This design comes from an exercise in tuning for small area, a short achievable clock period and few clock cycles per item on the open sky130 flow, not from production work.
At most, simulation tests tie the RTL to the original design; equivalence was not proved.
Some runs may be left out. An edit can pass the tests and still lose a function that they never use.
Only the layout flow was run in runs 1 to 3; the RTL was not checked for function there.

### Metal 1, run 1

Bar = 100 um. Supply wires on this layer in grey.
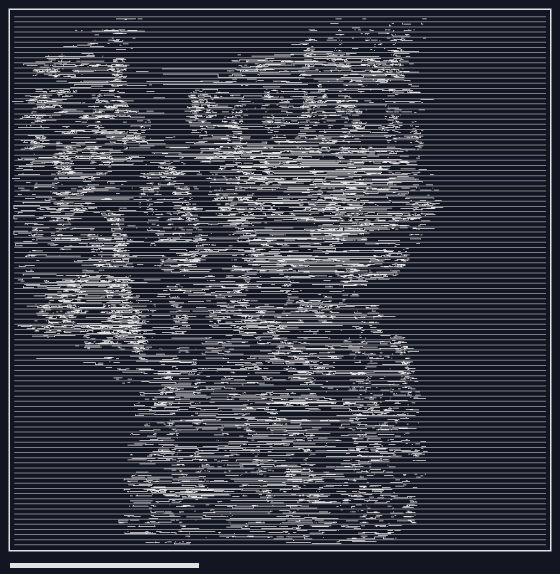
### Sequential cells grouped by signal name, run 1

Bar = 100 um. Other sequential cells in the stronger grey, the rest of the logic in the fainter grey.
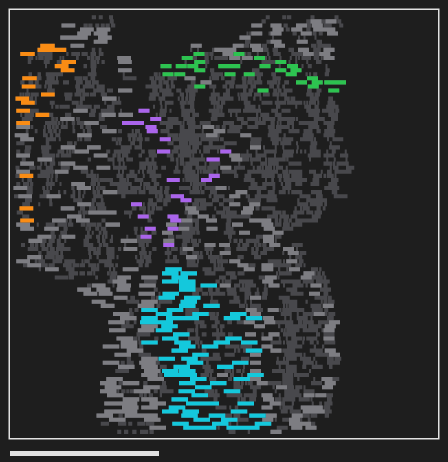
### The routed nets, run 1

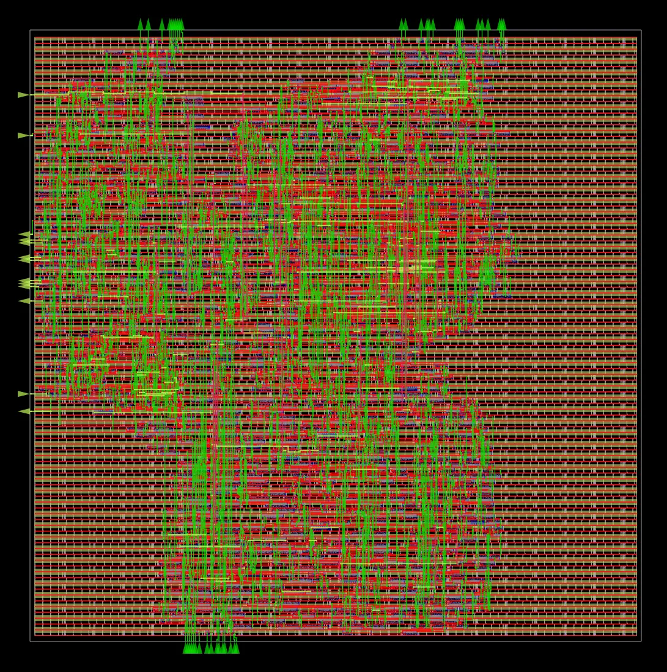
`flow/flow/run.sh`:
```
#!/bin/bash
set -euo pipefail
export SETUP_SLACK_MARGIN=9.3
export TNS_END_PERCENT=10
export BUFFER_PORTS_ARGS="-buffer_cell sky130_fd_sc_hd__buf_4"
bash standard.sh > standard.log 2>&1
```
`flow/standard.sh`:
```
#!/bin/bash
# synth_recipe.tcl (not shown) runs the flow's synth.tcl, then flattens the netlist and writes it again
# the make line also repeats each setting of config.mk as NAME=value (left out here)
make -C /OpenROAD-flow-scripts/flow DESIGN_CONFIG=/design/flow/config.mk WORK_HOME=/design/flow/orfs CLKGATE_MAP_FILE= SYNTH_SCRIPT=/design/flow/synth_recipe.tcl "${@:-finish}"
```
`flow/config.mk`:
```
export PLATFORM = sky130hd
export DESIGN_NAME = Milestone1
export DESIGN_NICKNAME = Milestone1
export VERILOG_FILES = /design/flow/design.v
export SDC_FILE = /design/flow/constraint.sdc
export NUM_CORES = 4
export LEC_CHECK = 0
export CAP_MARGIN = 20
export CORE_MARGIN = 2
export CORE_UTILIZATION = 30
export CTS_CLUSTER_DIAMETER = 120
export CTS_CLUSTER_SIZE = 20
export PLACE_DENSITY = 0.5
export SLEW_MARGIN = 20
```
`flow/constraint.sdc`:
```
create_clock -name core_clock -period 13.0 [get_ports {Clock}]
set_input_delay 2.6000 -clock core_clock [delete_from_list [all_inputs] [get_ports {Clock}]]
set_output_delay 2.6000 -clock core_clock [all_outputs]
set_load 0.01 [all_outputs]
```
`flow/design.v`:
```
module Milestone1 (
		input logic Clock,
		input logic Resetn,
		input logic Start,
		output logic Stop,
		output logic   [17:0]   SRAM_address,
		output logic   [15:0]   SRAM_write_data,
		output logic            SRAM_we_n,
		input  logic   [15:0]   SRAM_read_data
);
logic        running;       
logic        vrow;          
logic [4:0]  ph;            
logic [6:0]  c;             
logic [14:0] w;             
logic [2:0]  rdp;           
logic [17:0] rgb;           
logic        lastrow;       
logic        we;            
assign SRAM_we_n = ~we;
logic        a_rd, a_wr, a_isy, a_isv, a_yb;    
logic [1:0]  a_k;
logic        k_odd, k_eveny, k_sh, k_ldu, k_ldv;
logic [5:0]  k_src;         
logic [2:0]  k_wsel;        
logic        fle76, fe77, fe78, fe79;    
wire c79     = fe79;
wire wrap    = ((ph == 5'd9) & ~c79) | (ph == 5'd16);
wire last_wr = running & lastrow & c79 & (ph == 5'd10);
wire [4:0] phN  = wrap ? 5'd0 : ph + 5'd1;
wire [6:0] cN   = wrap ? (c79 ? 7'd0 : c + 7'd1) : c;
wire       vrN  = (wrap & c79) ? 1'b0 : vrow;
wire nle76 = wrap ? ((c <= 7'd75) | c79) : fle76;
wire ne77  = wrap ? (c == 7'd76) : fe77;
wire ne78  = wrap ? fe77 : fe78;
wire ne79  = wrap ? fe78 : fe79;
logic        d_rd, d_wr, d_isy, d_isv, d_yb, d_odd, d_sh, d_ldu, d_ldv, d_ldo;
logic [1:0]  d_k;
logic [5:0]  d_src;
logic [2:0]  d_wsel;
always_comb begin
	logic real_r, le76, le77, le78, e77, e78, e79, upre, vpre, dupn;
	real_r = ~vrN;
	le76 = nle76; le77 = nle76 | ne77; le78 = le77 | ne78;
	e77 = ne77; e78 = ne78; e79 = ne79;
	upre = (real_r & le77) | (e78 & ~lastrow);
	vpre = (real_r & le76) | (e77 & ~lastrow);
	dupn = ~le77;
	d_rd = 1'b0; d_wr = 1'b0; d_isy = 1'b0; d_isv = 1'b0; d_yb = 1'b0; d_k = 2'd0;
	d_odd = 1'b0; d_sh = 1'b0; d_ldu = 1'b0; d_ldv = 1'b0; d_ldo = 1'b0; d_src = 6'd0; d_wsel = 3'd0;
	case (phN)
		5'd0: begin d_rd = upre; d_k = 2'd2; end
		5'd1: begin d_rd = real_r; d_isy = 1'b1; d_yb = 1'b1; end
		5'd2, 5'd3, 5'd4, 5'd7, 5'd8, 5'd9: d_wr = real_r;
		5'd5: begin d_rd = vpre; d_isv = 1'b1; d_k = 2'd3; end
		5'd6: begin
			if (e79) begin d_rd = ~lastrow; d_isv = 1'b1; d_k = 2'd2; end
			else begin d_rd = real_r & le78; d_isy = 1'b1; d_k = 2'd1; end
		end
		5'd10: begin d_rd = ~lastrow; d_k = 2'd2; end
		5'd11: begin d_rd = ~lastrow; d_isv = 1'b1; d_k = 2'd3; end
		5'd13: begin d_rd = ~lastrow; d_isy = 1'b1; d_k = 2'd1; end
		default: ;
	endcase
	d_odd = (phN == 5'd1) | (phN == 5'd6);
	d_ldo = (phN == 5'd1) | (phN == 5'd2) | (phN == 5'd6) | (phN == 5'd7);
	d_wsel[0] = (phN == 5'd2) | (phN == 5'd7);
	d_wsel[1] = (phN == 5'd3) | (phN == 5'd8);
	d_wsel[2] = (phN == 5'd4) | (phN == 5'd9);
	if (e79 & (phN >= 5'd5)) begin
		d_sh = 1'b1;
		case (phN)
			5'd5, 5'd13: d_src = 6'b000001;
			5'd11, 5'd15: d_src = 6'b000010;
			5'd6: d_src = 6'b000100;
			5'd12, 5'd16: d_src = 6'b001000;
			5'd14: d_src = 6'b010000;
			default: d_src = 6'b100000;
		endcase
	end else begin
		case (phN)
			5'd3: begin d_sh = 1'b1; d_src = dupn ? 6'b100000 : 6'b000001; end
			5'd4: begin d_sh = 1'b1; d_src = dupn ? 6'b100000 : 6'b010000; end
			5'd8: begin d_sh = 1'b1; d_src = dupn ? 6'b100000 : 6'b000010; end
			5'd9: begin d_sh = 1'b1; d_src = dupn ? 6'b100000 : 6'b001000; end
			default: ;
		endcase
	end
	d_ldu = ((phN == 5'd4) & upre) | (e79 & (phN == 5'd14));
	d_ldv = ((phN == 5'd9) & vpre) | (e79 & ((phN == 5'd12) | (phN == 5'd15)));
end
wire [17:0] a_x = a_isy ? {{2{vrow}}, w, 1'b0} : {{3{vrow}}, w};
logic [17:0] a_c;
always_comb begin
	case ({a_isy, a_isv, a_k[0]})
		3'b100: a_c = 18'd1;            
		3'b101: a_c = 18'd2;            
		3'b010: a_c = 18'd57602;
		3'b011: a_c = 18'd57603;
		default: a_c = 18'd38402;
	endcase
end
wire [17:0] a_ad = a_x + a_c;
wire go = running & ~last_wr;
always_ff @(posedge Clock or negedge Resetn) begin
	if (~Resetn) begin
		running <= 1'b0; vrow <= 1'b1; ph <= 5'd4; c <= 7'd77; w <= 15'h7ffd;
		fle76 <= 1'b0; fe77 <= 1'b1; fe78 <= 1'b0; fe79 <= 1'b0;
		rdp <= 3'd0; rgb <= 18'd146944; lastrow <= 1'b0;
		SRAM_address <= 18'd0; we <= 1'b0; Stop <= 1'b0;
		a_rd <= 1'b0; a_wr <= 1'b0; a_isy <= 1'b0; a_isv <= 1'b0; a_yb <= 1'b0; a_k <= 2'd0;
		k_odd <= 1'b0; k_eveny <= 1'b1; k_sh <= 1'b0; k_ldu <= 1'b0; k_ldv <= 1'b0;
		k_src <= 6'd0; k_wsel <= 3'd0;
	end else begin
		if (Start) running <= 1'b1;
		lastrow <= ~vrow & (w >= 15'd19120);
		Stop <= running & lastrow & c79 & (ph == 5'd9);
		if (running) begin
			ph <= phN; c <= cN; vrow <= vrN;
			fle76 <= nle76; fe77 <= ne77; fe78 <= ne78; fe79 <= ne79;
			if (wrap) w <= w + 15'd1;
		end
		if (last_wr) begin
			running <= 1'b0; vrow <= 1'b1; ph <= 5'd4; c <= 7'd77; w <= 15'h7ffd;
			fle76 <= 1'b0; fe77 <= 1'b1; fe78 <= 1'b0; fe79 <= 1'b0;
		end
		a_rd <= go & d_rd; a_wr <= go & d_wr; a_isy <= d_isy; a_isv <= d_isv; a_yb <= d_yb; a_k <= d_k;
		k_odd <= d_odd; k_eveny <= ~d_odd; k_sh <= go & d_sh; k_ldu <= go & d_ldu; k_ldv <= go & d_ldv;
		k_src <= d_src; k_wsel <= d_wsel;
		rdp <= {rdp[1:0], a_rd};
		we <= a_wr;
		SRAM_address <= a_rd ? a_ad : rgb;
		if (a_wr) rgb <= rgb + 18'd1;
		if (~running) rgb <= 18'd146944;
	end
end
logic [15:0] D;                  
logic [7:0]  pu_hi, pu_lo, pv_hi, pv_lo;
logic [7:0]  ch [0:10];          
logic [9:0]  vhold;              
logic [22:0] yt;                 
logic [8:0]  cu, cv;             
logic [10:0] cu3, cv3;           
logic        nu, nv;
logic [7:0]  b0;
always_ff @(posedge Clock) begin
	if (rdp[2]) D <= SRAM_read_data;
end
logic [7:0] chin;
always_comb begin
	chin = ({8{k_src[0]}} & pv_hi) | ({8{k_src[1]}} & pv_lo) | ({8{k_src[2]}} & pu_hi)
	     | ({8{k_src[3]}} & pu_lo) | ({8{k_src[4]}} & D[15:8]) | ({8{k_src[5]}} & ch[1]);
end
integer i;
always_ff @(posedge Clock) begin
	if (k_sh) begin
		ch[0] <= chin;
		for (i = 1; i <= 10; i = i + 1) ch[i] <= ch[i-1];
	end
	if (k_ldu) begin pu_hi <= D[15:8]; pu_lo <= D[7:0]; end
	if (k_ldv) begin pv_hi <= D[15:8]; pv_lo <= D[7:0]; end
end
logic [8:0] fA, fB, fC;
always_ff @(posedge Clock) begin
	fA <= {1'b0, ch[9]} + {1'b0, chin};
	fB <= {1'b0, ch[7]} + {1'b0, ch[1]};
	fC <= {1'b0, ch[5]} + {1'b0, ch[3]} + 9'd1;
end
wire fl_1 = fA[5] ^ fA[3] ^ fA[1];
wire fl_2 = (fA[5] & fA[3]) | (fA[5] & fA[1]) | (fA[3] & fA[1]);
wire fl_3 = fA[6] ^ fA[4] ^ fA[2];
wire fl_4 = (fA[6] & fA[4]) | (fA[6] & fA[2]) | (fA[4] & fA[2]);
wire fl_5 = ~fB[0] ^ fB[3];
wire fl_6 = ~fB[0] & fB[3];
wire fl_7 = fA[7] ^ fA[5] ^ fA[3];
wire fl_8 = (fA[7] & fA[5]) | (fA[7] & fA[3]) | (fA[5] & fA[3]);
wire fl_9 = ~fB[1] ^ fB[4] ^ fB[5];
wire fl_10 = (~fB[1] & fB[4]) | (~fB[1] & fB[5]) | (fB[4] & fB[5]);
wire fl_11 = fC[0] ^ fC[2];
wire fl_12 = fC[0] & fC[2];
wire fl_13 = fA[8] ^ fA[6] ^ fA[4];
wire fl_14 = (fA[8] & fA[6]) | (fA[8] & fA[4]) | (fA[6] & fA[4]);
wire fl_15 = ~fB[2] ^ fB[5] ^ fB[6];
wire fl_16 = (~fB[2] & fB[5]) | (~fB[2] & fB[6]) | (fB[5] & fB[6]);
wire fl_17 = fC[1] ^ fC[3] ^ ~fC[8];
wire fl_18 = (fC[1] & fC[3]) | (fC[1] & ~fC[8]) | (fC[3] & ~fC[8]);
wire fl_19 = fA[7] ^ fA[5] ^ ~fB[3];
wire fl_20 = (fA[7] & fA[5]) | (fA[7] & ~fB[3]) | (fA[5] & ~fB[3]);
wire fl_21 = fB[6] ^ fB[7] ^ fC[2];
wire fl_22 = (fB[6] & fB[7]) | (fB[6] & fC[2]) | (fB[7] & fC[2]);
wire fl_23 = fC[4] ^ 1'b1;
wire fl_24 = fC[4] & 1'b1;
wire fl_25 = fA[8] ^ fA[6] ^ ~fB[4];
wire fl_26 = (fA[8] & fA[6]) | (fA[8] & ~fB[4]) | (fA[6] & ~fB[4]);
wire fl_27 = fB[7] ^ fB[8] ^ fC[3];
wire fl_28 = (fB[7] & fB[8]) | (fB[7] & fC[3]) | (fB[8] & fC[3]);
wire fl_29 = fC[5] ^ 1'b1;
wire fl_30 = fC[5] & 1'b1;
wire fl_31 = fA[7] ^ ~fB[5] ^ fB[8];
wire fl_32 = (fA[7] & ~fB[5]) | (fA[7] & fB[8]) | (~fB[5] & fB[8]);
wire fl_33 = fC[4] ^ fC[6];
wire fl_34 = fC[4] & fC[6];
wire fl_35 = fA[8] ^ ~fB[6];
wire fl_36 = fA[8] & ~fB[6];
wire fl_37 = fA[3] ^ fA[1];
wire fl_38 = fA[3] & fA[1];
wire fl_39 = fA[4] ^ fA[2] ^ fA[0];
wire fl_40 = (fA[4] & fA[2]) | (fA[4] & fA[0]) | (fA[2] & fA[0]);
wire fl_41 = fB[1] ^ fB[2];
wire fl_42 = fB[1] & fB[2];
wire fl_43 = fl_1 ^ fB[2] ^ fB[3];
wire fl_44 = (fl_1 & fB[2]) | (fl_1 & fB[3]) | (fB[2] & fB[3]);
wire fl_45 = fC[0] ^ ~fC[5] ^ 1'b1;
wire fl_46 = (fC[0] & ~fC[5]) | (fC[0] & 1'b1) | (~fC[5] & 1'b1);
wire fl_47 = fl_2 ^ fl_3 ^ fl_5;
wire fl_48 = (fl_2 & fl_3) | (fl_2 & fl_5) | (fl_3 & fl_5);
wire fl_49 = fB[4] ^ fC[1] ^ ~fC[6];
wire fl_50 = (fB[4] & fC[1]) | (fB[4] & ~fC[6]) | (fC[1] & ~fC[6]);
wire fl_51 = fl_4 ^ fl_6 ^ fl_7;
wire fl_52 = (fl_4 & fl_6) | (fl_4 & fl_7) | (fl_6 & fl_7);
wire fl_53 = fl_9 ^ fl_11 ^ ~fC[7];
wire fl_54 = (fl_9 & fl_11) | (fl_9 & ~fC[7]) | (fl_11 & ~fC[7]);
wire fl_55 = fl_8 ^ fl_10 ^ fl_12;
wire fl_56 = (fl_8 & fl_10) | (fl_8 & fl_12) | (fl_10 & fl_12);
wire fl_57 = fl_13 ^ fl_15 ^ fl_17;
wire fl_58 = (fl_13 & fl_15) | (fl_13 & fl_17) | (fl_15 & fl_17);
wire fl_59 = fl_14 ^ fl_16 ^ fl_18;
wire fl_60 = (fl_14 & fl_16) | (fl_14 & fl_18) | (fl_16 & fl_18);
wire fl_61 = fl_19 ^ fl_21 ^ fl_23;
wire fl_62 = (fl_19 & fl_21) | (fl_19 & fl_23) | (fl_21 & fl_23);
wire fl_63 = fl_20 ^ fl_22 ^ fl_24;
wire fl_64 = (fl_20 & fl_22) | (fl_20 & fl_24) | (fl_22 & fl_24);
wire fl_65 = fl_25 ^ fl_27 ^ fl_29;
wire fl_66 = (fl_25 & fl_27) | (fl_25 & fl_29) | (fl_27 & fl_29);
wire fl_67 = fl_26 ^ fl_28 ^ fl_30;
wire fl_68 = (fl_26 & fl_28) | (fl_26 & fl_30) | (fl_28 & fl_30);
wire fl_69 = fl_31 ^ fl_33 ^ 1'b1;
wire fl_70 = (fl_31 & fl_33) | (fl_31 & 1'b1) | (fl_33 & 1'b1);
wire fl_71 = fl_32 ^ fl_34 ^ fl_35;
wire fl_72 = (fl_32 & fl_34) | (fl_32 & fl_35) | (fl_34 & fl_35);
wire fl_73 = fC[5] ^ fC[7] ^ 1'b1;
wire fl_74 = (fC[5] & fC[7]) | (fC[5] & 1'b1) | (fC[7] & 1'b1);
wire fl_75 = fl_36 ^ ~fB[7] ^ fC[6];
wire fl_76 = (fl_36 & ~fB[7]) | (fl_36 & fC[6]) | (~fB[7] & fC[6]);
wire fl_77 = fC[8] ^ 1'b1;
wire fl_78 = fC[8] & 1'b1;
wire fl_79 = ~fB[8] ^ fC[7];
wire fl_80 = ~fB[8] & fC[7];
wire fl_81 = fA[2] ^ fA[0];
wire fl_82 = fA[2] & fA[0];
wire fl_83 = fl_37 ^ fB[0] ^ fB[1];
wire fl_84 = (fl_37 & fB[0]) | (fl_37 & fB[1]) | (fB[0] & fB[1]);
wire fl_85 = fl_38 ^ fl_39 ^ fl_41;
wire fl_86 = (fl_38 & fl_39) | (fl_38 & fl_41) | (fl_39 & fl_41);
wire fl_87 = fl_40 ^ fl_42 ^ fl_43;
wire fl_88 = (fl_40 & fl_42) | (fl_40 & fl_43) | (fl_42 & fl_43);
wire fl_89 = fl_44 ^ fl_46 ^ fl_47;
wire fl_90 = (fl_44 & fl_46) | (fl_44 & fl_47) | (fl_46 & fl_47);
wire fl_91 = fl_48 ^ fl_50 ^ fl_51;
wire fl_92 = (fl_48 & fl_50) | (fl_48 & fl_51) | (fl_50 & fl_51);
wire fl_93 = fl_52 ^ fl_54 ^ fl_55;
wire fl_94 = (fl_52 & fl_54) | (fl_52 & fl_55) | (fl_54 & fl_55);
wire fl_95 = fl_56 ^ fl_58 ^ fl_59;
wire fl_96 = (fl_56 & fl_58) | (fl_56 & fl_59) | (fl_58 & fl_59);
wire fl_97 = fl_60 ^ fl_62 ^ fl_63;
wire fl_98 = (fl_60 & fl_62) | (fl_60 & fl_63) | (fl_62 & fl_63);
wire fl_99 = fl_64 ^ fl_66 ^ fl_67;
wire fl_100 = (fl_64 & fl_66) | (fl_64 & fl_67) | (fl_66 & fl_67);
wire fl_101 = fl_68 ^ fl_70 ^ fl_71;
wire fl_102 = (fl_68 & fl_70) | (fl_68 & fl_71) | (fl_70 & fl_71);
wire fl_103 = fl_72 ^ fl_74 ^ fl_75;
wire fl_104 = (fl_72 & fl_74) | (fl_72 & fl_75) | (fl_74 & fl_75);
wire fl_105 = fl_76 ^ fl_78 ^ fl_79;
wire fl_106 = (fl_76 & fl_78) | (fl_76 & fl_79) | (fl_78 & fl_79);
wire fl_107 = fA[1] ^ ~fC[1];
wire fl_108 = fA[1] & ~fC[1];
wire fl_109 = fl_81 ^ fB[0] ^ ~fC[2];
wire fl_110 = (fl_81 & fB[0]) | (fl_81 & ~fC[2]) | (fB[0] & ~fC[2]);
wire fl_111 = fl_82 ^ fl_83 ^ ~fC[3];
wire fl_112 = (fl_82 & fl_83) | (fl_82 & ~fC[3]) | (fl_83 & ~fC[3]);
wire fl_113 = fl_84 ^ fl_85 ^ ~fC[4];
wire fl_114 = (fl_84 & fl_85) | (fl_84 & ~fC[4]) | (fl_85 & ~fC[4]);
wire fl_115 = fl_86 ^ fl_87 ^ fl_45;
wire fl_116 = (fl_86 & fl_87) | (fl_86 & fl_45) | (fl_87 & fl_45);
wire fl_117 = fl_88 ^ fl_89 ^ fl_49;
wire fl_118 = (fl_88 & fl_89) | (fl_88 & fl_49) | (fl_89 & fl_49);
wire fl_119 = fl_90 ^ fl_91 ^ fl_53;
wire fl_120 = (fl_90 & fl_91) | (fl_90 & fl_53) | (fl_91 & fl_53);
wire fl_121 = fl_92 ^ fl_93 ^ fl_57;
wire fl_122 = (fl_92 & fl_93) | (fl_92 & fl_57) | (fl_93 & fl_57);
wire fl_123 = fl_94 ^ fl_95 ^ fl_61;
wire fl_124 = (fl_94 & fl_95) | (fl_94 & fl_61) | (fl_95 & fl_61);
wire fl_125 = fl_96 ^ fl_97 ^ fl_65;
wire fl_126 = (fl_96 & fl_97) | (fl_96 & fl_65) | (fl_97 & fl_65);
wire fl_127 = fl_98 ^ fl_99 ^ fl_69;
wire fl_128 = (fl_98 & fl_99) | (fl_98 & fl_69) | (fl_99 & fl_69);
wire fl_129 = fl_100 ^ fl_101 ^ fl_73;
wire fl_130 = (fl_100 & fl_101) | (fl_100 & fl_73) | (fl_101 & fl_73);
wire fl_131 = fl_102 ^ fl_103 ^ fl_77;
wire fl_132 = (fl_102 & fl_103) | (fl_102 & fl_77) | (fl_103 & fl_77);
wire fl_133 = fl_104 ^ fl_105 ^ 1'b1;
wire fl_134 = (fl_104 & fl_105) | (fl_104 & 1'b1) | (fl_105 & 1'b1);
wire fl_135 = fl_106 ^ fl_80 ^ fC[8];
wire fl_136 = (fl_106 & fl_80) | (fl_106 & fC[8]) | (fl_80 & fC[8]);
wire [18:0] fl_a = {1'b1, 1'b1, fl_136, fl_134, fl_132, fl_130, fl_128, fl_126, fl_124, fl_122, fl_120, fl_118, fl_116, fl_114, fl_112, fl_110, fl_108, fl_107, fA[0]};
wire [18:0] fl_b = {1'b0, 1'b0, 1'b1, fl_135, fl_133, fl_131, fl_129, fl_127, fl_125, fl_123, fl_121, fl_119, fl_117, fl_115, fl_113, fl_111, fl_109, 1'b1, ~fC[0]};
logic [18:0] fa, fb;             
always_ff @(posedge Clock) begin
	fa <= fl_a; fb <= fl_b;
end
wire [18:0] fs = fa + fb;
wire [9:0]  fr = {fs[18], fs[16:8]};    
wire [10:0] f3 = {2'd0, fr[8:0]} + {1'b0, fr[8:0], 1'b0};
wire [7:0]  eu = ch[6], ev = ch[7];
wire [8:0]  vsel = k_odd ? vhold[8:0] : {1'b0, ev};
wire [10:0] vs3 = {2'd0, vsel} + {1'b0, vsel, 1'b0};
wire [10:0] eu3 = {3'd0, eu} + {2'd0, eu, 1'b0};
wire [7:0] Yv = k_eveny ? D[15:8] : D[7:0];
wire ym_1 = Yv[5] ^ Yv[3];
wire ym_2 = Yv[5] & Yv[3];
wire ym_3 = Yv[6] ^ Yv[4] ^ Yv[2];
wire ym_4 = (Yv[6] & Yv[4]) | (Yv[6] & Yv[2]) | (Yv[4] & Yv[2]);
wire ym_5 = Yv[7] ^ Yv[5] ^ Yv[3];
wire ym_6 = (Yv[7] & Yv[5]) | (Yv[7] & Yv[3]) | (Yv[5] & Yv[3]);
wire ym_7 = Yv[6] ^ Yv[4] ^ Yv[1];
wire ym_8 = (Yv[6] & Yv[4]) | (Yv[6] & Yv[1]) | (Yv[4] & Yv[1]);
wire ym_9 = Yv[7] ^ Yv[5];
wire ym_10 = Yv[7] & Yv[5];
wire ym_11 = Yv[6] ^ Yv[3];
wire ym_12 = Yv[6] & Yv[3];
wire ym_13 = ~Yv[7] ^ Yv[0];
wire ym_14 = ~Yv[7] & Yv[0];
wire ym_15 = Yv[3] ^ Yv[1];
wire ym_16 = Yv[3] & Yv[1];
wire ym_17 = Yv[4] ^ Yv[2] ^ Yv[0];
wire ym_18 = (Yv[4] & Yv[2]) | (Yv[4] & Yv[0]) | (Yv[2] & Yv[0]);
wire ym_19 = ym_1 ^ Yv[1] ^ 1'b1;
wire ym_20 = (ym_1 & Yv[1]) | (ym_1 & 1'b1) | (Yv[1] & 1'b1);
wire ym_21 = ym_2 ^ ym_3 ^ 1'b1;
wire ym_22 = (ym_2 & ym_3) | (ym_2 & 1'b1) | (ym_3 & 1'b1);
wire ym_23 = ym_4 ^ ym_5 ^ Yv[0];
wire ym_24 = (ym_4 & ym_5) | (ym_4 & Yv[0]) | (ym_5 & Yv[0]);
wire ym_25 = ym_6 ^ ym_7 ^ 1'b1;
wire ym_26 = (ym_6 & ym_7) | (ym_6 & 1'b1) | (ym_7 & 1'b1);
wire ym_27 = ym_8 ^ ym_9 ^ Yv[2];
wire ym_28 = (ym_8 & ym_9) | (ym_8 & Yv[2]) | (ym_9 & Yv[2]);
wire ym_29 = ym_10 ^ ym_11 ^ 1'b1;
wire ym_30 = (ym_10 & ym_11) | (ym_10 & 1'b1) | (ym_11 & 1'b1);
wire ym_31 = ym_12 ^ Yv[7] ^ Yv[4];
wire ym_32 = (ym_12 & Yv[7]) | (ym_12 & Yv[4]) | (Yv[7] & Yv[4]);
wire [22:0] ym_a = {1'b0, Yv[7], Yv[6], ym_32, ym_30, ym_28, ym_26, ym_24, ym_22, ym_20, ym_18, ym_16, ym_15, Yv[2], ym_14, ym_13, ~Yv[6], ~Yv[5], ~Yv[4], ~Yv[3], ~Yv[2], ~Yv[1], ~Yv[0]};
wire [22:0] ym_b = {1'b0, 1'b0, 1'b0, Yv[5], ym_31, ym_29, ym_27, ym_25, ym_23, ym_21, ym_19, ym_17, 1'b1, Yv[0], Yv[1], 1'b1, 1'b0, 1'b1, 1'b1, 1'b0, 1'b0, 1'b0, 1'b1};
wire [22:0] ytn = ym_a + ym_b;
always_ff @(posedge Clock) begin
	vhold <= fr;
	yt <= ytn;
	if (k_odd) begin
		cu <= fr[8:0]; cu3 <= f3; nu <= fr[9];
		cv <= vhold[8:0]; cv3 <= vs3; nv <= vhold[9];
	end else begin
		cu <= {1'b0, eu}; cu3 <= eu3; nu <= 1'b0;
		cv <= {1'b0, ev}; cv3 <= vs3; nv <= 1'b0;
	end
end
wire clr_1 = yt[5] ^ cv3[7];
wire clr_2 = yt[5] & cv3[7];
wire clr_3 = yt[6] ^ cv3[8] ^ cv[1];
wire clr_4 = (yt[6] & cv3[8]) | (yt[6] & cv[1]) | (cv3[8] & cv[1]);
wire clr_5 = yt[7] ^ cv3[9] ^ cv[2];
wire clr_6 = (yt[7] & cv3[9]) | (yt[7] & cv[2]) | (cv3[9] & cv[2]);
wire clr_7 = yt[8] ^ cv3[10] ^ cv[3];
wire clr_8 = (yt[8] & cv3[10]) | (yt[8] & cv[3]) | (cv3[10] & cv[3]);
wire clr_9 = yt[9] ^ cv3[0] ^ cv[4];
wire clr_10 = (yt[9] & cv3[0]) | (yt[9] & cv[4]) | (cv3[0] & cv[4]);
wire clr_11 = yt[10] ^ cv3[1] ^ cv[5];
wire clr_12 = (yt[10] & cv3[1]) | (yt[10] & cv[5]) | (cv3[1] & cv[5]);
wire clr_13 = yt[11] ^ cv3[2];
wire clr_14 = yt[11] & cv3[2];
wire clr_15 = yt[12] ^ cv3[3] ^ cv[7];
wire clr_16 = (yt[12] & cv3[3]) | (yt[12] & cv[7]) | (cv3[3] & cv[7]);
wire clr_17 = yt[13] ^ cv3[0] ^ cv3[4];
wire clr_18 = (yt[13] & cv3[0]) | (yt[13] & cv3[4]) | (cv3[0] & cv3[4]);
wire clr_19 = yt[14] ^ cv3[1];
wire clr_20 = yt[14] & cv3[1];
wire clr_21 = yt[15] ^ cv3[2] ^ cv3[6];
wire clr_22 = (yt[15] & cv3[2]) | (yt[15] & cv3[6]) | (cv3[2] & cv3[6]);
wire clr_23 = yt[16] ^ cv3[3] ^ cv3[7];
wire clr_24 = (yt[16] & cv3[3]) | (yt[16] & cv3[7]) | (cv3[3] & cv3[7]);
wire clr_25 = yt[17] ^ cv3[4];
wire clr_26 = yt[17] & cv3[4];
wire clr_27 = yt[18] ^ cv3[5] ^ cv3[9];
wire clr_28 = (yt[18] & cv3[5]) | (yt[18] & cv3[9]) | (cv3[5] & cv3[9]);
wire clr_29 = yt[19] ^ cv3[6];
wire clr_30 = yt[19] & cv3[6];
wire clr_31 = yt[2] ^ cv3[4];
wire clr_32 = yt[2] & cv3[4];
wire clr_33 = yt[3] ^ cv3[5] ^ cv[1];
wire clr_34 = (yt[3] & cv3[5]) | (yt[3] & cv[1]) | (cv3[5] & cv[1]);
wire clr_35 = yt[4] ^ cv3[6] ^ cv[2];
wire clr_36 = (yt[4] & cv3[6]) | (yt[4] & cv[2]) | (cv3[6] & cv[2]);
wire clr_37 = clr_1 ^ cv[0] ^ cv[3];
wire clr_38 = (clr_1 & cv[0]) | (clr_1 & cv[3]) | (cv[0] & cv[3]);
wire clr_39 = clr_2 ^ clr_3 ^ cv[4];
wire clr_40 = (clr_2 & clr_3) | (clr_2 & cv[4]) | (clr_3 & cv[4]);
wire clr_41 = clr_4 ^ clr_5 ^ cv[5];
wire clr_42 = (clr_4 & clr_5) | (clr_4 & cv[5]) | (clr_5 & cv[5]);
wire clr_43 = clr_6 ^ clr_7 ^ cv[6];
wire clr_44 = (clr_6 & clr_7) | (clr_6 & cv[6]) | (clr_7 & cv[6]);
wire clr_45 = clr_8 ^ clr_9 ^ cv[7];
wire clr_46 = (clr_8 & clr_9) | (clr_8 & cv[7]) | (clr_9 & cv[7]);
wire clr_47 = clr_10 ^ clr_11 ^ cv[8];
wire clr_48 = (clr_10 & clr_11) | (clr_10 & cv[8]) | (clr_11 & cv[8]);
wire clr_49 = clr_12 ^ clr_13 ^ cv[6];
wire clr_50 = (clr_12 & clr_13) | (clr_12 & cv[6]) | (clr_13 & cv[6]);
wire clr_51 = clr_14 ^ clr_15 ^ 1'b1;
wire clr_52 = (clr_14 & clr_15) | (clr_14 & 1'b1) | (clr_15 & 1'b1);
wire clr_53 = clr_16 ^ clr_17 ^ cv[8];
wire clr_54 = (clr_16 & clr_17) | (clr_16 & cv[8]) | (clr_17 & cv[8]);
wire clr_55 = clr_18 ^ clr_19 ^ cv3[5];
wire clr_56 = (clr_18 & clr_19) | (clr_18 & cv3[5]) | (clr_19 & cv3[5]);
wire clr_57 = clr_20 ^ clr_21 ^ 1'b1;
wire clr_58 = (clr_20 & clr_21) | (clr_20 & 1'b1) | (clr_21 & 1'b1);
wire clr_59 = clr_22 ^ clr_23 ^ 1'b1;
wire clr_60 = (clr_22 & clr_23) | (clr_22 & 1'b1) | (clr_23 & 1'b1);
wire clr_61 = clr_24 ^ clr_25 ^ cv3[8];
wire clr_62 = (clr_24 & clr_25) | (clr_24 & cv3[8]) | (clr_25 & cv3[8]);
wire clr_63 = clr_26 ^ clr_27 ^ 1'b1;
wire clr_64 = (clr_26 & clr_27) | (clr_26 & 1'b1) | (clr_27 & 1'b1);
wire clr_65 = clr_28 ^ clr_29 ^ cv3[10];
wire clr_66 = (clr_28 & clr_29) | (clr_28 & cv3[10]) | (clr_29 & cv3[10]);
wire clr_67 = clr_30 ^ yt[20] ^ cv3[7];
wire clr_68 = (clr_30 & yt[20]) | (clr_30 & cv3[7]) | (yt[20] & cv3[7]);
wire clr_69 = yt[21] ^ cv3[8];
wire clr_70 = yt[21] & cv3[8];
wire clr_71 = yt[22] ^ cv3[9] ^ 1'b1;
wire clr_72 = (yt[22] & cv3[9]) | (yt[22] & 1'b1) | (cv3[9] & 1'b1);
wire clr_73 = cv3[10] ^ 1'b1;
wire clr_74 = cv3[10] & 1'b1;
wire [27:0] clr_a = {1'b1, clr_74, clr_72, clr_70, clr_68, clr_66, clr_64, clr_62, clr_60, clr_58, clr_56, clr_54, clr_52, clr_50, clr_48, clr_46, clr_44, clr_42, clr_40, clr_38, clr_36, clr_34, clr_32, clr_31, yt[1], yt[0], cv3[1], cv3[0]};
wire [27:0] clr_b = {1'b0, 1'b1, clr_73, clr_71, clr_69, clr_67, clr_65, clr_63, clr_61, clr_59, clr_57, clr_55, clr_53, clr_51, clr_49, clr_47, clr_45, clr_43, clr_41, clr_39, clr_37, clr_35, clr_33, cv[0], cv3[3], cv3[2], 1'b0, 1'b0};
wire [27:0] Rs = clr_a + clr_b;
wire clg_1 = yt[3] ^ ~cu3[2];
wire clg_2 = yt[3] & ~cu3[2];
wire clg_3 = yt[4] ^ ~cu3[3];
wire clg_4 = yt[4] & ~cu3[3];
wire clg_5 = yt[5] ^ ~cu3[4];
wire clg_6 = yt[5] & ~cu3[4];
wire clg_7 = yt[6] ^ ~cu3[5];
wire clg_8 = yt[6] & ~cu3[5];
wire clg_9 = yt[9] ^ ~cu3[8];
wire clg_10 = yt[9] & ~cu3[8];
wire clg_11 = yt[10] ^ ~cu3[9] ^ ~cu[2];
wire clg_12 = (yt[10] & ~cu3[9]) | (yt[10] & ~cu[2]) | (~cu3[9] & ~cu[2]);
wire clg_13 = ~cv[0] ^ ~cv[7];
wire clg_14 = ~cv[0] & ~cv[7];
wire clg_15 = yt[11] ^ ~cu3[0] ^ ~cu3[10];
wire clg_16 = (yt[11] & ~cu3[0]) | (yt[11] & ~cu3[10]) | (~cu3[0] & ~cu3[10]);
wire clg_17 = ~cu[3] ^ ~cv[1] ^ ~cv[8];
wire clg_18 = (~cu[3] & ~cv[1]) | (~cu[3] & ~cv[8]) | (~cv[1] & ~cv[8]);
wire clg_19 = yt[12] ^ ~cu3[1] ^ ~cu[4];
wire clg_20 = (yt[12] & ~cu3[1]) | (yt[12] & ~cu[4]) | (~cu3[1] & ~cu[4]);
wire clg_21 = ~cv3[0] ^ ~cv[2];
wire clg_22 = ~cv3[0] & ~cv[2];
wire clg_23 = yt[13] ^ ~cu3[2] ^ ~cu[5];
wire clg_24 = (yt[13] & ~cu3[2]) | (yt[13] & ~cu[5]) | (~cu3[2] & ~cu[5]);
wire clg_25 = ~cv3[1] ^ ~cv[3] ^ 1'b1;
wire clg_26 = (~cv3[1] & ~cv[3]) | (~cv3[1] & 1'b1) | (~cv[3] & 1'b1);
wire clg_27 = yt[14] ^ ~cu3[3] ^ ~cu[6];
wire clg_28 = (yt[14] & ~cu3[3]) | (yt[14] & ~cu[6]) | (~cu3[3] & ~cu[6]);
wire clg_29 = ~cv3[2] ^ ~cv[4];
wire clg_30 = ~cv3[2] & ~cv[4];
wire clg_31 = yt[15] ^ ~cu3[4] ^ ~cu[7];
wire clg_32 = (yt[15] & ~cu3[4]) | (yt[15] & ~cu[7]) | (~cu3[4] & ~cu[7]);
wire clg_33 = ~cv3[3] ^ ~cv[5];
wire clg_34 = ~cv3[3] & ~cv[5];
wire clg_35 = yt[16] ^ ~cu3[5] ^ ~cu[8];
wire clg_36 = (yt[16] & ~cu3[5]) | (yt[16] & ~cu[8]) | (~cu3[5] & ~cu[8]);
wire clg_37 = ~cv3[4] ^ ~cv[6] ^ 1'b1;
wire clg_38 = (~cv3[4] & ~cv[6]) | (~cv3[4] & 1'b1) | (~cv[6] & 1'b1);
wire clg_39 = yt[17] ^ ~cu3[6] ^ ~cv3[5];
wire clg_40 = (yt[17] & ~cu3[6]) | (yt[17] & ~cv3[5]) | (~cu3[6] & ~cv3[5]);
wire clg_41 = yt[18] ^ ~cu3[7] ^ ~cv3[6];
wire clg_42 = (yt[18] & ~cu3[7]) | (yt[18] & ~cv3[6]) | (~cu3[7] & ~cv3[6]);
wire clg_43 = yt[1] ^ ~cu3[0];
wire clg_44 = yt[1] & ~cu3[0];
wire clg_45 = yt[2] ^ ~cu3[1];
wire clg_46 = yt[2] & ~cu3[1];
wire clg_47 = clg_1 ^ ~cv[0] ^ ~cv[5];
wire clg_48 = (clg_1 & ~cv[0]) | (clg_1 & ~cv[5]) | (~cv[0] & ~cv[5]);
wire clg_49 = clg_2 ^ clg_3 ^ ~cv[1];
wire clg_50 = (clg_2 & clg_3) | (clg_2 & ~cv[1]) | (clg_3 & ~cv[1]);
wire clg_51 = clg_4 ^ clg_5 ^ ~cv[2];
wire clg_52 = (clg_4 & clg_5) | (clg_4 & ~cv[2]) | (clg_5 & ~cv[2]);
wire clg_53 = clg_6 ^ clg_7 ^ ~cv[3];
wire clg_54 = (clg_6 & clg_7) | (clg_6 & ~cv[3]) | (clg_7 & ~cv[3]);
wire clg_55 = clg_8 ^ yt[7] ^ ~cu3[6];
wire clg_56 = (clg_8 & yt[7]) | (clg_8 & ~cu3[6]) | (yt[7] & ~cu3[6]);
wire clg_57 = yt[8] ^ ~cu3[7] ^ ~cu[0];
wire clg_58 = (yt[8] & ~cu3[7]) | (yt[8] & ~cu[0]) | (~cu3[7] & ~cu[0]);
wire clg_59 = clg_9 ^ ~cu[1] ^ ~cv[6];
wire clg_60 = (clg_9 & ~cu[1]) | (clg_9 & ~cv[6]) | (~cu[1] & ~cv[6]);
wire clg_61 = clg_10 ^ clg_11 ^ clg_13;
wire clg_62 = (clg_10 & clg_11) | (clg_10 & clg_13) | (clg_11 & clg_13);
wire clg_63 = clg_12 ^ clg_14 ^ clg_15;
wire clg_64 = (clg_12 & clg_14) | (clg_12 & clg_15) | (clg_14 & clg_15);
wire clg_65 = clg_16 ^ clg_18 ^ clg_19;
wire clg_66 = (clg_16 & clg_18) | (clg_16 & clg_19) | (clg_18 & clg_19);
wire clg_67 = clg_20 ^ clg_22 ^ clg_23;
wire clg_68 = (clg_20 & clg_22) | (clg_20 & clg_23) | (clg_22 & clg_23);
wire clg_69 = clg_24 ^ clg_26 ^ clg_27;
wire clg_70 = (clg_24 & clg_26) | (clg_24 & clg_27) | (clg_26 & clg_27);
wire clg_71 = clg_28 ^ clg_30 ^ clg_31;
wire clg_72 = (clg_28 & clg_30) | (clg_28 & clg_31) | (clg_30 & clg_31);
wire clg_73 = clg_32 ^ clg_34 ^ clg_35;
wire clg_74 = (clg_32 & clg_34) | (clg_32 & clg_35) | (clg_34 & clg_35);
wire clg_75 = clg_36 ^ clg_38 ^ clg_39;
wire clg_76 = (clg_36 & clg_38) | (clg_36 & clg_39) | (clg_38 & clg_39);
wire clg_77 = clg_40 ^ clg_41 ^ ~cv[8];
wire clg_78 = (clg_40 & clg_41) | (clg_40 & ~cv[8]) | (clg_41 & ~cv[8]);
wire clg_79 = clg_42 ^ yt[19] ^ ~cu3[8];
wire clg_80 = (clg_42 & yt[19]) | (clg_42 & ~cu3[8]) | (yt[19] & ~cu3[8]);
wire clg_81 = yt[20] ^ ~cu3[9] ^ ~cv3[8];
wire clg_82 = (yt[20] & ~cu3[9]) | (yt[20] & ~cv3[8]) | (~cu3[9] & ~cv3[8]);
wire clg_83 = yt[21] ^ ~cu3[10];
wire clg_84 = yt[21] & ~cu3[10];
wire clg_85 = yt[22] ^ ~cv3[10];
wire clg_86 = yt[22] & ~cv3[10];
wire clg_87 = clg_43 ^ ~cv[3];
wire clg_88 = clg_43 & ~cv[3];
wire clg_89 = clg_44 ^ clg_45 ^ ~cv[4];
wire clg_90 = (clg_44 & clg_45) | (clg_44 & ~cv[4]) | (clg_45 & ~cv[4]);
wire clg_91 = clg_46 ^ clg_47 ^ 1'b1;
wire clg_92 = (clg_46 & clg_47) | (clg_46 & 1'b1) | (clg_47 & 1'b1);
wire clg_93 = clg_48 ^ clg_49 ^ ~cv[6];
wire clg_94 = (clg_48 & clg_49) | (clg_48 & ~cv[6]) | (clg_49 & ~cv[6]);
wire clg_95 = clg_50 ^ clg_51 ^ ~cv[7];
wire clg_96 = (clg_50 & clg_51) | (clg_50 & ~cv[7]) | (clg_51 & ~cv[7]);
wire clg_97 = clg_52 ^ clg_53 ^ ~cv[8];
wire clg_98 = (clg_52 & clg_53) | (clg_52 & ~cv[8]) | (clg_53 & ~cv[8]);
wire clg_99 = clg_54 ^ clg_55 ^ ~cv[4];
wire clg_100 = (clg_54 & clg_55) | (clg_54 & ~cv[4]) | (clg_55 & ~cv[4]);
wire clg_101 = clg_56 ^ clg_57 ^ ~cv[5];
wire clg_102 = (clg_56 & clg_57) | (clg_56 & ~cv[5]) | (clg_57 & ~cv[5]);
wire clg_103 = clg_58 ^ clg_59 ^ 1'b1;
wire clg_104 = (clg_58 & clg_59) | (clg_58 & 1'b1) | (clg_59 & 1'b1);
wire clg_105 = clg_60 ^ clg_61 ^ 1'b1;
wire clg_106 = (clg_60 & clg_61) | (clg_60 & 1'b1) | (clg_61 & 1'b1);
wire clg_107 = clg_62 ^ clg_63 ^ clg_17;
wire clg_108 = (clg_62 & clg_63) | (clg_62 & clg_17) | (clg_63 & clg_17);
wire clg_109 = clg_64 ^ clg_65 ^ clg_21;
wire clg_110 = (clg_64 & clg_65) | (clg_64 & clg_21) | (clg_65 & clg_21);
wire clg_111 = clg_66 ^ clg_67 ^ clg_25;
wire clg_112 = (clg_66 & clg_67) | (clg_66 & clg_25) | (clg_67 & clg_25);
wire clg_113 = clg_68 ^ clg_69 ^ clg_29;
wire clg_114 = (clg_68 & clg_69) | (clg_68 & clg_29) | (clg_69 & clg_29);
wire clg_115 = clg_70 ^ clg_71 ^ clg_33;
wire clg_116 = (clg_70 & clg_71) | (clg_70 & clg_33) | (clg_71 & clg_33);
wire clg_117 = clg_72 ^ clg_73 ^ clg_37;
wire clg_118 = (clg_72 & clg_73) | (clg_72 & clg_37) | (clg_73 & clg_37);
wire clg_119 = clg_74 ^ clg_75 ^ ~cv[7];
wire clg_120 = (clg_74 & clg_75) | (clg_74 & ~cv[7]) | (clg_75 & ~cv[7]);
wire clg_121 = clg_76 ^ clg_77 ^ 1'b1;
wire clg_122 = (clg_76 & clg_77) | (clg_76 & 1'b1) | (clg_77 & 1'b1);
wire clg_123 = clg_78 ^ clg_79 ^ ~cv3[7];
wire clg_124 = (clg_78 & clg_79) | (clg_78 & ~cv3[7]) | (clg_79 & ~cv3[7]);
wire clg_125 = clg_80 ^ clg_81 ^ 1'b1;
wire clg_126 = (clg_80 & clg_81) | (clg_80 & 1'b1) | (clg_81 & 1'b1);
wire clg_127 = clg_82 ^ clg_83 ^ ~cv3[9];
wire clg_128 = (clg_82 & clg_83) | (clg_82 & ~cv3[9]) | (clg_83 & ~cv3[9]);
wire clg_129 = clg_84 ^ clg_85 ^ 1'b1;
wire clg_130 = (clg_84 & clg_85) | (clg_84 & 1'b1) | (clg_85 & 1'b1);
wire [27:0] clg_a = {1'b1, 1'b1, clg_130, clg_128, clg_126, clg_124, clg_122, clg_120, clg_118, clg_116, clg_114, clg_112, clg_110, clg_108, clg_106, clg_104, clg_102, clg_100, clg_98, clg_96, clg_94, clg_92, clg_90, clg_88, clg_87, yt[0], ~cv[1], ~cv[0]};
wire [27:0] clg_b = {1'b0, 1'b0, clg_86, clg_129, clg_127, clg_125, clg_123, clg_121, clg_119, clg_117, clg_115, clg_113, clg_111, clg_109, clg_107, clg_105, clg_103, clg_101, clg_99, clg_97, clg_95, clg_93, clg_91, clg_89, 1'b1, ~cv[2], 1'b0, 1'b1};
wire [27:0] Gs = clg_a + clg_b;
wire clb_1 = yt[8] ^ cu[0] ^ cu[3];
wire clb_2 = (yt[8] & cu[0]) | (yt[8] & cu[3]) | (cu[0] & cu[3]);
wire clb_3 = yt[9] ^ cu[1] ^ cu[4];
wire clb_4 = (yt[9] & cu[1]) | (yt[9] & cu[4]) | (cu[1] & cu[4]);
wire clb_5 = yt[10] ^ cu[2] ^ cu[5];
wire clb_6 = (yt[10] & cu[2]) | (yt[10] & cu[5]) | (cu[2] & cu[5]);
wire clb_7 = yt[11] ^ cu[3] ^ cu[6];
wire clb_8 = (yt[11] & cu[3]) | (yt[11] & cu[6]) | (cu[3] & cu[6]);
wire clb_9 = yt[5] ^ cu[0];
wire clb_10 = yt[5] & cu[0];
wire clb_11 = yt[6] ^ cu[1] ^ cu3[5];
wire clb_12 = (yt[6] & cu[1]) | (yt[6] & cu3[5]) | (cu[1] & cu3[5]);
wire clb_13 = yt[7] ^ cu[2] ^ cu3[6];
wire clb_14 = (yt[7] & cu[2]) | (yt[7] & cu3[6]) | (cu[2] & cu3[6]);
wire clb_15 = clb_1 ^ cu3[7] ^ cu3[10];
wire clb_16 = (clb_1 & cu3[7]) | (clb_1 & cu3[10]) | (cu3[7] & cu3[10]);
wire clb_17 = clb_2 ^ clb_3 ^ cu3[8];
wire clb_18 = (clb_2 & clb_3) | (clb_2 & cu3[8]) | (clb_3 & cu3[8]);
wire clb_19 = clb_4 ^ clb_5 ^ cu3[9];
wire clb_20 = (clb_4 & clb_5) | (clb_4 & cu3[9]) | (clb_5 & cu3[9]);
wire clb_21 = clb_6 ^ clb_7 ^ cu3[10];
wire clb_22 = (clb_6 & clb_7) | (clb_6 & cu3[10]) | (clb_7 & cu3[10]);
wire clb_23 = clb_8 ^ yt[12] ^ cu[4];
wire clb_24 = (clb_8 & yt[12]) | (clb_8 & cu[4]) | (yt[12] & cu[4]);
wire clb_25 = yt[13] ^ cu[5];
wire clb_26 = yt[13] & cu[5];
wire clb_27 = yt[1] ^ cu3[0];
wire clb_28 = yt[1] & cu3[0];
wire clb_29 = yt[2] ^ cu3[1] ^ cu3[4];
wire clb_30 = (yt[2] & cu3[1]) | (yt[2] & cu3[4]) | (cu3[1] & cu3[4]);
wire clb_31 = yt[3] ^ cu3[2] ^ cu3[5];
wire clb_32 = (yt[3] & cu3[2]) | (yt[3] & cu3[5]) | (cu3[2] & cu3[5]);
wire clb_33 = yt[4] ^ cu3[3] ^ cu3[6];
wire clb_34 = (yt[4] & cu3[3]) | (yt[4] & cu3[6]) | (cu3[3] & cu3[6]);
wire clb_35 = clb_9 ^ cu3[4] ^ cu3[7];
wire clb_36 = (clb_9 & cu3[4]) | (clb_9 & cu3[7]) | (cu3[4] & cu3[7]);
wire clb_37 = clb_10 ^ clb_11 ^ cu3[8];
wire clb_38 = (clb_10 & clb_11) | (clb_10 & cu3[8]) | (clb_11 & cu3[8]);
wire clb_39 = clb_12 ^ clb_13 ^ cu3[9];
wire clb_40 = (clb_12 & clb_13) | (clb_12 & cu3[9]) | (clb_13 & cu3[9]);
wire clb_41 = clb_14 ^ clb_15 ^ 1'b1;
wire clb_42 = (clb_14 & clb_15) | (clb_14 & 1'b1) | (clb_15 & 1'b1);
wire clb_43 = clb_16 ^ clb_17 ^ 1'b1;
wire clb_44 = (clb_16 & clb_17) | (clb_16 & 1'b1) | (clb_17 & 1'b1);
wire clb_45 = clb_18 ^ clb_19 ^ 1'b1;
wire clb_46 = (clb_18 & clb_19) | (clb_18 & 1'b1) | (clb_19 & 1'b1);
wire clb_47 = clb_20 ^ clb_21 ^ 1'b1;
wire clb_48 = (clb_20 & clb_21) | (clb_20 & 1'b1) | (clb_21 & 1'b1);
wire clb_49 = clb_22 ^ clb_23 ^ cu[7];
wire clb_50 = (clb_22 & clb_23) | (clb_22 & cu[7]) | (clb_23 & cu[7]);
wire clb_51 = clb_24 ^ clb_25 ^ cu[8];
wire clb_52 = (clb_24 & clb_25) | (clb_24 & cu[8]) | (clb_25 & cu[8]);
wire clb_53 = clb_26 ^ yt[14] ^ cu[6];
wire clb_54 = (clb_26 & yt[14]) | (clb_26 & cu[6]) | (yt[14] & cu[6]);
wire clb_55 = yt[15] ^ cu[0] ^ cu[7];
wire clb_56 = (yt[15] & cu[0]) | (yt[15] & cu[7]) | (cu[0] & cu[7]);
wire clb_57 = yt[16] ^ cu[1] ^ cu[8];
wire clb_58 = (yt[16] & cu[1]) | (yt[16] & cu[8]) | (cu[1] & cu[8]);
wire clb_59 = yt[17] ^ cu[2];
wire clb_60 = yt[17] & cu[2];
wire clb_61 = yt[18] ^ cu[3];
wire clb_62 = yt[18] & cu[3];
wire clb_63 = yt[19] ^ cu[4] ^ 1'b1;
wire clb_64 = (yt[19] & cu[4]) | (yt[19] & 1'b1) | (cu[4] & 1'b1);
wire clb_65 = yt[20] ^ cu[5] ^ 1'b1;
wire clb_66 = (yt[20] & cu[5]) | (yt[20] & 1'b1) | (cu[5] & 1'b1);
wire clb_67 = yt[21] ^ cu[6] ^ 1'b1;
wire clb_68 = (yt[21] & cu[6]) | (yt[21] & 1'b1) | (cu[6] & 1'b1);
wire clb_69 = yt[22] ^ cu[7];
wire clb_70 = yt[22] & cu[7];
wire clb_71 = cu[8] ^ 1'b1;
wire clb_72 = cu[8] & 1'b1;
wire [27:0] clb_a = {1'b1, clb_72, clb_70, clb_68, clb_66, clb_64, clb_62, clb_60, clb_58, clb_56, clb_54, clb_52, clb_50, clb_48, clb_46, clb_44, clb_42, clb_40, clb_38, clb_36, clb_34, clb_32, clb_30, clb_28, clb_27, yt[0], cu3[1], cu3[0]};
wire [27:0] clb_b = {1'b0, 1'b1, clb_71, clb_69, clb_67, clb_65, clb_63, clb_61, clb_59, clb_57, clb_55, clb_53, clb_51, clb_49, clb_47, clb_45, clb_43, clb_41, clb_39, clb_37, clb_35, clb_33, clb_31, clb_29, cu3[3], cu3[2], 1'b0, 1'b0};
wire [27:0] Bs = clb_a + clb_b;
logic [29:0] o;                  
wire [9:0] Rq = {Rs[27] | nv, |Rs[26:24], Rs[23:16]};
wire [9:0] Gq = {Gs[27] | nu | nv, |Gs[26:24], Gs[23:16]};
wire [9:0] Bq = {Bs[27] | nu, |Bs[26:24], Bs[23:16]};
function automatic [7:0] clip(input logic [9:0] q);
	clip = q[9] ? 8'd0 : q[8] ? 8'd255 : q[7:0];
endfunction
wire [7:0] oR = clip(o[29:20]), oG = clip(o[19:10]), oB = clip(o[9:0]);
logic [15:0] gb;
always_ff @(posedge Clock) begin
	o <= {Rq, Gq, Bq};
	b0 <= oB;
	gb <= {oG, oB};
	SRAM_write_data <= ({16{k_wsel[0]}} & {oR, oG}) | ({16{k_wsel[1]}} & {b0, oR})
	                 | ({16{k_wsel[2]}} & gb);
end
endmodule
```
==> out/results.ini, run 1 <==
[detailed_routing]
vias_per_cell = 4.61
postRouteAntennaNets = 0
drt-initial-drc-count = 787
drc = 0

[critical_path]
path_delay_family = adder cells
rr_startpoint = yt[11]
ff2ff_path_depth = 15
cp-endpoint = o[19]
cp.depth = 15
cp_max_fo = 3
critical_path.cell_chain = inv_2, fa_1, inv_2, fa_1, inv_1, fa_1, inv_2, ha_4, or3_4, o41ai_4, a21oi_2, a221o_1, a41o_1, a31o_1, a31oi_1
cp_slowest_stage_delay_ns = 0.55
reg2reg_to = o[19]
ff2ff_setup_slack_ns = 9.04
cp_slowest_cell = fa_1
start_kind = flip-flop
crit_required_ns = 13.51
cp-startpoint = yt[11]
crit_buf_inv = 4
crit_type = flip-flop to flip-flop

[clock_tree]
cts_tree = done
insertion_delay_ns = 0.59
clk_pin_slew_ns = 0.09
h-tree-depth = 1
root_buffer = clkbuf_16
cts.sinks = 416

[finish]
drive_gt1_share_pct = 11.1
num-nets-final = 2665
fin_util_pct = 33.8
syn2layout_area_growth_pct = 11.5
regArea_um2 = 10100
multi_input_area_um2 = 12500
antennaDiodeCount = 0
fillers = 7932

[floorplan]
core-area_um2 = 79000
die_w_um = 286
fp-row-count = 103
initial_core_util_pct = 30.3
io_pins = 55
fp.dieH_um = 286

[yosys]
yosysSeqAreaShare_pct = 42.3
synth_area_um2 = 23900
synth-seq-cells = 416
async_flop_share_pct = 22.6
synth-edff-count = 128
avgSynthCellArea_um2 = 10.9
synth_top_area_cell = dfxtp_1
synth_ff_type = dfxtp_1
synth_cells = 2191
ys_top_cells_by_count = inv_1 (354), ha_1 (243), dfxtp_1 (194), fa_1 (155), nor2_1 (140)
synth_cell_type_count = 79
synth.area.top_cells = dfxtp_1 (16%), edfxtp_1 (16%), fa_1 (13%)
post-synth-top-count-cell = inv_1

[timing]
worstMarginPinSlew_ns = 1.06
setup_viol = 0
fin_crit_ns = 3.96
fmax_mhz = 252
finalMaxSlewViolations = 0
finClkSkew_ns = 0.0176
slew_headroom_pct = 29.6
rsz0062_at_grt = yes
fin_crit_sh_pct = 30.5

[hold_path]
hp-class = flip-flop to flip-flop

[global_routing]
track_usage_pct = 13.7
antenna_found_initial = 0
grt_pass1_vias = 16200
grt_max_degree = 81
use_met1_pct = 17.6
met3_usage_pct = 1.46
grt_pass1_wl_um = 88900

[job]
maxCapViolCount = 0

[placement]
routabilityCongestion = 0.906
io_buffers = 54
hpwl_um = 43800

[run_status]
status = timing/DRC/antenna clean

About 'Metal 1':
longest straight run: 76.8 um
main direction: horizontal
share of all routed wire: 45%

About 'Sequential cells grouped by signal name':
[orange] rgb | placed flops: 18 | where: upper left
[cyan] ch | placed flops: 80 | where: bottom centre
[purple] yt | placed flops: 23
[green] o | placed flops: 30 | where: top centre

About 'The routed nets':
DR WL/cell: 16.8 um
met1 WL: 25,000 um
DRT Wirelength: 55,600 um

[run 1: cells in the final DEF (no fill, tap or decap), types with 12 or more instances in the layout]
cell,synthesis,layout
dfrtp_1,66,65
buf_4,0,79
nand4_1,14,14
o21bai_1,21,21
a22oi_1,26,26
dfstp_2,28,27
o21ai_0,66,64
clkbuf_16,0,25
and2_1,14,14
a21o_1,32,31
dfxtp_1,194,181
a31oi_1,16,15
nor2b_1,20,19
o21a_1,15,15
mux2_2,31,31
xnor2_1,79,77
or3_1,12,12
nand3_1,50,49
nor2_1,140,137
mux2i_1,21,15
nand2b_1,15,15
a222oi_1,16,16
and3_1,17,15
inv_1,354,339
inv_2,0,14
edfxtp_1,128,128
a21oi_1,108,103
nand2_1,87,87
ha_1,243,236
clkbuf_1,38,13
xor2_1,36,36
fa_1,155,155
nor3_1,31,29
[run 1: cells by family (layout without fill, tap and decap cells)]
kind of cell,count (synthesis),after routing,share of synthesized area [%]
adder cells (fa/ha/maj),398,398,25.7
buffers and inverters,406,477,6.44
flip-flops,416,416,42.3
AO/OA/AOI/OAI,373,373,10.3
AND/OR/NAND/NOR,430,430,8.66
XOR/XNOR,116,116,4.31
multiplexers,52,52,2.34
[run 1: worst min-delay path by stage]
stage	start	end	cells after the start
global placement	rdp[1]	rdp[2]	0
detailed placement	rdp[1]	rdp[2]	0
global route	rdp[0]	rdp[1]	0
floorplan	rdp[0]	rdp[1]	0
finish	rdp[0]	rdp[1]	0
CTS	rdp[1]	rdp[2]	0
[run 1: flip-flops by register name, summed over array words and instances (netlist names), 7 cells and up]
| name | count |
|---|---|
| cv3 | 11 |
| pu_lo | 8 |
| pv_lo | 8 |
| vhold | 10 |
| cu | 9 |
| c | 7 |
| fb | 15 |
| cv | 8 |
| fC | 9 |
| rgb | 18 |
| ch | 80 |
| fA | 9 |
| SRAM_address | 18 |
| yt | 23 |
| o | 30 |
| pu_hi | 8 |
| D | 16 |
| fB | 9 |
| w | 15 |
| fa | 17 |
| pv_hi | 8 |
| SRAM_write_data | 16 |
| gb | 16 |
| cu3 | 10 |
[run 1: what timing repair did]
item	4_1_cts	5_1_grt
buffers inserted	15	7
cloned	0	0
hold buffers	0	0
gates resized for setup	41	31
setup endpoints to repair	46	53
pin swaps	8	17
[run 1: layer usage]
layer | share of wire (%) | vias up
met5 | 0 | -
met4 | 2.9 | 0
met3 | 3.0 | 82
met2 | 49 | 204
met1 | 45 | 7516
li1 | - | 7482
[run 1: layout make-up]
type / count / share of cell area, %
Clock buffer: 38 / 2.53
Clock inverter: 3 / 0.183
Timing Repair Buffer: 81 / 2.31
Inverter: 355 / 5.01
Multi-Input combinational cell: 1369 / 47.0
Tap cell: 1050 / 4.93
Sequential cell: 416 / 38.1
[run 1: stage by stage]
step	std cells	hold WS [ns]	cell area, um2	worst slack (ns)
after CTS	3305	0.357	26500	9.00
after global placement	3249	0.337	25500	8.65
after detailed placement	3249	0.338	25500	8.68
after floorplan	2191	0.331	23900	9.29
after global routing	3312	0.358	26700	8.83
final	3312	0.352	26700	9.04
### M2 wires, run 1

Bar = 100 um.
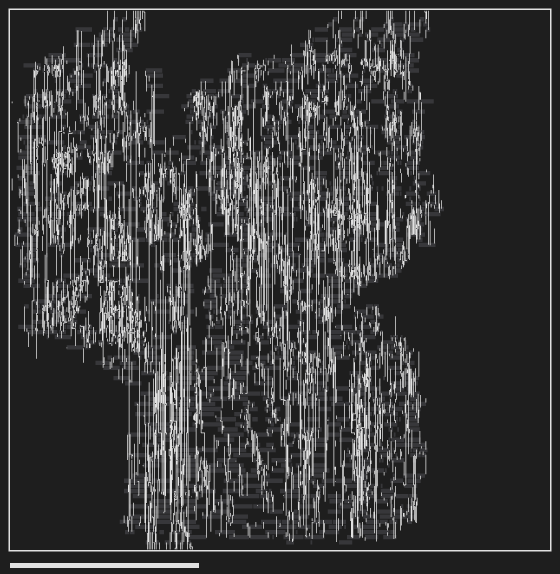

==> run 2: changes to the inputs <==
--- a/flow/design.v
+++ b/flow/design.v
@@ -106,14 +106,10 @@
 	if (~Resetn) begin
 		running <= 1'b0; vrow <= 1'b1; ph <= 5'd4; c <= 7'd77; w <= 15'h7ffd;
 		fle76 <= 1'b0; fe77 <= 1'b1; fe78 <= 1'b0; fe79 <= 1'b0;
-		rdp <= 3'd0; rgb <= 18'd146944; lastrow <= 1'b0;
+		rgb <= 18'd146944;
 		SRAM_address <= 18'd0; we <= 1'b0; Stop <= 1'b0;
-		a_rd <= 1'b0; a_wr <= 1'b0; a_isy <= 1'b0; a_isv <= 1'b0; a_yb <= 1'b0; a_k <= 2'd0;
-		k_odd <= 1'b0; k_eveny <= 1'b1; k_sh <= 1'b0; k_ldu <= 1'b0; k_ldv <= 1'b0;
-		k_src <= 6'd0; k_wsel <= 3'd0;
 	end else begin
 		if (Start) running <= 1'b1;
-		lastrow <= ~vrow & (w >= 15'd19120);
 		Stop <= running & lastrow & c79 & (ph == 5'd9);
 		if (running) begin
 			ph <= phN; c <= cN; vrow <= vrN;
@@ -124,16 +120,19 @@
 			running <= 1'b0; vrow <= 1'b1; ph <= 5'd4; c <= 7'd77; w <= 15'h7ffd;
 			fle76 <= 1'b0; fe77 <= 1'b1; fe78 <= 1'b0; fe79 <= 1'b0;
 		end
-		a_rd <= go & d_rd; a_wr <= go & d_wr; a_isy <= d_isy; a_isv <= d_isv; a_yb <= d_yb; a_k <= d_k;
-		k_odd <= d_odd; k_eveny <= ~d_odd; k_sh <= go & d_sh; k_ldu <= go & d_ldu; k_ldv <= go & d_ldv;
-		k_src <= d_src; k_wsel <= d_wsel;
-		rdp <= {rdp[1:0], a_rd};
 		we <= a_wr;
 		SRAM_address <= a_rd ? a_ad : rgb;
 		if (a_wr) rgb <= rgb + 18'd1;
 		if (~running) rgb <= 18'd146944;
 	end
 end
+always_ff @(posedge Clock) begin
+	lastrow <= ~vrow & (w >= 15'd19120);
+	a_rd <= go & d_rd; a_wr <= go & d_wr; a_isy <= d_isy; a_isv <= d_isv; a_yb <= d_yb; a_k <= d_k;
+	k_odd <= d_odd; k_eveny <= ~d_odd; k_sh <= go & d_sh; k_ldu <= go & d_ldu; k_ldv <= go & d_ldv;
+	k_src <= d_src; k_wsel <= d_wsel;
+	rdp <= {rdp[1:0], a_rd};
+end
 logic [15:0] D;                  
 logic [7:0]  pu_hi, pu_lo, pv_hi, pv_lo;
 logic [7:0]  ch [0:10];          
--- a/flow/config.mk
+++ b/flow/config.mk
@@ -8,7 +8,7 @@
 export CAP_MARGIN = 20
 export CORE_MARGIN = 2
 export CORE_UTILIZATION = 30
-export CTS_CLUSTER_DIAMETER = 120
-export CTS_CLUSTER_SIZE = 20
+export CTS_CLUSTER_DIAMETER = 140
+export CTS_CLUSTER_SIZE = 24
 export PLACE_DENSITY = 0.5
 export SLEW_MARGIN = 20
### M2 wires, run 2

Bar = 100 um.
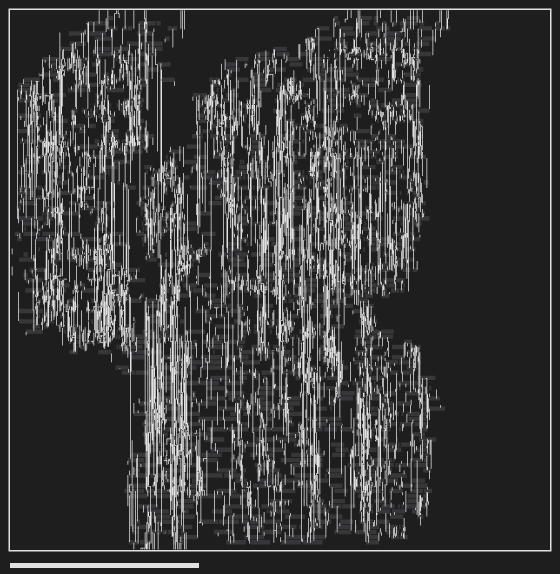
nets with wire on the layer: 2,195
longest straight run: 91.1 um
wire length on this layer: 27.7 mm

### Layout detail, run 2

Bar = 10 um. Window x 123 to 163, y 66 to 106 um. Cells in grey, sequential cells in the stronger grey; small squares are vias.
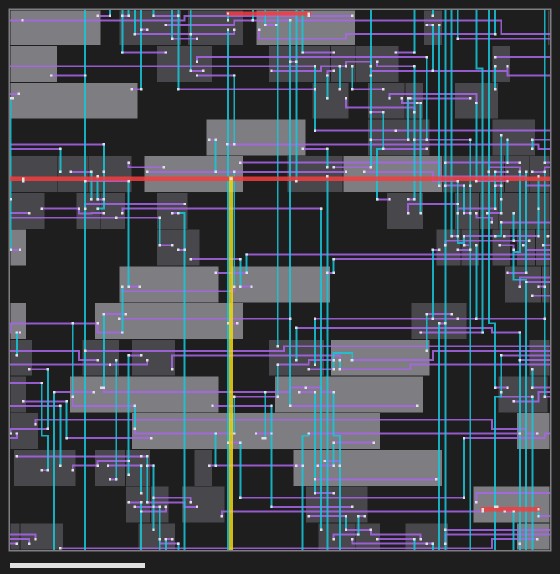
[yellow] metal 4
[purple] metal 1
[red] metal 3
[cyan] metal 2
netlist names of flops here include: ch (7), vhold (5), fC (3)
most frequent: dfxtp_1 (9)
sequential cells in the window: 16
cells with their middle in the window: 70

==> out/results.ini, run 2 <==
[finish]
syn2layout_area_growth_pct = 11.0
num-nets-final = 2664
top_regs = ch x80, o x30, yt x23
drive_gt1_share_pct = 10.7
final_cells = 3310
multi_input_area_um2 = 12500

[yosys]
synth_cells = 2199
synth_cell_type_count = 80
post-synth-top-count-cell = inv_1
synth_top_area_cell = dfxtp_1
synth-edff-count = 128
synth_ff_type = dfxtp_1

[detailed_routing]
vias_per_cell = 4.58
wl_met2_um = 27700
routed_wl_um = 55900
met1Wirelength_um = 25400
routedWlPerCell_um = 16.9

[timing]
setup_viol = 0
worstMarginPinSlew_ns = 1.07
finalMaxSlewViolations = 0

[hold_path]
worstHoldPathCells = 0
min_from = rdp[1]

[clock_tree]
h-tree-depth = 1
insertion_delay_ns = 0.57
root_buffer = clkbuf_16
cts.sinks = 416
clk_pin_slew_ns = 0.11

[floorplan]
fp-row-count = 103
initial_core_util_pct = 30.3
die_w_um = 286
core-area_um2 = 78700

[critical_path]
cp_slowest_cell = fa_1
crit_required_ns = 13.43

[global_routing]
grt_pass1_vias = 15900
grt_pass1_wl_um = 88800
antenna_found_initial = 0

[run_status]
status = timing/DRC/antenna clean

[placement]
hpwl_um = 44200

### Metal 1, run 2

Bar = 100 um. Supply wires on this layer in grey.
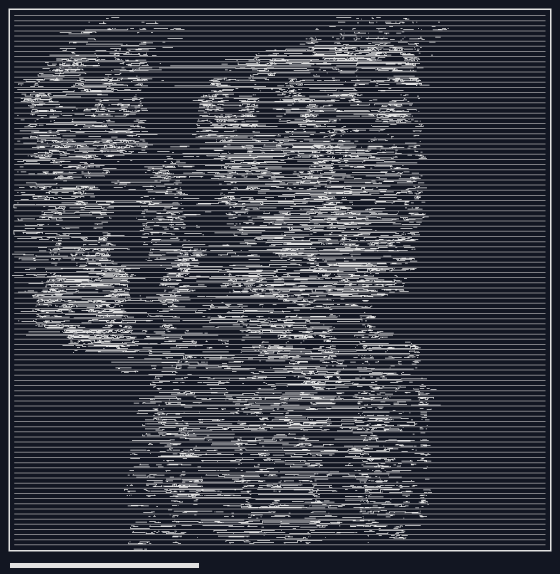
longest straight run: 74.5 um
wire length on this layer: 25.4 mm
share of all routed wire: 45%

==> run 2: worst max-delay path, delay by kind of cell (launching register included) <==
kind | cells | cell delay, ns
simple gates | 4 | 0.76
flops | 1 | 0.38
fa+ha+maj | 4 | 1.83
compound gates | 4 | 0.57
buf+inv | 3 | 0.15
==> run 2: worst max-delay path by stage <==
stage / from / endpoint / cells past startpoint
after global placement: k_eveny / yt[20] / 13
after detailed placement: cu[0] / o[8] / 15
after CTS: cu[0] / o[19] / 15
after floorplan: k_eveny / yt[22] / 14
final: cu[0] / o[19] / 15
after global routing: yt[10] / o[9] / 15
==> run 2: cell families (layout without fill, tap and decap cells) <==
| family | Yosys count | after routing | synth area share (%) |
|---|---|---|---|
| multiplexers | 52 | 52 | 2.35 |
| AND/OR/NAND/NOR | 421 | 421 | 8.27 |
| AO/OA/AOI/OAI | 377 | 377 | 10.6 |
| XOR/XNOR | 120 | 120 | 4.41 |
| adder cells (fa/ha/maj) | 398 | 398 | 25.8 |
| buffers and inverters | 415 | 476 | 6.59 |
| flip-flops | 416 | 416 | 42.0 |
==> run 2: through the flow <==
stage                     setup slack [ns]  hold WS (ns)  util (%)
after floorplan                       9.31         0.310         -
final                                 9.19         0.338      33.6
after detailed placement              8.82         0.312      32.3
after CTS                             9.15         0.337      33.3
after global placement                8.88         0.312      32.3
after global routing                  9.03         0.343      33.6
==> run 2: metal layers <==
| layer | up-vias | global-route usage [%] |
|---|---|---|
| li1 | 7440 | - |
| met5 | - | 0 |
| met2 | 218 | 24.5 |
| met1 | 7457 | 17.9 |
| met4 | 0 | 3.49 |
| met3 | 53 | 1.04 |
==> run 2: cell type report <==
type / count / share of cell area (%)
clock buffer: 33 / 2.16
inverter: 362 / 5.14
multi-input combinational: 1368 / 47.4
timing repair buffer: 78 / 2.20
sequential: 416 / 38.0
clock inverter: 3 / 0.109
tap: 1050 / 4.97
==> run 2: repair_timing <==
| item | 4_1_cts | 5_1_grt |
|---|---|---|
| pin swaps | 13 | 4 |
| hold buffers | 0 | 0 |
| endpoints found under the setup margin | 45 | 52 |
| gates resized for setup | 41 | 31 |
| setup buffers | 13 | 6 |
| hold endpoints to repair | 0 | 0 |
### The routed nets, run 2

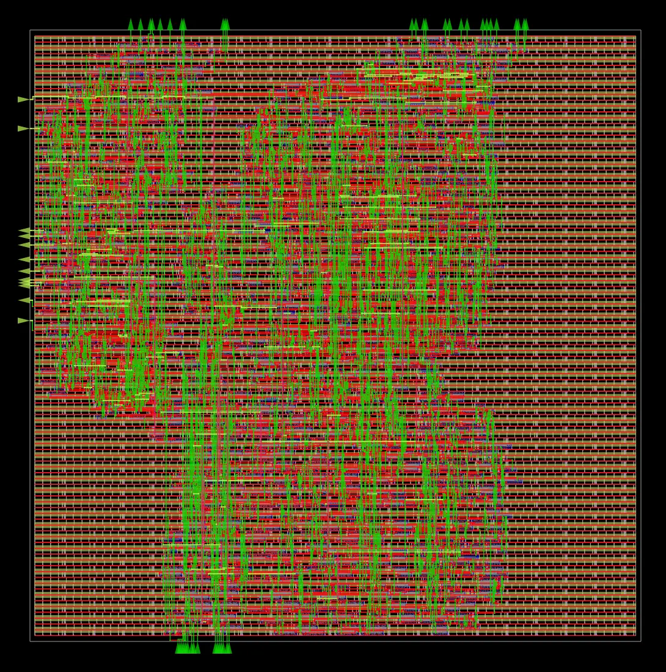

==> run 3: changes to the inputs <==
--- a/flow/design.v
+++ b/flow/design.v
@@ -303,12 +303,14 @@
 wire fl_136 = (fl_106 & fl_80) | (fl_106 & fC[8]) | (fl_80 & fC[8]);
 wire [18:0] fl_a = {1'b1, 1'b1, fl_136, fl_134, fl_132, fl_130, fl_128, fl_126, fl_124, fl_122, fl_120, fl_118, fl_116, fl_114, fl_112, fl_110, fl_108, fl_107, fA[0]};
 wire [18:0] fl_b = {1'b0, 1'b0, 1'b1, fl_135, fl_133, fl_131, fl_129, fl_127, fl_125, fl_123, fl_121, fl_119, fl_117, fl_115, fl_113, fl_111, fl_109, 1'b1, ~fC[0]};
-logic [18:0] fa, fb;             
+wire [8:0]  fl_lo = {1'b0, fl_a[7:0]} + {1'b0, fl_b[7:0]};
+logic [10:0] fa, fb;
+logic        fc8;
 always_ff @(posedge Clock) begin
-	fa <= fl_a; fb <= fl_b;
+	fa <= fl_a[18:8]; fb <= fl_b[18:8]; fc8 <= fl_lo[8];
 end
-wire [18:0] fs = fa + fb;
-wire [9:0]  fr = {fs[18], fs[16:8]};    
+wire [10:0] fs = fa + fb + {10'd0, fc8};
+wire [9:0]  fr = {fs[10], fs[8:0]};    
 wire [10:0] f3 = {2'd0, fr[8:0]} + {1'b0, fr[8:0], 1'b0};
 wire [7:0]  eu = ch[6], ev = ch[7];
 wire [8:0]  vsel = k_odd ? vhold[8:0] : {1'b0, ev};
### The routed nets, run 3

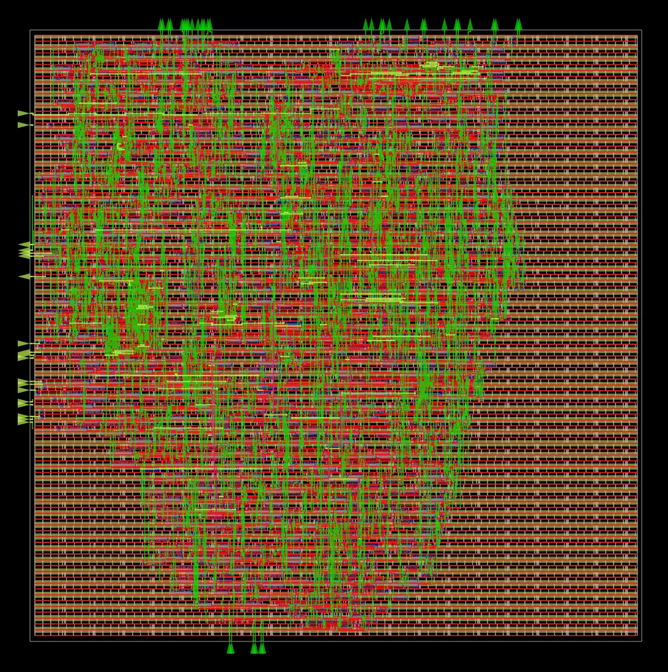
uppermost layer routed: met4
DR WL met2: 28,200 um

### M2 wires, run 3

Bar = 100 um.
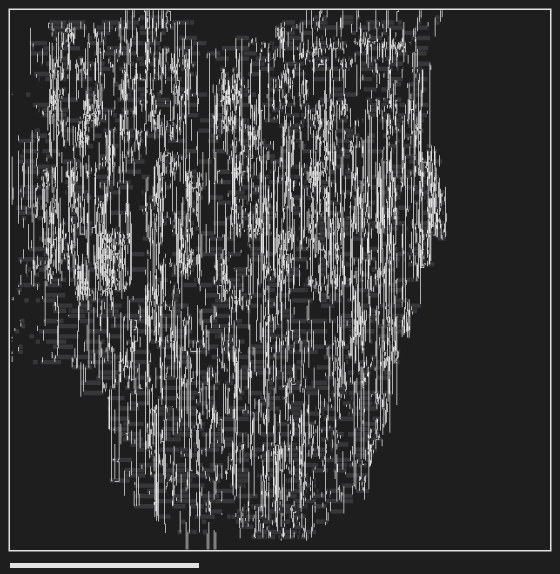
share of all routed wire: 50%
wire length on this layer: 28.2 mm

==> out/results.ini, run 3 <==
[global_routing]
track_usage_pct = 14.1
grt_pass1_wl_um = 92000
antenna_found_initial = 0
grt_pass1_vias = 16400
grt_max_degree = 81
overflow = 0

[floorplan]
io_pins = 55
fp.dieH_um = 285
core-area_um2 = 78700
initial_core_util_pct = 30.2
die_area_um2 = 81500
die_w_um = 285
fp-row-count = 103

[yosys]
yosys_warnings = 2
async_flop_share_pct = 17.7
avgSynthCellArea_um2 = 10.7
yosysSeqAreaShare_pct = 40.9
synth_ff_type = dfxtp_1
synth_top_area_share_pct = 17.1
synth-edff-count = 128
synth.area.top_cells = dfxtp_1 (17%), edfxtp_1 (16%), fa_1 (13%)
synth_cell_type_count = 77
synth_cells = 2214
synth-seq-cells = 402
synth_area_um2 = 23800
ys_top_cells_by_count = inv_1 (365), ha_1 (242), dfxtp_1 (203), nor2_1 (158), fa_1 (157)
synth_top_area_cell = dfxtp_1
post-synth-top-count-cell = inv_1

[clock_tree]
cts_hold_buf = 0
cts.sinks = 402
insertion_delay_ns = 0.57
h-tree-depth = 1
cts_buffer_depth = 3
cts_tree = done
root_buffer = clkbuf_16
clk_pin_slew_ns = 0.11

[finish]
final_cell_mix = inv_1 (358), ha_1 (238), dfxtp_1 (186)
largest_reg_flops = 80
final_cells = 3327
antennaDiodeCount = 0
num-nets-final = 2682
syn2layout_area_growth_pct = 10.6
layout_commonest_cell = inv_1
top_regs = ch x80, o x30, yt x23
largest-register = ch
drive_gt1_share_pct = 10.2
fillers = 7919

[detailed_routing]
num_vias = 15400
routed_wl_um = 56900
drc = 0
postRouteAntennaNets = 0
routedWlPerCell_um = 17.1
vias_per_cell = 4.63
drtPass1Iterations = 7
drt-initial-drc-count = 923

[critical_path]
rr_startpoint = cu[0]
start_kind = flip-flop
worst_setup_path_end_kind = flip-flop
cp_data_arrival_time_ns = 4.44
crit_type = flip-flop to flip-flop
cp_max_fo = 3
crit_required_ns = 13.49
cp-startpoint = cu[0]

[placement]
dp_cells = 3274
routabilityCongestion = 0.874
pre_cts_ws_ns = 8.78
hpwl_um = 45200
io_buffers = 54

[timing]
fin_setup_tns_ns = 0
finalMaxSlewViolations = 0
worstMarginPinSlew_ns = 1.02
fin_crit_ns = 3.95
slew_headroom_pct = 32.1
setup_viol = 0
fmax_mhz = 253
layout_setup_ws_ns = 9.05
finClkSkew_ns = 0.0225
rsz0062_at_grt = yes
fin_crit_sh_pct = 30.4

[hold_path]
hp-class = flip-flop to flip-flop
min_from = rdp[0]

[job]
maxCapViolCount = 0

[run_status]
status = timing/DRC/antenna clean

### Metal 1, run 3

Bar = 100 um. Supply wires on this layer in grey.
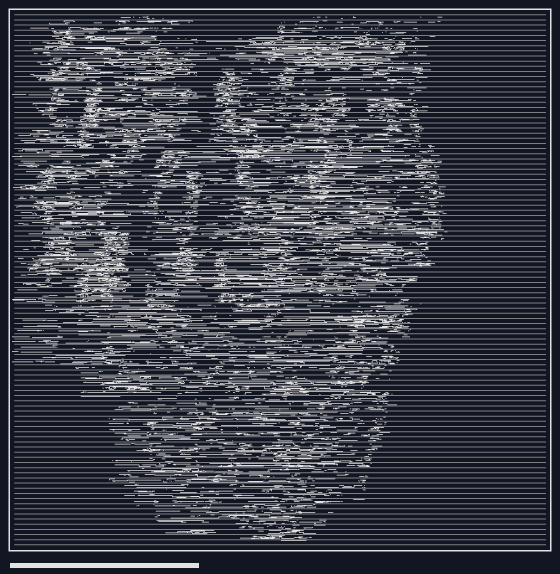
main direction: horizontal
longest straight run: 74.1 um
share of all routed wire: 47%
nets with wire on the layer: 2,571

run 3: cells by family (layout without fill, tap and decap cells):
| logic type | Yosys count | count (layout) | share of synthesized area, % |
|---|---|---|---|
| multiplexers | 54 | 54 | 2.45 |
| AND/OR/NAND/NOR | 437 | 437 | 8.61 |
| XOR/XNOR | 114 | 114 | 4.20 |
| buffers and inverters | 414 | 477 | 6.59 |
| flip-flops | 402 | 402 | 40.9 |
| AO/OA/AOI/OAI | 394 | 394 | 11.3 |
| adder cells (fa/ha/maj) | 399 | 399 | 26.0 |
run 3: cell type report:
cell class	instances	area (um2)	area share, %
Clock buffer	32	546	2.08
Clock inverter	3	26.3	0.100
Inverter	365	1370	5.21
Multi-Input combinational cell	1398	12700	48.2
Sequential cell	402	9760	37.2
Tap cell	1050	1310	5.00
Timing Repair Buffer	77	591	2.25
run 3: final timing paths:
path	to	slack, ns	cells after the start
min	rdp[1]	0.34	0
max in group asynchronous	ph[0]	10.26	1
max reg2reg	o[17]	9.05	16
min in group asynchronous	rgb[1]	2.15	1
max	o[17]	9.05	16
min reg2reg	rdp[1]	0.34	0
run 3: critical path: stages (launching register included):
cell and delay [ns]:
dfxtp_4 0.37, fa_1 0.55, inv_2 0.05, fa_1 0.49, inv_2 0.04, fa_1 0.54
inv_2 0.05, ha_4 0.22, and3_4 0.16, a221oi_2 0.23, o211ai_1 0.13, o311a_1 0.36
o21a_1 0.20, buf_4 0.13, buf_4 0.12, nor2_1 0.10, xnor2_1 0.12
run 3: timing repair:
item | in CTS | in global routing
pin swaps | 15 | 14
setup buffers | 10 | 7
resized for setup | 42 | 18
endpoints found under the setup margin | 46 | 53
hold endpoints to repair | 0 | 0
run 3: per-stage QoR:
| step | area, um2 | util (%) | hold WS [ns] |
|---|---|---|---|
| global placement | 25400 | 32.2 | 0.313 |
| CTS | 26200 | 33.2 | 0.337 |
| floorplan | 23800 | - | 0.310 |
| detailed placement | 25400 | 32.2 | 0.314 |
| global route | 26300 | 33.4 | 0.343 |
| finish | 26300 | 33.4 | 0.337 |
run 3: routing by layer:
metal | up-vias | wire [um] | track usage, %
met4 | 0 | 595 | 1.95
met2 | 195 | 28200 | 25.3
met3 | 35 | 1430 | 1.11
met1 | 7619 | 26700 | 19.0
met5 | - | 0 | 0
li1 | 7568 | - | -
### Layout detail, run 3

Bar = 10 um. Window x 123 to 163, y 66 to 106 um. Cells in grey, sequential cells in the stronger grey; small squares are vias.
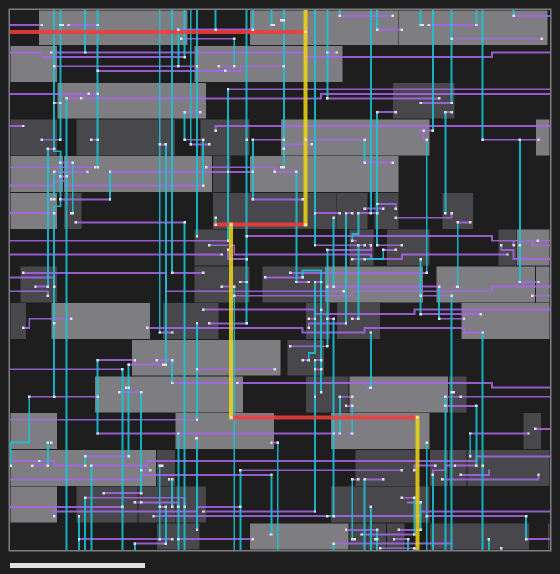

==> run 4: changes to the inputs <==
--- a/flow/design.v
+++ b/flow/design.v
@@ -20,7 +20,7 @@
 assign SRAM_we_n = ~we;
 logic        a_rd, a_wr, a_isy, a_isv, a_yb;    
 logic [1:0]  a_k;
-logic        k_odd, k_eveny, k_sh, k_ldu, k_ldv;
+logic        k_odd, k_ybus, k_sh, k_ldu, k_ldv;
 logic [5:0]  k_src;         
 logic [2:0]  k_wsel;        
 logic        fle76, fe77, fe78, fe79;    
@@ -34,7 +34,7 @@
 wire ne77  = wrap ? (c == 7'd76) : fe77;
 wire ne78  = wrap ? fe77 : fe78;
 wire ne79  = wrap ? fe78 : fe79;
-logic        d_rd, d_wr, d_isy, d_isv, d_yb, d_odd, d_sh, d_ldu, d_ldv, d_ldo;
+logic        d_rd, d_wr, d_isy, d_isv, d_yb, d_odd, d_ybus, d_sh, d_ldu, d_ldv, d_ldo;
 logic [1:0]  d_k;
 logic [5:0]  d_src;
 logic [2:0]  d_wsel;
@@ -63,6 +63,7 @@
 		default: ;
 	endcase
 	d_odd = (phN == 5'd1) | (phN == 5'd6);
+	d_ybus = (phN == 5'd4) | (phN == 5'd9) | (e79 & (phN == 5'd16));
 	d_ldo = (phN == 5'd1) | (phN == 5'd2) | (phN == 5'd6) | (phN == 5'd7);
 	d_wsel[0] = (phN == 5'd2) | (phN == 5'd7);
 	d_wsel[1] = (phN == 5'd3) | (phN == 5'd8);
@@ -129,7 +130,7 @@
 always_ff @(posedge Clock) begin
 	lastrow <= ~vrow & (w >= 15'd19120);
 	a_rd <= go & d_rd; a_wr <= go & d_wr; a_isy <= d_isy; a_isv <= d_isv; a_yb <= d_yb; a_k <= d_k;
-	k_odd <= d_odd; k_eveny <= ~d_odd; k_sh <= go & d_sh; k_ldu <= go & d_ldu; k_ldv <= go & d_ldv;
+	k_odd <= d_odd; k_ybus <= d_ybus; k_sh <= go & d_sh; k_ldu <= go & d_ldu; k_ldv <= go & d_ldv;
 	k_src <= d_src; k_wsel <= d_wsel;
 	rdp <= {rdp[1:0], a_rd};
 end
@@ -316,7 +317,10 @@
 wire [8:0]  vsel = k_odd ? vhold[8:0] : {1'b0, ev};
 wire [10:0] vs3 = {2'd0, vsel} + {1'b0, vsel, 1'b0};
 wire [10:0] eu3 = {3'd0, eu} + {2'd0, eu, 1'b0};
-wire [7:0] Yv = k_eveny ? D[15:8] : D[7:0];
+logic [7:0] Yv;
+always_ff @(posedge Clock) begin
+	Yv <= k_ybus ? SRAM_read_data[15:8] : D[7:0];
+end
 wire ym_1 = Yv[5] ^ Yv[3];
 wire ym_2 = Yv[5] & Yv[3];
 wire ym_3 = Yv[6] ^ Yv[4] ^ Yv[2];
@@ -648,17 +652,14 @@
 wire [27:0] clb_a = {1'b1, clb_72, clb_70, clb_68, clb_66, clb_64, clb_62, clb_60, clb_58, clb_56, clb_54, clb_52, clb_50, clb_48, clb_46, clb_44, clb_42, clb_40, clb_38, clb_36, clb_34, clb_32, clb_30, clb_28, clb_27, yt[0], cu3[1], cu3[0]};
 wire [27:0] clb_b = {1'b0, 1'b1, clb_71, clb_69, clb_67, clb_65, clb_63, clb_61, clb_59, clb_57, clb_55, clb_53, clb_51, clb_49, clb_47, clb_45, clb_43, clb_41, clb_39, clb_37, clb_35, clb_33, clb_31, clb_29, cu3[3], cu3[2], 1'b0, 1'b0};
 wire [27:0] Bs = clb_a + clb_b;
-logic [29:0] o;                  
-wire [9:0] Rq = {Rs[27] | nv, |Rs[26:24], Rs[23:16]};
-wire [9:0] Gq = {Gs[27] | nu | nv, |Gs[26:24], Gs[23:16]};
-wire [9:0] Bq = {Bs[27] | nu, |Bs[26:24], Bs[23:16]};
-function automatic [7:0] clip(input logic [9:0] q);
-	clip = q[9] ? 8'd0 : q[8] ? 8'd255 : q[7:0];
+logic [37:0] o;                  
+always_ff @(posedge Clock) o <= {Rs[27:16], Gs[27:16], Bs[27:16], nu, nv};
+function automatic [7:0] clip(input logic [11:0] x, input logic z);
+	clip = (z | x[11]) ? 8'd0 : (|x[10:8]) ? 8'd255 : x[7:0];
 endfunction
-wire [7:0] oR = clip(o[29:20]), oG = clip(o[19:10]), oB = clip(o[9:0]);
+wire [7:0] oR = clip(o[37:26], o[0]), oG = clip(o[25:14], o[1] | o[0]), oB = clip(o[13:2], o[1]);
 logic [15:0] gb;
 always_ff @(posedge Clock) begin
-	o <= {Rq, Gq, Bq};
 	b0 <= oB;
 	gb <= {oG, oB};
 	SRAM_write_data <= ({16{k_wsel[0]}} & {oR, oG}) | ({16{k_wsel[1]}} & {b0, oR})
--- a/flow/config.mk
+++ b/flow/config.mk
@@ -7,8 +7,8 @@
 export LEC_CHECK = 0
 export CAP_MARGIN = 20
 export CORE_MARGIN = 2
-export CORE_UTILIZATION = 30
+export CORE_UTILIZATION = 55
 export CTS_CLUSTER_DIAMETER = 140
 export CTS_CLUSTER_SIZE = 24
-export PLACE_DENSITY = 0.5
+export PLACE_DENSITY = 0.75
 export SLEW_MARGIN = 20
### Layout detail, run 4

Bar = 10 um. Window x 88 to 128, y 45 to 85 um. Cells in grey, sequential cells in the stronger grey; small squares are vias.
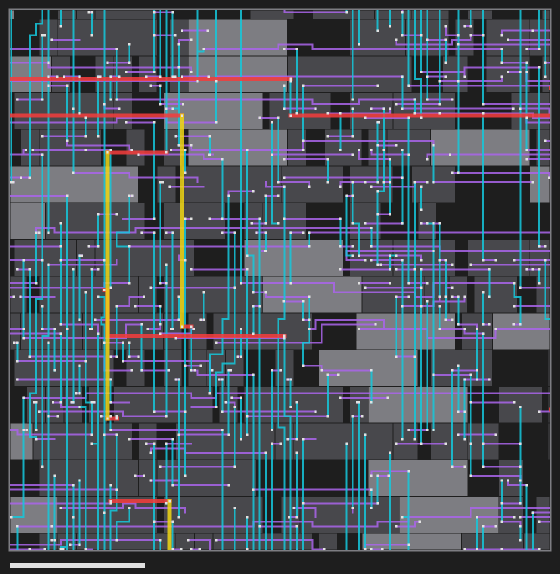
[yellow] metal 4
[red] metal 3
[cyan] metal 2
[purple] metal 1
cells with their middle in the window: 111
most frequent: inv_1 (36), fa_1 (19), dfxtp_1 (13)
netlist names of flops here include: fb (6), fa (5), vhold (2)
sequential cells in the window: 14

### Sequential cells grouped by signal name, run 4

Bar = 50 um. Other sequential cells in the stronger grey, the rest of the logic in the fainter grey.
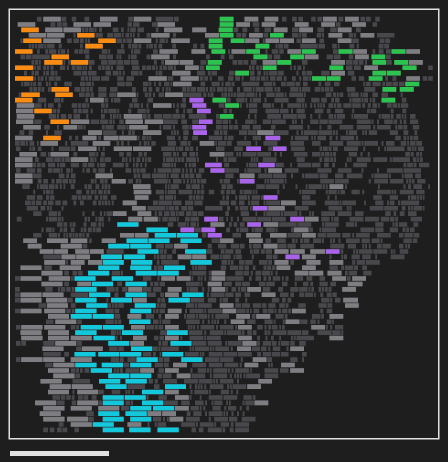
[purple] yt | placed flops: 23
[green] o | placed flops: 38
[cyan] ch | placed flops: 80
[orange] rgb | placed flops: 18 | where: upper left
not coloured: 259

==> out/results.ini, run 4 <==
[run_status]
status = timing/DRC/antenna clean

[detailed_routing]
routedWlPerCell_um = 18.4
drc = 0
vias_per_cell = 5.65
routed_wl_um = 53400
drtPass1Iterations = 5

[yosys]
synth-edff-count = 128
synth_top_area_cell = dfxtp_1
synth-seq-cells = 418
avgSynthCellArea_um2 = 10.8
synth_ff_type = dfxtp_1
synth_top_area_share_pct = 17.8
synth_area_um2 = 24600
ys_top_cells_by_count = inv_1 (346), ha_1 (242), dfxtp_1 (219), fa_1 (157), edfxtp_1 (128)
post-synth-top-count-cell = inv_1
synth.area.top_cells = dfxtp_1 (18%), edfxtp_1 (16%), fa_1 (13%)
yosysSeqAreaShare_pct = 40.9
synth_cells = 2268

[clock_tree]
clk_pin_slew_ns = 0.10
root_buffer = clkbuf_16
cts_tree = done
cts_buffer_depth = 3
h-tree-depth = 1
insertion_delay_ns = 0.56
cts_hold_buf = 0
cts.sinks = 418

[finish]
drive_gt1_share_pct = 9.39
num-nets-final = 2716
multi_input_area_um2 = 13100
antennaDiodeCount = 0
fillers = 3642
layout_commonest_cell = inv_1
final_cell_mix = inv_1 (342), ha_1 (238), dfxtp_1 (197)
largest-register = ch
final_cells = 2902
largest_reg_flops = 80
regArea_um2 = 10100

[job]
maxCapViolCount = 0

[floorplan]
fp-row-count = 77
die_w_um = 215
fp.dieH_um = 215
core-area_um2 = 44100
initial_core_util_pct = 55.7

[timing]
fmax_mhz = 265
finalMaxSlewViolations = 0
fin_crit_ns = 3.78
fin_setup_tns_ns = 0
fin_crit_sh_pct = 29.0
hold_slack_ns = 0.337
rsz0062_at_grt = yes

[hold_path]
min_from = rdp[1]
hp-class = flip-flop to flip-flop

[placement]
io_buffers = 54
dp_cells = 2863
hpwl_um = 42800
routabilityCongestion = 0.956

[critical_path]
cp_max_fo = 4
start_kind = flip-flop
worst_setup_path_end_kind = flip-flop
crit_required_ns = 13.46

[global_routing]
grt_pass1_vias = 16700
grt_pass1_wl_um = 87800
overflow = 0
grt_max_degree = 81
antenna_found_initial = 0

Testbench counts for the RTL of run 4, summed over its fixed seeds: cycles 774,832, frames 4.
### The routed nets, run 4

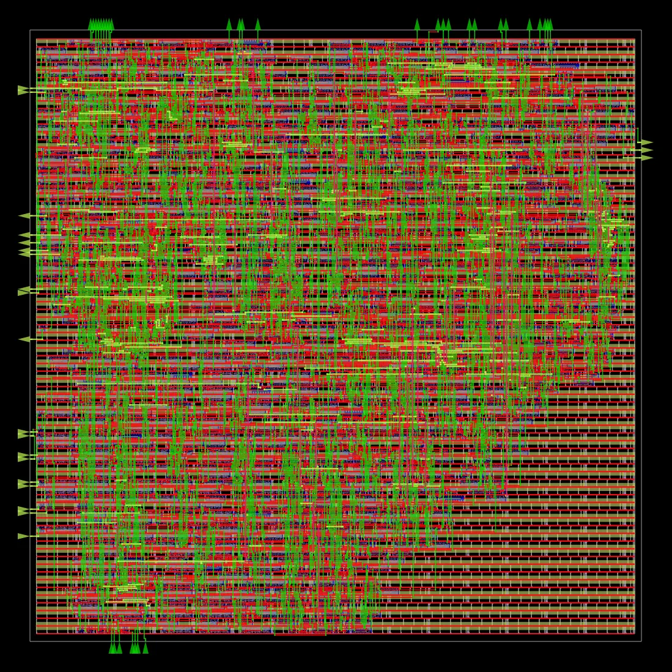
Total GRT Usage: 23.5%
via count: 16.4k

==> run 4: changes by cell type after synthesis, moves of 11 or more <==
cell / previous run / this run
nor2_1: 158 / 102
inv_1: 365 / 346
a21oi_1: 98 / 114
a222oi_1: 16 / 0
dfxtp_1: 203 / 219
o21ai_0: 65 / 79
or3_1: 8 / 20
nor3_1: 27 / 16
o211ai_1: 6 / 17
==> run 4: critical path, cell delays in order, from the launching register on <==
cell and delay [ns]:
dfxtp_4 0.39, fa_1 0.50, inv_1 0.05, fa_1 0.35
inv_1 0.08, fa_1 0.42, ha_1 0.34, and3_1 0.20
o21bai_1 0.15, o211a_1 0.22, a21oi_1 0.10, a21bo_2 0.27
or4_1 0.41, and3_1 0.18
==> run 4: kinds of logic (layout without fill, tap and decap cells) <==
family | Yosys count | after routing | share of synthesized area (%)
compound gates | 451 | 451 | 12.4
simple gates | 422 | 422 | 8.68
flops | 418 | 418 | 40.9
buf+inv | 402 | 444 | 6.21
fa+ha+maj | 399 | 399 | 25.1
xor+xnor | 124 | 124 | 4.45
mux | 52 | 52 | 2.32
==> run 4: worst paths after layout <==
path | to | slack (ns) | cells past startpoint
min | rdp[2] | 0.34 | 0
max | o[12] | 9.22 | 13
min in group asynchronous | we | 2.17 | 1
max reg2reg | o[12] | 9.22 | 13
min reg2reg | rdp[2] | 0.34 | 0
max in group asynchronous | c[5] | 10.26 | 1
==> run 4: cell type report <==
type	count	area share [%]
Clock inverter	2	0.0952
Inverter	347	4.96
Timing Repair Buffer	62	1.77
Clock buffer	33	2.17
Multi-Input combinational cell	1448	49.8
Tap cell	592	2.82
Sequential cell	418	38.3
==> run 4: metal layers <==
layer | track usage [%] | routed length, um
met5 | 0 | 0
met4 | 6.28 | 1440
met3 | 2.09 | 2210
met2 | 40.3 | 25800
met1 | 32.3 | 24000
==> run 4: repair_timing <==
item,CTS,global route
buffers inserted,2,2
cloned,0,0
endpoints found under the hold margin,0,0
pin swaps,4,11
endpoints found under the setup margin,22,34
gates resized for setup,21,39
==> run 4: through the flow <==
| stage | area [um2] | util [%] | worst slack (ns) |
|---|---|---|---|
| 2_1_floorplan | 24600 | - | 9.33 |
| 3_3_place_gp | 25500 | 57.9 | 8.89 |
| 3_5_place_dp | 25500 | 57.9 | 8.85 |
| 4_1_cts | 26200 | 59.3 | 9.25 |
| 5_1_grt | 26300 | 59.6 | 9.15 |
| 6_report | 26300 | 59.6 | 9.22 |
### M2 wires, run 4

Bar = 50 um.
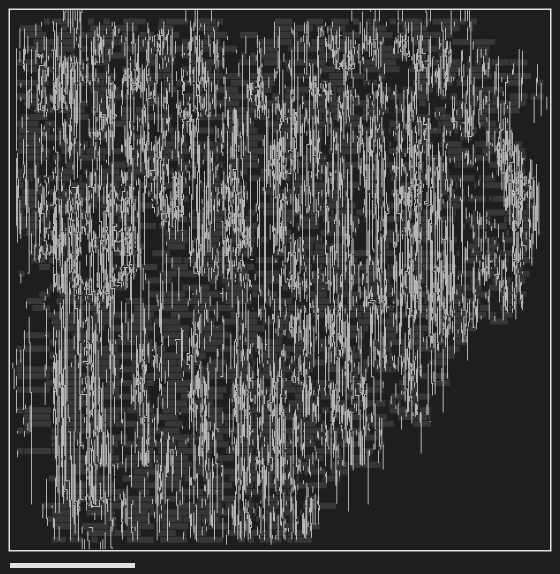

==> run 5: changes to the inputs <==
--- a/flow/config.mk
+++ b/flow/config.mk
@@ -7,8 +7,8 @@
 export LEC_CHECK = 0
 export CAP_MARGIN = 20
 export CORE_MARGIN = 2
-export CORE_UTILIZATION = 55
+export CORE_UTILIZATION = 30
 export CTS_CLUSTER_DIAMETER = 140
 export CTS_CLUSTER_SIZE = 24
-export PLACE_DENSITY = 0.75
+export PLACE_DENSITY = 0.5
 export SLEW_MARGIN = 20
### M2 wires, run 5

Bar = 100 um.
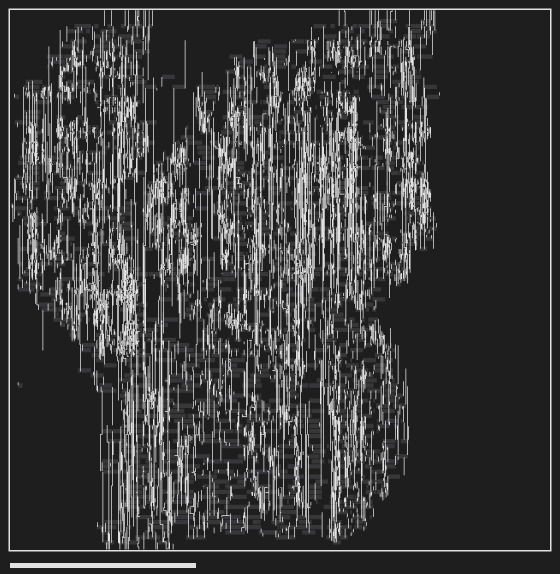
longest straight run: 89.1 um
wire length on this layer: 29.6 mm

### Metal 1, run 5

Bar = 100 um. Supply wires on this layer in grey.
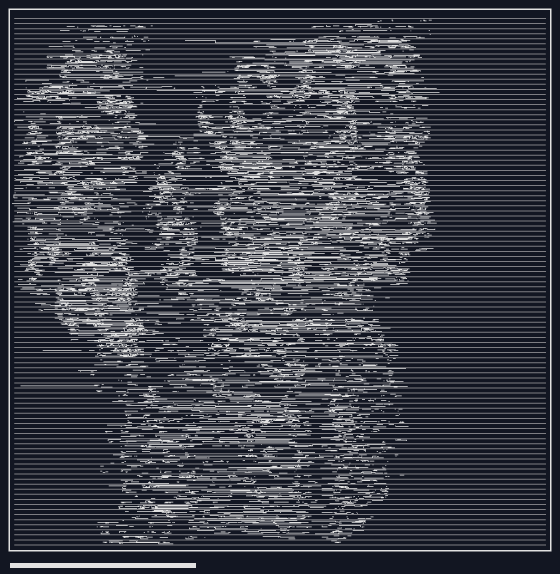
nets with wire on the layer: 2,612
longest straight run: 80.5 um
share of all routed wire: 45%
main direction: horizontal
wire length on this layer: 26.8 mm

### The routed nets, run 5

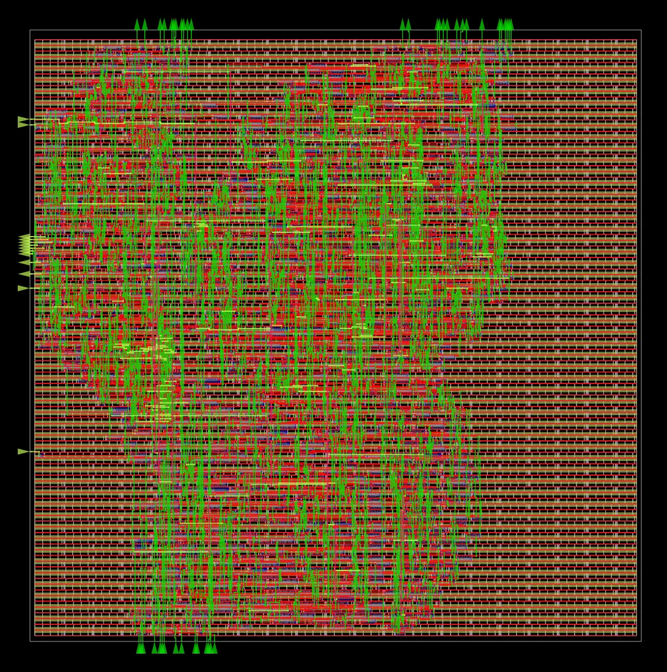
DR WL met2: 29,600 um
via count: 16.0k

==> out/results.ini, run 5 <==
[run_status]
status = timing/DRC/antenna clean

[yosys]
synth-edff-count = 128
post-synth-top-count-cell = inv_1
synth_ff_type = dfxtp_1
synth.area.top_cells = dfxtp_1 (18%), edfxtp_1 (16%), fa_1 (13%)
synth_cell_type_count = 88
yosys_warnings = 2
synth_top_area_share_pct = 17.8

[timing]
fin_setup_tns_ns = 0
rsz0062_at_grt = yes
setup_viol = 0
fin_crit_ns = 3.72
fmax_mhz = 269
worstMarginPinSlew_ns = 1.06
finClkSkew_ns = 0.0180

[critical_path]
cp_max_fo = 1
cp_slowest_cell = dfrtp_1
crit_required_ns = 10.40
crit_buf_inv = 1

[detailed_routing]
postRouteAntennaNets = 0
drc = 0
routed_wl_um = 59300

[clock_tree]
cts.sinks = 418
cts_hold_buf = 0
insertion_delay_ns = 0.57
h-tree-depth = 1

[global_routing]
grt_max_degree = 81
antenna_found_initial = 1
track_usage_pct = 14.0
overflow = 0

[job]
maxCapViolCount = 0

[finish]
syn2layout_area_growth_pct = 10.1
final_cell_mix = inv_1 (340), ha_1 (236), dfxtp_1 (194)
layout_commonest_cell = inv_1
drive_gt1_share_pct = 10.3
num-nets-final = 2723
largest_reg_flops = 80

[floorplan]
io_pins = 55
die_w_um = 290
initial_core_util_pct = 30.4

[placement]
io_buffers = 54
hpwl_um = 46900

-- run 5: final timing paths --
path                                   from               end  slack, ns  depth (start not counted)
setup / recovery           SRAM_address[17]  SRAM_address[17]       9.28                          1
max in group asynchronous            Resetn             ph[1]      10.26                          1
setup reg to reg                     yt[12]             o[15]       9.37                         12
min in group asynchronous            Resetn            rgb[0]       2.16                          1
hold reg to reg                      rdp[0]            rdp[1]       0.33                          0
hold / removal                       rdp[0]            rdp[1]       0.33                          0
-- run 5: timing repair --
action,CTS,global route
pin swaps,3,18
setup buffers,2,7
setup endpoints to repair,35,42
gates cloned,0,0
gates resized for setup,23,50
-- run 5: cell type report --
class | instances | area, um2
clock buffer | 32 | 588
clock inverter | 5 | 62.6
fill | 8026 | 53800
inverter | 347 | 1310
multi-input combinational | 1448 | 13200
sequential | 418 | 10100
tap | 1060 | 1330
timing repair buffer | 68 | 522
-- run 5: cell families after synthesis --
family,after synthesis,synth area share (%)
mux,52,2.32
fa+ha+maj,399,25.1
buf+inv,402,6.21
compound gates,451,12.4
xor+xnor,124,4.45
flops,418,40.9
simple gates,422,8.68
-- run 5: layer usage --
metal | share of wire, % | vias to the layer above | wire [um] | GRT usage (%)
met3 | 2.8 | 63 | 1640 | 1.15
met1 | 45 | 7861 | 26800 | 18.2
met4 | 2.0 | 0 | 1200 | 3.19
met5 | 0 | - | 0 | 0
li1 | - | 7817 | - | -
met2 | 50 | 261 | 29600 | 25.2
-- run 5: stage by stage --
stage,utilization [%],instance area [um2],instances,setup WS (ns)
6_report,33.5,27100,3378,9.28
4_1_cts,33.2,26800,3370,9.20
3_5_place_dp,32.3,26100,3331,8.95
3_3_place_gp,32.3,26100,3331,8.97
2_1_floorplan,-,24600,2268,9.33
5_1_grt,33.5,27100,3378,9.16
### Sequential cells grouped by signal name, run 5

Bar = 100 um. Other sequential cells in the stronger grey, the rest of the logic in the fainter grey.
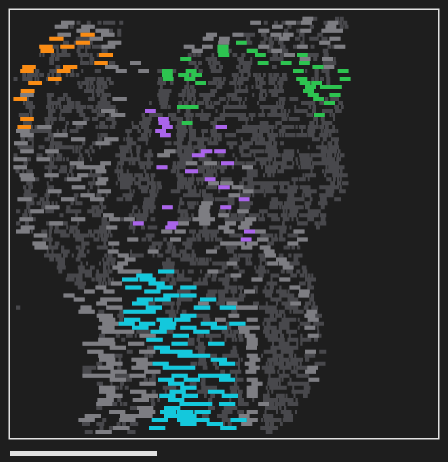

==> run 6: changes to the inputs <==
==> flow/flow/run.sh (replaced) <==
#!/bin/bash
set -euo pipefail
export SETUP_SLACK_MARGIN=9.3
export TNS_END_PERCENT=100
export BUFFER_PORTS_ARGS="-buffer_cell sky130_fd_sc_hd__buf_4"
bash standard.sh > standard.log 2>&1
### Sequential cells grouped by signal name, run 6

Bar = 100 um. Other sequential cells in the stronger grey, the rest of the logic in the fainter grey.
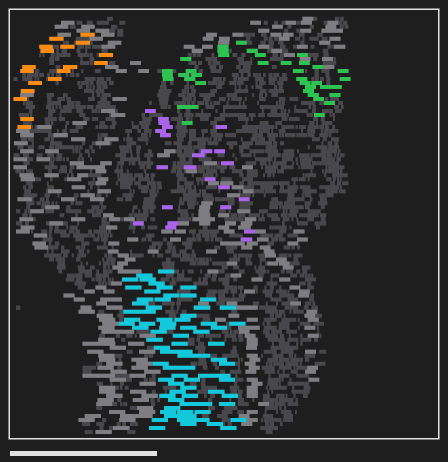
[orange] rgb | placed flops: 18 | where: upper left
[green] o | placed flops: 38
[cyan] ch | placed flops: 80 | where: bottom centre
[purple] yt | placed flops: 23
not coloured: 259

### The routed nets, run 6

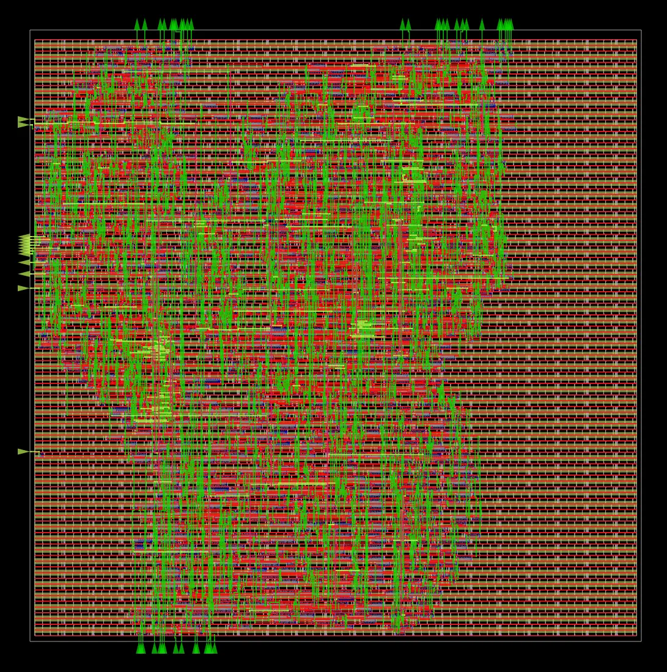
Total GRT Usage: 14.0%
DR WL/cell: 17.6 um
via count: 16.1k
met1 WL: 26,800 um

==> out/results.ini, run 6 <==
[run_status]
status = timing/DRC/antenna clean

[yosys]
synth-edff-count = 128
synth_top_area_cell = dfxtp_1
synth-seq-cells = 418
synth_area_um2 = 24600
yosys_warnings = 2
ys_top_cells_by_count = inv_1 (346), ha_1 (242), dfxtp_1 (219), fa_1 (157), edfxtp_1 (128)
synth_top_area_share_pct = 17.8
yosysSeqAreaShare_pct = 40.9
synth.area.top_cells = dfxtp_1 (18%), edfxtp_1 (16%), fa_1 (13%)
async_flop_share_pct = 17.0

[clock_tree]
h-tree-depth = 1
clk_pin_slew_ns = 0.10
cts.sinks = 418
cts_buffer_depth = 3
root_buffer = clkbuf_16
insertion_delay_ns = 0.57
cts_tree = done

[global_routing]
antenna_found_initial = 1
overflow = 0
grt_max_degree = 81

[placement]
io_buffers = 54
hpwl_um = 46900
pre_cts_ws_ns = 8.95

[timing]
fin_setup_tns_ns = 0
fin_crit_sh_pct = 28.6
finalMaxSlewViolations = 0
layout_setup_ws_ns = 9.28
setup_viol = 0
slew_headroom_pct = 29.3
fmax_mhz = 269

[finish]
multi_input_area_um2 = 13200
top_regs = ch x80, o x38, yt x23
drive_gt1_share_pct = 10.9
fillers = 8021
layout_commonest_cell = inv_1
antennaDiodeCount = 0
largest_reg_flops = 80

[job]
maxCapViolCount = 0

[floorplan]
core-area_um2 = 80800
die_w_um = 290
die_area_um2 = 84200
fp.dieH_um = 290
io_pins = 55

[critical_path]
crit_buf_inv = 1
critical_path.cell_chain = buf_6
cp_data_arrival_time_ns = 1.12
path_delay_family = flip-flops
start_kind = flip-flop
worst_setup_path_end_kind = output pin
cp_max_fo = 1

[detailed_routing]
dr_wl_met3_um = 1690
routed_wl_um = 59300
vias_per_cell = 4.75
drc = 0
dr.max_layer_used = met4
drtPass1Iterations = 5
drt-initial-drc-count = 1006

[hold_path]
worstHoldPathCells = 0

### Layout detail, run 6

Bar = 10 um. Window x 125 to 165, y 67 to 107 um. Cells in grey, sequential cells in the stronger grey; small squares are vias.
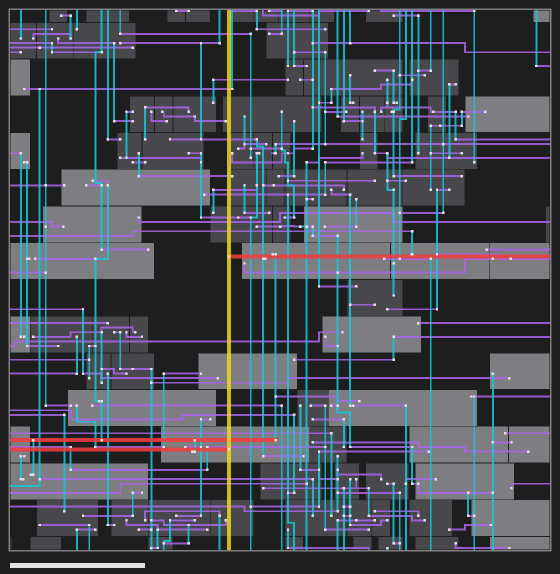
[red] metal 3
[purple] metal 1
[cyan] metal 2
[yellow] metal 4
netlist names of flops here include: ch (7), fC (6), fB (2)
most frequent: ha_1 (12), dfxtp_1 (11), inv_1 (8)
cells with their middle in the window: 66
sequential cells in the window: 18

-- run 6: changes by cell type in the layout (fill, tap and decap cells not counted), sizes merged --
cell  before  now
buf       68   69
-- run 6: layout make-up --
class / count / area share [%]
well taps: 1060 / 4.88
repair buffers: 69 / 2.18
clock buffers: 32 / 2.16
inverters: 347 / 4.80
clock inverters: 5 / 0.230
flip-flops and latches: 418 / 37.2
multi-input cells: 1448 / 48.6
-- run 6: kinds of logic (layout without fill, tap and decap cells) --
logic type | after synthesis | after routing | synth area share, %
XOR/XNOR | 124 | 124 | 4.45
flip-flops | 418 | 418 | 40.9
AO/OA/AOI/OAI | 451 | 451 | 12.4
AND/OR/NAND/NOR | 422 | 422 | 8.68
buffers and inverters | 402 | 453 | 6.21
adder cells (fa/ha/maj) | 399 | 399 | 25.1
multiplexers | 52 | 52 | 2.32
-- run 6: layer usage --
layer | vias up | GRT usage, %
met5 | - | 0
met2 | 264 | 25.2
met4 | 0 | 3.29
li1 | 7823 | -
met3 | 75 | 1.19
met1 | 7903 | 18.2
-- run 6: worst paths after layout --
check / startpoint / endpoint / slack [ns]
max in group asynchronous: Resetn / ph[1] / 10.25
hold / removal: rdp[0] / rdp[1] / 0.33
hold reg to reg: rdp[0] / rdp[1] / 0.33
setup reg to reg: yt[11] / o[12] / 9.37
setup / recovery: SRAM_address[17] / SRAM_address[17] / 9.28
min in group asynchronous: Resetn / rgb[0] / 2.15
-- run 6: metrics by stage --
stage | instance area, um2 | hold WS [ns] | utilization (%) | instances
floorplan | 24600 | 0.310 | - | 2268
global placement | 26100 | 0.315 | 32.3 | 3331
detailed placement | 26100 | 0.315 | 32.3 | 3331
CTS | 26900 | 0.331 | 33.3 | 3372
global route | 27200 | 0.332 | 33.6 | 3379
finish | 27200 | 0.330 | 33.6 | 3379
-- run 6: repair_timing --
action,CTS,global route
hold buffers,0,0
pin swaps,7,20
setup buffers,4,7
gates resized for setup,48,60
endpoints found under the setup margin,35,41
### M2 wires, run 6

Bar = 100 um.
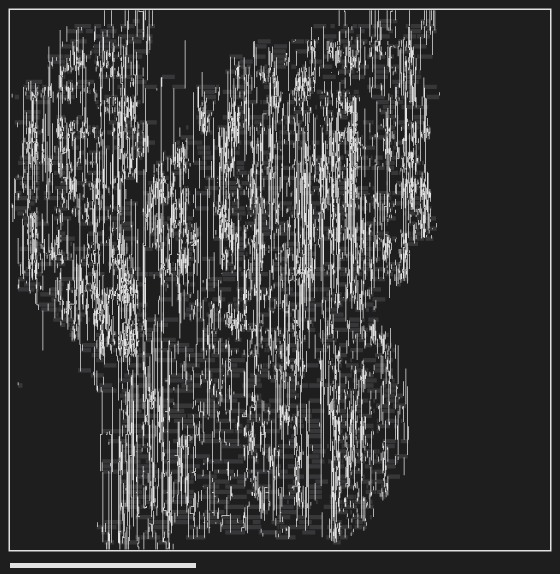

==> run 7: changes to the inputs <==
==> flow/flow/run.sh (replaced) <==
#!/bin/bash
set -euo pipefail
export SETUP_SLACK_MARGIN=9.3
export TNS_END_PERCENT=10
export BUFFER_PORTS_ARGS="-buffer_cell sky130_fd_sc_hd__buf_2"
bash standard.sh > standard.log 2>&1
### M2 wires, run 7

Bar = 100 um.
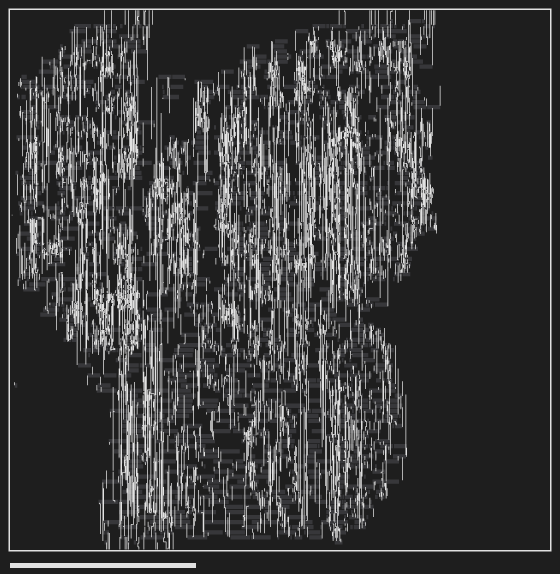
main direction: vertical
wire length on this layer: 29.1 mm
nets with wire on the layer: 2,273

### Sequential cells grouped by signal name, run 7

Bar = 100 um. Other sequential cells in the stronger grey, the rest of the logic in the fainter grey.
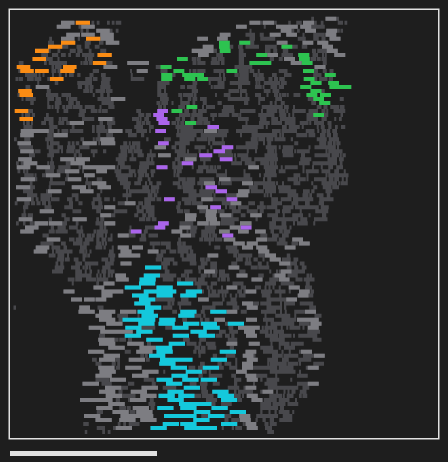
[orange] rgb | placed flops: 18 | where: upper left
[purple] yt | placed flops: 23
[cyan] ch | placed flops: 80 | where: bottom centre
[green] o | placed flops: 38
not coloured: 259

### Layout detail, run 7

Bar = 10 um. Window x 125 to 165, y 67 to 107 um. Cells in grey, sequential cells in the stronger grey; small squares are vias.
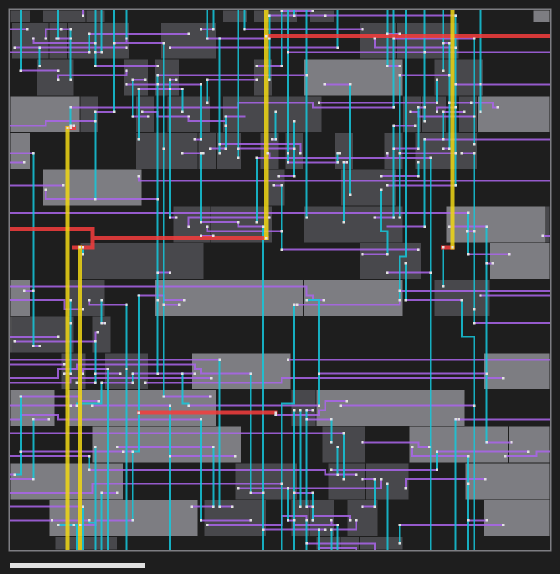
[cyan] metal 2
[yellow] metal 4
[red] metal 3
[purple] metal 1
sequential cells in the window: 17
most frequent: dfxtp_1 (11), inv_1 (9), ha_1 (9)
cells with their middle in the window: 65
netlist names of flops here include: ch (6), fC (5), fB (3)

==> out/results.ini, run 7 <==
[yosys]
synth_area_um2 = 24600
synth_cell_type_count = 88
muxShareOfSynthArea_pct = 2.32
synth-seq-cells = 418
synth_top_area_share_pct = 17.8
synth_compound_area_share_pct = 12.4
synthSimpleGateAreaFrac_pct = 8.68
synth.area.top_cells = dfxtp_1 (18%), edfxtp_1 (16%), fa_1 (13%)
ys_top_cells_by_count = inv_1 (346), ha_1 (242), dfxtp_1 (219), fa_1 (157), edfxtp_1 (128)
yosysSeqAreaShare_pct = 40.9
post-synth-top-count-cell = inv_1
yosys_warnings = 2
synth_cells = 2268
async_flop_share_pct = 17.0
avgSynthCellArea_um2 = 10.8
synth-edff-count = 128
synth_ff_type = dfxtp_1

[finish]
largest_reg_flops = 80
antennaDiodeCount = 0
largest-register = ch
final_cells = 3379
top_regs = ch x80, o x38, yt x23
final_cell_mix = inv_1 (342), ha_1 (237), dfxtp_1 (195)

[timing]
worstMarginPinSlew_ns = 1.03
finClkSkew_ns = 0.0252
fin_setup_tns_ns = 0
fmax_mhz = 268
rsz0062_at_grt = yes
hold_slack_ns = 0.333
finalMaxSlewViolations = 0
slew_headroom_pct = 31.5

[critical_path]
start_kind = flip-flop
path_delay_family = flip-flops
cp_slowest_stage_delay_ns = 0.41
cp_data_arrival_time_ns = 1.13
critical_path.cell_chain = buf_2
crit_buf_inv = 1
cp_max_fo = 1

[clock_tree]
clk_pin_slew_ns = 0.10
cts_tree = done
cts_buffer_depth = 3
cts.sinks = 418
root_buffer = clkbuf_16
cts_hold_buf = 0
insertion_delay_ns = 0.58

[floorplan]
fp.dieH_um = 290
fp-row-count = 104
io_pins = 55

[job]
maxCapViolCount = 0

[detailed_routing]
routedWlPerCell_um = 17.4
postRouteAntennaNets = 0
routed_wl_um = 58900
drt-initial-drc-count = 782
drtPass1Iterations = 5
drc = 0
num_vias = 16100

[hold_path]
hp-class = flip-flop to flip-flop
holdPathEnd = rdp[2]
min_from = rdp[1]

[run_status]
status = timing/DRC/antenna clean

[placement]
io_buffers = 54
dp_cells = 3332
routabilityCongestion = 0.896

[global_routing]
grt_pass1_wl_um = 94200
grt_pass1_vias = 16800
grt_max_degree = 81

run 7: cell count changes in the layout (fill, tap and decap cells not counted), sizes merged:
cell and delta:
clkinv -2, buf +2
run 7: through the flow:
stage,setup slack [ns],util [%]
floorplan,9.33,-
global placement,8.96,32.2
detailed placement,8.90,32.2
CTS,9.17,32.9
global route,9.21,33.2
finish,9.27,33.2
run 7: timing repair:
action	CTS	global route
setup buffers	1	9
resized for setup	14	49
pin swaps	1	13
endpoints found under the setup margin	36	44
endpoints found under the hold margin	0	0
run 7: worst max path at each step:
| stage | from | endpoint | slack, ns | depth (start not counted) |
|---|---|---|---|---|
| after global placement | cu3[5] | o[23] | 8.96 | 12 |
| after floorplan | cu[3] | o[8] | 9.33 | 13 |
| final | SRAM_address[17] | SRAM_address[17] | 9.27 | 1 |
| after detailed placement | cu3[5] | o[23] | 8.90 | 12 |
| after global routing | yt[8] | o[31] | 9.21 | 12 |
| after CTS | yt[11] | o[21] | 9.17 | 13 |
run 7: final cells by class:
type / count / area [um2]
fill: 8060 / 53900
multi-input combinational: 1448 / 13200
sequential: 418 / 10100
tap: 1060 / 1330
inverter: 347 / 1300
clock buffer: 32 / 567
timing repair buffer: 71 / 405
clock inverter: 3 / 26.3
run 7: kinds of logic (layout without fill, tap and decap cells):
family          after synthesis  after routing
fa+ha+maj                   399            399
flops                       418            418
mux                          52             52
xor+xnor                    124            124
simple gates                422            422
compound gates              451            451
buf+inv                     402            453
run 7: per-layer routing:
| layer | GRT usage [%] | wire (um) | share of wire [%] | vias to the layer above |
|---|---|---|---|---|
| li1 | - | - | - | 7812 |
| met1 | 18.2 | 26900 | 46 | 7948 |
| met2 | 25.1 | 29100 | 49 | 240 |
| met3 | 1.06 | 1560 | 2.7 | 69 |
| met4 | 3.07 | 1310 | 2.2 | 0 |
| met5 | 0 | 0 | 0 | - |
### The routed nets, run 7

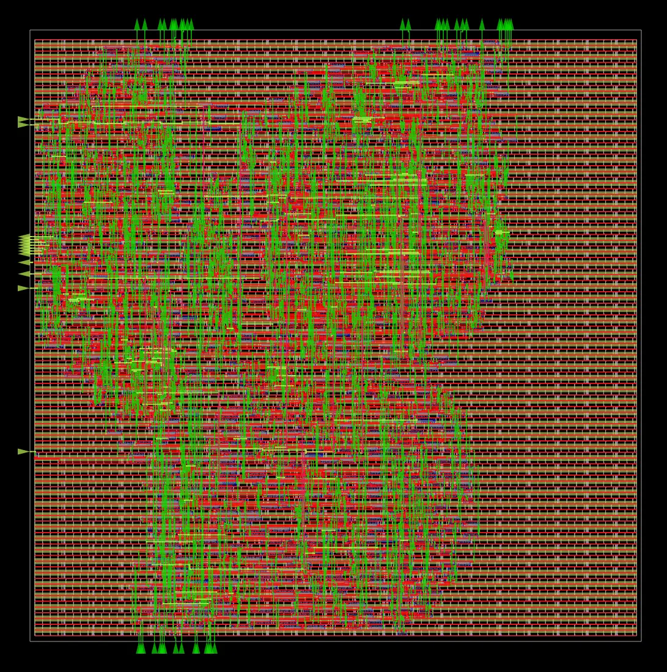

==> run 8: changes to the inputs <==
--- a/flow/design.v
+++ b/flow/design.v
@@ -13,14 +13,14 @@
 logic [4:0]  ph;            
 logic [6:0]  c;             
 logic [14:0] w;             
-logic [2:0]  rdp;           
 logic [17:0] rgb;           
 logic        lastrow;       
 logic        we;            
 assign SRAM_we_n = ~we;
-logic        a_rd, a_wr, a_isy, a_isv, a_yb;    
+logic        a_rd, a_wr, a_isy, a_isv;    
 logic [1:0]  a_k;
-logic        k_odd, k_ybus, k_sh, k_ldu, k_ldv;
+logic        k_odd, k_ybus, k_sh, k_puhl;
+logic [3:0]  k_ld;          
 logic [5:0]  k_src;         
 logic [2:0]  k_wsel;        
 logic        fle76, fe77, fe78, fe79;    
@@ -34,7 +34,8 @@
 wire ne77  = wrap ? (c == 7'd76) : fe77;
 wire ne78  = wrap ? fe77 : fe78;
 wire ne79  = wrap ? fe78 : fe79;
-logic        d_rd, d_wr, d_isy, d_isv, d_yb, d_odd, d_ybus, d_sh, d_ldu, d_ldv, d_ldo;
+logic        d_rd, d_wr, d_isy, d_isv, d_odd, d_ybus, d_sh, d_pulo;
+logic [3:0]  d_ld;
 logic [1:0]  d_k;
 logic [5:0]  d_src;
 logic [2:0]  d_wsel;
@@ -46,11 +47,11 @@
 	upre = (real_r & le77) | (e78 & ~lastrow);
 	vpre = (real_r & le76) | (e77 & ~lastrow);
 	dupn = ~le77;
-	d_rd = 1'b0; d_wr = 1'b0; d_isy = 1'b0; d_isv = 1'b0; d_yb = 1'b0; d_k = 2'd0;
-	d_odd = 1'b0; d_sh = 1'b0; d_ldu = 1'b0; d_ldv = 1'b0; d_ldo = 1'b0; d_src = 6'd0; d_wsel = 3'd0;
+	d_rd = 1'b0; d_wr = 1'b0; d_isy = 1'b0; d_isv = 1'b0; d_k = 2'd0;
+	d_odd = 1'b0; d_sh = 1'b0; d_src = 6'd0; d_wsel = 3'd0; d_ld = 4'd0; d_pulo = 1'b0;
 	case (phN)
 		5'd0: begin d_rd = upre; d_k = 2'd2; end
-		5'd1: begin d_rd = real_r; d_isy = 1'b1; d_yb = 1'b1; end
+		5'd1: begin d_rd = real_r; d_isy = 1'b1; end
 		5'd2, 5'd3, 5'd4, 5'd7, 5'd8, 5'd9: d_wr = real_r;
 		5'd5: begin d_rd = vpre; d_isv = 1'b1; d_k = 2'd3; end
 		5'd6: begin
@@ -64,7 +65,6 @@
 	endcase
 	d_odd = (phN == 5'd1) | (phN == 5'd6);
 	d_ybus = (phN == 5'd4) | (phN == 5'd9) | (e79 & (phN == 5'd16));
-	d_ldo = (phN == 5'd1) | (phN == 5'd2) | (phN == 5'd6) | (phN == 5'd7);
 	d_wsel[0] = (phN == 5'd2) | (phN == 5'd7);
 	d_wsel[1] = (phN == 5'd3) | (phN == 5'd8);
 	d_wsel[2] = (phN == 5'd4) | (phN == 5'd9);
@@ -72,7 +72,8 @@
 		d_sh = 1'b1;
 		case (phN)
 			5'd5, 5'd13: d_src = 6'b000001;
-			5'd11, 5'd15: d_src = 6'b000010;
+			5'd11: d_src = 6'b000010;
+			5'd15: d_src = 6'b000100;
 			5'd6: d_src = 6'b000100;
 			5'd12, 5'd16: d_src = 6'b001000;
 			5'd14: d_src = 6'b010000;
@@ -87,8 +88,11 @@
 			default: ;
 		endcase
 	end
-	d_ldu = ((phN == 5'd4) & upre) | (e79 & (phN == 5'd14));
-	d_ldv = ((phN == 5'd9) & vpre) | (e79 & ((phN == 5'd12) | (phN == 5'd15)));
+	d_ld[0] = ((phN == 5'd4) & upre) | (e79 & (phN == 5'd10));                        
+	d_ld[1] = ((phN == 5'd4) & upre) | (e79 & (phN == 5'd14));                        
+	d_ld[2] = ((phN == 5'd9) & vpre) | (e79 & ((phN == 5'd10) | (phN == 5'd15)));     
+	d_ld[3] = ((phN == 5'd9) & vpre) | (e79 & (phN == 5'd15));                        
+	d_pulo = e79 & (phN == 5'd10);
 end
 wire [17:0] a_x = a_isy ? {{2{vrow}}, w, 1'b0} : {{3{vrow}}, w};
 logic [17:0] a_c;
@@ -129,10 +133,9 @@
 end
 always_ff @(posedge Clock) begin
 	lastrow <= ~vrow & (w >= 15'd19120);
-	a_rd <= go & d_rd; a_wr <= go & d_wr; a_isy <= d_isy; a_isv <= d_isv; a_yb <= d_yb; a_k <= d_k;
-	k_odd <= d_odd; k_ybus <= d_ybus; k_sh <= go & d_sh; k_ldu <= go & d_ldu; k_ldv <= go & d_ldv;
+	a_rd <= go & d_rd; a_wr <= go & d_wr; a_isy <= d_isy; a_isv <= d_isv; a_k <= d_k;
+	k_odd <= d_odd; k_ybus <= d_ybus; k_sh <= go & d_sh; k_ld <= {4{go}} & d_ld; k_puhl <= d_pulo;
 	k_src <= d_src; k_wsel <= d_wsel;
-	rdp <= {rdp[1:0], a_rd};
 end
 logic [15:0] D;                  
 logic [7:0]  pu_hi, pu_lo, pv_hi, pv_lo;
@@ -144,7 +147,7 @@
 logic        nu, nv;
 logic [7:0]  b0;
 always_ff @(posedge Clock) begin
-	if (rdp[2]) D <= SRAM_read_data;
+	D <= SRAM_read_data;
 end
 logic [7:0] chin;
 always_comb begin
@@ -157,8 +160,10 @@
 		ch[0] <= chin;
 		for (i = 1; i <= 10; i = i + 1) ch[i] <= ch[i-1];
 	end
-	if (k_ldu) begin pu_hi <= D[15:8]; pu_lo <= D[7:0]; end
-	if (k_ldv) begin pv_hi <= D[15:8]; pv_lo <= D[7:0]; end
+	if (k_ld[0]) pu_hi <= k_puhl ? D[7:0] : D[15:8];
+	if (k_ld[1]) pu_lo <= D[7:0];
+	if (k_ld[2]) pv_hi <= D[15:8];
+	if (k_ld[3]) pv_lo <= D[7:0];
 end
 logic [8:0] fA, fB, fC;
 always_ff @(posedge Clock) begin
==> flow/flow/run.sh (replaced) <==
#!/bin/bash
set -euo pipefail
export SETUP_SLACK_MARGIN=9.3
export TNS_END_PERCENT=10
export BUFFER_PORTS_ARGS="-buffer_cell sky130_fd_sc_hd__buf_4"
bash standard.sh > standard.log 2>&1
### The routed nets, run 8

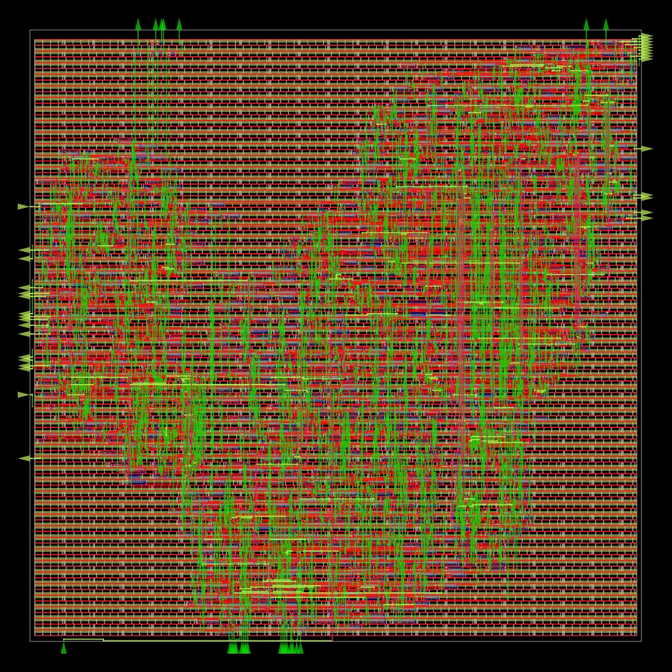
Met3 Routed Length: 1690 um
met1 WL: 26,300 um

### Layout detail, run 8

Bar = 10 um. Window x 124 to 164, y 66 to 106 um. Cells in grey, sequential cells in the stronger grey; small squares are vias.
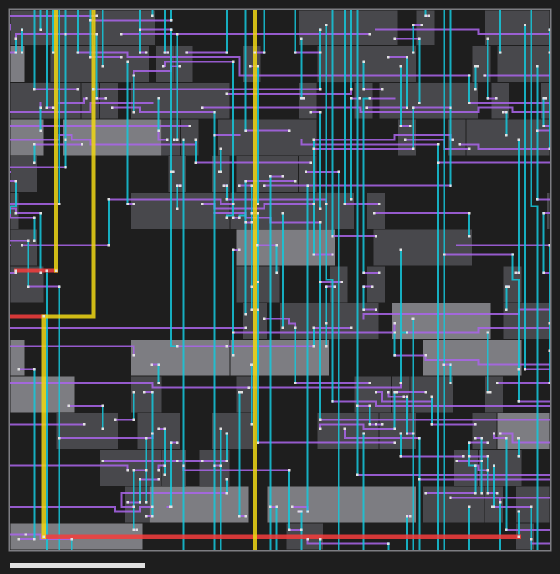
[cyan] metal 2
[yellow] metal 4
[purple] metal 1
[red] metal 3
sequential cells in the window: 10
netlist names of flops here include: fA (4), fB (4), ch (2)
most frequent: inv_1 (25), fa_1 (15), dfxtp_1 (8)
cells with their middle in the window: 77

==> out/results.ini, run 8 <==
[timing]
setup_viol = 0
slew_headroom_pct = 28.4
finalMaxSlewViolations = 0

[global_routing]
track_usage_pct = 14.3
overflow = 0

[floorplan]
die_w_um = 287
die_area_um2 = 82600
initial_core_util_pct = 30.4
core-area_um2 = 79300
io_pins = 55
fp.dieH_um = 287
fp-row-count = 103

[finish]
drive_gt1_share_pct = 9.82
top_regs = ch x80, o x38, yt x23
num-nets-final = 2684
largest-register = ch
fillers = 8071
largest_reg_flops = 80

[yosys]
synth-edff-count = 112
synth_ff_type = dfxtp_1
synth_cell_type_count = 86
yosys_warnings = 2
synth-seq-cells = 418
post-synth-top-count-cell = inv_1
synth.area.top_cells = dfxtp_1 (20%), edfxtp_1 (14%), fa_1 (13%)
synth_top_area_share_pct = 19.5
yosysSeqAreaShare_pct = 41.0

[run_status]
status = timing/DRC/antenna clean

[critical_path]
cp_slowest_stage_delay_ns = 0.52
path_delay_family = adder cells
cp_max_fo = 4
ff2ff_setup_slack_ns = 9.18
critical_path.cell_chain = inv_1, fa_1, inv_1, fa_1, fa_1, inv_1, ha_1, a211oi_2, o21ai_1, a21oi_2, o31ai_4, a311o_1, a31oi_4, xnor2_1
crit_buf_inv = 3

[detailed_routing]
vias_per_cell = 4.64
routed_wl_um = 58300
num_vias = 15500

[placement]
hpwl_um = 46400

[clock_tree]
clk_pin_slew_ns = 0.11
cts_tree = done
insertion_delay_ns = 0.61

[hold_path]
worstHoldPathCells = 0
min_from = nu
hp-class = flip-flop to flip-flop

[job]
maxCapViolCount = 0

Testbench counts for the RTL of run 8, summed over its fixed seeds: cycles 774,832, frames 4.
### Sequential cells grouped by signal name, run 8

Bar = 100 um. Other sequential cells in the stronger grey, the rest of the logic in the fainter grey.
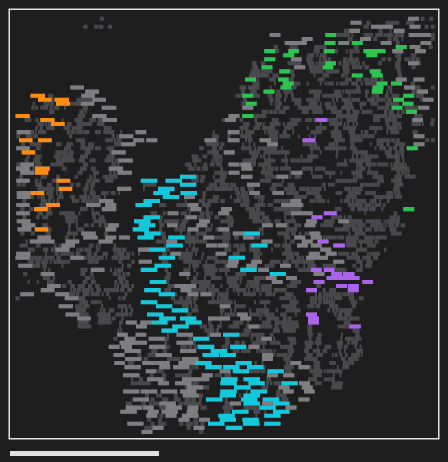
[cyan] ch | placed flops: 80
[purple] yt | placed flops: 23
[orange] rgb | placed flops: 18
[green] o | placed flops: 38 | where: upper right
not coloured: 259

[run 8: how the worst max path moves through the flow]
| stage | cells after the start | startpoint | slack, ns | to |
|---|---|---|---|---|
| global placement | 14 | cu[0] | 9.05 | o[12] |
| floorplan | 15 | yt[11] | 9.34 | o[18] |
| CTS | 1 | SRAM_address[11] | 9.18 | SRAM_address[11] |
| finish | 14 | cu[6] | 9.18 | o[23] |
| global route | 12 | cv3[5] | 9.03 | o[23] |
| detailed placement | 14 | cu[0] | 8.88 | o[12] |
[run 8: layout make-up]
| type | instances | area (um2) | area share, % |
|---|---|---|---|
| clock buffer | 33 | 592 | 2.24 |
| clock inverter | 5 | 75.1 | 0.284 |
| sequential | 418 | 9910 | 37.4 |
| multi-input combinational | 1387 | 12700 | 48.0 |
| inverter | 373 | 1400 | 5.29 |
| tap | 1050 | 1310 | 4.96 |
| timing repair buffer | 64 | 480 | 1.82 |
[run 8: layer usage]
metal / vias to the layer above / track usage, % / wire length, um
li1: 7543 / - / -
met1: 7563 / 18.5 / 26300
met3: 81 / 1.53 / 1690
met4: 0 / 5.09 / 2160
met5: - / 0 / 0
met2: 265 / 24.7 / 28100
[run 8: stage by stage]
stage	instances	hold slack (ns)	area, um2	setup WS [ns]
global placement	3287	0.317	25600	9.05
CTS	3328	0.339	26400	9.18
global route	3330	0.347	26500	9.03
floorplan	2230	0.310	24100	9.34
detailed placement	3287	0.315	25600	8.88
finish	3330	0.338	26500	9.18
[run 8: cell families (layout without fill, tap and decap cells)]
logic type / count (synthesis) / after routing
multiplexers: 57 / 57
buffers and inverters: 425 / 475
flip-flops: 418 / 418
adder cells (fa/ha/maj): 399 / 399
AND/OR/NAND/NOR: 396 / 396
AO/OA/AOI/OAI: 412 / 412
XOR/XNOR: 123 / 123
[run 8: timing repair]
item	in CTS	in global routing
buffers inserted	3	2
resized for setup	20	19
endpoints found under the setup margin	42	44
pin swaps	6	5
endpoints found under the hold margin	0	0
hold buffers	0	0
### Metal 1, run 8

Bar = 100 um. Supply wires on this layer in grey.
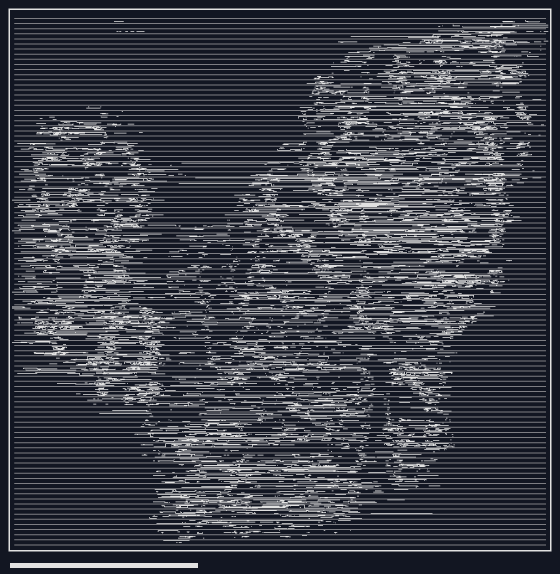

==> run 9: changes to the inputs <==
==> flow/flow/run.sh (replaced) <==
#!/bin/bash
set -euo pipefail
export SETUP_SLACK_MARGIN=9.3
export TNS_END_PERCENT=10
export BUFFER_PORTS_ARGS="-buffer_cell sky130_fd_sc_hd__buf_2"
bash standard.sh > standard.log 2>&1
--- a/flow/config.mk
+++ b/flow/config.mk
@@ -7,8 +7,8 @@
 export LEC_CHECK = 0
 export CAP_MARGIN = 20
 export CORE_MARGIN = 2
-export CORE_UTILIZATION = 30
+export CORE_UTILIZATION = 55
 export CTS_CLUSTER_DIAMETER = 140
 export CTS_CLUSTER_SIZE = 24
-export PLACE_DENSITY = 0.5
+export PLACE_DENSITY = 0.75
 export SLEW_MARGIN = 20
### Metal 1, run 9

Bar = 50 um. Supply wires on this layer in grey.
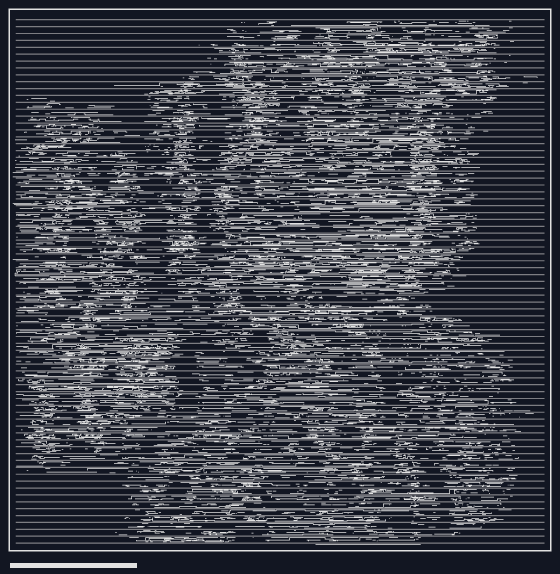
share of all routed wire: 45%
longest straight run: 69.5 um
main direction: horizontal

### Sequential cells grouped by signal name, run 9

Bar = 50 um. Other sequential cells in the stronger grey, the rest of the logic in the fainter grey.
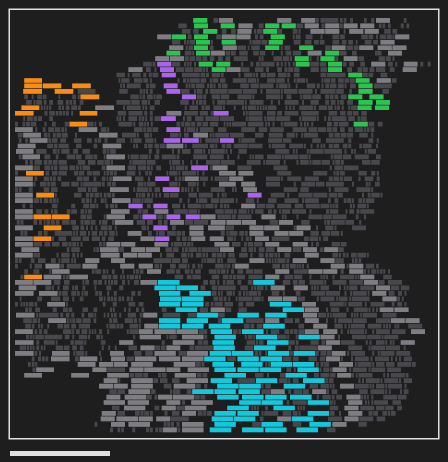
[green] o | placed flops: 38
[cyan] ch | placed flops: 80 | where: bottom centre
[orange] rgb | placed flops: 18
[purple] yt | placed flops: 23

==> out/results.ini, run 9 <==
[critical_path]
crit_type = flip-flop to flip-flop
cp_max_fo = 5
rr_startpoint = yt[16]
cp_data_arrival_time_ns = 4.20
ff2ff_path_depth = 13
worst_setup_path_end_kind = flip-flop

[global_routing]
grt_pass1_vias = 16400
grt_pass1_wl_um = 85300
antenna_found_initial = 0

[finish]
top_regs = ch x80, o x38, yt x23
largest-register = ch
num-nets-final = 2690
fillers = 3439
syn2layout_area_growth_pct = 7.27

[timing]
fmax_mhz = 267
slew_headroom_pct = 32.5
fin_setup_tns_ns = 0
fin_crit_sh_pct = 28.8
worstMarginPinSlew_ns = 1.01
finClkSkew_ns = 0.0196

[yosys]
avgSynthCellArea_um2 = 10.8
async_flop_share_pct = 17.0
synth_cells = 2230
synth_ff_type = dfxtp_1
ys_top_cells_by_count = inv_1 (371), ha_1 (242), dfxtp_1 (235), fa_1 (157), nand2_1 (114)
synth_top_area_cell = dfxtp_1
yosys_warnings = 2

[hold_path]
hp-class = flip-flop to flip-flop
worstHoldPathCells = 0
holdPathEnd = o[1]

[floorplan]
core-area_um2 = 43200
die_w_um = 213
io_pins = 55

[placement]
io_buffers = 54
hpwl_um = 41100

[clock_tree]
insertion_delay_ns = 0.57
cts_buffer_depth = 3
cts.sinks = 418
h-tree-depth = 1
cts_hold_buf = 0

[detailed_routing]
drc = 0
routed_wl_um = 52400
drtPass1Iterations = 7
postRouteAntennaNets = 0

[run_status]
status = timing/DRC/antenna clean

### The routed nets, run 9

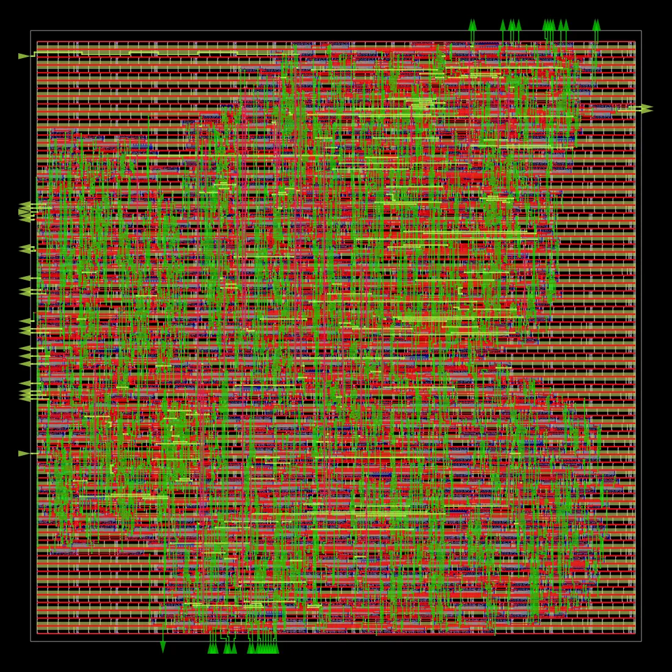
DR WL met2: 25,100 um
via count: 15.7k
met1 WL: 23,600 um
DR WL/cell: 18.3 um

run 9: cell types whose count changed in the layout (fill, tap and decap cells not counted), moves of 4 or more:
cell     previous run  this run
dfxtp_4             4         9
inv_2               8        13
dfxtp_1           220       212
o21ai_0            66        62
buf_4              64        15
inv_1             365       359
buf_2               0        54
run 9: repair_timing:
| item | 4_1_cts | 5_1_grt |
|---|---|---|
| cloned | 0 | 0 |
| pin swaps | 7 | 14 |
| resized for setup | 25 | 50 |
| endpoints found under the setup margin | 20 | 39 |
| buffers inserted | 6 | 6 |
run 9: final cells by class:
class	instances	area [um2]	area share, %
multi-input cells	1387	12800	49.4
inverters	373	1400	5.43
clock buffers	33	581	2.25
repair buffers	71	399	1.54
flip-flops and latches	418	9930	38.4
clock inverters	2	25.0	0.0968
well taps	585	732	2.83
run 9: worst max path at each step:
stage / startpoint / endpoint
floorplan: yt[11] / o[18]
global placement: cu[3] / o[12]
detailed placement: cu[3] / o[12]
CTS: yt[11] / o[22]
global route: cu[4] / o[21]
finish: yt[16] / o[22]
run 9: logic make-up after synthesis:
logic type | share of synthesized area [%]
xor+xnor | 4.50
simple gates | 8.10
fa+ha+maj | 25.6
flops | 41.0
buf+inv | 6.71
mux | 2.64
compound gates | 11.4
run 9: critical path: stages, from the launching register on:
cell     delay, ns
dfxtp_2       0.38
inv_1         0.08
fa_1          0.52
fa_1          0.51
inv_1         0.05
fa_1          0.56
ha_4          0.24
a21oi_1       0.15
o21ai_0       0.10
a21o_1        0.21
and2_1        0.20
a311o_1       0.33
and2_4        0.16
xor2_1        0.14
run 9: stage by stage:
step	std cells	cell area, um2	util (%)	setup slack [ns]
finish	2869	25800	59.9	9.26
detailed placement	2821	24900	57.7	9.02
floorplan	2230	24100	-	9.34
CTS	2862	25700	59.4	9.27
global route	2869	25800	59.9	9.11
global placement	2821	24900	57.7	9.15
run 9: routing by layer:
| layer | vias up | GRT usage (%) | part of all wire, % |
|---|---|---|---|
| met3 | 76 | 2.66 | 4.2 |
| met5 | - | 0 | 0 |
| met2 | 314 | 40.9 | 48 |
| met4 | 0 | 7.47 | 3.0 |
| met1 | 7751 | 32.3 | 45 |
| li1 | 7543 | - | - |
### Layout detail, run 9

Bar = 10 um. Window x 87 to 127, y 44 to 84 um. Cells in grey, sequential cells in the stronger grey; small squares are vias.
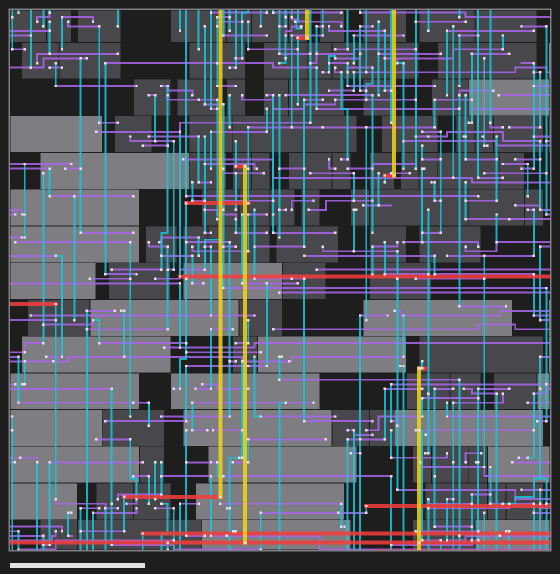

## Run 10: files that changed since run 9, shown whole
==> flow/design.v <==
module Milestone1 (
		input logic Clock,
		input logic Resetn,
		input logic Start,
		output logic Stop,
		output logic   [17:0]   SRAM_address,
		output logic   [15:0]   SRAM_write_data,
		output logic            SRAM_we_n,
		input  logic   [15:0]   SRAM_read_data
);
logic        running;       
logic        vrow;          
logic [4:0]  ph;            
logic [6:0]  c;             
logic [14:0] w;             
logic [17:0] rgb;           
logic        lastrow;       
logic        we;            
assign SRAM_we_n = ~we;
logic        a_rd, a_wr, a_isy, a_isv;    
logic [1:0]  a_k;
logic        k_odd, k_ybus, k_sh, k_puhl;
logic [3:0]  k_ld;          
logic [5:0]  k_src;         
logic [2:0]  k_wsel;        
logic        fle76, fe77, fe78, fe79;    
wire c79     = fe79;
wire wrap    = ((ph == 5'd9) & ~c79) | (ph == 5'd16);
wire last_wr = running & lastrow & c79 & (ph == 5'd10);
wire [4:0] phN  = wrap ? 5'd0 : ph + 5'd1;
wire [6:0] cN   = wrap ? (c79 ? 7'd0 : c + 7'd1) : c;
wire       vrN  = (wrap & c79) ? 1'b0 : vrow;
wire nle76 = wrap ? ((c <= 7'd75) | c79) : fle76;
wire ne77  = wrap ? (c == 7'd76) : fe77;
wire ne78  = wrap ? fe77 : fe78;
wire ne79  = wrap ? fe78 : fe79;
logic        d_rd, d_wr, d_isy, d_isv, d_odd, d_ybus, d_sh, d_pulo;
logic [3:0]  d_ld;
logic [1:0]  d_k;
logic [5:0]  d_src;
logic [2:0]  d_wsel;
always_comb begin
	logic real_r, le76, le77, le78, e77, e78, e79, upre, vpre, dupn;
	real_r = ~vrN;
	le76 = nle76; le77 = nle76 | ne77; le78 = le77 | ne78;
	e77 = ne77; e78 = ne78; e79 = ne79;
	upre = (real_r & le77) | (e78 & ~lastrow);
	vpre = (real_r & le76) | (e77 & ~lastrow);
	dupn = ~le77;
	d_rd = 1'b0; d_wr = 1'b0; d_isy = 1'b0; d_isv = 1'b0; d_k = 2'd0;
	d_odd = 1'b0; d_sh = 1'b0; d_src = 6'd0; d_wsel = 3'd0; d_ld = 4'd0; d_pulo = 1'b0;
	case (phN)
		5'd0: begin d_rd = upre; d_k = 2'd2; end
		5'd1: begin d_rd = real_r; d_isy = 1'b1; end
		5'd2, 5'd3, 5'd4, 5'd7, 5'd8, 5'd9: d_wr = real_r;
		5'd5: begin d_rd = vpre; d_isv = 1'b1; d_k = 2'd3; end
		5'd6: begin
			if (e79) begin d_rd = ~lastrow; d_isv = 1'b1; d_k = 2'd2; end
			else begin d_rd = real_r & le78; d_isy = 1'b1; d_k = 2'd1; end
		end
		5'd10: begin d_rd = ~lastrow; d_k = 2'd2; end
		5'd11: begin d_rd = ~lastrow; d_isv = 1'b1; d_k = 2'd3; end
		5'd13: begin d_rd = ~lastrow; d_isy = 1'b1; d_k = 2'd1; end
		default: ;
	endcase
	d_odd = (phN == 5'd1) | (phN == 5'd6);
	d_ybus = (phN == 5'd4) | (phN == 5'd9) | (e79 & (phN == 5'd16));
	d_wsel[0] = (phN == 5'd2) | (phN == 5'd7);
	d_wsel[1] = (phN == 5'd3) | (phN == 5'd8);
	d_wsel[2] = (phN == 5'd4) | (phN == 5'd9);
	if (e79 & (phN >= 5'd5)) begin
		d_sh = 1'b1;
		case (phN)
			5'd5, 5'd13: d_src = 6'b000001;
			5'd11: d_src = 6'b000010;
			5'd15: d_src = 6'b000100;
			5'd6: d_src = 6'b000100;
			5'd12, 5'd16: d_src = 6'b001000;
			5'd14: d_src = 6'b010000;
			default: d_src = 6'b100000;
		endcase
	end else begin
		case (phN)
			5'd3: begin d_sh = 1'b1; d_src = dupn ? 6'b100000 : 6'b000001; end
			5'd4: begin d_sh = 1'b1; d_src = dupn ? 6'b100000 : 6'b010000; end
			5'd8: begin d_sh = 1'b1; d_src = dupn ? 6'b100000 : 6'b000010; end
			5'd9: begin d_sh = 1'b1; d_src = dupn ? 6'b100000 : 6'b001000; end
			default: ;
		endcase
	end
	d_ld[0] = ((phN == 5'd4) & upre) | (e79 & (phN == 5'd10));                        
	d_ld[1] = ((phN == 5'd4) & upre) | (e79 & (phN == 5'd14));                        
	d_ld[2] = ((phN == 5'd9) & vpre) | (e79 & ((phN == 5'd10) | (phN == 5'd15)));     
	d_ld[3] = ((phN == 5'd9) & vpre) | (e79 & (phN == 5'd15));                        
	d_pulo = e79 & (phN == 5'd10);
end
wire [17:0] a_x = a_isy ? {{2{vrow}}, w, 1'b0} : {{3{vrow}}, w};
logic [17:0] a_c;
always_comb begin
	case ({a_isy, a_isv, a_k[0]})
		3'b100: a_c = 18'd1;            
		3'b101: a_c = 18'd2;            
		3'b010: a_c = 18'd57602;
		3'b011: a_c = 18'd57603;
		default: a_c = 18'd38402;
	endcase
end
wire [17:0] a_ad = a_x + a_c;
wire go = running & ~last_wr;
always_ff @(posedge Clock or negedge Resetn) begin
	if (~Resetn) begin
		running <= 1'b0; vrow <= 1'b1; ph <= 5'd4; c <= 7'd77; w <= 15'h7ffd;
		fle76 <= 1'b0; fe77 <= 1'b1; fe78 <= 1'b0; fe79 <= 1'b0;
		rgb <= 18'd146944;
		SRAM_address <= 18'd0; we <= 1'b0; Stop <= 1'b0;
	end else begin
		if (Start) running <= 1'b1;
		Stop <= running & lastrow & c79 & (ph == 5'd9);
		if (running) begin
			ph <= phN; c <= cN; vrow <= vrN;
			fle76 <= nle76; fe77 <= ne77; fe78 <= ne78; fe79 <= ne79;
			if (wrap) w <= w + 15'd1;
		end
		if (last_wr) begin
			running <= 1'b0; vrow <= 1'b1; ph <= 5'd4; c <= 7'd77; w <= 15'h7ffd;
			fle76 <= 1'b0; fe77 <= 1'b1; fe78 <= 1'b0; fe79 <= 1'b0;
		end
		we <= a_wr;
		SRAM_address <= a_rd ? a_ad : rgb;
		if (a_wr) rgb <= rgb + 18'd1;
		if (~running) rgb <= 18'd146944;
	end
end
always_ff @(posedge Clock) begin
	lastrow <= ~vrow & (w >= 15'd19120);
	a_rd <= go & d_rd; a_wr <= go & d_wr; a_isy <= d_isy; a_isv <= d_isv; a_k <= d_k;
	k_odd <= d_odd; k_ybus <= d_ybus; k_sh <= go & d_sh; k_ld <= {4{go}} & d_ld; k_puhl <= d_pulo;
	k_src <= d_src; k_wsel <= d_wsel;
end
logic [15:0] D;                  
logic [7:0]  pu_hi, pu_lo, pv_hi, pv_lo;
logic [7:0]  ch [0:10];          
logic [9:0]  vhold;              
logic [22:0] yt;                 
logic [8:0]  cu, cv;             
logic [10:0] cu3, cv3;           
logic        nu, nv;
logic [7:0]  b0;
always_ff @(posedge Clock) begin
	D <= SRAM_read_data;
end
logic [7:0] chin;
always_comb begin
	chin = ({8{k_src[0]}} & pv_hi) | ({8{k_src[1]}} & pv_lo) | ({8{k_src[2]}} & pu_hi)
	     | ({8{k_src[3]}} & pu_lo) | ({8{k_src[4]}} & D[15:8]) | ({8{k_src[5]}} & ch[1]);
end
integer i;
always_ff @(posedge Clock) begin
	if (k_sh) begin
		ch[0] <= chin;
		for (i = 1; i <= 10; i = i + 1) ch[i] <= ch[i-1];
	end
	if (k_ld[0]) pu_hi <= k_puhl ? D[7:0] : D[15:8];
	if (k_ld[1]) pu_lo <= D[7:0];
	if (k_ld[2]) pv_hi <= D[15:8];
	if (k_ld[3]) pv_lo <= D[7:0];
end
logic [8:0] fA, fB, fC;
always_ff @(posedge Clock) begin
	fA <= {1'b0, ch[9]} + {1'b0, chin};
	fB <= {1'b0, ch[7]} + {1'b0, ch[1]};
	fC <= {1'b0, ch[5]} + {1'b0, ch[3]} + 9'd1;
end
wire fl_1, fl_2;
csa_fa fl_1_i (.a(fA[5]), .b(fA[3]), .c(fA[1]), .s(fl_1), .co(fl_2));
wire fl_3, fl_4;
csa_fa fl_3_i (.a(fA[6]), .b(fA[4]), .c(fA[2]), .s(fl_3), .co(fl_4));
wire fl_5, fl_6;
csa_ha fl_5_i (.a(~fB[0]), .b(fB[3]), .s(fl_5), .co(fl_6));
wire fl_7, fl_8;
csa_fa fl_7_i (.a(fA[7]), .b(fA[5]), .c(fA[3]), .s(fl_7), .co(fl_8));
wire fl_9, fl_10;
csa_fa fl_9_i (.a(~fB[1]), .b(fB[4]), .c(fB[5]), .s(fl_9), .co(fl_10));
wire fl_11, fl_12;
csa_ha fl_11_i (.a(fC[0]), .b(fC[2]), .s(fl_11), .co(fl_12));
wire fl_13, fl_14;
csa_fa fl_13_i (.a(fA[8]), .b(fA[6]), .c(fA[4]), .s(fl_13), .co(fl_14));
wire fl_15, fl_16;
csa_fa fl_15_i (.a(~fB[2]), .b(fB[5]), .c(fB[6]), .s(fl_15), .co(fl_16));
wire fl_17, fl_18;
csa_fa fl_17_i (.a(fC[1]), .b(fC[3]), .c(~fC[8]), .s(fl_17), .co(fl_18));
wire fl_19, fl_20;
csa_fa fl_19_i (.a(fA[7]), .b(fA[5]), .c(~fB[3]), .s(fl_19), .co(fl_20));
wire fl_21, fl_22;
csa_fa fl_21_i (.a(fB[6]), .b(fB[7]), .c(fC[2]), .s(fl_21), .co(fl_22));
wire fl_23, fl_24;
csa_ha fl_23_i (.a(fC[4]), .b(1'b1), .s(fl_23), .co(fl_24));
wire fl_25, fl_26;
csa_fa fl_25_i (.a(fA[8]), .b(fA[6]), .c(~fB[4]), .s(fl_25), .co(fl_26));
wire fl_27, fl_28;
csa_fa fl_27_i (.a(fB[7]), .b(fB[8]), .c(fC[3]), .s(fl_27), .co(fl_28));
wire fl_29, fl_30;
csa_ha fl_29_i (.a(fC[5]), .b(1'b1), .s(fl_29), .co(fl_30));
wire fl_31, fl_32;
csa_fa fl_31_i (.a(fA[7]), .b(~fB[5]), .c(fB[8]), .s(fl_31), .co(fl_32));
wire fl_33, fl_34;
csa_ha fl_33_i (.a(fC[4]), .b(fC[6]), .s(fl_33), .co(fl_34));
wire fl_35, fl_36;
csa_ha fl_35_i (.a(fA[8]), .b(~fB[6]), .s(fl_35), .co(fl_36));
wire fl_37, fl_38;
csa_ha fl_37_i (.a(fA[3]), .b(fA[1]), .s(fl_37), .co(fl_38));
wire fl_39, fl_40;
csa_fa fl_39_i (.a(fA[4]), .b(fA[2]), .c(fA[0]), .s(fl_39), .co(fl_40));
wire fl_41, fl_42;
csa_ha fl_41_i (.a(fB[1]), .b(fB[2]), .s(fl_41), .co(fl_42));
wire fl_43, fl_44;
csa_fa fl_43_i (.a(fl_1), .b(fB[2]), .c(fB[3]), .s(fl_43), .co(fl_44));
wire fl_45, fl_46;
csa_fa fl_45_i (.a(fC[0]), .b(~fC[5]), .c(1'b1), .s(fl_45), .co(fl_46));
wire fl_47, fl_48;
csa_fa fl_47_i (.a(fl_2), .b(fl_3), .c(fl_5), .s(fl_47), .co(fl_48));
wire fl_49, fl_50;
csa_fa fl_49_i (.a(fB[4]), .b(fC[1]), .c(~fC[6]), .s(fl_49), .co(fl_50));
wire fl_51, fl_52;
csa_fa fl_51_i (.a(fl_4), .b(fl_6), .c(fl_7), .s(fl_51), .co(fl_52));
wire fl_53, fl_54;
csa_fa fl_53_i (.a(fl_9), .b(fl_11), .c(~fC[7]), .s(fl_53), .co(fl_54));
wire fl_55, fl_56;
csa_fa fl_55_i (.a(fl_8), .b(fl_10), .c(fl_12), .s(fl_55), .co(fl_56));
wire fl_57, fl_58;
csa_fa fl_57_i (.a(fl_13), .b(fl_15), .c(fl_17), .s(fl_57), .co(fl_58));
wire fl_59, fl_60;
csa_fa fl_59_i (.a(fl_14), .b(fl_16), .c(fl_18), .s(fl_59), .co(fl_60));
wire fl_61, fl_62;
csa_fa fl_61_i (.a(fl_19), .b(fl_21), .c(fl_23), .s(fl_61), .co(fl_62));
wire fl_63, fl_64;
csa_fa fl_63_i (.a(fl_20), .b(fl_22), .c(fl_24), .s(fl_63), .co(fl_64));
wire fl_65, fl_66;
csa_fa fl_65_i (.a(fl_25), .b(fl_27), .c(fl_29), .s(fl_65), .co(fl_66));
wire fl_67, fl_68;
csa_fa fl_67_i (.a(fl_26), .b(fl_28), .c(fl_30), .s(fl_67), .co(fl_68));
wire fl_69, fl_70;
csa_fa fl_69_i (.a(fl_31), .b(fl_33), .c(1'b1), .s(fl_69), .co(fl_70));
wire fl_71, fl_72;
csa_fa fl_71_i (.a(fl_32), .b(fl_34), .c(fl_35), .s(fl_71), .co(fl_72));
wire fl_73, fl_74;
csa_fa fl_73_i (.a(fC[5]), .b(fC[7]), .c(1'b1), .s(fl_73), .co(fl_74));
wire fl_75, fl_76;
csa_fa fl_75_i (.a(fl_36), .b(~fB[7]), .c(fC[6]), .s(fl_75), .co(fl_76));
wire fl_77, fl_78;
csa_ha fl_77_i (.a(fC[8]), .b(1'b1), .s(fl_77), .co(fl_78));
wire fl_79, fl_80;
csa_ha fl_79_i (.a(~fB[8]), .b(fC[7]), .s(fl_79), .co(fl_80));
wire fl_81, fl_82;
csa_ha fl_81_i (.a(fA[2]), .b(fA[0]), .s(fl_81), .co(fl_82));
wire fl_83, fl_84;
csa_fa fl_83_i (.a(fl_37), .b(fB[0]), .c(fB[1]), .s(fl_83), .co(fl_84));
wire fl_85, fl_86;
csa_fa fl_85_i (.a(fl_38), .b(fl_39), .c(fl_41), .s(fl_85), .co(fl_86));
wire fl_87, fl_88;
csa_fa fl_87_i (.a(fl_40), .b(fl_42), .c(fl_43), .s(fl_87), .co(fl_88));
wire fl_89, fl_90;
csa_fa fl_89_i (.a(fl_44), .b(fl_46), .c(fl_47), .s(fl_89), .co(fl_90));
wire fl_91, fl_92;
csa_fa fl_91_i (.a(fl_48), .b(fl_50), .c(fl_51), .s(fl_91), .co(fl_92));
wire fl_93, fl_94;
csa_fa fl_93_i (.a(fl_52), .b(fl_54), .c(fl_55), .s(fl_93), .co(fl_94));
wire fl_95, fl_96;
csa_fa fl_95_i (.a(fl_56), .b(fl_58), .c(fl_59), .s(fl_95), .co(fl_96));
wire fl_97, fl_98;
csa_fa fl_97_i (.a(fl_60), .b(fl_62), .c(fl_63), .s(fl_97), .co(fl_98));
wire fl_99, fl_100;
csa_fa fl_99_i (.a(fl_64), .b(fl_66), .c(fl_67), .s(fl_99), .co(fl_100));
wire fl_101, fl_102;
csa_fa fl_101_i (.a(fl_68), .b(fl_70), .c(fl_71), .s(fl_101), .co(fl_102));
wire fl_103, fl_104;
csa_fa fl_103_i (.a(fl_72), .b(fl_74), .c(fl_75), .s(fl_103), .co(fl_104));
wire fl_105, fl_106;
csa_fa fl_105_i (.a(fl_76), .b(fl_78), .c(fl_79), .s(fl_105), .co(fl_106));
wire fl_107, fl_108;
csa_ha fl_107_i (.a(fA[1]), .b(~fC[1]), .s(fl_107), .co(fl_108));
wire fl_109, fl_110;
csa_fa fl_109_i (.a(fl_81), .b(fB[0]), .c(~fC[2]), .s(fl_109), .co(fl_110));
wire fl_111, fl_112;
csa_fa fl_111_i (.a(fl_82), .b(fl_83), .c(~fC[3]), .s(fl_111), .co(fl_112));
wire fl_113, fl_114;
csa_fa fl_113_i (.a(fl_84), .b(fl_85), .c(~fC[4]), .s(fl_113), .co(fl_114));
wire fl_115, fl_116;
csa_fa fl_115_i (.a(fl_86), .b(fl_87), .c(fl_45), .s(fl_115), .co(fl_116));
wire fl_117, fl_118;
csa_fa fl_117_i (.a(fl_88), .b(fl_89), .c(fl_49), .s(fl_117), .co(fl_118));
wire fl_119, fl_120;
csa_fa fl_119_i (.a(fl_90), .b(fl_91), .c(fl_53), .s(fl_119), .co(fl_120));
wire fl_121, fl_122;
csa_fa fl_121_i (.a(fl_92), .b(fl_93), .c(fl_57), .s(fl_121), .co(fl_122));
wire fl_123, fl_124;
csa_fa fl_123_i (.a(fl_94), .b(fl_95), .c(fl_61), .s(fl_123), .co(fl_124));
wire fl_125, fl_126;
csa_fa fl_125_i (.a(fl_96), .b(fl_97), .c(fl_65), .s(fl_125), .co(fl_126));
wire fl_127, fl_128;
csa_fa fl_127_i (.a(fl_98), .b(fl_99), .c(fl_69), .s(fl_127), .co(fl_128));
wire fl_129, fl_130;
csa_fa fl_129_i (.a(fl_100), .b(fl_101), .c(fl_73), .s(fl_129), .co(fl_130));
wire fl_131, fl_132;
csa_fa fl_131_i (.a(fl_102), .b(fl_103), .c(fl_77), .s(fl_131), .co(fl_132));
wire fl_133, fl_134;
csa_fa fl_133_i (.a(fl_104), .b(fl_105), .c(1'b1), .s(fl_133), .co(fl_134));
wire fl_135, fl_136;
csa_fa fl_135_i (.a(fl_106), .b(fl_80), .c(fC[8]), .s(fl_135), .co(fl_136));
wire [18:0] fl_a = {1'b1, 1'b1, fl_136, fl_134, fl_132, fl_130, fl_128, fl_126, fl_124, fl_122, fl_120, fl_118, fl_116, fl_114, fl_112, fl_110, fl_108, fl_107, fA[0]};
wire [18:0] fl_b = {1'b0, 1'b0, 1'b1, fl_135, fl_133, fl_131, fl_129, fl_127, fl_125, fl_123, fl_121, fl_119, fl_117, fl_115, fl_113, fl_111, fl_109, 1'b1, ~fC[0]};
wire [8:0]  fl_lo = {1'b0, fl_a[7:0]} + {1'b0, fl_b[7:0]};
logic [10:0] fa, fb;
logic        fc8;
always_ff @(posedge Clock) begin
	fa <= fl_a[18:8]; fb <= fl_b[18:8]; fc8 <= fl_lo[8];
end
wire [10:0] fs = fa + fb + {10'd0, fc8};
wire [9:0]  fr = {fs[10], fs[8:0]};    
wire [10:0] f3 = {2'd0, fr[8:0]} + {1'b0, fr[8:0], 1'b0};
wire [7:0]  eu = ch[6], ev = ch[7];
wire [8:0]  vsel = k_odd ? vhold[8:0] : {1'b0, ev};
wire [10:0] vs3 = {2'd0, vsel} + {1'b0, vsel, 1'b0};
wire [10:0] eu3 = {3'd0, eu} + {2'd0, eu, 1'b0};
logic [7:0] Yv;
always_ff @(posedge Clock) begin
	Yv <= k_ybus ? SRAM_read_data[15:8] : D[7:0];
end
wire ym_1, ym_2;
csa_ha ym_1_i (.a(Yv[5]), .b(Yv[3]), .s(ym_1), .co(ym_2));
wire ym_3, ym_4;
csa_fa ym_3_i (.a(Yv[6]), .b(Yv[4]), .c(Yv[2]), .s(ym_3), .co(ym_4));
wire ym_5, ym_6;
csa_fa ym_5_i (.a(Yv[7]), .b(Yv[5]), .c(Yv[3]), .s(ym_5), .co(ym_6));
wire ym_7, ym_8;
csa_fa ym_7_i (.a(Yv[6]), .b(Yv[4]), .c(Yv[1]), .s(ym_7), .co(ym_8));
wire ym_9, ym_10;
csa_ha ym_9_i (.a(Yv[7]), .b(Yv[5]), .s(ym_9), .co(ym_10));
wire ym_11, ym_12;
csa_ha ym_11_i (.a(Yv[6]), .b(Yv[3]), .s(ym_11), .co(ym_12));
wire ym_13, ym_14;
csa_ha ym_13_i (.a(~Yv[7]), .b(Yv[0]), .s(ym_13), .co(ym_14));
wire ym_15, ym_16;
csa_ha ym_15_i (.a(Yv[3]), .b(Yv[1]), .s(ym_15), .co(ym_16));
wire ym_17, ym_18;
csa_fa ym_17_i (.a(Yv[4]), .b(Yv[2]), .c(Yv[0]), .s(ym_17), .co(ym_18));
wire ym_19, ym_20;
csa_fa ym_19_i (.a(ym_1), .b(Yv[1]), .c(1'b1), .s(ym_19), .co(ym_20));
wire ym_21, ym_22;
csa_fa ym_21_i (.a(ym_2), .b(ym_3), .c(1'b1), .s(ym_21), .co(ym_22));
wire ym_23, ym_24;
csa_fa ym_23_i (.a(ym_4), .b(ym_5), .c(Yv[0]), .s(ym_23), .co(ym_24));
wire ym_25, ym_26;
csa_fa ym_25_i (.a(ym_6), .b(ym_7), .c(1'b1), .s(ym_25), .co(ym_26));
wire ym_27, ym_28;
csa_fa ym_27_i (.a(ym_8), .b(ym_9), .c(Yv[2]), .s(ym_27), .co(ym_28));
wire ym_29, ym_30;
csa_fa ym_29_i (.a(ym_10), .b(ym_11), .c(1'b1), .s(ym_29), .co(ym_30));
wire ym_31, ym_32;
csa_fa ym_31_i (.a(ym_12), .b(Yv[7]), .c(Yv[4]), .s(ym_31), .co(ym_32));
wire [22:0] ym_a = {1'b0, Yv[7], Yv[6], ym_32, ym_30, ym_28, ym_26, ym_24, ym_22, ym_20, ym_18, ym_16, ym_15, Yv[2], ym_14, ym_13, ~Yv[6], ~Yv[5], ~Yv[4], ~Yv[3], ~Yv[2], ~Yv[1], ~Yv[0]};
wire [22:0] ym_b = {1'b0, 1'b0, 1'b0, Yv[5], ym_31, ym_29, ym_27, ym_25, ym_23, ym_21, ym_19, ym_17, 1'b1, Yv[0], Yv[1], 1'b1, 1'b0, 1'b1, 1'b1, 1'b0, 1'b0, 1'b0, 1'b1};
wire [22:0] ytn = ym_a + ym_b;
always_ff @(posedge Clock) begin
	vhold <= fr;
	yt <= ytn;
	if (k_odd) begin
		cu <= fr[8:0]; cu3 <= f3; nu <= fr[9];
		cv <= vhold[8:0]; cv3 <= vs3; nv <= vhold[9];
	end else begin
		cu <= {1'b0, eu}; cu3 <= eu3; nu <= 1'b0;
		cv <= {1'b0, ev}; cv3 <= vs3; nv <= 1'b0;
	end
end
wire clr_1, clr_2;
csa_ha clr_1_i (.a(yt[5]), .b(cv3[7]), .s(clr_1), .co(clr_2));
wire clr_3, clr_4;
csa_fa clr_3_i (.a(yt[6]), .b(cv3[8]), .c(cv[1]), .s(clr_3), .co(clr_4));
wire clr_5, clr_6;
csa_fa clr_5_i (.a(yt[7]), .b(cv3[9]), .c(cv[2]), .s(clr_5), .co(clr_6));
wire clr_7, clr_8;
csa_fa clr_7_i (.a(yt[8]), .b(cv3[10]), .c(cv[3]), .s(clr_7), .co(clr_8));
wire clr_9, clr_10;
csa_fa clr_9_i (.a(yt[9]), .b(cv3[0]), .c(cv[4]), .s(clr_9), .co(clr_10));
wire clr_11, clr_12;
csa_fa clr_11_i (.a(yt[10]), .b(cv3[1]), .c(cv[5]), .s(clr_11), .co(clr_12));
wire clr_13, clr_14;
csa_ha clr_13_i (.a(yt[11]), .b(cv3[2]), .s(clr_13), .co(clr_14));
wire clr_15, clr_16;
csa_fa clr_15_i (.a(yt[12]), .b(cv3[3]), .c(cv[7]), .s(clr_15), .co(clr_16));
wire clr_17, clr_18;
csa_fa clr_17_i (.a(yt[13]), .b(cv3[0]), .c(cv3[4]), .s(clr_17), .co(clr_18));
wire clr_19, clr_20;
csa_ha clr_19_i (.a(yt[14]), .b(cv3[1]), .s(clr_19), .co(clr_20));
wire clr_21, clr_22;
csa_fa clr_21_i (.a(yt[15]), .b(cv3[2]), .c(cv3[6]), .s(clr_21), .co(clr_22));
wire clr_23, clr_24;
csa_fa clr_23_i (.a(yt[16]), .b(cv3[3]), .c(cv3[7]), .s(clr_23), .co(clr_24));
wire clr_25, clr_26;
csa_ha clr_25_i (.a(yt[17]), .b(cv3[4]), .s(clr_25), .co(clr_26));
wire clr_27, clr_28;
csa_fa clr_27_i (.a(yt[18]), .b(cv3[5]), .c(cv3[9]), .s(clr_27), .co(clr_28));
wire clr_29, clr_30;
csa_ha clr_29_i (.a(yt[19]), .b(cv3[6]), .s(clr_29), .co(clr_30));
wire clr_31, clr_32;
csa_ha clr_31_i (.a(yt[2]), .b(cv3[4]), .s(clr_31), .co(clr_32));
wire clr_33, clr_34;
csa_fa clr_33_i (.a(yt[3]), .b(cv3[5]), .c(cv[1]), .s(clr_33), .co(clr_34));
wire clr_35, clr_36;
csa_fa clr_35_i (.a(yt[4]), .b(cv3[6]), .c(cv[2]), .s(clr_35), .co(clr_36));
wire clr_37, clr_38;
csa_fa clr_37_i (.a(clr_1), .b(cv[0]), .c(cv[3]), .s(clr_37), .co(clr_38));
wire clr_39, clr_40;
csa_fa clr_39_i (.a(clr_2), .b(clr_3), .c(cv[4]), .s(clr_39), .co(clr_40));
wire clr_41, clr_42;
csa_fa clr_41_i (.a(clr_4), .b(clr_5), .c(cv[5]), .s(clr_41), .co(clr_42));
wire clr_43, clr_44;
csa_fa clr_43_i (.a(clr_6), .b(clr_7), .c(cv[6]), .s(clr_43), .co(clr_44));
wire clr_45, clr_46;
csa_fa clr_45_i (.a(clr_8), .b(clr_9), .c(cv[7]), .s(clr_45), .co(clr_46));
wire clr_47, clr_48;
csa_fa clr_47_i (.a(clr_10), .b(clr_11), .c(cv[8]), .s(clr_47), .co(clr_48));
wire clr_49, clr_50;
csa_fa clr_49_i (.a(clr_12), .b(clr_13), .c(cv[6]), .s(clr_49), .co(clr_50));
wire clr_51, clr_52;
csa_fa clr_51_i (.a(clr_14), .b(clr_15), .c(1'b1), .s(clr_51), .co(clr_52));
wire clr_53, clr_54;
csa_fa clr_53_i (.a(clr_16), .b(clr_17), .c(cv[8]), .s(clr_53), .co(clr_54));
wire clr_55, clr_56;
csa_fa clr_55_i (.a(clr_18), .b(clr_19), .c(cv3[5]), .s(clr_55), .co(clr_56));
wire clr_57, clr_58;
csa_fa clr_57_i (.a(clr_20), .b(clr_21), .c(1'b1), .s(clr_57), .co(clr_58));
wire clr_59, clr_60;
csa_fa clr_59_i (.a(clr_22), .b(clr_23), .c(1'b1), .s(clr_59), .co(clr_60));
wire clr_61, clr_62;
csa_fa clr_61_i (.a(clr_24), .b(clr_25), .c(cv3[8]), .s(clr_61), .co(clr_62));
wire clr_63, clr_64;
csa_fa clr_63_i (.a(clr_26), .b(clr_27), .c(1'b1), .s(clr_63), .co(clr_64));
wire clr_65, clr_66;
csa_fa clr_65_i (.a(clr_28), .b(clr_29), .c(cv3[10]), .s(clr_65), .co(clr_66));
wire clr_67, clr_68;
csa_fa clr_67_i (.a(clr_30), .b(yt[20]), .c(cv3[7]), .s(clr_67), .co(clr_68));
wire clr_69, clr_70;
csa_ha clr_69_i (.a(yt[21]), .b(cv3[8]), .s(clr_69), .co(clr_70));
wire clr_71, clr_72;
csa_fa clr_71_i (.a(yt[22]), .b(cv3[9]), .c(1'b1), .s(clr_71), .co(clr_72));
wire clr_73, clr_74;
csa_ha clr_73_i (.a(cv3[10]), .b(1'b1), .s(clr_73), .co(clr_74));
wire [27:0] clr_a = {1'b1, clr_74, clr_72, clr_70, clr_68, clr_66, clr_64, clr_62, clr_60, clr_58, clr_56, clr_54, clr_52, clr_50, clr_48, clr_46, clr_44, clr_42, clr_40, clr_38, clr_36, clr_34, clr_32, clr_31, yt[1], yt[0], cv3[1], cv3[0]};
wire [27:0] clr_b = {1'b0, 1'b1, clr_73, clr_71, clr_69, clr_67, clr_65, clr_63, clr_61, clr_59, clr_57, clr_55, clr_53, clr_51, clr_49, clr_47, clr_45, clr_43, clr_41, clr_39, clr_37, clr_35, clr_33, cv[0], cv3[3], cv3[2], 1'b0, 1'b0};
wire [27:0] Rs = clr_a + clr_b;
wire clg_1, clg_2;
csa_ha clg_1_i (.a(yt[3]), .b(~cu3[2]), .s(clg_1), .co(clg_2));
wire clg_3, clg_4;
csa_ha clg_3_i (.a(yt[4]), .b(~cu3[3]), .s(clg_3), .co(clg_4));
wire clg_5, clg_6;
csa_ha clg_5_i (.a(yt[5]), .b(~cu3[4]), .s(clg_5), .co(clg_6));
wire clg_7, clg_8;
csa_ha clg_7_i (.a(yt[6]), .b(~cu3[5]), .s(clg_7), .co(clg_8));
wire clg_9, clg_10;
csa_ha clg_9_i (.a(yt[9]), .b(~cu3[8]), .s(clg_9), .co(clg_10));
wire clg_11, clg_12;
csa_fa clg_11_i (.a(yt[10]), .b(~cu3[9]), .c(~cu[2]), .s(clg_11), .co(clg_12));
wire clg_13, clg_14;
csa_ha clg_13_i (.a(~cv[0]), .b(~cv[7]), .s(clg_13), .co(clg_14));
wire clg_15, clg_16;
csa_fa clg_15_i (.a(yt[11]), .b(~cu3[0]), .c(~cu3[10]), .s(clg_15), .co(clg_16));
wire clg_17, clg_18;
csa_fa clg_17_i (.a(~cu[3]), .b(~cv[1]), .c(~cv[8]), .s(clg_17), .co(clg_18));
wire clg_19, clg_20;
csa_fa clg_19_i (.a(yt[12]), .b(~cu3[1]), .c(~cu[4]), .s(clg_19), .co(clg_20));
wire clg_21, clg_22;
csa_ha clg_21_i (.a(~cv3[0]), .b(~cv[2]), .s(clg_21), .co(clg_22));
wire clg_23, clg_24;
csa_fa clg_23_i (.a(yt[13]), .b(~cu3[2]), .c(~cu[5]), .s(clg_23), .co(clg_24));
wire clg_25, clg_26;
csa_fa clg_25_i (.a(~cv3[1]), .b(~cv[3]), .c(1'b1), .s(clg_25), .co(clg_26));
wire clg_27, clg_28;
csa_fa clg_27_i (.a(yt[14]), .b(~cu3[3]), .c(~cu[6]), .s(clg_27), .co(clg_28));
wire clg_29, clg_30;
csa_ha clg_29_i (.a(~cv3[2]), .b(~cv[4]), .s(clg_29), .co(clg_30));
wire clg_31, clg_32;
csa_fa clg_31_i (.a(yt[15]), .b(~cu3[4]), .c(~cu[7]), .s(clg_31), .co(clg_32));
wire clg_33, clg_34;
csa_ha clg_33_i (.a(~cv3[3]), .b(~cv[5]), .s(clg_33), .co(clg_34));
wire clg_35, clg_36;
csa_fa clg_35_i (.a(yt[16]), .b(~cu3[5]), .c(~cu[8]), .s(clg_35), .co(clg_36));
wire clg_37, clg_38;
csa_fa clg_37_i (.a(~cv3[4]), .b(~cv[6]), .c(1'b1), .s(clg_37), .co(clg_38));
wire clg_39, clg_40;
csa_fa clg_39_i (.a(yt[17]), .b(~cu3[6]), .c(~cv3[5]), .s(clg_39), .co(clg_40));
wire clg_41, clg_42;
csa_fa clg_41_i (.a(yt[18]), .b(~cu3[7]), .c(~cv3[6]), .s(clg_41), .co(clg_42));
wire clg_43, clg_44;
csa_ha clg_43_i (.a(yt[1]), .b(~cu3[0]), .s(clg_43), .co(clg_44));
wire clg_45, clg_46;
csa_ha clg_45_i (.a(yt[2]), .b(~cu3[1]), .s(clg_45), .co(clg_46));
wire clg_47, clg_48;
csa_fa clg_47_i (.a(clg_1), .b(~cv[0]), .c(~cv[5]), .s(clg_47), .co(clg_48));
wire clg_49, clg_50;
csa_fa clg_49_i (.a(clg_2), .b(clg_3), .c(~cv[1]), .s(clg_49), .co(clg_50));
wire clg_51, clg_52;
csa_fa clg_51_i (.a(clg_4), .b(clg_5), .c(~cv[2]), .s(clg_51), .co(clg_52));
wire clg_53, clg_54;
csa_fa clg_53_i (.a(clg_6), .b(clg_7), .c(~cv[3]), .s(clg_53), .co(clg_54));
wire clg_55, clg_56;
csa_fa clg_55_i (.a(clg_8), .b(yt[7]), .c(~cu3[6]), .s(clg_55), .co(clg_56));
wire clg_57, clg_58;
csa_fa clg_57_i (.a(yt[8]), .b(~cu3[7]), .c(~cu[0]), .s(clg_57), .co(clg_58));
wire clg_59, clg_60;
csa_fa clg_59_i (.a(clg_9), .b(~cu[1]), .c(~cv[6]), .s(clg_59), .co(clg_60));
wire clg_61, clg_62;
csa_fa clg_61_i (.a(clg_10), .b(clg_11), .c(clg_13), .s(clg_61), .co(clg_62));
wire clg_63, clg_64;
csa_fa clg_63_i (.a(clg_12), .b(clg_14), .c(clg_15), .s(clg_63), .co(clg_64));
wire clg_65, clg_66;
csa_fa clg_65_i (.a(clg_16), .b(clg_18), .c(clg_19), .s(clg_65), .co(clg_66));
wire clg_67, clg_68;
csa_fa clg_67_i (.a(clg_20), .b(clg_22), .c(clg_23), .s(clg_67), .co(clg_68));
wire clg_69, clg_70;
csa_fa clg_69_i (.a(clg_24), .b(clg_26), .c(clg_27), .s(clg_69), .co(clg_70));
wire clg_71, clg_72;
csa_fa clg_71_i (.a(clg_28), .b(clg_30), .c(clg_31), .s(clg_71), .co(clg_72));
wire clg_73, clg_74;
csa_fa clg_73_i (.a(clg_32), .b(clg_34), .c(clg_35), .s(clg_73), .co(clg_74));
wire clg_75, clg_76;
csa_fa clg_75_i (.a(clg_36), .b(clg_38), .c(clg_39), .s(clg_75), .co(clg_76));
wire clg_77, clg_78;
csa_fa clg_77_i (.a(clg_40), .b(clg_41), .c(~cv[8]), .s(clg_77), .co(clg_78));
wire clg_79, clg_80;
csa_fa clg_79_i (.a(clg_42), .b(yt[19]), .c(~cu3[8]), .s(clg_79), .co(clg_80));
wire clg_81, clg_82;
csa_fa clg_81_i (.a(yt[20]), .b(~cu3[9]), .c(~cv3[8]), .s(clg_81), .co(clg_82));
wire clg_83, clg_84;
csa_ha clg_83_i (.a(yt[21]), .b(~cu3[10]), .s(clg_83), .co(clg_84));
wire clg_85, clg_86;
csa_ha clg_85_i (.a(yt[22]), .b(~cv3[10]), .s(clg_85), .co(clg_86));
wire clg_87, clg_88;
csa_ha clg_87_i (.a(clg_43), .b(~cv[3]), .s(clg_87), .co(clg_88));
wire clg_89, clg_90;
csa_fa clg_89_i (.a(clg_44), .b(clg_45), .c(~cv[4]), .s(clg_89), .co(clg_90));
wire clg_91, clg_92;
csa_fa clg_91_i (.a(clg_46), .b(clg_47), .c(1'b1), .s(clg_91), .co(clg_92));
wire clg_93, clg_94;
csa_fa clg_93_i (.a(clg_48), .b(clg_49), .c(~cv[6]), .s(clg_93), .co(clg_94));
wire clg_95, clg_96;
csa_fa clg_95_i (.a(clg_50), .b(clg_51), .c(~cv[7]), .s(clg_95), .co(clg_96));
wire clg_97, clg_98;
csa_fa clg_97_i (.a(clg_52), .b(clg_53), .c(~cv[8]), .s(clg_97), .co(clg_98));
wire clg_99, clg_100;
csa_fa clg_99_i (.a(clg_54), .b(clg_55), .c(~cv[4]), .s(clg_99), .co(clg_100));
wire clg_101, clg_102;
csa_fa clg_101_i (.a(clg_56), .b(clg_57), .c(~cv[5]), .s(clg_101), .co(clg_102));
wire clg_103, clg_104;
csa_fa clg_103_i (.a(clg_58), .b(clg_59), .c(1'b1), .s(clg_103), .co(clg_104));
wire clg_105, clg_106;
csa_fa clg_105_i (.a(clg_60), .b(clg_61), .c(1'b1), .s(clg_105), .co(clg_106));
wire clg_107, clg_108;
csa_fa clg_107_i (.a(clg_62), .b(clg_63), .c(clg_17), .s(clg_107), .co(clg_108));
wire clg_109, clg_110;
csa_fa clg_109_i (.a(clg_64), .b(clg_65), .c(clg_21), .s(clg_109), .co(clg_110));
wire clg_111, clg_112;
csa_fa clg_111_i (.a(clg_66), .b(clg_67), .c(clg_25), .s(clg_111), .co(clg_112));
wire clg_113, clg_114;
csa_fa clg_113_i (.a(clg_68), .b(clg_69), .c(clg_29), .s(clg_113), .co(clg_114));
wire clg_115, clg_116;
csa_fa clg_115_i (.a(clg_70), .b(clg_71), .c(clg_33), .s(clg_115), .co(clg_116));
wire clg_117, clg_118;
csa_fa clg_117_i (.a(clg_72), .b(clg_73), .c(clg_37), .s(clg_117), .co(clg_118));
wire clg_119, clg_120;
csa_fa clg_119_i (.a(clg_74), .b(clg_75), .c(~cv[7]), .s(clg_119), .co(clg_120));
wire clg_121, clg_122;
csa_fa clg_121_i (.a(clg_76), .b(clg_77), .c(1'b1), .s(clg_121), .co(clg_122));
wire clg_123, clg_124;
csa_fa clg_123_i (.a(clg_78), .b(clg_79), .c(~cv3[7]), .s(clg_123), .co(clg_124));
wire clg_125, clg_126;
csa_fa clg_125_i (.a(clg_80), .b(clg_81), .c(1'b1), .s(clg_125), .co(clg_126));
wire clg_127, clg_128;
csa_fa clg_127_i (.a(clg_82), .b(clg_83), .c(~cv3[9]), .s(clg_127), .co(clg_128));
wire clg_129, clg_130;
csa_fa clg_129_i (.a(clg_84), .b(clg_85), .c(1'b1), .s(clg_129), .co(clg_130));
wire [27:0] clg_a = {1'b1, 1'b1, clg_130, clg_128, clg_126, clg_124, clg_122, clg_120, clg_118, clg_116, clg_114, clg_112, clg_110, clg_108, clg_106, clg_104, clg_102, clg_100, clg_98, clg_96, clg_94, clg_92, clg_90, clg_88, clg_87, yt[0], ~cv[1], ~cv[0]};
wire [27:0] clg_b = {1'b0, 1'b0, clg_86, clg_129, clg_127, clg_125, clg_123, clg_121, clg_119, clg_117, clg_115, clg_113, clg_111, clg_109, clg_107, clg_105, clg_103, clg_101, clg_99, clg_97, clg_95, clg_93, clg_91, clg_89, 1'b1, ~cv[2], 1'b0, 1'b1};
wire [27:0] Gs = clg_a + clg_b;
wire clb_1, clb_2;
csa_fa clb_1_i (.a(yt[8]), .b(cu[0]), .c(cu[3]), .s(clb_1), .co(clb_2));
wire clb_3, clb_4;
csa_fa clb_3_i (.a(yt[9]), .b(cu[1]), .c(cu[4]), .s(clb_3), .co(clb_4));
wire clb_5, clb_6;
csa_fa clb_5_i (.a(yt[10]), .b(cu[2]), .c(cu[5]), .s(clb_5), .co(clb_6));
wire clb_7, clb_8;
csa_fa clb_7_i (.a(yt[11]), .b(cu[3]), .c(cu[6]), .s(clb_7), .co(clb_8));
wire clb_9, clb_10;
csa_ha clb_9_i (.a(yt[5]), .b(cu[0]), .s(clb_9), .co(clb_10));
wire clb_11, clb_12;
csa_fa clb_11_i (.a(yt[6]), .b(cu[1]), .c(cu3[5]), .s(clb_11), .co(clb_12));
wire clb_13, clb_14;
csa_fa clb_13_i (.a(yt[7]), .b(cu[2]), .c(cu3[6]), .s(clb_13), .co(clb_14));
wire clb_15, clb_16;
csa_fa clb_15_i (.a(clb_1), .b(cu3[7]), .c(cu3[10]), .s(clb_15), .co(clb_16));
wire clb_17, clb_18;
csa_fa clb_17_i (.a(clb_2), .b(clb_3), .c(cu3[8]), .s(clb_17), .co(clb_18));
wire clb_19, clb_20;
csa_fa clb_19_i (.a(clb_4), .b(clb_5), .c(cu3[9]), .s(clb_19), .co(clb_20));
wire clb_21, clb_22;
csa_fa clb_21_i (.a(clb_6), .b(clb_7), .c(cu3[10]), .s(clb_21), .co(clb_22));
wire clb_23, clb_24;
csa_fa clb_23_i (.a(clb_8), .b(yt[12]), .c(cu[4]), .s(clb_23), .co(clb_24));
wire clb_25, clb_26;
csa_ha clb_25_i (.a(yt[13]), .b(cu[5]), .s(clb_25), .co(clb_26));
wire clb_27, clb_28;
csa_ha clb_27_i (.a(yt[1]), .b(cu3[0]), .s(clb_27), .co(clb_28));
wire clb_29, clb_30;
csa_fa clb_29_i (.a(yt[2]), .b(cu3[1]), .c(cu3[4]), .s(clb_29), .co(clb_30));
wire clb_31, clb_32;
csa_fa clb_31_i (.a(yt[3]), .b(cu3[2]), .c(cu3[5]), .s(clb_31), .co(clb_32));
wire clb_33, clb_34;
csa_fa clb_33_i (.a(yt[4]), .b(cu3[3]), .c(cu3[6]), .s(clb_33), .co(clb_34));
wire clb_35, clb_36;
csa_fa clb_35_i (.a(clb_9), .b(cu3[4]), .c(cu3[7]), .s(clb_35), .co(clb_36));
wire clb_37, clb_38;
csa_fa clb_37_i (.a(clb_10), .b(clb_11), .c(cu3[8]), .s(clb_37), .co(clb_38));
wire clb_39, clb_40;
csa_fa clb_39_i (.a(clb_12), .b(clb_13), .c(cu3[9]), .s(clb_39), .co(clb_40));
wire clb_41, clb_42;
csa_fa clb_41_i (.a(clb_14), .b(clb_15), .c(1'b1), .s(clb_41), .co(clb_42));
wire clb_43, clb_44;
csa_fa clb_43_i (.a(clb_16), .b(clb_17), .c(1'b1), .s(clb_43), .co(clb_44));
wire clb_45, clb_46;
csa_fa clb_45_i (.a(clb_18), .b(clb_19), .c(1'b1), .s(clb_45), .co(clb_46));
wire clb_47, clb_48;
csa_fa clb_47_i (.a(clb_20), .b(clb_21), .c(1'b1), .s(clb_47), .co(clb_48));
wire clb_49, clb_50;
csa_fa clb_49_i (.a(clb_22), .b(clb_23), .c(cu[7]), .s(clb_49), .co(clb_50));
wire clb_51, clb_52;
csa_fa clb_51_i (.a(clb_24), .b(clb_25), .c(cu[8]), .s(clb_51), .co(clb_52));
wire clb_53, clb_54;
csa_fa clb_53_i (.a(clb_26), .b(yt[14]), .c(cu[6]), .s(clb_53), .co(clb_54));
wire clb_55, clb_56;
csa_fa clb_55_i (.a(yt[15]), .b(cu[0]), .c(cu[7]), .s(clb_55), .co(clb_56));
wire clb_57, clb_58;
csa_fa clb_57_i (.a(yt[16]), .b(cu[1]), .c(cu[8]), .s(clb_57), .co(clb_58));
wire clb_59, clb_60;
csa_ha clb_59_i (.a(yt[17]), .b(cu[2]), .s(clb_59), .co(clb_60));
wire clb_61, clb_62;
csa_ha clb_61_i (.a(yt[18]), .b(cu[3]), .s(clb_61), .co(clb_62));
wire clb_63, clb_64;
csa_fa clb_63_i (.a(yt[19]), .b(cu[4]), .c(1'b1), .s(clb_63), .co(clb_64));
wire clb_65, clb_66;
csa_fa clb_65_i (.a(yt[20]), .b(cu[5]), .c(1'b1), .s(clb_65), .co(clb_66));
wire clb_67, clb_68;
csa_fa clb_67_i (.a(yt[21]), .b(cu[6]), .c(1'b1), .s(clb_67), .co(clb_68));
wire clb_69, clb_70;
csa_ha clb_69_i (.a(yt[22]), .b(cu[7]), .s(clb_69), .co(clb_70));
wire clb_71, clb_72;
csa_ha clb_71_i (.a(cu[8]), .b(1'b1), .s(clb_71), .co(clb_72));
wire [27:0] clb_a = {1'b1, clb_72, clb_70, clb_68, clb_66, clb_64, clb_62, clb_60, clb_58, clb_56, clb_54, clb_52, clb_50, clb_48, clb_46, clb_44, clb_42, clb_40, clb_38, clb_36, clb_34, clb_32, clb_30, clb_28, clb_27, yt[0], cu3[1], cu3[0]};
wire [27:0] clb_b = {1'b0, 1'b1, clb_71, clb_69, clb_67, clb_65, clb_63, clb_61, clb_59, clb_57, clb_55, clb_53, clb_51, clb_49, clb_47, clb_45, clb_43, clb_41, clb_39, clb_37, clb_35, clb_33, clb_31, clb_29, cu3[3], cu3[2], 1'b0, 1'b0};
wire [27:0] Bs = clb_a + clb_b;
logic [37:0] o;                  
always_ff @(posedge Clock) o <= {Rs[27:16], Gs[27:16], Bs[27:16], nu, nv};
function automatic [7:0] clip(input logic [11:0] x, input logic z);
	clip = (z | x[11]) ? 8'd0 : (|x[10:8]) ? 8'd255 : x[7:0];
endfunction
wire [7:0] oR = clip(o[37:26], o[0]), oG = clip(o[25:14], o[1] | o[0]), oB = clip(o[13:2], o[1]);
logic [15:0] gb;
always_ff @(posedge Clock) begin
	b0 <= oB;
	gb <= {oG, oB};
	SRAM_write_data <= ({16{k_wsel[0]}} & {oR, oG}) | ({16{k_wsel[1]}} & {b0, oR})
	                 | ({16{k_wsel[2]}} & gb);
end
endmodule
module csa_fa (input logic a, input logic b, input logic c, output logic s, output logic co);
	assign s = a ^ b ^ c;
	assign co = (a & b) | (a & c) | (b & c);
endmodule
module csa_ha (input logic a, input logic b, output logic s, output logic co);
	assign s = a ^ b;
	assign co = a & b;
endmodule
==> flow/flow/run.sh <==
#!/bin/bash
set -euo pipefail
export SETUP_SLACK_MARGIN=9.3
export TNS_END_PERCENT=10
export BUFFER_PORTS_ARGS="-buffer_cell sky130_fd_sc_hd__buf_4"
bash standard.sh > standard.log 2>&1
==> flow/config.mk <==
export PLATFORM = sky130hd
export DESIGN_NAME = Milestone1
export DESIGN_NICKNAME = Milestone1
export VERILOG_FILES = /design/flow/design.v
export SDC_FILE = /design/flow/constraint.sdc
export NUM_CORES = 4
export LEC_CHECK = 0
export CAP_MARGIN = 20
export CORE_MARGIN = 2
export CORE_UTILIZATION = 30
export CTS_CLUSTER_DIAMETER = 140
export CTS_CLUSTER_SIZE = 24
export PLACE_DENSITY = 0.5
export SLEW_MARGIN = 20
export SYNTH_HIERARCHICAL = 1
### Layout detail, run 10

Bar = 10 um. Window x 122 to 162, y 65 to 105 um. Cells in grey, sequential cells in the stronger grey; small squares are vias.
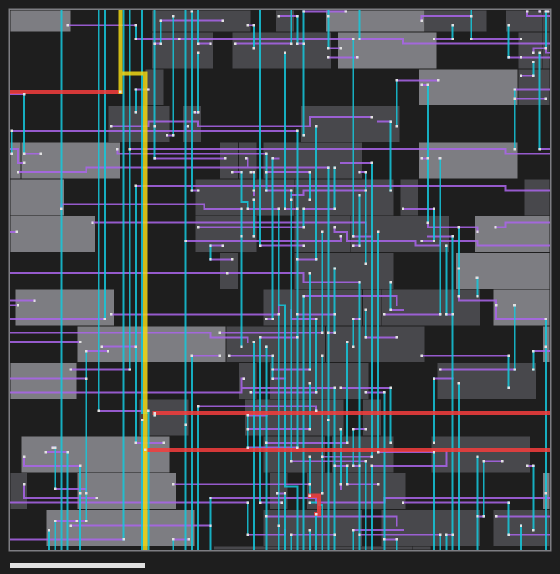
[red] metal 3
[yellow] metal 4
[cyan] metal 2
[purple] metal 1
most frequent: fa_1 (20), dfxtp_1 (13), ha_1 (7)
netlist names of flops here include: fC (4), ch (3), fa (3)
cells with their middle in the window: 58
sequential cells in the window: 16

### The routed nets, run 10

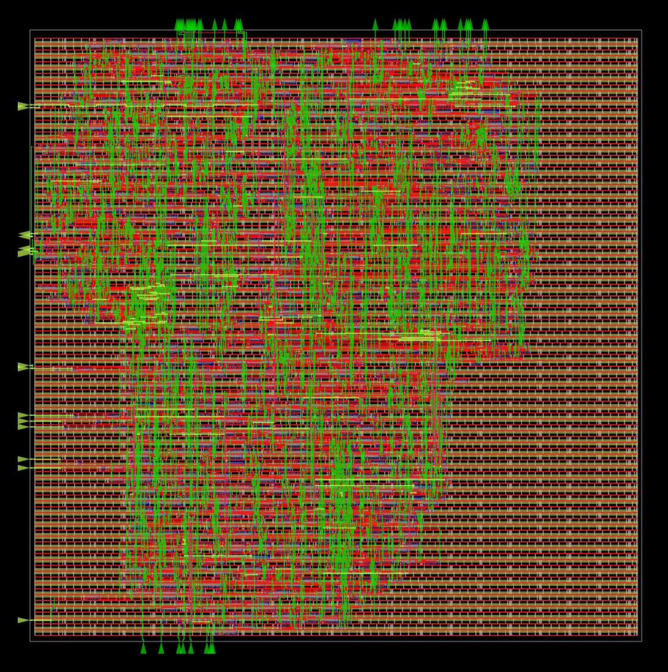
via count: 14.5k
Met3 Routed Length: 1570 um
met1 WL: 25,700 um

### Metal 1, run 10

Bar = 100 um. Supply wires on this layer in grey.
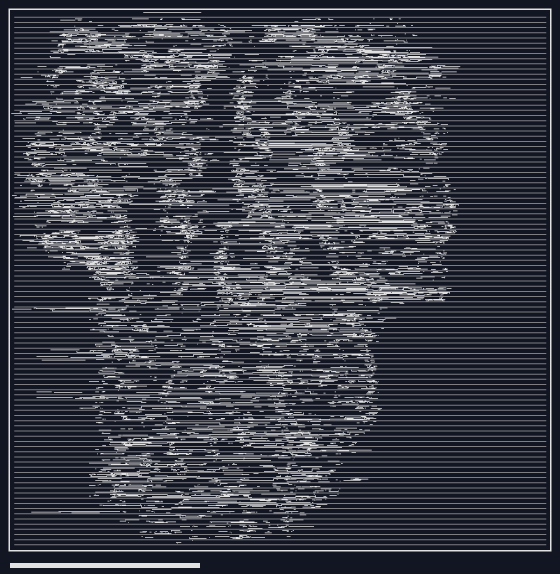
longest straight run: 80.5 um
nets with wire on the layer: 2,360

==> out/results.ini, run 10 <==
[global_routing]
track_usage_pct = 13.7
grt_max_degree = 81

[floorplan]
fp.dieH_um = 284
core-area_um2 = 77600
die_w_um = 284
initial_core_util_pct = 30.3

[critical_path]
start_kind = flip-flop
crit_buf_inv = 2
critical_path.cell_chain = inv_1, buf_4
worst_setup_path_end_kind = output pin
cp_slowest_stage_delay_ns = 0.39
ff2ff_path_depth = 13
cp_data_arrival_time_ns = 1.12
crit_type = flip-flop to output pin
ff2ff_setup_slack_ns = 9.36

[run_status]
status = timing/DRC/antenna clean

[finish]
drive_gt1_share_pct = 11.4
top_regs = ch x80, o x38, yt x23
final_area_um2 = 26000
final_cell_mix = ha_1 (215), dfxtp_1 (208), fa_1 (185)
antennaDiodeCount = 0
largest-register = ch
num-nets-final = 2478

[detailed_routing]
drt-initial-drc-count = 835
routedWlPerCell_um = 17.8
drtPass1Iterations = 7
vias_per_cell = 4.67
postRouteAntennaNets = 0

[placement]
placed_area_um2 = 25100
dp_cells = 3070
routabilityCongestion = 0.863

[clock_tree]
cts.sinks = 418
cts_tree = done
clk_pin_slew_ns = 0.10
cts_buffer_depth = 3
h-tree-depth = 1
cts_hold_buf = 0

[yosys]
ys_top_cells_by_count = dfxtp_1 (235), ha_1 (216), fa_1 (185), inv_1 (128), a21oi_1 (116)
post-synth-top-count-cell = dfxtp_1
synth-seq-cells = 418
synth_cell_type_count = 81
synth_area_um2 = 23500
synth_ff_type = dfxtp_1
yosys_warnings = 8
async_flop_share_pct = 17.0
avgSynthCellArea_um2 = 11.8
yosysSeqAreaShare_pct = 42.0

[hold_path]
min_from = nv
hp-class = flip-flop to flip-flop

[job]
maxCapViolCount = 0

[timing]
fin_crit_ns = 3.72
slew_headroom_pct = 29.0
rsz0062_at_grt = yes
worstMarginPinSlew_ns = 1.07

Testbench counts for the RTL of run 10, summed over its fixed seeds: cycles 774,832, frames 4.
-- run 10: cell count changes after synthesis, sizes merged, moves of 6 or more --
cell    delta
and3       +8
fa        +28
nor2      -13
nand4      -6
ha        -26
inv      -245
mux2i      +6
nand3      +8
a21oi     +21
clkbuf     -7
nor3       +8
o21ai     -21
-- run 10: layout make-up --
type / count / share of cell area, %
Tap cell: 1040 / 5.01
Sequential cell: 418 / 38.2
Multi-Input combinational cell: 1427 / 50.8
Inverter: 129 / 1.87
Clock buffer: 33 / 2.20
Clock inverter: 3 / 0.164
Timing Repair Buffer: 61 / 1.76
-- run 10: routing by layer --
metal  global-route usage (%)  share of wire [%]  vias up
li1                         -                  -     7077
met1                     18.3                 47     7217
met2                     24.1                 49      190
met3                     1.45                2.8       56
met4                     2.93                1.8        0
met5                        0                  0        -
-- run 10: worst max-delay path by stage --
stage	start	to	slack (ns)	depth (start not counted)
finish	we	SRAM_we_n	9.28	2
CTS	cv3[10]	o[35]	9.12	11
global placement	cu[0]	o[12]	8.90	12
detailed placement	cu[0]	o[13]	8.89	12
floorplan	cu[0]	o[12]	9.46	12
global route	yt[8]	o[12]	9.17	13
-- run 10: kinds of logic (layout without fill, tap and decap cells) --
kind of cell	after synthesis	count (layout)	share of synthesized area [%]
fa+ha+maj	401	401	27.2
buf+inv	175	226	3.08
flops	418	418	42.0
compound gates	404	404	11.3
xor+xnor	122	122	4.54
simple gates	401	401	8.73
other cells	1	33	0.0159
mux	66	66	3.06
-- run 10: per-module statistics from Yosys (local to each module, per instance) --
module      cells inside  cell area [um2]  flip-flops and latches
Milestone1          1766            19400                     418
csa_fa                 1             20.0                       0
csa_ha                 1             12.5                       0
-- run 10: repair_timing --
item / CTS / global route
endpoints found under the setup margin: 53 / 51
buffers inserted: 2 / 3
resized for setup: 28 / 32
pin swaps: 8 / 12
### Sequential cells grouped by signal name, run 10

Bar = 100 um. Other sequential cells in the stronger grey, the rest of the logic in the fainter grey.
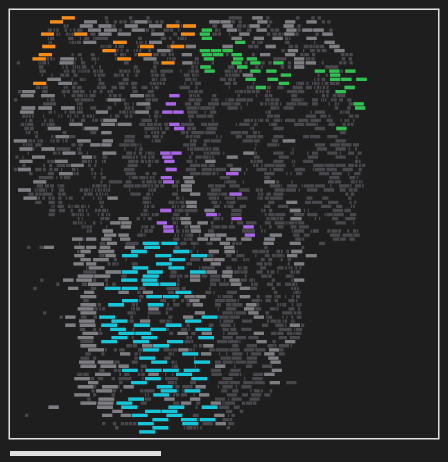

==> run 11: changes to the inputs <==
==> flow/flow/run.sh (replaced) <==
#!/bin/bash
set -euo pipefail
export SETUP_SLACK_MARGIN=9.3
export TNS_END_PERCENT=10
export BUFFER_PORTS_ARGS="-buffer_cell sky130_fd_sc_hd__buf_2"
bash standard.sh > standard.log 2>&1
--- a/flow/config.mk
+++ b/flow/config.mk
@@ -7,9 +7,9 @@
 export LEC_CHECK = 0
 export CAP_MARGIN = 20
 export CORE_MARGIN = 2
-export CORE_UTILIZATION = 30
+export CORE_UTILIZATION = 55
 export CTS_CLUSTER_DIAMETER = 140
 export CTS_CLUSTER_SIZE = 24
-export PLACE_DENSITY = 0.5
+export PLACE_DENSITY = 0.75
 export SLEW_MARGIN = 20
 export SYNTH_HIERARCHICAL = 1
### Sequential cells grouped by signal name, run 11

Bar = 50 um. Other sequential cells in the stronger grey, the rest of the logic in the fainter grey.
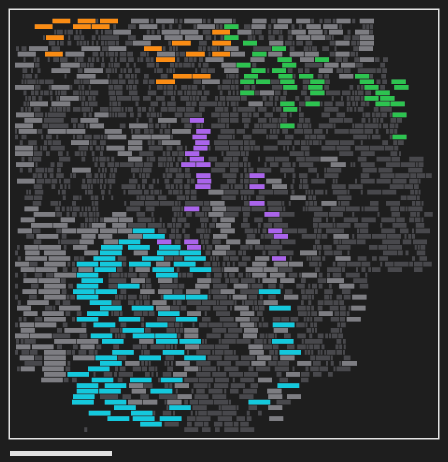
[cyan] ch | placed flops: 80
[purple] yt | placed flops: 23 | where: centre
[orange] rgb | placed flops: 18
[green] o | placed flops: 38
not coloured: 259

### The routed nets, run 11

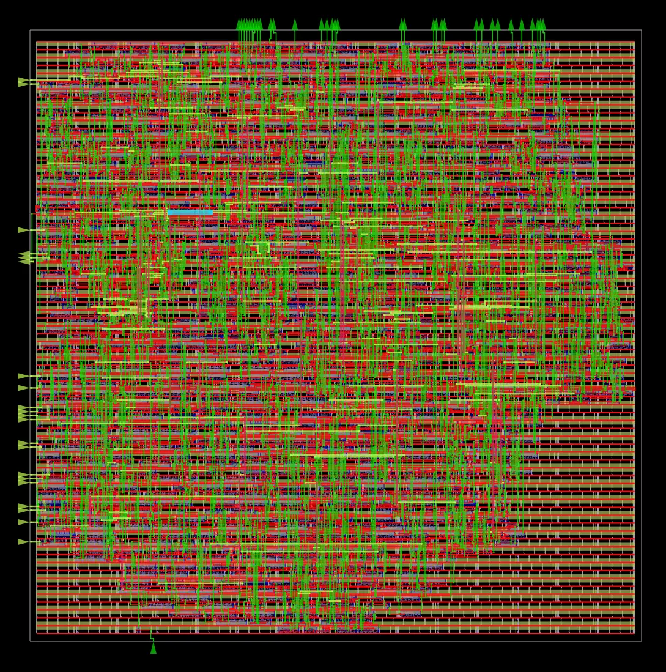
Met3 Routed Length: 2380 um
DR WL/cell: 19.4 um
via count: 14.9k

### M2 wires, run 11

Bar = 50 um.
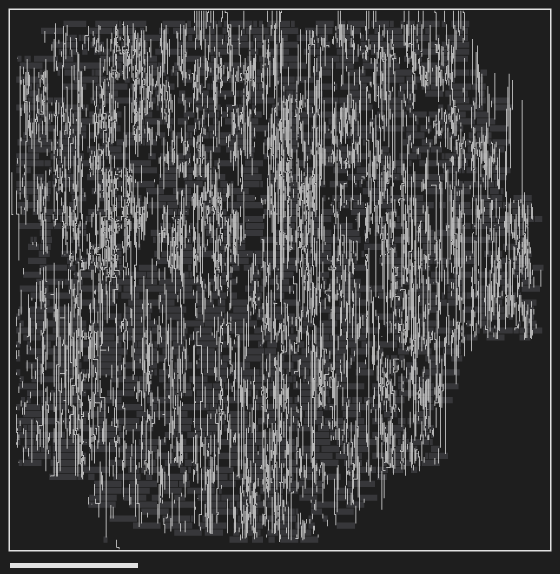
nets with wire on the layer: 2,162
share of all routed wire: 48%
longest straight run: 92.8 um

==> out/results.ini, run 11 <==
[run_status]
status = timing/DRC/antenna clean

[floorplan]
core-area_um2 = 42000
die_w_um = 211
io_pins = 55
fp-row-count = 75
fp.dieH_um = 211
die_area_um2 = 44400
initial_core_util_pct = 55.9

[job]
maxCapViolCount = 0

[critical_path]
critical_path.cell_chain = buf_2
cp_data_arrival_time_ns = 1.09
cp_max_fo = 1
crit_required_ns = 10.40
path_delay_family = flip-flops
start_kind = flip-flop
cp_slowest_cell = dfrtp_1
worst_setup_path_end_kind = output pin
cp_slowest_stage_delay_ns = 0.41
crit_buf_inv = 1
crit_type = flip-flop to output pin

[finish]
num-nets-final = 2478
top_regs = ch x80, o x38, yt x23
drive_gt1_share_pct = 11.2
fin_util_pct = 59.9
largest_reg_flops = 80
final_cells = 2613
layout_commonest_cell = ha_1
final_area_um2 = 25200
syn2layout_area_growth_pct = 7.04
largest-register = ch
final_cell_mix = ha_1 (214), dfxtp_1 (208), fa_1 (185)

[global_routing]
track_usage_pct = 23.5
overflow = 0
grt_pass1_vias = 15600
antenna_found_initial = 3
grt_pass1_wl_um = 81800
grt_max_degree = 81

[clock_tree]
cts_buffer_depth = 3
cts.sinks = 418
cts_tree = done
clk_pin_slew_ns = 0.09
insertion_delay_ns = 0.55
root_buffer = clkbuf_16
h-tree-depth = 1

[placement]
routabilityCongestion = 0.943
placed_area_um2 = 24400
hpwl_um = 40000
pre_cts_ws_ns = 8.96
dp_cells = 2570
io_buffers = 54

[yosys]
yosys_warnings = 8
synth_area_um2 = 23500
synth_cells = 1988
ys_top_cells_by_count = dfxtp_1 (235), ha_1 (216), fa_1 (185), inv_1 (128), a21oi_1 (116)
synthSimpleGateAreaFrac_pct = 8.73
muxShareOfSynthArea_pct = 3.06
async_flop_share_pct = 17.0
synth-edff-count = 112
synth-seq-cells = 418
synth_top_family_by_area = adder cells
avgSynthCellArea_um2 = 11.8
synth_cell_type_count = 81
post-synth-top-count-cell = dfxtp_1
synth.area.top_cells = dfxtp_1 (20%), fa_1 (16%), edfxtp_1 (14%)
yosys.area_share.adder_pct = 27.2
synth_ff_type = dfxtp_1
synth-xor-area-share_pct = 4.54
synth_top_area_share_pct = 20.0
yosysSeqAreaShare_pct = 42.0
synth_top_area_cell = dfxtp_1

[timing]
finalMaxSlewViolations = 0
hold_viol_final = 0
layout_setup_ws_ns = 9.31
hold_slack_ns = 0.346
slew_headroom_pct = 27.3
worstMarginPinSlew_ns = 1.09
fin_crit_sh_pct = 28.4
fin_setup_tns_ns = 0
setup_viol = 0
rsz0062_at_grt = yes

[detailed_routing]
drc = 0
routed_wl_um = 50700
postRouteAntennaNets = 0
drtPass1Iterations = 7
drt-initial-drc-count = 880
vias_per_cell = 5.71

[hold_path]
hp-class = flip-flop to flip-flop

==> run 11: cell counts after synthesis <==
No cell type changed its count.
==> run 11: worst register-to-register path, stage by stage, from the launching register on <==
cell and delay (ns):
dfxtp_4 0.37, fa_1 0.56, fa_1 0.44, fa_1 0.54, ha_4 0.22, nand3_1 0.13
nor3b_2 0.07, o31ai_2 0.35, a21o_1 0.21, a21o_1 0.16, nand3_2 0.10, a311oi_2 0.26
nor2b_1 0.16
==> run 11: area by class of cell <==
type                            instances  area [um2]
Tap cell                              539         674
Antenna cell                            3        7.51
Timing Repair Buffer                   61         323
Fill cell                            3403       16900
Multi-Input combinational cell       1427       13200
Sequential cell                       418        9930
Inverter                              129         484
Clock inverter                          2        25.0
Clock buffer                           34         574
==> run 11: metal layers <==
metal | wire [um] | up-vias | track usage [%]
li1 | - | 7060 | -
met1 | 22700 | 7450 | 32.2
met2 | 24500 | 334 | 40.0
met3 | 2380 | 74 | 2.96
met4 | 1070 | 2 | 5.49
met5 | 13 | - | 0
==> run 11: path summary, 6_finish.rpt <==
path | from | end | slack (ns) | depth (start not counted)
setup / recovery | SRAM_address[0] | SRAM_address[0] | 9.31 | 1
hold reg to reg | nv | o[0] | 0.35 | 0
hold / removal | nv | o[0] | 0.35 | 0
max in group asynchronous | Resetn | rgb[15] | 10.17 | 2
setup reg to reg | cu[0] | o[13] | 9.38 | 12
min in group asynchronous | Resetn | SRAM_address[0] | 2.25 | 2
==> run 11: modules after synthesis (local to each module, per instance) <==
| module | copies in the design | flip-flops and latches | cells inside | cell area, um2 |
|---|---|---|---|---|
| Milestone1 | 1 | 418 | 1766 | 19400 |
| csa_fa | 176 | 0 | 1 | 20.0 |
| csa_ha | 46 | 0 | 1 | 12.5 |
==> run 11: cells by family (layout without fill, tap and decap cells) <==
group                      after synthesis  in the layout
AOI/OAI and AO/OA                      404            404
xor gates and xnor gates               122            122
adders and majority gates              401            401
buffers and inverters                  175            226
DFF                                    418            418
muxes                                   66             66
other                                    1             36
and+or+nand+nor                        401            401
==> run 11: repair_timing <==
action	4_1_cts	5_1_grt
hold buffers	0	0
gates resized for setup	19	38
setup buffers	3	1
pin swaps	7	8
setup endpoints to repair	29	33
### Metal 1, run 11

Bar = 50 um. Supply wires on this layer in grey.
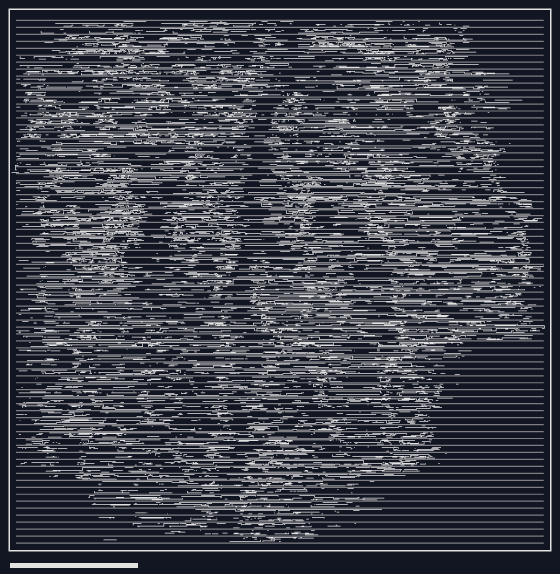

==> run 12: changes to the inputs <==
==> flow/flow/run.sh (replaced) <==
#!/bin/bash
set -euo pipefail
export SETUP_SLACK_MARGIN=9.5
export TNS_END_PERCENT=10
export BUFFER_PORTS_ARGS="-buffer_cell sky130_fd_sc_hd__buf_2"
bash standard.sh > standard.log 2>&1
### Metal 1, run 12

Bar = 50 um. Supply wires on this layer in grey.
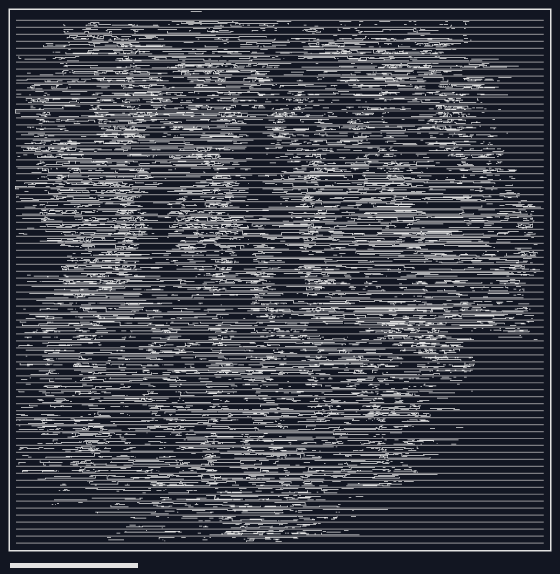
wire length on this layer: 23.0 mm
longest straight run: 54.3 um
main direction: horizontal
nets with wire on the layer: 2,364

### Layout detail, run 12

Bar = 10 um. Window x 85 to 125, y 43 to 83 um. Cells in grey, sequential cells in the stronger grey; small squares are vias.
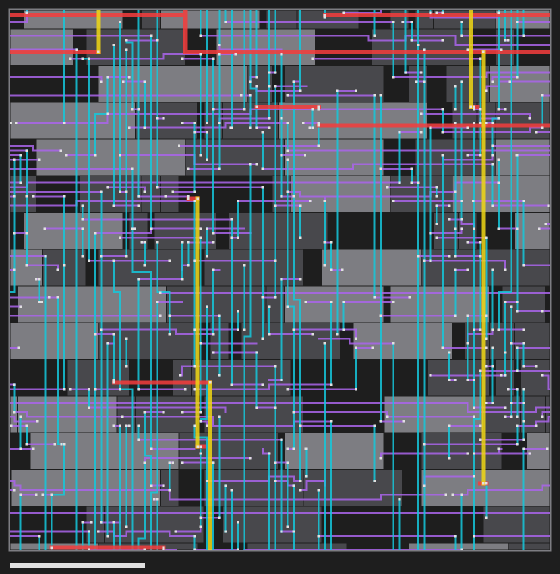
[red] metal 3
[cyan] metal 2
[purple] metal 1
[yellow] metal 4
cells with their middle in the window: 94
sequential cells in the window: 27
most frequent: dfxtp_1 (19), fa_1 (17), ha_1 (11)
netlist names of flops here include: ch (8), fa (5), fC (4)

### M2 wires, run 12

Bar = 50 um.
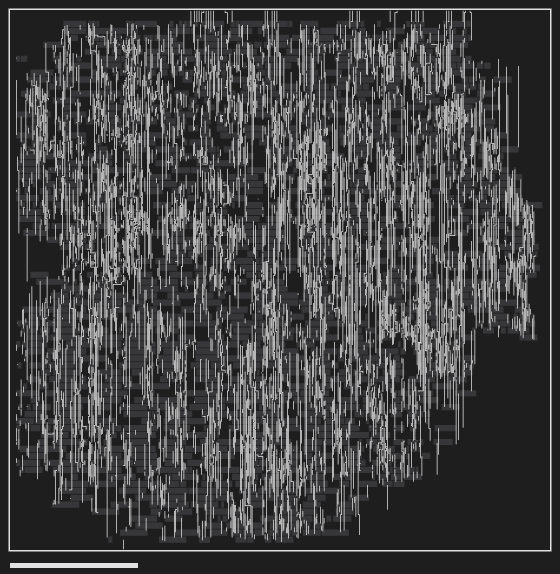
longest straight run: 78.9 um
wire length on this layer: 25.3 mm
main direction: vertical

==> out/results.ini, run 12 <==
[run_status]
status = timing/DRC/antenna clean

[clock_tree]
h-tree-depth = 1
clk_pin_slew_ns = 0.10
insertion_delay_ns = 0.55

[critical_path]
crit_buf_inv = 1
cp_data_arrival_time_ns = 1.10
crit_type = flip-flop to output pin
cp_slowest_cell = dfrtp_1
worst_setup_path_end_kind = output pin
cp_slowest_stage_delay_ns = 0.41
critical_path.cell_chain = buf_2
cp_max_fo = 1
crit_required_ns = 10.40
path_delay_family = flip-flops
start_kind = flip-flop

[global_routing]
track_usage_pct = 23.5
grt_pass1_wl_um = 82100
grt_pass1_vias = 15400
grt_max_degree = 81

[yosys]
avgSynthCellArea_um2 = 11.8
synth.area.top_cells = dfxtp_1 (20%), fa_1 (16%), edfxtp_1 (14%)
synth-edff-count = 112
synth_ff_type = dfxtp_1
yosys_warnings = 8
ys_top_cells_by_count = dfxtp_1 (235), ha_1 (216), fa_1 (185), inv_1 (128), a21oi_1 (116)
synth_area_um2 = 23500
synth-seq-cells = 418
synth_cell_type_count = 81
synth_top_area_cell = dfxtp_1

[floorplan]
core-area_um2 = 42000
die_w_um = 211
die_area_um2 = 44400
fp.dieH_um = 211
io_pins = 55
fp-row-count = 75
initial_core_util_pct = 55.9

[finish]
antennaDiodeCount = 0
drive_gt1_share_pct = 14.9
largest_reg_flops = 80
syn2layout_area_growth_pct = 8.89
top_regs = ch x80, o x38, yt x23
largest-register = ch

[timing]
finClkSkew_ns = 0.0182
fmax_mhz = 270
slew_headroom_pct = 28.4
fin_crit_ns = 3.70
fin_setup_tns_ns = 0
hold_viol_final = 0

[hold_path]
hp-class = flip-flop to flip-flop

[detailed_routing]
drc = 0
routedWlPerCell_um = 19.6
drt-initial-drc-count = 1016
drtPass1Iterations = 5
num_vias = 15100

[placement]
pre_cts_ws_ns = 9.05
io_buffers = 54
routabilityCongestion = 0.926

## run 12: cell counts after synthesis
Identical to the previous run, type by type.
## run 12: timing repair
item	CTS	global route
buffers inserted	4	16
pin swaps	11	51
gates resized for setup	34	104
setup endpoints to repair	75	76
hold buffers	0	0
## run 12: layout make-up
cell class              count  area (um2)  area share [%]
multi-input cells        1427       13400            52.4
flip-flops and latches    418        9970            38.9
well taps                 539         674            2.63
clock buffers              34         574            2.24
inverters                 129         488            1.91
repair buffers             78         450            1.76
clock inverters             3        26.3           0.103
## run 12: cell families (layout without fill, tap and decap cells)
group,after synthesis,after routing,synth area share (%)
adders and majority gates,401,401,27.2
xor gates and xnor gates,122,122,4.54
muxes,66,66,3.06
AOI/OAI and AO/OA,404,404,11.3
and+or+nand+nor,401,401,8.73
DFF,418,418,42.0
other,1,33,0.0159
buffers and inverters,175,244,3.08
## run 12: final timing paths
kind / start / end / slack [ns] / cells past startpoint
setup / recovery: SRAM_address[0] / SRAM_address[0] / 9.30 / 1
hold / removal: nu / o[1] / 0.35 / 0
setup reg to reg: yt[8] / o[12] / 9.31 / 12
hold reg to reg: nu / o[1] / 0.35 / 0
max in group asynchronous: Resetn / rgb[16] / 10.20 / 2
min in group asynchronous: Resetn / SRAM_address[0] / 2.25 / 2
## run 12: per-layer routing
| metal | vias to the layer above | part of all wire [%] | GRT usage, % |
|---|---|---|---|
| met2 | 356 | 49 | 40.6 |
| met3 | 48 | 4.4 | 1.84 |
| li1 | 7109 | - | - |
| met4 | 0 | 1.6 | 4.32 |
| met1 | 7550 | 45 | 32.9 |
| met5 | - | 0 | 0 |
## run 12: metrics by stage
step                      cell area (um2)  hold slack [ns]
after global placement              24400            0.317
after detailed placement            24400            0.317
after global routing                25600            0.359
after floorplan                     23600            0.310
final                               25600            0.352
after CTS                           25100            0.356
## run 12: per-module statistics from Yosys, one instance, submodules excluded
module | cells | flip-flops and latches | copies in the design
Milestone1 | 1766 | 418 | 1
csa_ha | 1 | 0 | 46
csa_fa | 1 | 0 | 176
### Sequential cells grouped by signal name, run 12

Bar = 50 um. Other sequential cells in the stronger grey, the rest of the logic in the fainter grey.
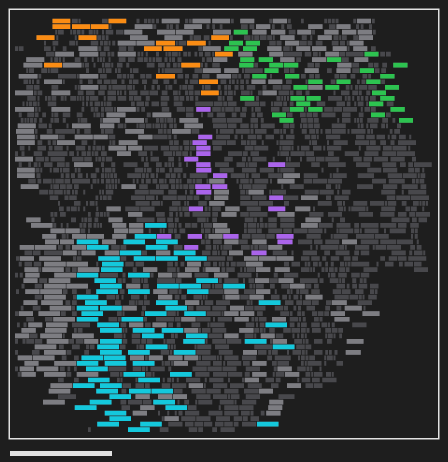

==> run 13: changes to the inputs <==
--- a/flow/design.v
+++ b/flow/design.v
@@ -193,14 +193,14 @@
 csa_fa fl_19_i (.a(fA[7]), .b(fA[5]), .c(~fB[3]), .s(fl_19), .co(fl_20));
 wire fl_21, fl_22;
 csa_fa fl_21_i (.a(fB[6]), .b(fB[7]), .c(fC[2]), .s(fl_21), .co(fl_22));
-wire fl_23, fl_24;
-csa_ha fl_23_i (.a(fC[4]), .b(1'b1), .s(fl_23), .co(fl_24));
+wire fl_23 = ~fC[4];
+wire fl_24 = fC[4];
 wire fl_25, fl_26;
 csa_fa fl_25_i (.a(fA[8]), .b(fA[6]), .c(~fB[4]), .s(fl_25), .co(fl_26));
 wire fl_27, fl_28;
 csa_fa fl_27_i (.a(fB[7]), .b(fB[8]), .c(fC[3]), .s(fl_27), .co(fl_28));
-wire fl_29, fl_30;
-csa_ha fl_29_i (.a(fC[5]), .b(1'b1), .s(fl_29), .co(fl_30));
+wire fl_29 = ~fC[5];
+wire fl_30 = fC[5];
 wire fl_31, fl_32;
 csa_fa fl_31_i (.a(fA[7]), .b(~fB[5]), .c(fB[8]), .s(fl_31), .co(fl_32));
 wire fl_33, fl_34;
@@ -215,8 +215,8 @@
 csa_ha fl_41_i (.a(fB[1]), .b(fB[2]), .s(fl_41), .co(fl_42));
 wire fl_43, fl_44;
 csa_fa fl_43_i (.a(fl_1), .b(fB[2]), .c(fB[3]), .s(fl_43), .co(fl_44));
-wire fl_45, fl_46;
-csa_fa fl_45_i (.a(fC[0]), .b(~fC[5]), .c(1'b1), .s(fl_45), .co(fl_46));
+wire fl_45 = ~(fC[0] ^ ~fC[5]);
+wire fl_46 = fC[0] | ~fC[5];
 wire fl_47, fl_48;
 csa_fa fl_47_i (.a(fl_2), .b(fl_3), .c(fl_5), .s(fl_47), .co(fl_48));
 wire fl_49, fl_50;
@@ -239,16 +239,16 @@
 csa_fa fl_65_i (.a(fl_25), .b(fl_27), .c(fl_29), .s(fl_65), .co(fl_66));
 wire fl_67, fl_68;
 csa_fa fl_67_i (.a(fl_26), .b(fl_28), .c(fl_30), .s(fl_67), .co(fl_68));
-wire fl_69, fl_70;
-csa_fa fl_69_i (.a(fl_31), .b(fl_33), .c(1'b1), .s(fl_69), .co(fl_70));
+wire fl_69 = ~(fl_31 ^ fl_33);
+wire fl_70 = fl_31 | fl_33;
 wire fl_71, fl_72;
 csa_fa fl_71_i (.a(fl_32), .b(fl_34), .c(fl_35), .s(fl_71), .co(fl_72));
-wire fl_73, fl_74;
-csa_fa fl_73_i (.a(fC[5]), .b(fC[7]), .c(1'b1), .s(fl_73), .co(fl_74));
+wire fl_73 = ~(fC[5] ^ fC[7]);
+wire fl_74 = fC[5] | fC[7];
 wire fl_75, fl_76;
 csa_fa fl_75_i (.a(fl_36), .b(~fB[7]), .c(fC[6]), .s(fl_75), .co(fl_76));
-wire fl_77, fl_78;
-csa_ha fl_77_i (.a(fC[8]), .b(1'b1), .s(fl_77), .co(fl_78));
+wire fl_77 = ~fC[8];
+wire fl_78 = fC[8];
 wire fl_79, fl_80;
 csa_ha fl_79_i (.a(~fB[8]), .b(fC[7]), .s(fl_79), .co(fl_80));
 wire fl_81, fl_82;
@@ -303,8 +303,8 @@
 csa_fa fl_129_i (.a(fl_100), .b(fl_101), .c(fl_73), .s(fl_129), .co(fl_130));
 wire fl_131, fl_132;
 csa_fa fl_131_i (.a(fl_102), .b(fl_103), .c(fl_77), .s(fl_131), .co(fl_132));
-wire fl_133, fl_134;
-csa_fa fl_133_i (.a(fl_104), .b(fl_105), .c(1'b1), .s(fl_133), .co(fl_134));
+wire fl_133 = ~(fl_104 ^ fl_105);
+wire fl_134 = fl_104 | fl_105;
 wire fl_135, fl_136;
 csa_fa fl_135_i (.a(fl_106), .b(fl_80), .c(fC[8]), .s(fl_135), .co(fl_136));
 wire [18:0] fl_a = {1'b1, 1'b1, fl_136, fl_134, fl_132, fl_130, fl_128, fl_126, fl_124, fl_122, fl_120, fl_118, fl_116, fl_114, fl_112, fl_110, fl_108, fl_107, fA[0]};
@@ -344,18 +344,18 @@
 csa_ha ym_15_i (.a(Yv[3]), .b(Yv[1]), .s(ym_15), .co(ym_16));
 wire ym_17, ym_18;
 csa_fa ym_17_i (.a(Yv[4]), .b(Yv[2]), .c(Yv[0]), .s(ym_17), .co(ym_18));
-wire ym_19, ym_20;
-csa_fa ym_19_i (.a(ym_1), .b(Yv[1]), .c(1'b1), .s(ym_19), .co(ym_20));
-wire ym_21, ym_22;
-csa_fa ym_21_i (.a(ym_2), .b(ym_3), .c(1'b1), .s(ym_21), .co(ym_22));
+wire ym_19 = ~(ym_1 ^ Yv[1]);
+wire ym_20 = ym_1 | Yv[1];
+wire ym_21 = ~(ym_2 ^ ym_3);
+wire ym_22 = ym_2 | ym_3;
 wire ym_23, ym_24;
 csa_fa ym_23_i (.a(ym_4), .b(ym_5), .c(Yv[0]), .s(ym_23), .co(ym_24));
-wire ym_25, ym_26;
-csa_fa ym_25_i (.a(ym_6), .b(ym_7), .c(1'b1), .s(ym_25), .co(ym_26));
+wire ym_25 = ~(ym_6 ^ ym_7);
+wire ym_26 = ym_6 | ym_7;
 wire ym_27, ym_28;
 csa_fa ym_27_i (.a(ym_8), .b(ym_9), .c(Yv[2]), .s(ym_27), .co(ym_28));
-wire ym_29, ym_30;
-csa_fa ym_29_i (.a(ym_10), .b(ym_11), .c(1'b1), .s(ym_29), .co(ym_30));
+wire ym_29 = ~(ym_10 ^ ym_11);
+wire ym_30 = ym_10 | ym_11;
 wire ym_31, ym_32;
 csa_fa ym_31_i (.a(ym_12), .b(Yv[7]), .c(Yv[4]), .s(ym_31), .co(ym_32));
 wire [22:0] ym_a = {1'b0, Yv[7], Yv[6], ym_32, ym_30, ym_28, ym_26, ym_24, ym_22, ym_20, ym_18, ym_16, ym_15, Yv[2], ym_14, ym_13, ~Yv[6], ~Yv[5], ~Yv[4], ~Yv[3], ~Yv[2], ~Yv[1], ~Yv[0]};
@@ -422,30 +422,30 @@
 csa_fa clr_47_i (.a(clr_10), .b(clr_11), .c(cv[8]), .s(clr_47), .co(clr_48));
 wire clr_49, clr_50;
 csa_fa clr_49_i (.a(clr_12), .b(clr_13), .c(cv[6]), .s(clr_49), .co(clr_50));
-wire clr_51, clr_52;
-csa_fa clr_51_i (.a(clr_14), .b(clr_15), .c(1'b1), .s(clr_51), .co(clr_52));
+wire clr_51 = ~(clr_14 ^ clr_15);
+wire clr_52 = clr_14 | clr_15;
 wire clr_53, clr_54;
 csa_fa clr_53_i (.a(clr_16), .b(clr_17), .c(cv[8]), .s(clr_53), .co(clr_54));
 wire clr_55, clr_56;
 csa_fa clr_55_i (.a(clr_18), .b(clr_19), .c(cv3[5]), .s(clr_55), .co(clr_56));
-wire clr_57, clr_58;
-csa_fa clr_57_i (.a(clr_20), .b(clr_21), .c(1'b1), .s(clr_57), .co(clr_58));
-wire clr_59, clr_60;
-csa_fa clr_59_i (.a(clr_22), .b(clr_23), .c(1'b1), .s(clr_59), .co(clr_60));
+wire clr_57 = ~(clr_20 ^ clr_21);
+wire clr_58 = clr_20 | clr_21;
+wire clr_59 = ~(clr_22 ^ clr_23);
+wire clr_60 = clr_22 | clr_23;
 wire clr_61, clr_62;
 csa_fa clr_61_i (.a(clr_24), .b(clr_25), .c(cv3[8]), .s(clr_61), .co(clr_62));
-wire clr_63, clr_64;
-csa_fa clr_63_i (.a(clr_26), .b(clr_27), .c(1'b1), .s(clr_63), .co(clr_64));
+wire clr_63 = ~(clr_26 ^ clr_27);
+wire clr_64 = clr_26 | clr_27;
 wire clr_65, clr_66;
 csa_fa clr_65_i (.a(clr_28), .b(clr_29), .c(cv3[10]), .s(clr_65), .co(clr_66));
 wire clr_67, clr_68;
 csa_fa clr_67_i (.a(clr_30), .b(yt[20]), .c(cv3[7]), .s(clr_67), .co(clr_68));
 wire clr_69, clr_70;
 csa_ha clr_69_i (.a(yt[21]), .b(cv3[8]), .s(clr_69), .co(clr_70));
-wire clr_71, clr_72;
-csa_fa clr_71_i (.a(yt[22]), .b(cv3[9]), .c(1'b1), .s(clr_71), .co(clr_72));
-wire clr_73, clr_74;
-csa_ha clr_73_i (.a(cv3[10]), .b(1'b1), .s(clr_73), .co(clr_74));
+wire clr_71 = ~(yt[22] ^ cv3[9]);
+wire clr_72 = yt[22] | cv3[9];
+wire clr_73 = ~cv3[10];
+wire clr_74 = cv3[10];
 wire [27:0] clr_a = {1'b1, clr_74, clr_72, clr_70, clr_68, clr_66, clr_64, clr_62, clr_60, clr_58, clr_56, clr_54, clr_52, clr_50, clr_48, clr_46, clr_44, clr_42, clr_40, clr_38, clr_36, clr_34, clr_32, clr_31, yt[1], yt[0], cv3[1], cv3[0]};
 wire [27:0] clr_b = {1'b0, 1'b1, clr_73, clr_71, clr_69, clr_67, clr_65, clr_63, clr_61, clr_59, clr_57, clr_55, clr_53, clr_51, clr_49, clr_47, clr_45, clr_43, clr_41, clr_39, clr_37, clr_35, clr_33, cv[0], cv3[3], cv3[2], 1'b0, 1'b0};
 wire [27:0] Rs = clr_a + clr_b;
@@ -473,8 +473,8 @@
 csa_ha clg_21_i (.a(~cv3[0]), .b(~cv[2]), .s(clg_21), .co(clg_22));
 wire clg_23, clg_24;
 csa_fa clg_23_i (.a(yt[13]), .b(~cu3[2]), .c(~cu[5]), .s(clg_23), .co(clg_24));
-wire clg_25, clg_26;
-csa_fa clg_25_i (.a(~cv3[1]), .b(~cv[3]), .c(1'b1), .s(clg_25), .co(clg_26));
+wire clg_25 = ~(~cv3[1] ^ ~cv[3]);
+wire clg_26 = ~cv3[1] | ~cv[3];
 wire clg_27, clg_28;
 csa_fa clg_27_i (.a(yt[14]), .b(~cu3[3]), .c(~cu[6]), .s(clg_27), .co(clg_28));
 wire clg_29, clg_30;
@@ -485,8 +485,8 @@
 csa_ha clg_33_i (.a(~cv3[3]), .b(~cv[5]), .s(clg_33), .co(clg_34));
 wire clg_35, clg_36;
 csa_fa clg_35_i (.a(yt[16]), .b(~cu3[5]), .c(~cu[8]), .s(clg_35), .co(clg_36));
-wire clg_37, clg_38;
-csa_fa clg_37_i (.a(~cv3[4]), .b(~cv[6]), .c(1'b1), .s(clg_37), .co(clg_38));
+wire clg_37 = ~(~cv3[4] ^ ~cv[6]);
+wire clg_38 = ~cv3[4] | ~cv[6];
 wire clg_39, clg_40;
 csa_fa clg_39_i (.a(yt[17]), .b(~cu3[6]), .c(~cv3[5]), .s(clg_39), .co(clg_40));
 wire clg_41, clg_42;
@@ -539,8 +539,8 @@
 csa_ha clg_87_i (.a(clg_43), .b(~cv[3]), .s(clg_87), .co(clg_88));
 wire clg_89, clg_90;
 csa_fa clg_89_i (.a(clg_44), .b(clg_45), .c(~cv[4]), .s(clg_89), .co(clg_90));
-wire clg_91, clg_92;
-csa_fa clg_91_i (.a(clg_46), .b(clg_47), .c(1'b1), .s(clg_91), .co(clg_92));
+wire clg_91 = ~(clg_46 ^ clg_47);
+wire clg_92 = clg_46 | clg_47;
 wire clg_93, clg_94;
 csa_fa clg_93_i (.a(clg_48), .b(clg_49), .c(~cv[6]), .s(clg_93), .co(clg_94));
 wire clg_95, clg_96;
@@ -551,10 +551,10 @@
 csa_fa clg_99_i (.a(clg_54), .b(clg_55), .c(~cv[4]), .s(clg_99), .co(clg_100));
 wire clg_101, clg_102;
 csa_fa clg_101_i (.a(clg_56), .b(clg_57), .c(~cv[5]), .s(clg_101), .co(clg_102));
-wire clg_103, clg_104;
-csa_fa clg_103_i (.a(clg_58), .b(clg_59), .c(1'b1), .s(clg_103), .co(clg_104));
-wire clg_105, clg_106;
-csa_fa clg_105_i (.a(clg_60), .b(clg_61), .c(1'b1), .s(clg_105), .co(clg_106));
+wire clg_103 = ~(clg_58 ^ clg_59);
+wire clg_104 = clg_58 | clg_59;
+wire clg_105 = ~(clg_60 ^ clg_61);
+wire clg_106 = clg_60 | clg_61;
 wire clg_107, clg_108;
 csa_fa clg_107_i (.a(clg_62), .b(clg_63), .c(clg_17), .s(clg_107), .co(clg_108));
 wire clg_109, clg_110;
@@ -569,16 +569,16 @@
 csa_fa clg_117_i (.a(clg_72), .b(clg_73), .c(clg_37), .s(clg_117), .co(clg_118));
 wire clg_119, clg_120;
 csa_fa clg_119_i (.a(clg_74), .b(clg_75), .c(~cv[7]), .s(clg_119), .co(clg_120));
-wire clg_121, clg_122;
-csa_fa clg_121_i (.a(clg_76), .b(clg_77), .c(1'b1), .s(clg_121), .co(clg_122));
+wire clg_121 = ~(clg_76 ^ clg_77);
+wire clg_122 = clg_76 | clg_77;
 wire clg_123, clg_124;
 csa_fa clg_123_i (.a(clg_78), .b(clg_79), .c(~cv3[7]), .s(clg_123), .co(clg_124));
-wire clg_125, clg_126;
-csa_fa clg_125_i (.a(clg_80), .b(clg_81), .c(1'b1), .s(clg_125), .co(clg_126));
+wire clg_125 = ~(clg_80 ^ clg_81);
+wire clg_126 = clg_80 | clg_81;
 wire clg_127, clg_128;
 csa_fa clg_127_i (.a(clg_82), .b(clg_83), .c(~cv3[9]), .s(clg_127), .co(clg_128));
-wire clg_129, clg_130;
-csa_fa clg_129_i (.a(clg_84), .b(clg_85), .c(1'b1), .s(clg_129), .co(clg_130));
+wire clg_129 = ~(clg_84 ^ clg_85);
+wire clg_130 = clg_84 | clg_85;
 wire [27:0] clg_a = {1'b1, 1'b1, clg_130, clg_128, clg_126, clg_124, clg_122, clg_120, clg_118, clg_116, clg_114, clg_112, clg_110, clg_108, clg_106, clg_104, clg_102, clg_100, clg_98, clg_96, clg_94, clg_92, clg_90, clg_88, clg_87, yt[0], ~cv[1], ~cv[0]};
 wire [27:0] clg_b = {1'b0, 1'b0, clg_86, clg_129, clg_127, clg_125, clg_123, clg_121, clg_119, clg_117, clg_115, clg_113, clg_111, clg_109, clg_107, clg_105, clg_103, clg_101, clg_99, clg_97, clg_95, clg_93, clg_91, clg_89, 1'b1, ~cv[2], 1'b0, 1'b1};
 wire [27:0] Gs = clg_a + clg_b;
@@ -622,14 +622,14 @@
 csa_fa clb_37_i (.a(clb_10), .b(clb_11), .c(cu3[8]), .s(clb_37), .co(clb_38));
 wire clb_39, clb_40;
 csa_fa clb_39_i (.a(clb_12), .b(clb_13), .c(cu3[9]), .s(clb_39), .co(clb_40));
-wire clb_41, clb_42;
-csa_fa clb_41_i (.a(clb_14), .b(clb_15), .c(1'b1), .s(clb_41), .co(clb_42));
-wire clb_43, clb_44;
-csa_fa clb_43_i (.a(clb_16), .b(clb_17), .c(1'b1), .s(clb_43), .co(clb_44));
-wire clb_45, clb_46;
-csa_fa clb_45_i (.a(clb_18), .b(clb_19), .c(1'b1), .s(clb_45), .co(clb_46));
-wire clb_47, clb_48;
-csa_fa clb_47_i (.a(clb_20), .b(clb_21), .c(1'b1), .s(clb_47), .co(clb_48));
+wire clb_41 = ~(clb_14 ^ clb_15);
+wire clb_42 = clb_14 | clb_15;
+wire clb_43 = ~(clb_16 ^ clb_17);
+wire clb_44 = clb_16 | clb_17;
+wire clb_45 = ~(clb_18 ^ clb_19);
+wire clb_46 = clb_18 | clb_19;
+wire clb_47 = ~(clb_20 ^ clb_21);
+wire clb_48 = clb_20 | clb_21;
 wire clb_49, clb_50;
 csa_fa clb_49_i (.a(clb_22), .b(clb_23), .c(cu[7]), .s(clb_49), .co(clb_50));
 wire clb_51, clb_52;
@@ -644,16 +644,16 @@
 csa_ha clb_59_i (.a(yt[17]), .b(cu[2]), .s(clb_59), .co(clb_60));
 wire clb_61, clb_62;
 csa_ha clb_61_i (.a(yt[18]), .b(cu[3]), .s(clb_61), .co(clb_62));
-wire clb_63, clb_64;
-csa_fa clb_63_i (.a(yt[19]), .b(cu[4]), .c(1'b1), .s(clb_63), .co(clb_64));
-wire clb_65, clb_66;
-csa_fa clb_65_i (.a(yt[20]), .b(cu[5]), .c(1'b1), .s(clb_65), .co(clb_66));
-wire clb_67, clb_68;
-csa_fa clb_67_i (.a(yt[21]), .b(cu[6]), .c(1'b1), .s(clb_67), .co(clb_68));
+wire clb_63 = ~(yt[19] ^ cu[4]);
+wire clb_64 = yt[19] | cu[4];
+wire clb_65 = ~(yt[20] ^ cu[5]);
+wire clb_66 = yt[20] | cu[5];
+wire clb_67 = ~(yt[21] ^ cu[6]);
+wire clb_68 = yt[21] | cu[6];
 wire clb_69, clb_70;
 csa_ha clb_69_i (.a(yt[22]), .b(cu[7]), .s(clb_69), .co(clb_70));
-wire clb_71, clb_72;
-csa_ha clb_71_i (.a(cu[8]), .b(1'b1), .s(clb_71), .co(clb_72));
+wire clb_71 = ~cu[8];
+wire clb_72 = cu[8];
 wire [27:0] clb_a = {1'b1, clb_72, clb_70, clb_68, clb_66, clb_64, clb_62, clb_60, clb_58, clb_56, clb_54, clb_52, clb_50, clb_48, clb_46, clb_44, clb_42, clb_40, clb_38, clb_36, clb_34, clb_32, clb_30, clb_28, clb_27, yt[0], cu3[1], cu3[0]};
 wire [27:0] clb_b = {1'b0, 1'b1, clb_71, clb_69, clb_67, clb_65, clb_63, clb_61, clb_59, clb_57, clb_55, clb_53, clb_51, clb_49, clb_47, clb_45, clb_43, clb_41, clb_39, clb_37, clb_35, clb_33, clb_31, clb_29, cu3[3], cu3[2], 1'b0, 1'b0};
 wire [27:0] Bs = clb_a + clb_b;
==> flow/flow/run.sh (replaced) <==
#!/bin/bash
set -euo pipefail
export SETUP_SLACK_MARGIN=9.3
export TNS_END_PERCENT=10
export BUFFER_PORTS_ARGS="-buffer_cell sky130_fd_sc_hd__buf_2"
bash standard.sh > standard.log 2>&1
### Sequential cells grouped by signal name, run 13

Bar = 50 um. Other sequential cells in the stronger grey, the rest of the logic in the fainter grey.
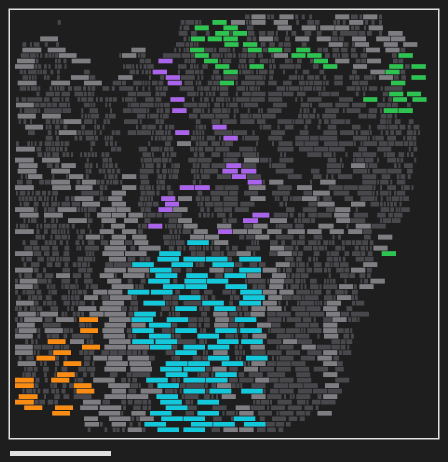
[orange] rgb | placed flops: 18 | where: lower left
[purple] yt | placed flops: 23
[cyan] ch | placed flops: 80
[green] o | placed flops: 38

### The routed nets, run 13

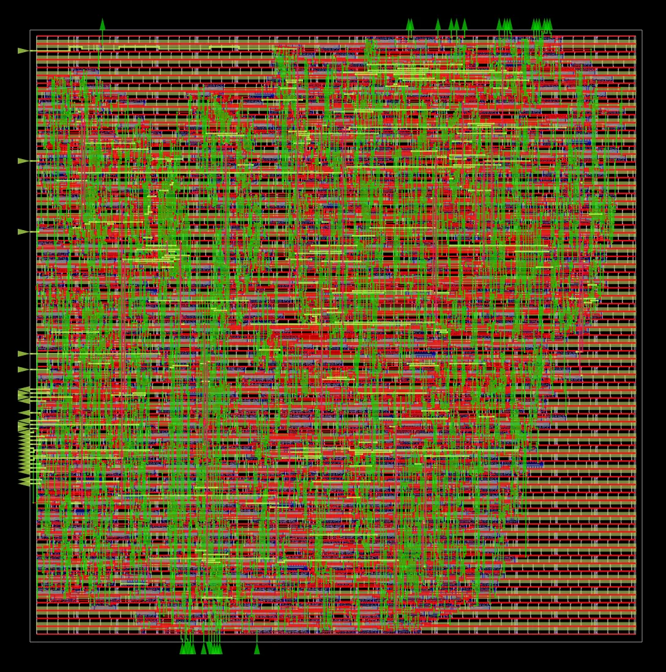
DR WL met2: 26,400 um
met1 WL: 23,200 um
Met3 Routed Length: 2220 um

==> out/results.ini, run 13 <==
[global_routing]
grt_pass1_vias = 16200
grt_max_degree = 81
antenna_found_initial = 2
track_usage_pct = 24.4
grt_pass1_wl_um = 85100
overflow = 0

[yosys]
synth_ff_type = dfxtp_1
synth-edff-count = 112
post-synth-top-count-cell = ha_1
ys_top_cells_by_count = ha_1 (241), inv_1 (239), dfxtp_1 (235), fa_1 (157), nand2_1 (121)
synth-seq-cells = 418
synth_cells = 2123
yosysSeqAreaShare_pct = 41.7
synth_area_um2 = 23700
synth.area.top_cells = dfxtp_1 (20%), edfxtp_1 (14%), fa_1 (13%)
yosys_warnings = 8
synth_top_area_share_pct = 19.9
avgSynthCellArea_um2 = 11.2
synth_top_area_cell = dfxtp_1
async_flop_share_pct = 17.0
synth_cell_type_count = 76

[clock_tree]
cts_tree = done
insertion_delay_ns = 0.56
root_buffer = clkbuf_16
cts.sinks = 418
cts_hold_buf = 0
cts_buffer_depth = 3
cts_buffers = 21
h-tree-depth = 1
clk_pin_slew_ns = 0.10

[detailed_routing]
vias_per_cell = 5.70
drc = 0
drt-initial-drc-count = 1065
routedWlPerCell_um = 19.5
routed_wl_um = 53000
postRouteAntennaNets = 0
num_vias = 15500
drtPass1Iterations = 6

[hold_path]
hp-class = flip-flop to flip-flop
worstHoldPathCells = 0
min_from = nu
holdPathEnd = o[1]

[timing]
finClkSkew_ns = 0.0246
worstMarginPinSlew_ns = 1.03
rsz0062_at_grt = yes
setup_viol = 0
finalMaxSlewViolations = 0
fin_crit_sh_pct = 28.6
slew_headroom_pct = 31.4
fin_crit_ns = 3.72
fmax_mhz = 269
hold_viol_final = 0
fin_setup_tns_ns = 0

[critical_path]
crit_required_ns = 13.45
start_kind = flip-flop
reg2reg_to = o[12]
ff2ff_setup_slack_ns = 9.28
ff2ff_path_depth = 12
worst_setup_path_end_kind = flip-flop
cp_max_fo = 3
rr_startpoint = yt[11]
cp_data_arrival_time_ns = 4.17
crit_type = flip-flop to flip-flop

[finish]
final_cell_mix = inv_1 (237), ha_1 (237), dfxtp_1 (213)
num-nets-final = 2576
drive_gt1_share_pct = 10.0
final_area_um2 = 25300
largest_reg_flops = 80
syn2layout_area_growth_pct = 6.71
top_regs = ch x80, o x38, yt x23
largest-register = ch

[floorplan]
io_pins = 55
fp-row-count = 76
core-area_um2 = 42800
fp.dieH_um = 212
initial_core_util_pct = 55.4
die_w_um = 212
die_area_um2 = 44700

[run_status]
status = timing/DRC/antenna clean

[placement]
hpwl_um = 42200
routabilityCongestion = 0.925
placed_area_um2 = 24500
io_buffers = 54

[job]
maxCapViolCount = 0

Testbench counts for the RTL of run 13, summed over its fixed seeds: cycles 774,832, frames 4.
### Metal 1, run 13

Bar = 50 um. Supply wires on this layer in grey.
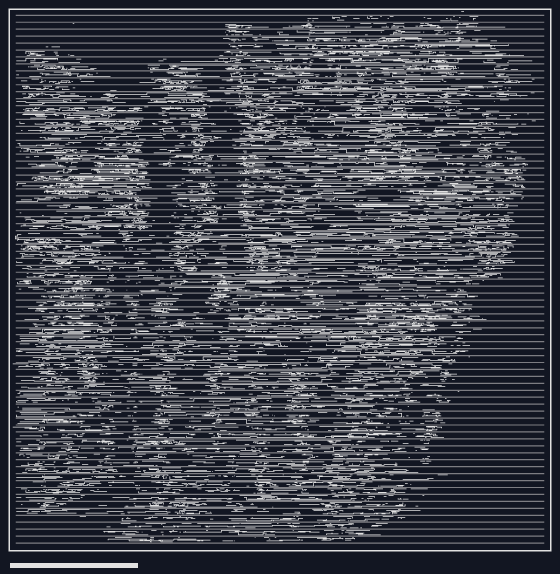
nets with wire on the layer: 2,447
main direction: horizontal
longest straight run: 51.5 um
wire length on this layer: 23.2 mm
share of all routed wire: 44%

-- run 13: worst max-delay path, stage by stage, from the launching register on --
cell and delay, ns:
dfxtp_2 0.44, fa_2 0.47, fa_1 0.44, fa_1 0.50, ha_1 0.36, a21oi_2 0.16
nand2_1 0.08, a21oi_2 0.15, a211oi_2 0.10, a211o_1 0.33, a211oi_2 0.32, o21bai_1 0.12
xnor2_1 0.13
-- run 13: metrics by stage --
step           hold slack (ns)  instances  utilization [%]  setup WS (ns)
4_1_cts                  0.351       2713             58.6           9.07
3_5_place_dp             0.330       2677             57.2           9.06
2_1_floorplan            0.310       2123                -           9.41
5_1_grt                  0.358       2718             59.1           9.12
6_report                 0.343       2719             59.1           9.28
3_3_place_gp             0.322       2676             57.2           9.13
-- run 13: timing repair --
| item | 4_1_cts | 5_1_grt |
|---|---|---|
| resized for setup | 3 | 53 |
| buffers inserted | 0 | 5 |
| pin swaps | 0 | 18 |
| setup endpoints to repair | 18 | 41 |
-- run 13: worst max-delay path by stage --
stage / from / endpoint / slack, ns / depth (start not counted)
floorplan: cu[0] / o[23] / 9.41 / 13
finish: yt[11] / o[12] / 9.28 / 12
detailed placement: yt[11] / o[12] / 9.06 / 12
CTS: cu[0] / o[22] / 9.07 / 13
global placement: cu[0] / o[23] / 9.13 / 13
global route: cv3[8] / o[33] / 9.12 / 11
-- run 13: final cells by class --
class	count	area, um2
Clock inverter	2	25.0
Fill cell	3510	17500
Tap cell	546	683
Antenna cell	1	2.50
Multi-Input combinational cell	1416	12800
Sequential cell	418	9930
Timing Repair Buffer	63	338
Inverter	239	900
Clock buffer	34	574
-- run 13: kinds of logic (layout without fill, tap and decap cells) --
| kind of cell | count (synthesis) | count (layout) | synth area share [%] |
|---|---|---|---|
| flip-flops | 418 | 418 | 41.7 |
| AND/OR/NAND/NOR | 417 | 417 | 8.59 |
| AO/OA/AOI/OAI | 414 | 414 | 11.6 |
| adder cells (fa/ha/maj) | 398 | 398 | 26.0 |
| buffers and inverters | 289 | 338 | 4.65 |
| XOR/XNOR | 131 | 131 | 4.84 |
| multiplexers | 56 | 56 | 2.58 |
| other | 0 | 1 | 0 |
-- run 13: Yosys stat by module (local to each module, per instance) --
module | copies in the design | flip-flops and latches | cell area [um2]
Milestone1 | 1 | 418 | 20200
csa_fa | 148 | 0 | 20.0
csa_ha | 41 | 0 | 12.5
-- run 13: layer usage --
layer  wire [um]  GRT usage [%]
met5           0              0
met4        1250           6.14
met3        2220           2.86
met2       26400           43.4
met1       23200           31.8
### Layout detail, run 13

Bar = 10 um. Window x 86 to 126, y 43 to 83 um. Cells in grey, sequential cells in the stronger grey; small squares are vias.
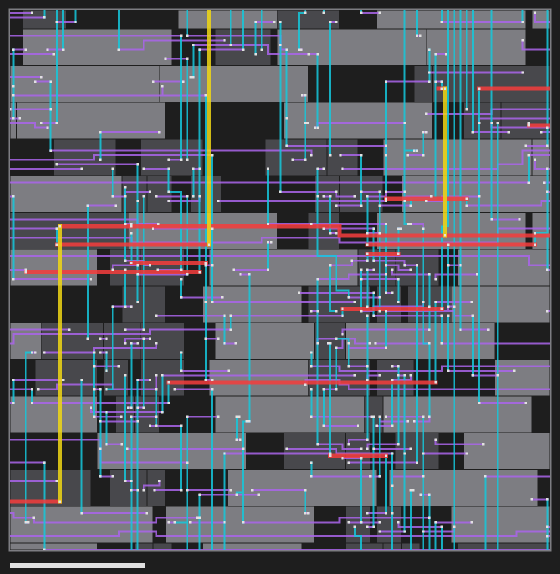

==> run 14: changes to the inputs <==
==> flow/flow/run.sh (replaced) <==
#!/bin/bash
set -euo pipefail
export SETUP_SLACK_MARGIN=9.3
export TNS_END_PERCENT=10
export BUFFER_PORTS_ARGS="-buffer_cell sky130_fd_sc_hd__buf_4"
bash standard.sh > standard.log 2>&1
--- a/flow/config.mk
+++ b/flow/config.mk
@@ -7,9 +7,9 @@
 export LEC_CHECK = 0
 export CAP_MARGIN = 20
 export CORE_MARGIN = 2
-export CORE_UTILIZATION = 55
+export CORE_UTILIZATION = 30
 export CTS_CLUSTER_DIAMETER = 140
 export CTS_CLUSTER_SIZE = 24
-export PLACE_DENSITY = 0.75
+export PLACE_DENSITY = 0.5
 export SLEW_MARGIN = 20
 export SYNTH_HIERARCHICAL = 1
### Layout detail, run 14

Bar = 10 um. Window x 122 to 162, y 65 to 105 um. Cells in grey, sequential cells in the stronger grey; small squares are vias.
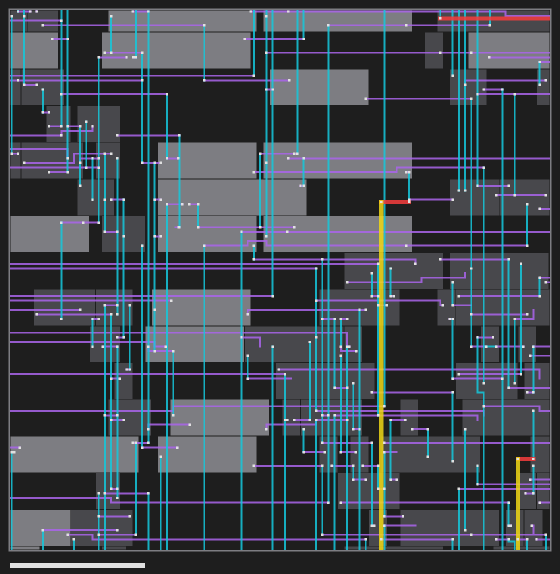
[purple] metal 1
[cyan] metal 2
[red] metal 3
[yellow] metal 4
netlist names of flops here include: ch (8), fC (5), fA (3)
most frequent: inv_1 (14), dfxtp_1 (9)
sequential cells in the window: 17
cells with their middle in the window: 64

### The routed nets, run 14

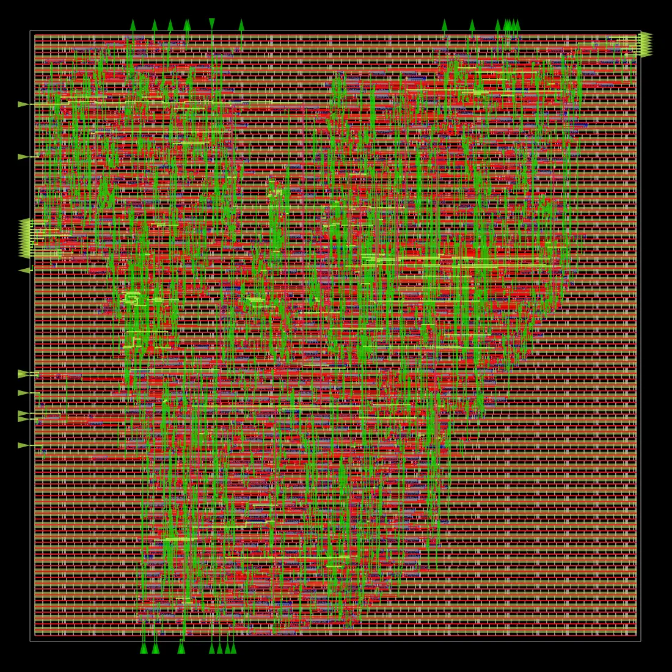
via count: 15.2k
Met3 Routed Length: 1960 um
DRT Wirelength: 58,200 um
DR WL/cell: 18.0 um

==> out/results.ini, run 14 <==
[hold_path]
hp-class = flip-flop to flip-flop
worstHoldPathCells = 0

[floorplan]
die_area_um2 = 81200
fp.dieH_um = 285
io_pins = 55
fp-row-count = 103
die_w_um = 285
core-area_um2 = 78600
initial_core_util_pct = 30.1

[global_routing]
grt_pass1_wl_um = 91700
antenna_found_initial = 0
grt_max_degree = 81
track_usage_pct = 14.3
grt_pass1_vias = 16100
overflow = 0

[yosys]
synth_ff_type = dfxtp_1
synth_top_area_cell = dfxtp_1
ys_top_cells_by_count = ha_1 (241), inv_1 (239), dfxtp_1 (235), fa_1 (157), nand2_1 (121)
post-synth-top-count-cell = ha_1
synth_cell_type_count = 76
synth_top_area_share_pct = 19.9
synth.area.top_cells = dfxtp_1 (20%), edfxtp_1 (14%), fa_1 (13%)
yosys_warnings = 8
synth-edff-count = 112
synth-seq-cells = 418
synth_cells = 2123
avgSynthCellArea_um2 = 11.2
yosysSeqAreaShare_pct = 41.7
synth_area_um2 = 23700
async_flop_share_pct = 17.0

[timing]
fin_crit_ns = 3.72
finalMaxSlewViolations = 0
hold_viol_final = 0
finClkSkew_ns = 0.0409
rsz0062_at_grt = yes
fin_setup_tns_ns = 0
fin_crit_sh_pct = 28.6
fmax_mhz = 269
slew_headroom_pct = 29.3
worstMarginPinSlew_ns = 1.06
hold_slack_ns = 0.340
layout_setup_ws_ns = 9.28
setup_viol = 0

[critical_path]
ff2ff_path_depth = 14
worst_setup_path_end_kind = flip-flop
start_kind = flip-flop
crit_required_ns = 13.47
cp_max_fo = 4
cp_data_arrival_time_ns = 4.19
crit_type = flip-flop to flip-flop

[detailed_routing]
postRouteAntennaNets = 0
drtPass1Iterations = 7
drt-initial-drc-count = 884
vias_per_cell = 4.70
drc = 0

[finish]
syn2layout_area_growth_pct = 10.5
largest-register = ch
largest_reg_flops = 80
final_area_um2 = 26200
antennaDiodeCount = 0
num-nets-final = 2589
fillers = 7891
top_regs = ch x80, o x38, yt x23
multi_input_area_um2 = 12800
drive_gt1_share_pct = 11.2
final_cell_mix = ha_1 (236), inv_1 (235), dfxtp_1 (205)
regArea_um2 = 9940
layout_commonest_cell = ha_1

[placement]
routabilityCongestion = 0.884
pre_cts_ws_ns = 9.04
placed_area_um2 = 25200
hpwl_um = 46200
io_buffers = 54

[job]
maxCapViolCount = 0

[run_status]
status = timing/DRC/antenna clean

[clock_tree]
root_buffer = clkbuf_16
cts_tree = done
h-tree-depth = 1
cts.sinks = 418
cts_buffers = 21
cts_buffer_depth = 3
clk_pin_slew_ns = 0.09
insertion_delay_ns = 0.59

### Metal 1, run 14

Bar = 100 um. Supply wires on this layer in grey.
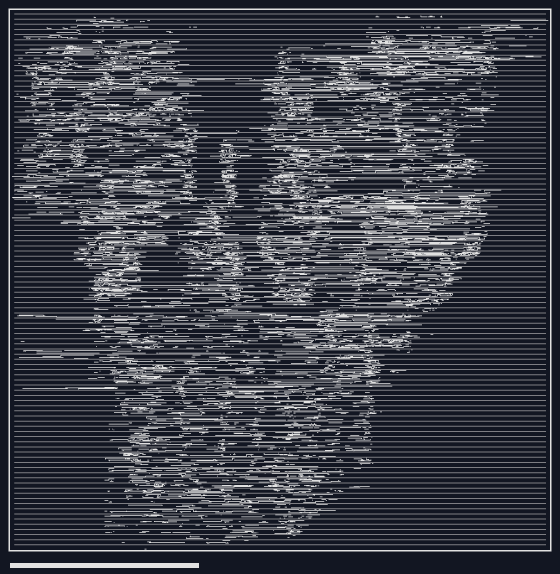
nets with wire on the layer: 2,465
wire length on this layer: 26.7 mm

-- run 14: cell families after synthesis --
group	Yosys count	share of synthesized area, %
compound gates	414	11.6
xor+xnor	131	4.84
fa+ha+maj	398	26.0
buf+inv	289	4.65
flops	418	41.7
mux	56	2.58
simple gates	417	8.59
-- run 14: final cells by class --
class                           count  share of cell area [%]
Multi-Input combinational cell   1416                    49.1
Timing Repair Buffer               76                    2.18
Sequential cell                   418                    38.0
Clock buffer                       33                    2.22
Inverter                          239                    3.45
Tap cell                         1050                    5.02
Clock inverter                      3                  0.0956
-- run 14: per-layer routing --
| metal | part of all wire [%] | wire (um) | track usage (%) | vias up |
|---|---|---|---|---|
| li1 | - | - | - | 7379 |
| met1 | 46 | 26700 | 18.8 | 7496 |
| met2 | 48 | 28000 | 24.9 | 272 |
| met3 | 3.4 | 1960 | 1.82 | 72 |
| met4 | 2.5 | 1450 | 3.87 | 0 |
| met5 | 0 | 0 | 0 | - |
-- run 14: final timing paths --
| path | slack, ns | from | to |
|---|---|---|---|
| min in group asynchronous | 2.14 | Resetn | SRAM_address[11] |
| worst max-delay path | 9.28 | cu3[3] | o[23] |
| max in group asynchronous | 10.27 | Resetn | c[5] |
| worst min register to register | 0.34 | nv | o[0] |
| worst min-delay path | 0.34 | nv | o[0] |
| worst max register to register | 9.28 | cu3[3] | o[23] |
-- run 14: stage by stage --
stage               cells  utilization (%)
floorplan            2123                -
global placement     3181             32.1
detailed placement   3181             32.1
CTS                  3220             33.0
global route         3235             33.3
finish               3235             33.3
-- run 14: per-module statistics from Yosys, one instance, submodules excluded --
module,flops+latches,cells inside,copies in the design
Milestone1,418,1934,1
csa_fa,0,1,148
csa_ha,0,1,41
-- run 14: critical path: stages (launching register included) --
cell and delay (ns):
dfxtp_2 0.36, inv_4 0.05, ha_4 0.21, fa_1 0.56, fa_1 0.45, ha_2 0.22
or3_1 0.31, a311o_1 0.34, a211o_1 0.32, nand4_2 0.12, a31oi_4 0.11, a41o_1 0.22
buf_4 0.14, nor3_1 0.13, nor2_1 0.06
-- run 14: what timing repair did --
item | 4_1_cts | 5_1_grt
gates resized for setup | 37 | 39
pin swaps | 10 | 24
hold buffers | 0 | 0
endpoints found under the hold margin | 0 | 0
buffers inserted | 3 | 15
setup endpoints to repair | 36 | 44

## port drivers added, routing unchanged
In the flow no input, the clock included, has a driving cell. The finished layouts below were timed again as built, in two steps.
Step 1 sets driving cells, clkbuf_16 on the clock port and buf_2 on the other inputs (assumed; they add their load-dependent delay and slew).
Step 2 times the ports against the registers' clock, not the clock port: input delays grow and output delays shrink by t, the midpoint of the rising clock arrivals with the driver on.
a / b / c = no drivers / after step 1 / after step 2; a / b = the first two.
run | shift t [ns] | setup WS [ns] | worst setup path at the end | latest minus earliest clock arrival (ns) | worst register clock-pin slew, ns
run 1 | 0.640 | 9.037 / 9.037 / 9.037 | register to register | 0.021 / 0.020 | 0.09 / 0.09
run 2 | 0.617 | 9.185 / 9.185 / 9.185 | register to register | 0.027 / 0.027 | 0.11 / 0.11
run 3 | 0.617 | 9.052 / 9.052 / 9.052 | register to register | 0.022 / 0.023 | 0.11 / 0.11
run 4 | 0.604 | 9.225 / 9.225 / 9.225 | register to register | 0.018 / 0.018 | 0.10 / 0.10
run 5 | 0.625 | 9.280 / 9.222 / 9.366 | register to register | 0.020 / 0.019 | 0.10 / 0.10
run 6 | 0.625 | 9.279 / 9.221 / 9.372 | register to register | 0.020 / 0.021 | 0.10 / 0.10
run 7 | 0.623 | 9.265 / 9.204 / 9.354 | register to register | 0.028 / 0.027 | 0.10 / 0.10
run 8 | 0.641 | 9.182 / 9.182 / 9.182 | register to register | 0.053 / 0.053 | 0.11 / 0.11
run 9 | 0.615 | 9.257 / 9.232 / 9.257 | register to register | 0.019 / 0.019 | 0.10 / 0.10
run 10 | 0.611 | 9.278 / 9.221 / 9.362 | register to register | 0.025 / 0.025 | 0.11 / 0.11
run 11 | 0.595 | 9.313 / 9.259 / 9.378 | register to register | 0.028 / 0.028 | 0.10 / 0.10
run 12 | 0.597 | 9.297 / 9.242 / 9.308 | register to register | 0.025 / 0.026 | 0.11 / 0.11
run 13 | 0.603 | 9.281 / 9.252 / 9.281 | register to register | 0.030 / 0.030 | 0.10 / 0.10
run 14 | 0.629 | 9.282 / 9.222 / 9.282 | register to register | 0.049 / 0.048 | 0.11 / 0.11
After both steps setup and hold are still met in every run listed.
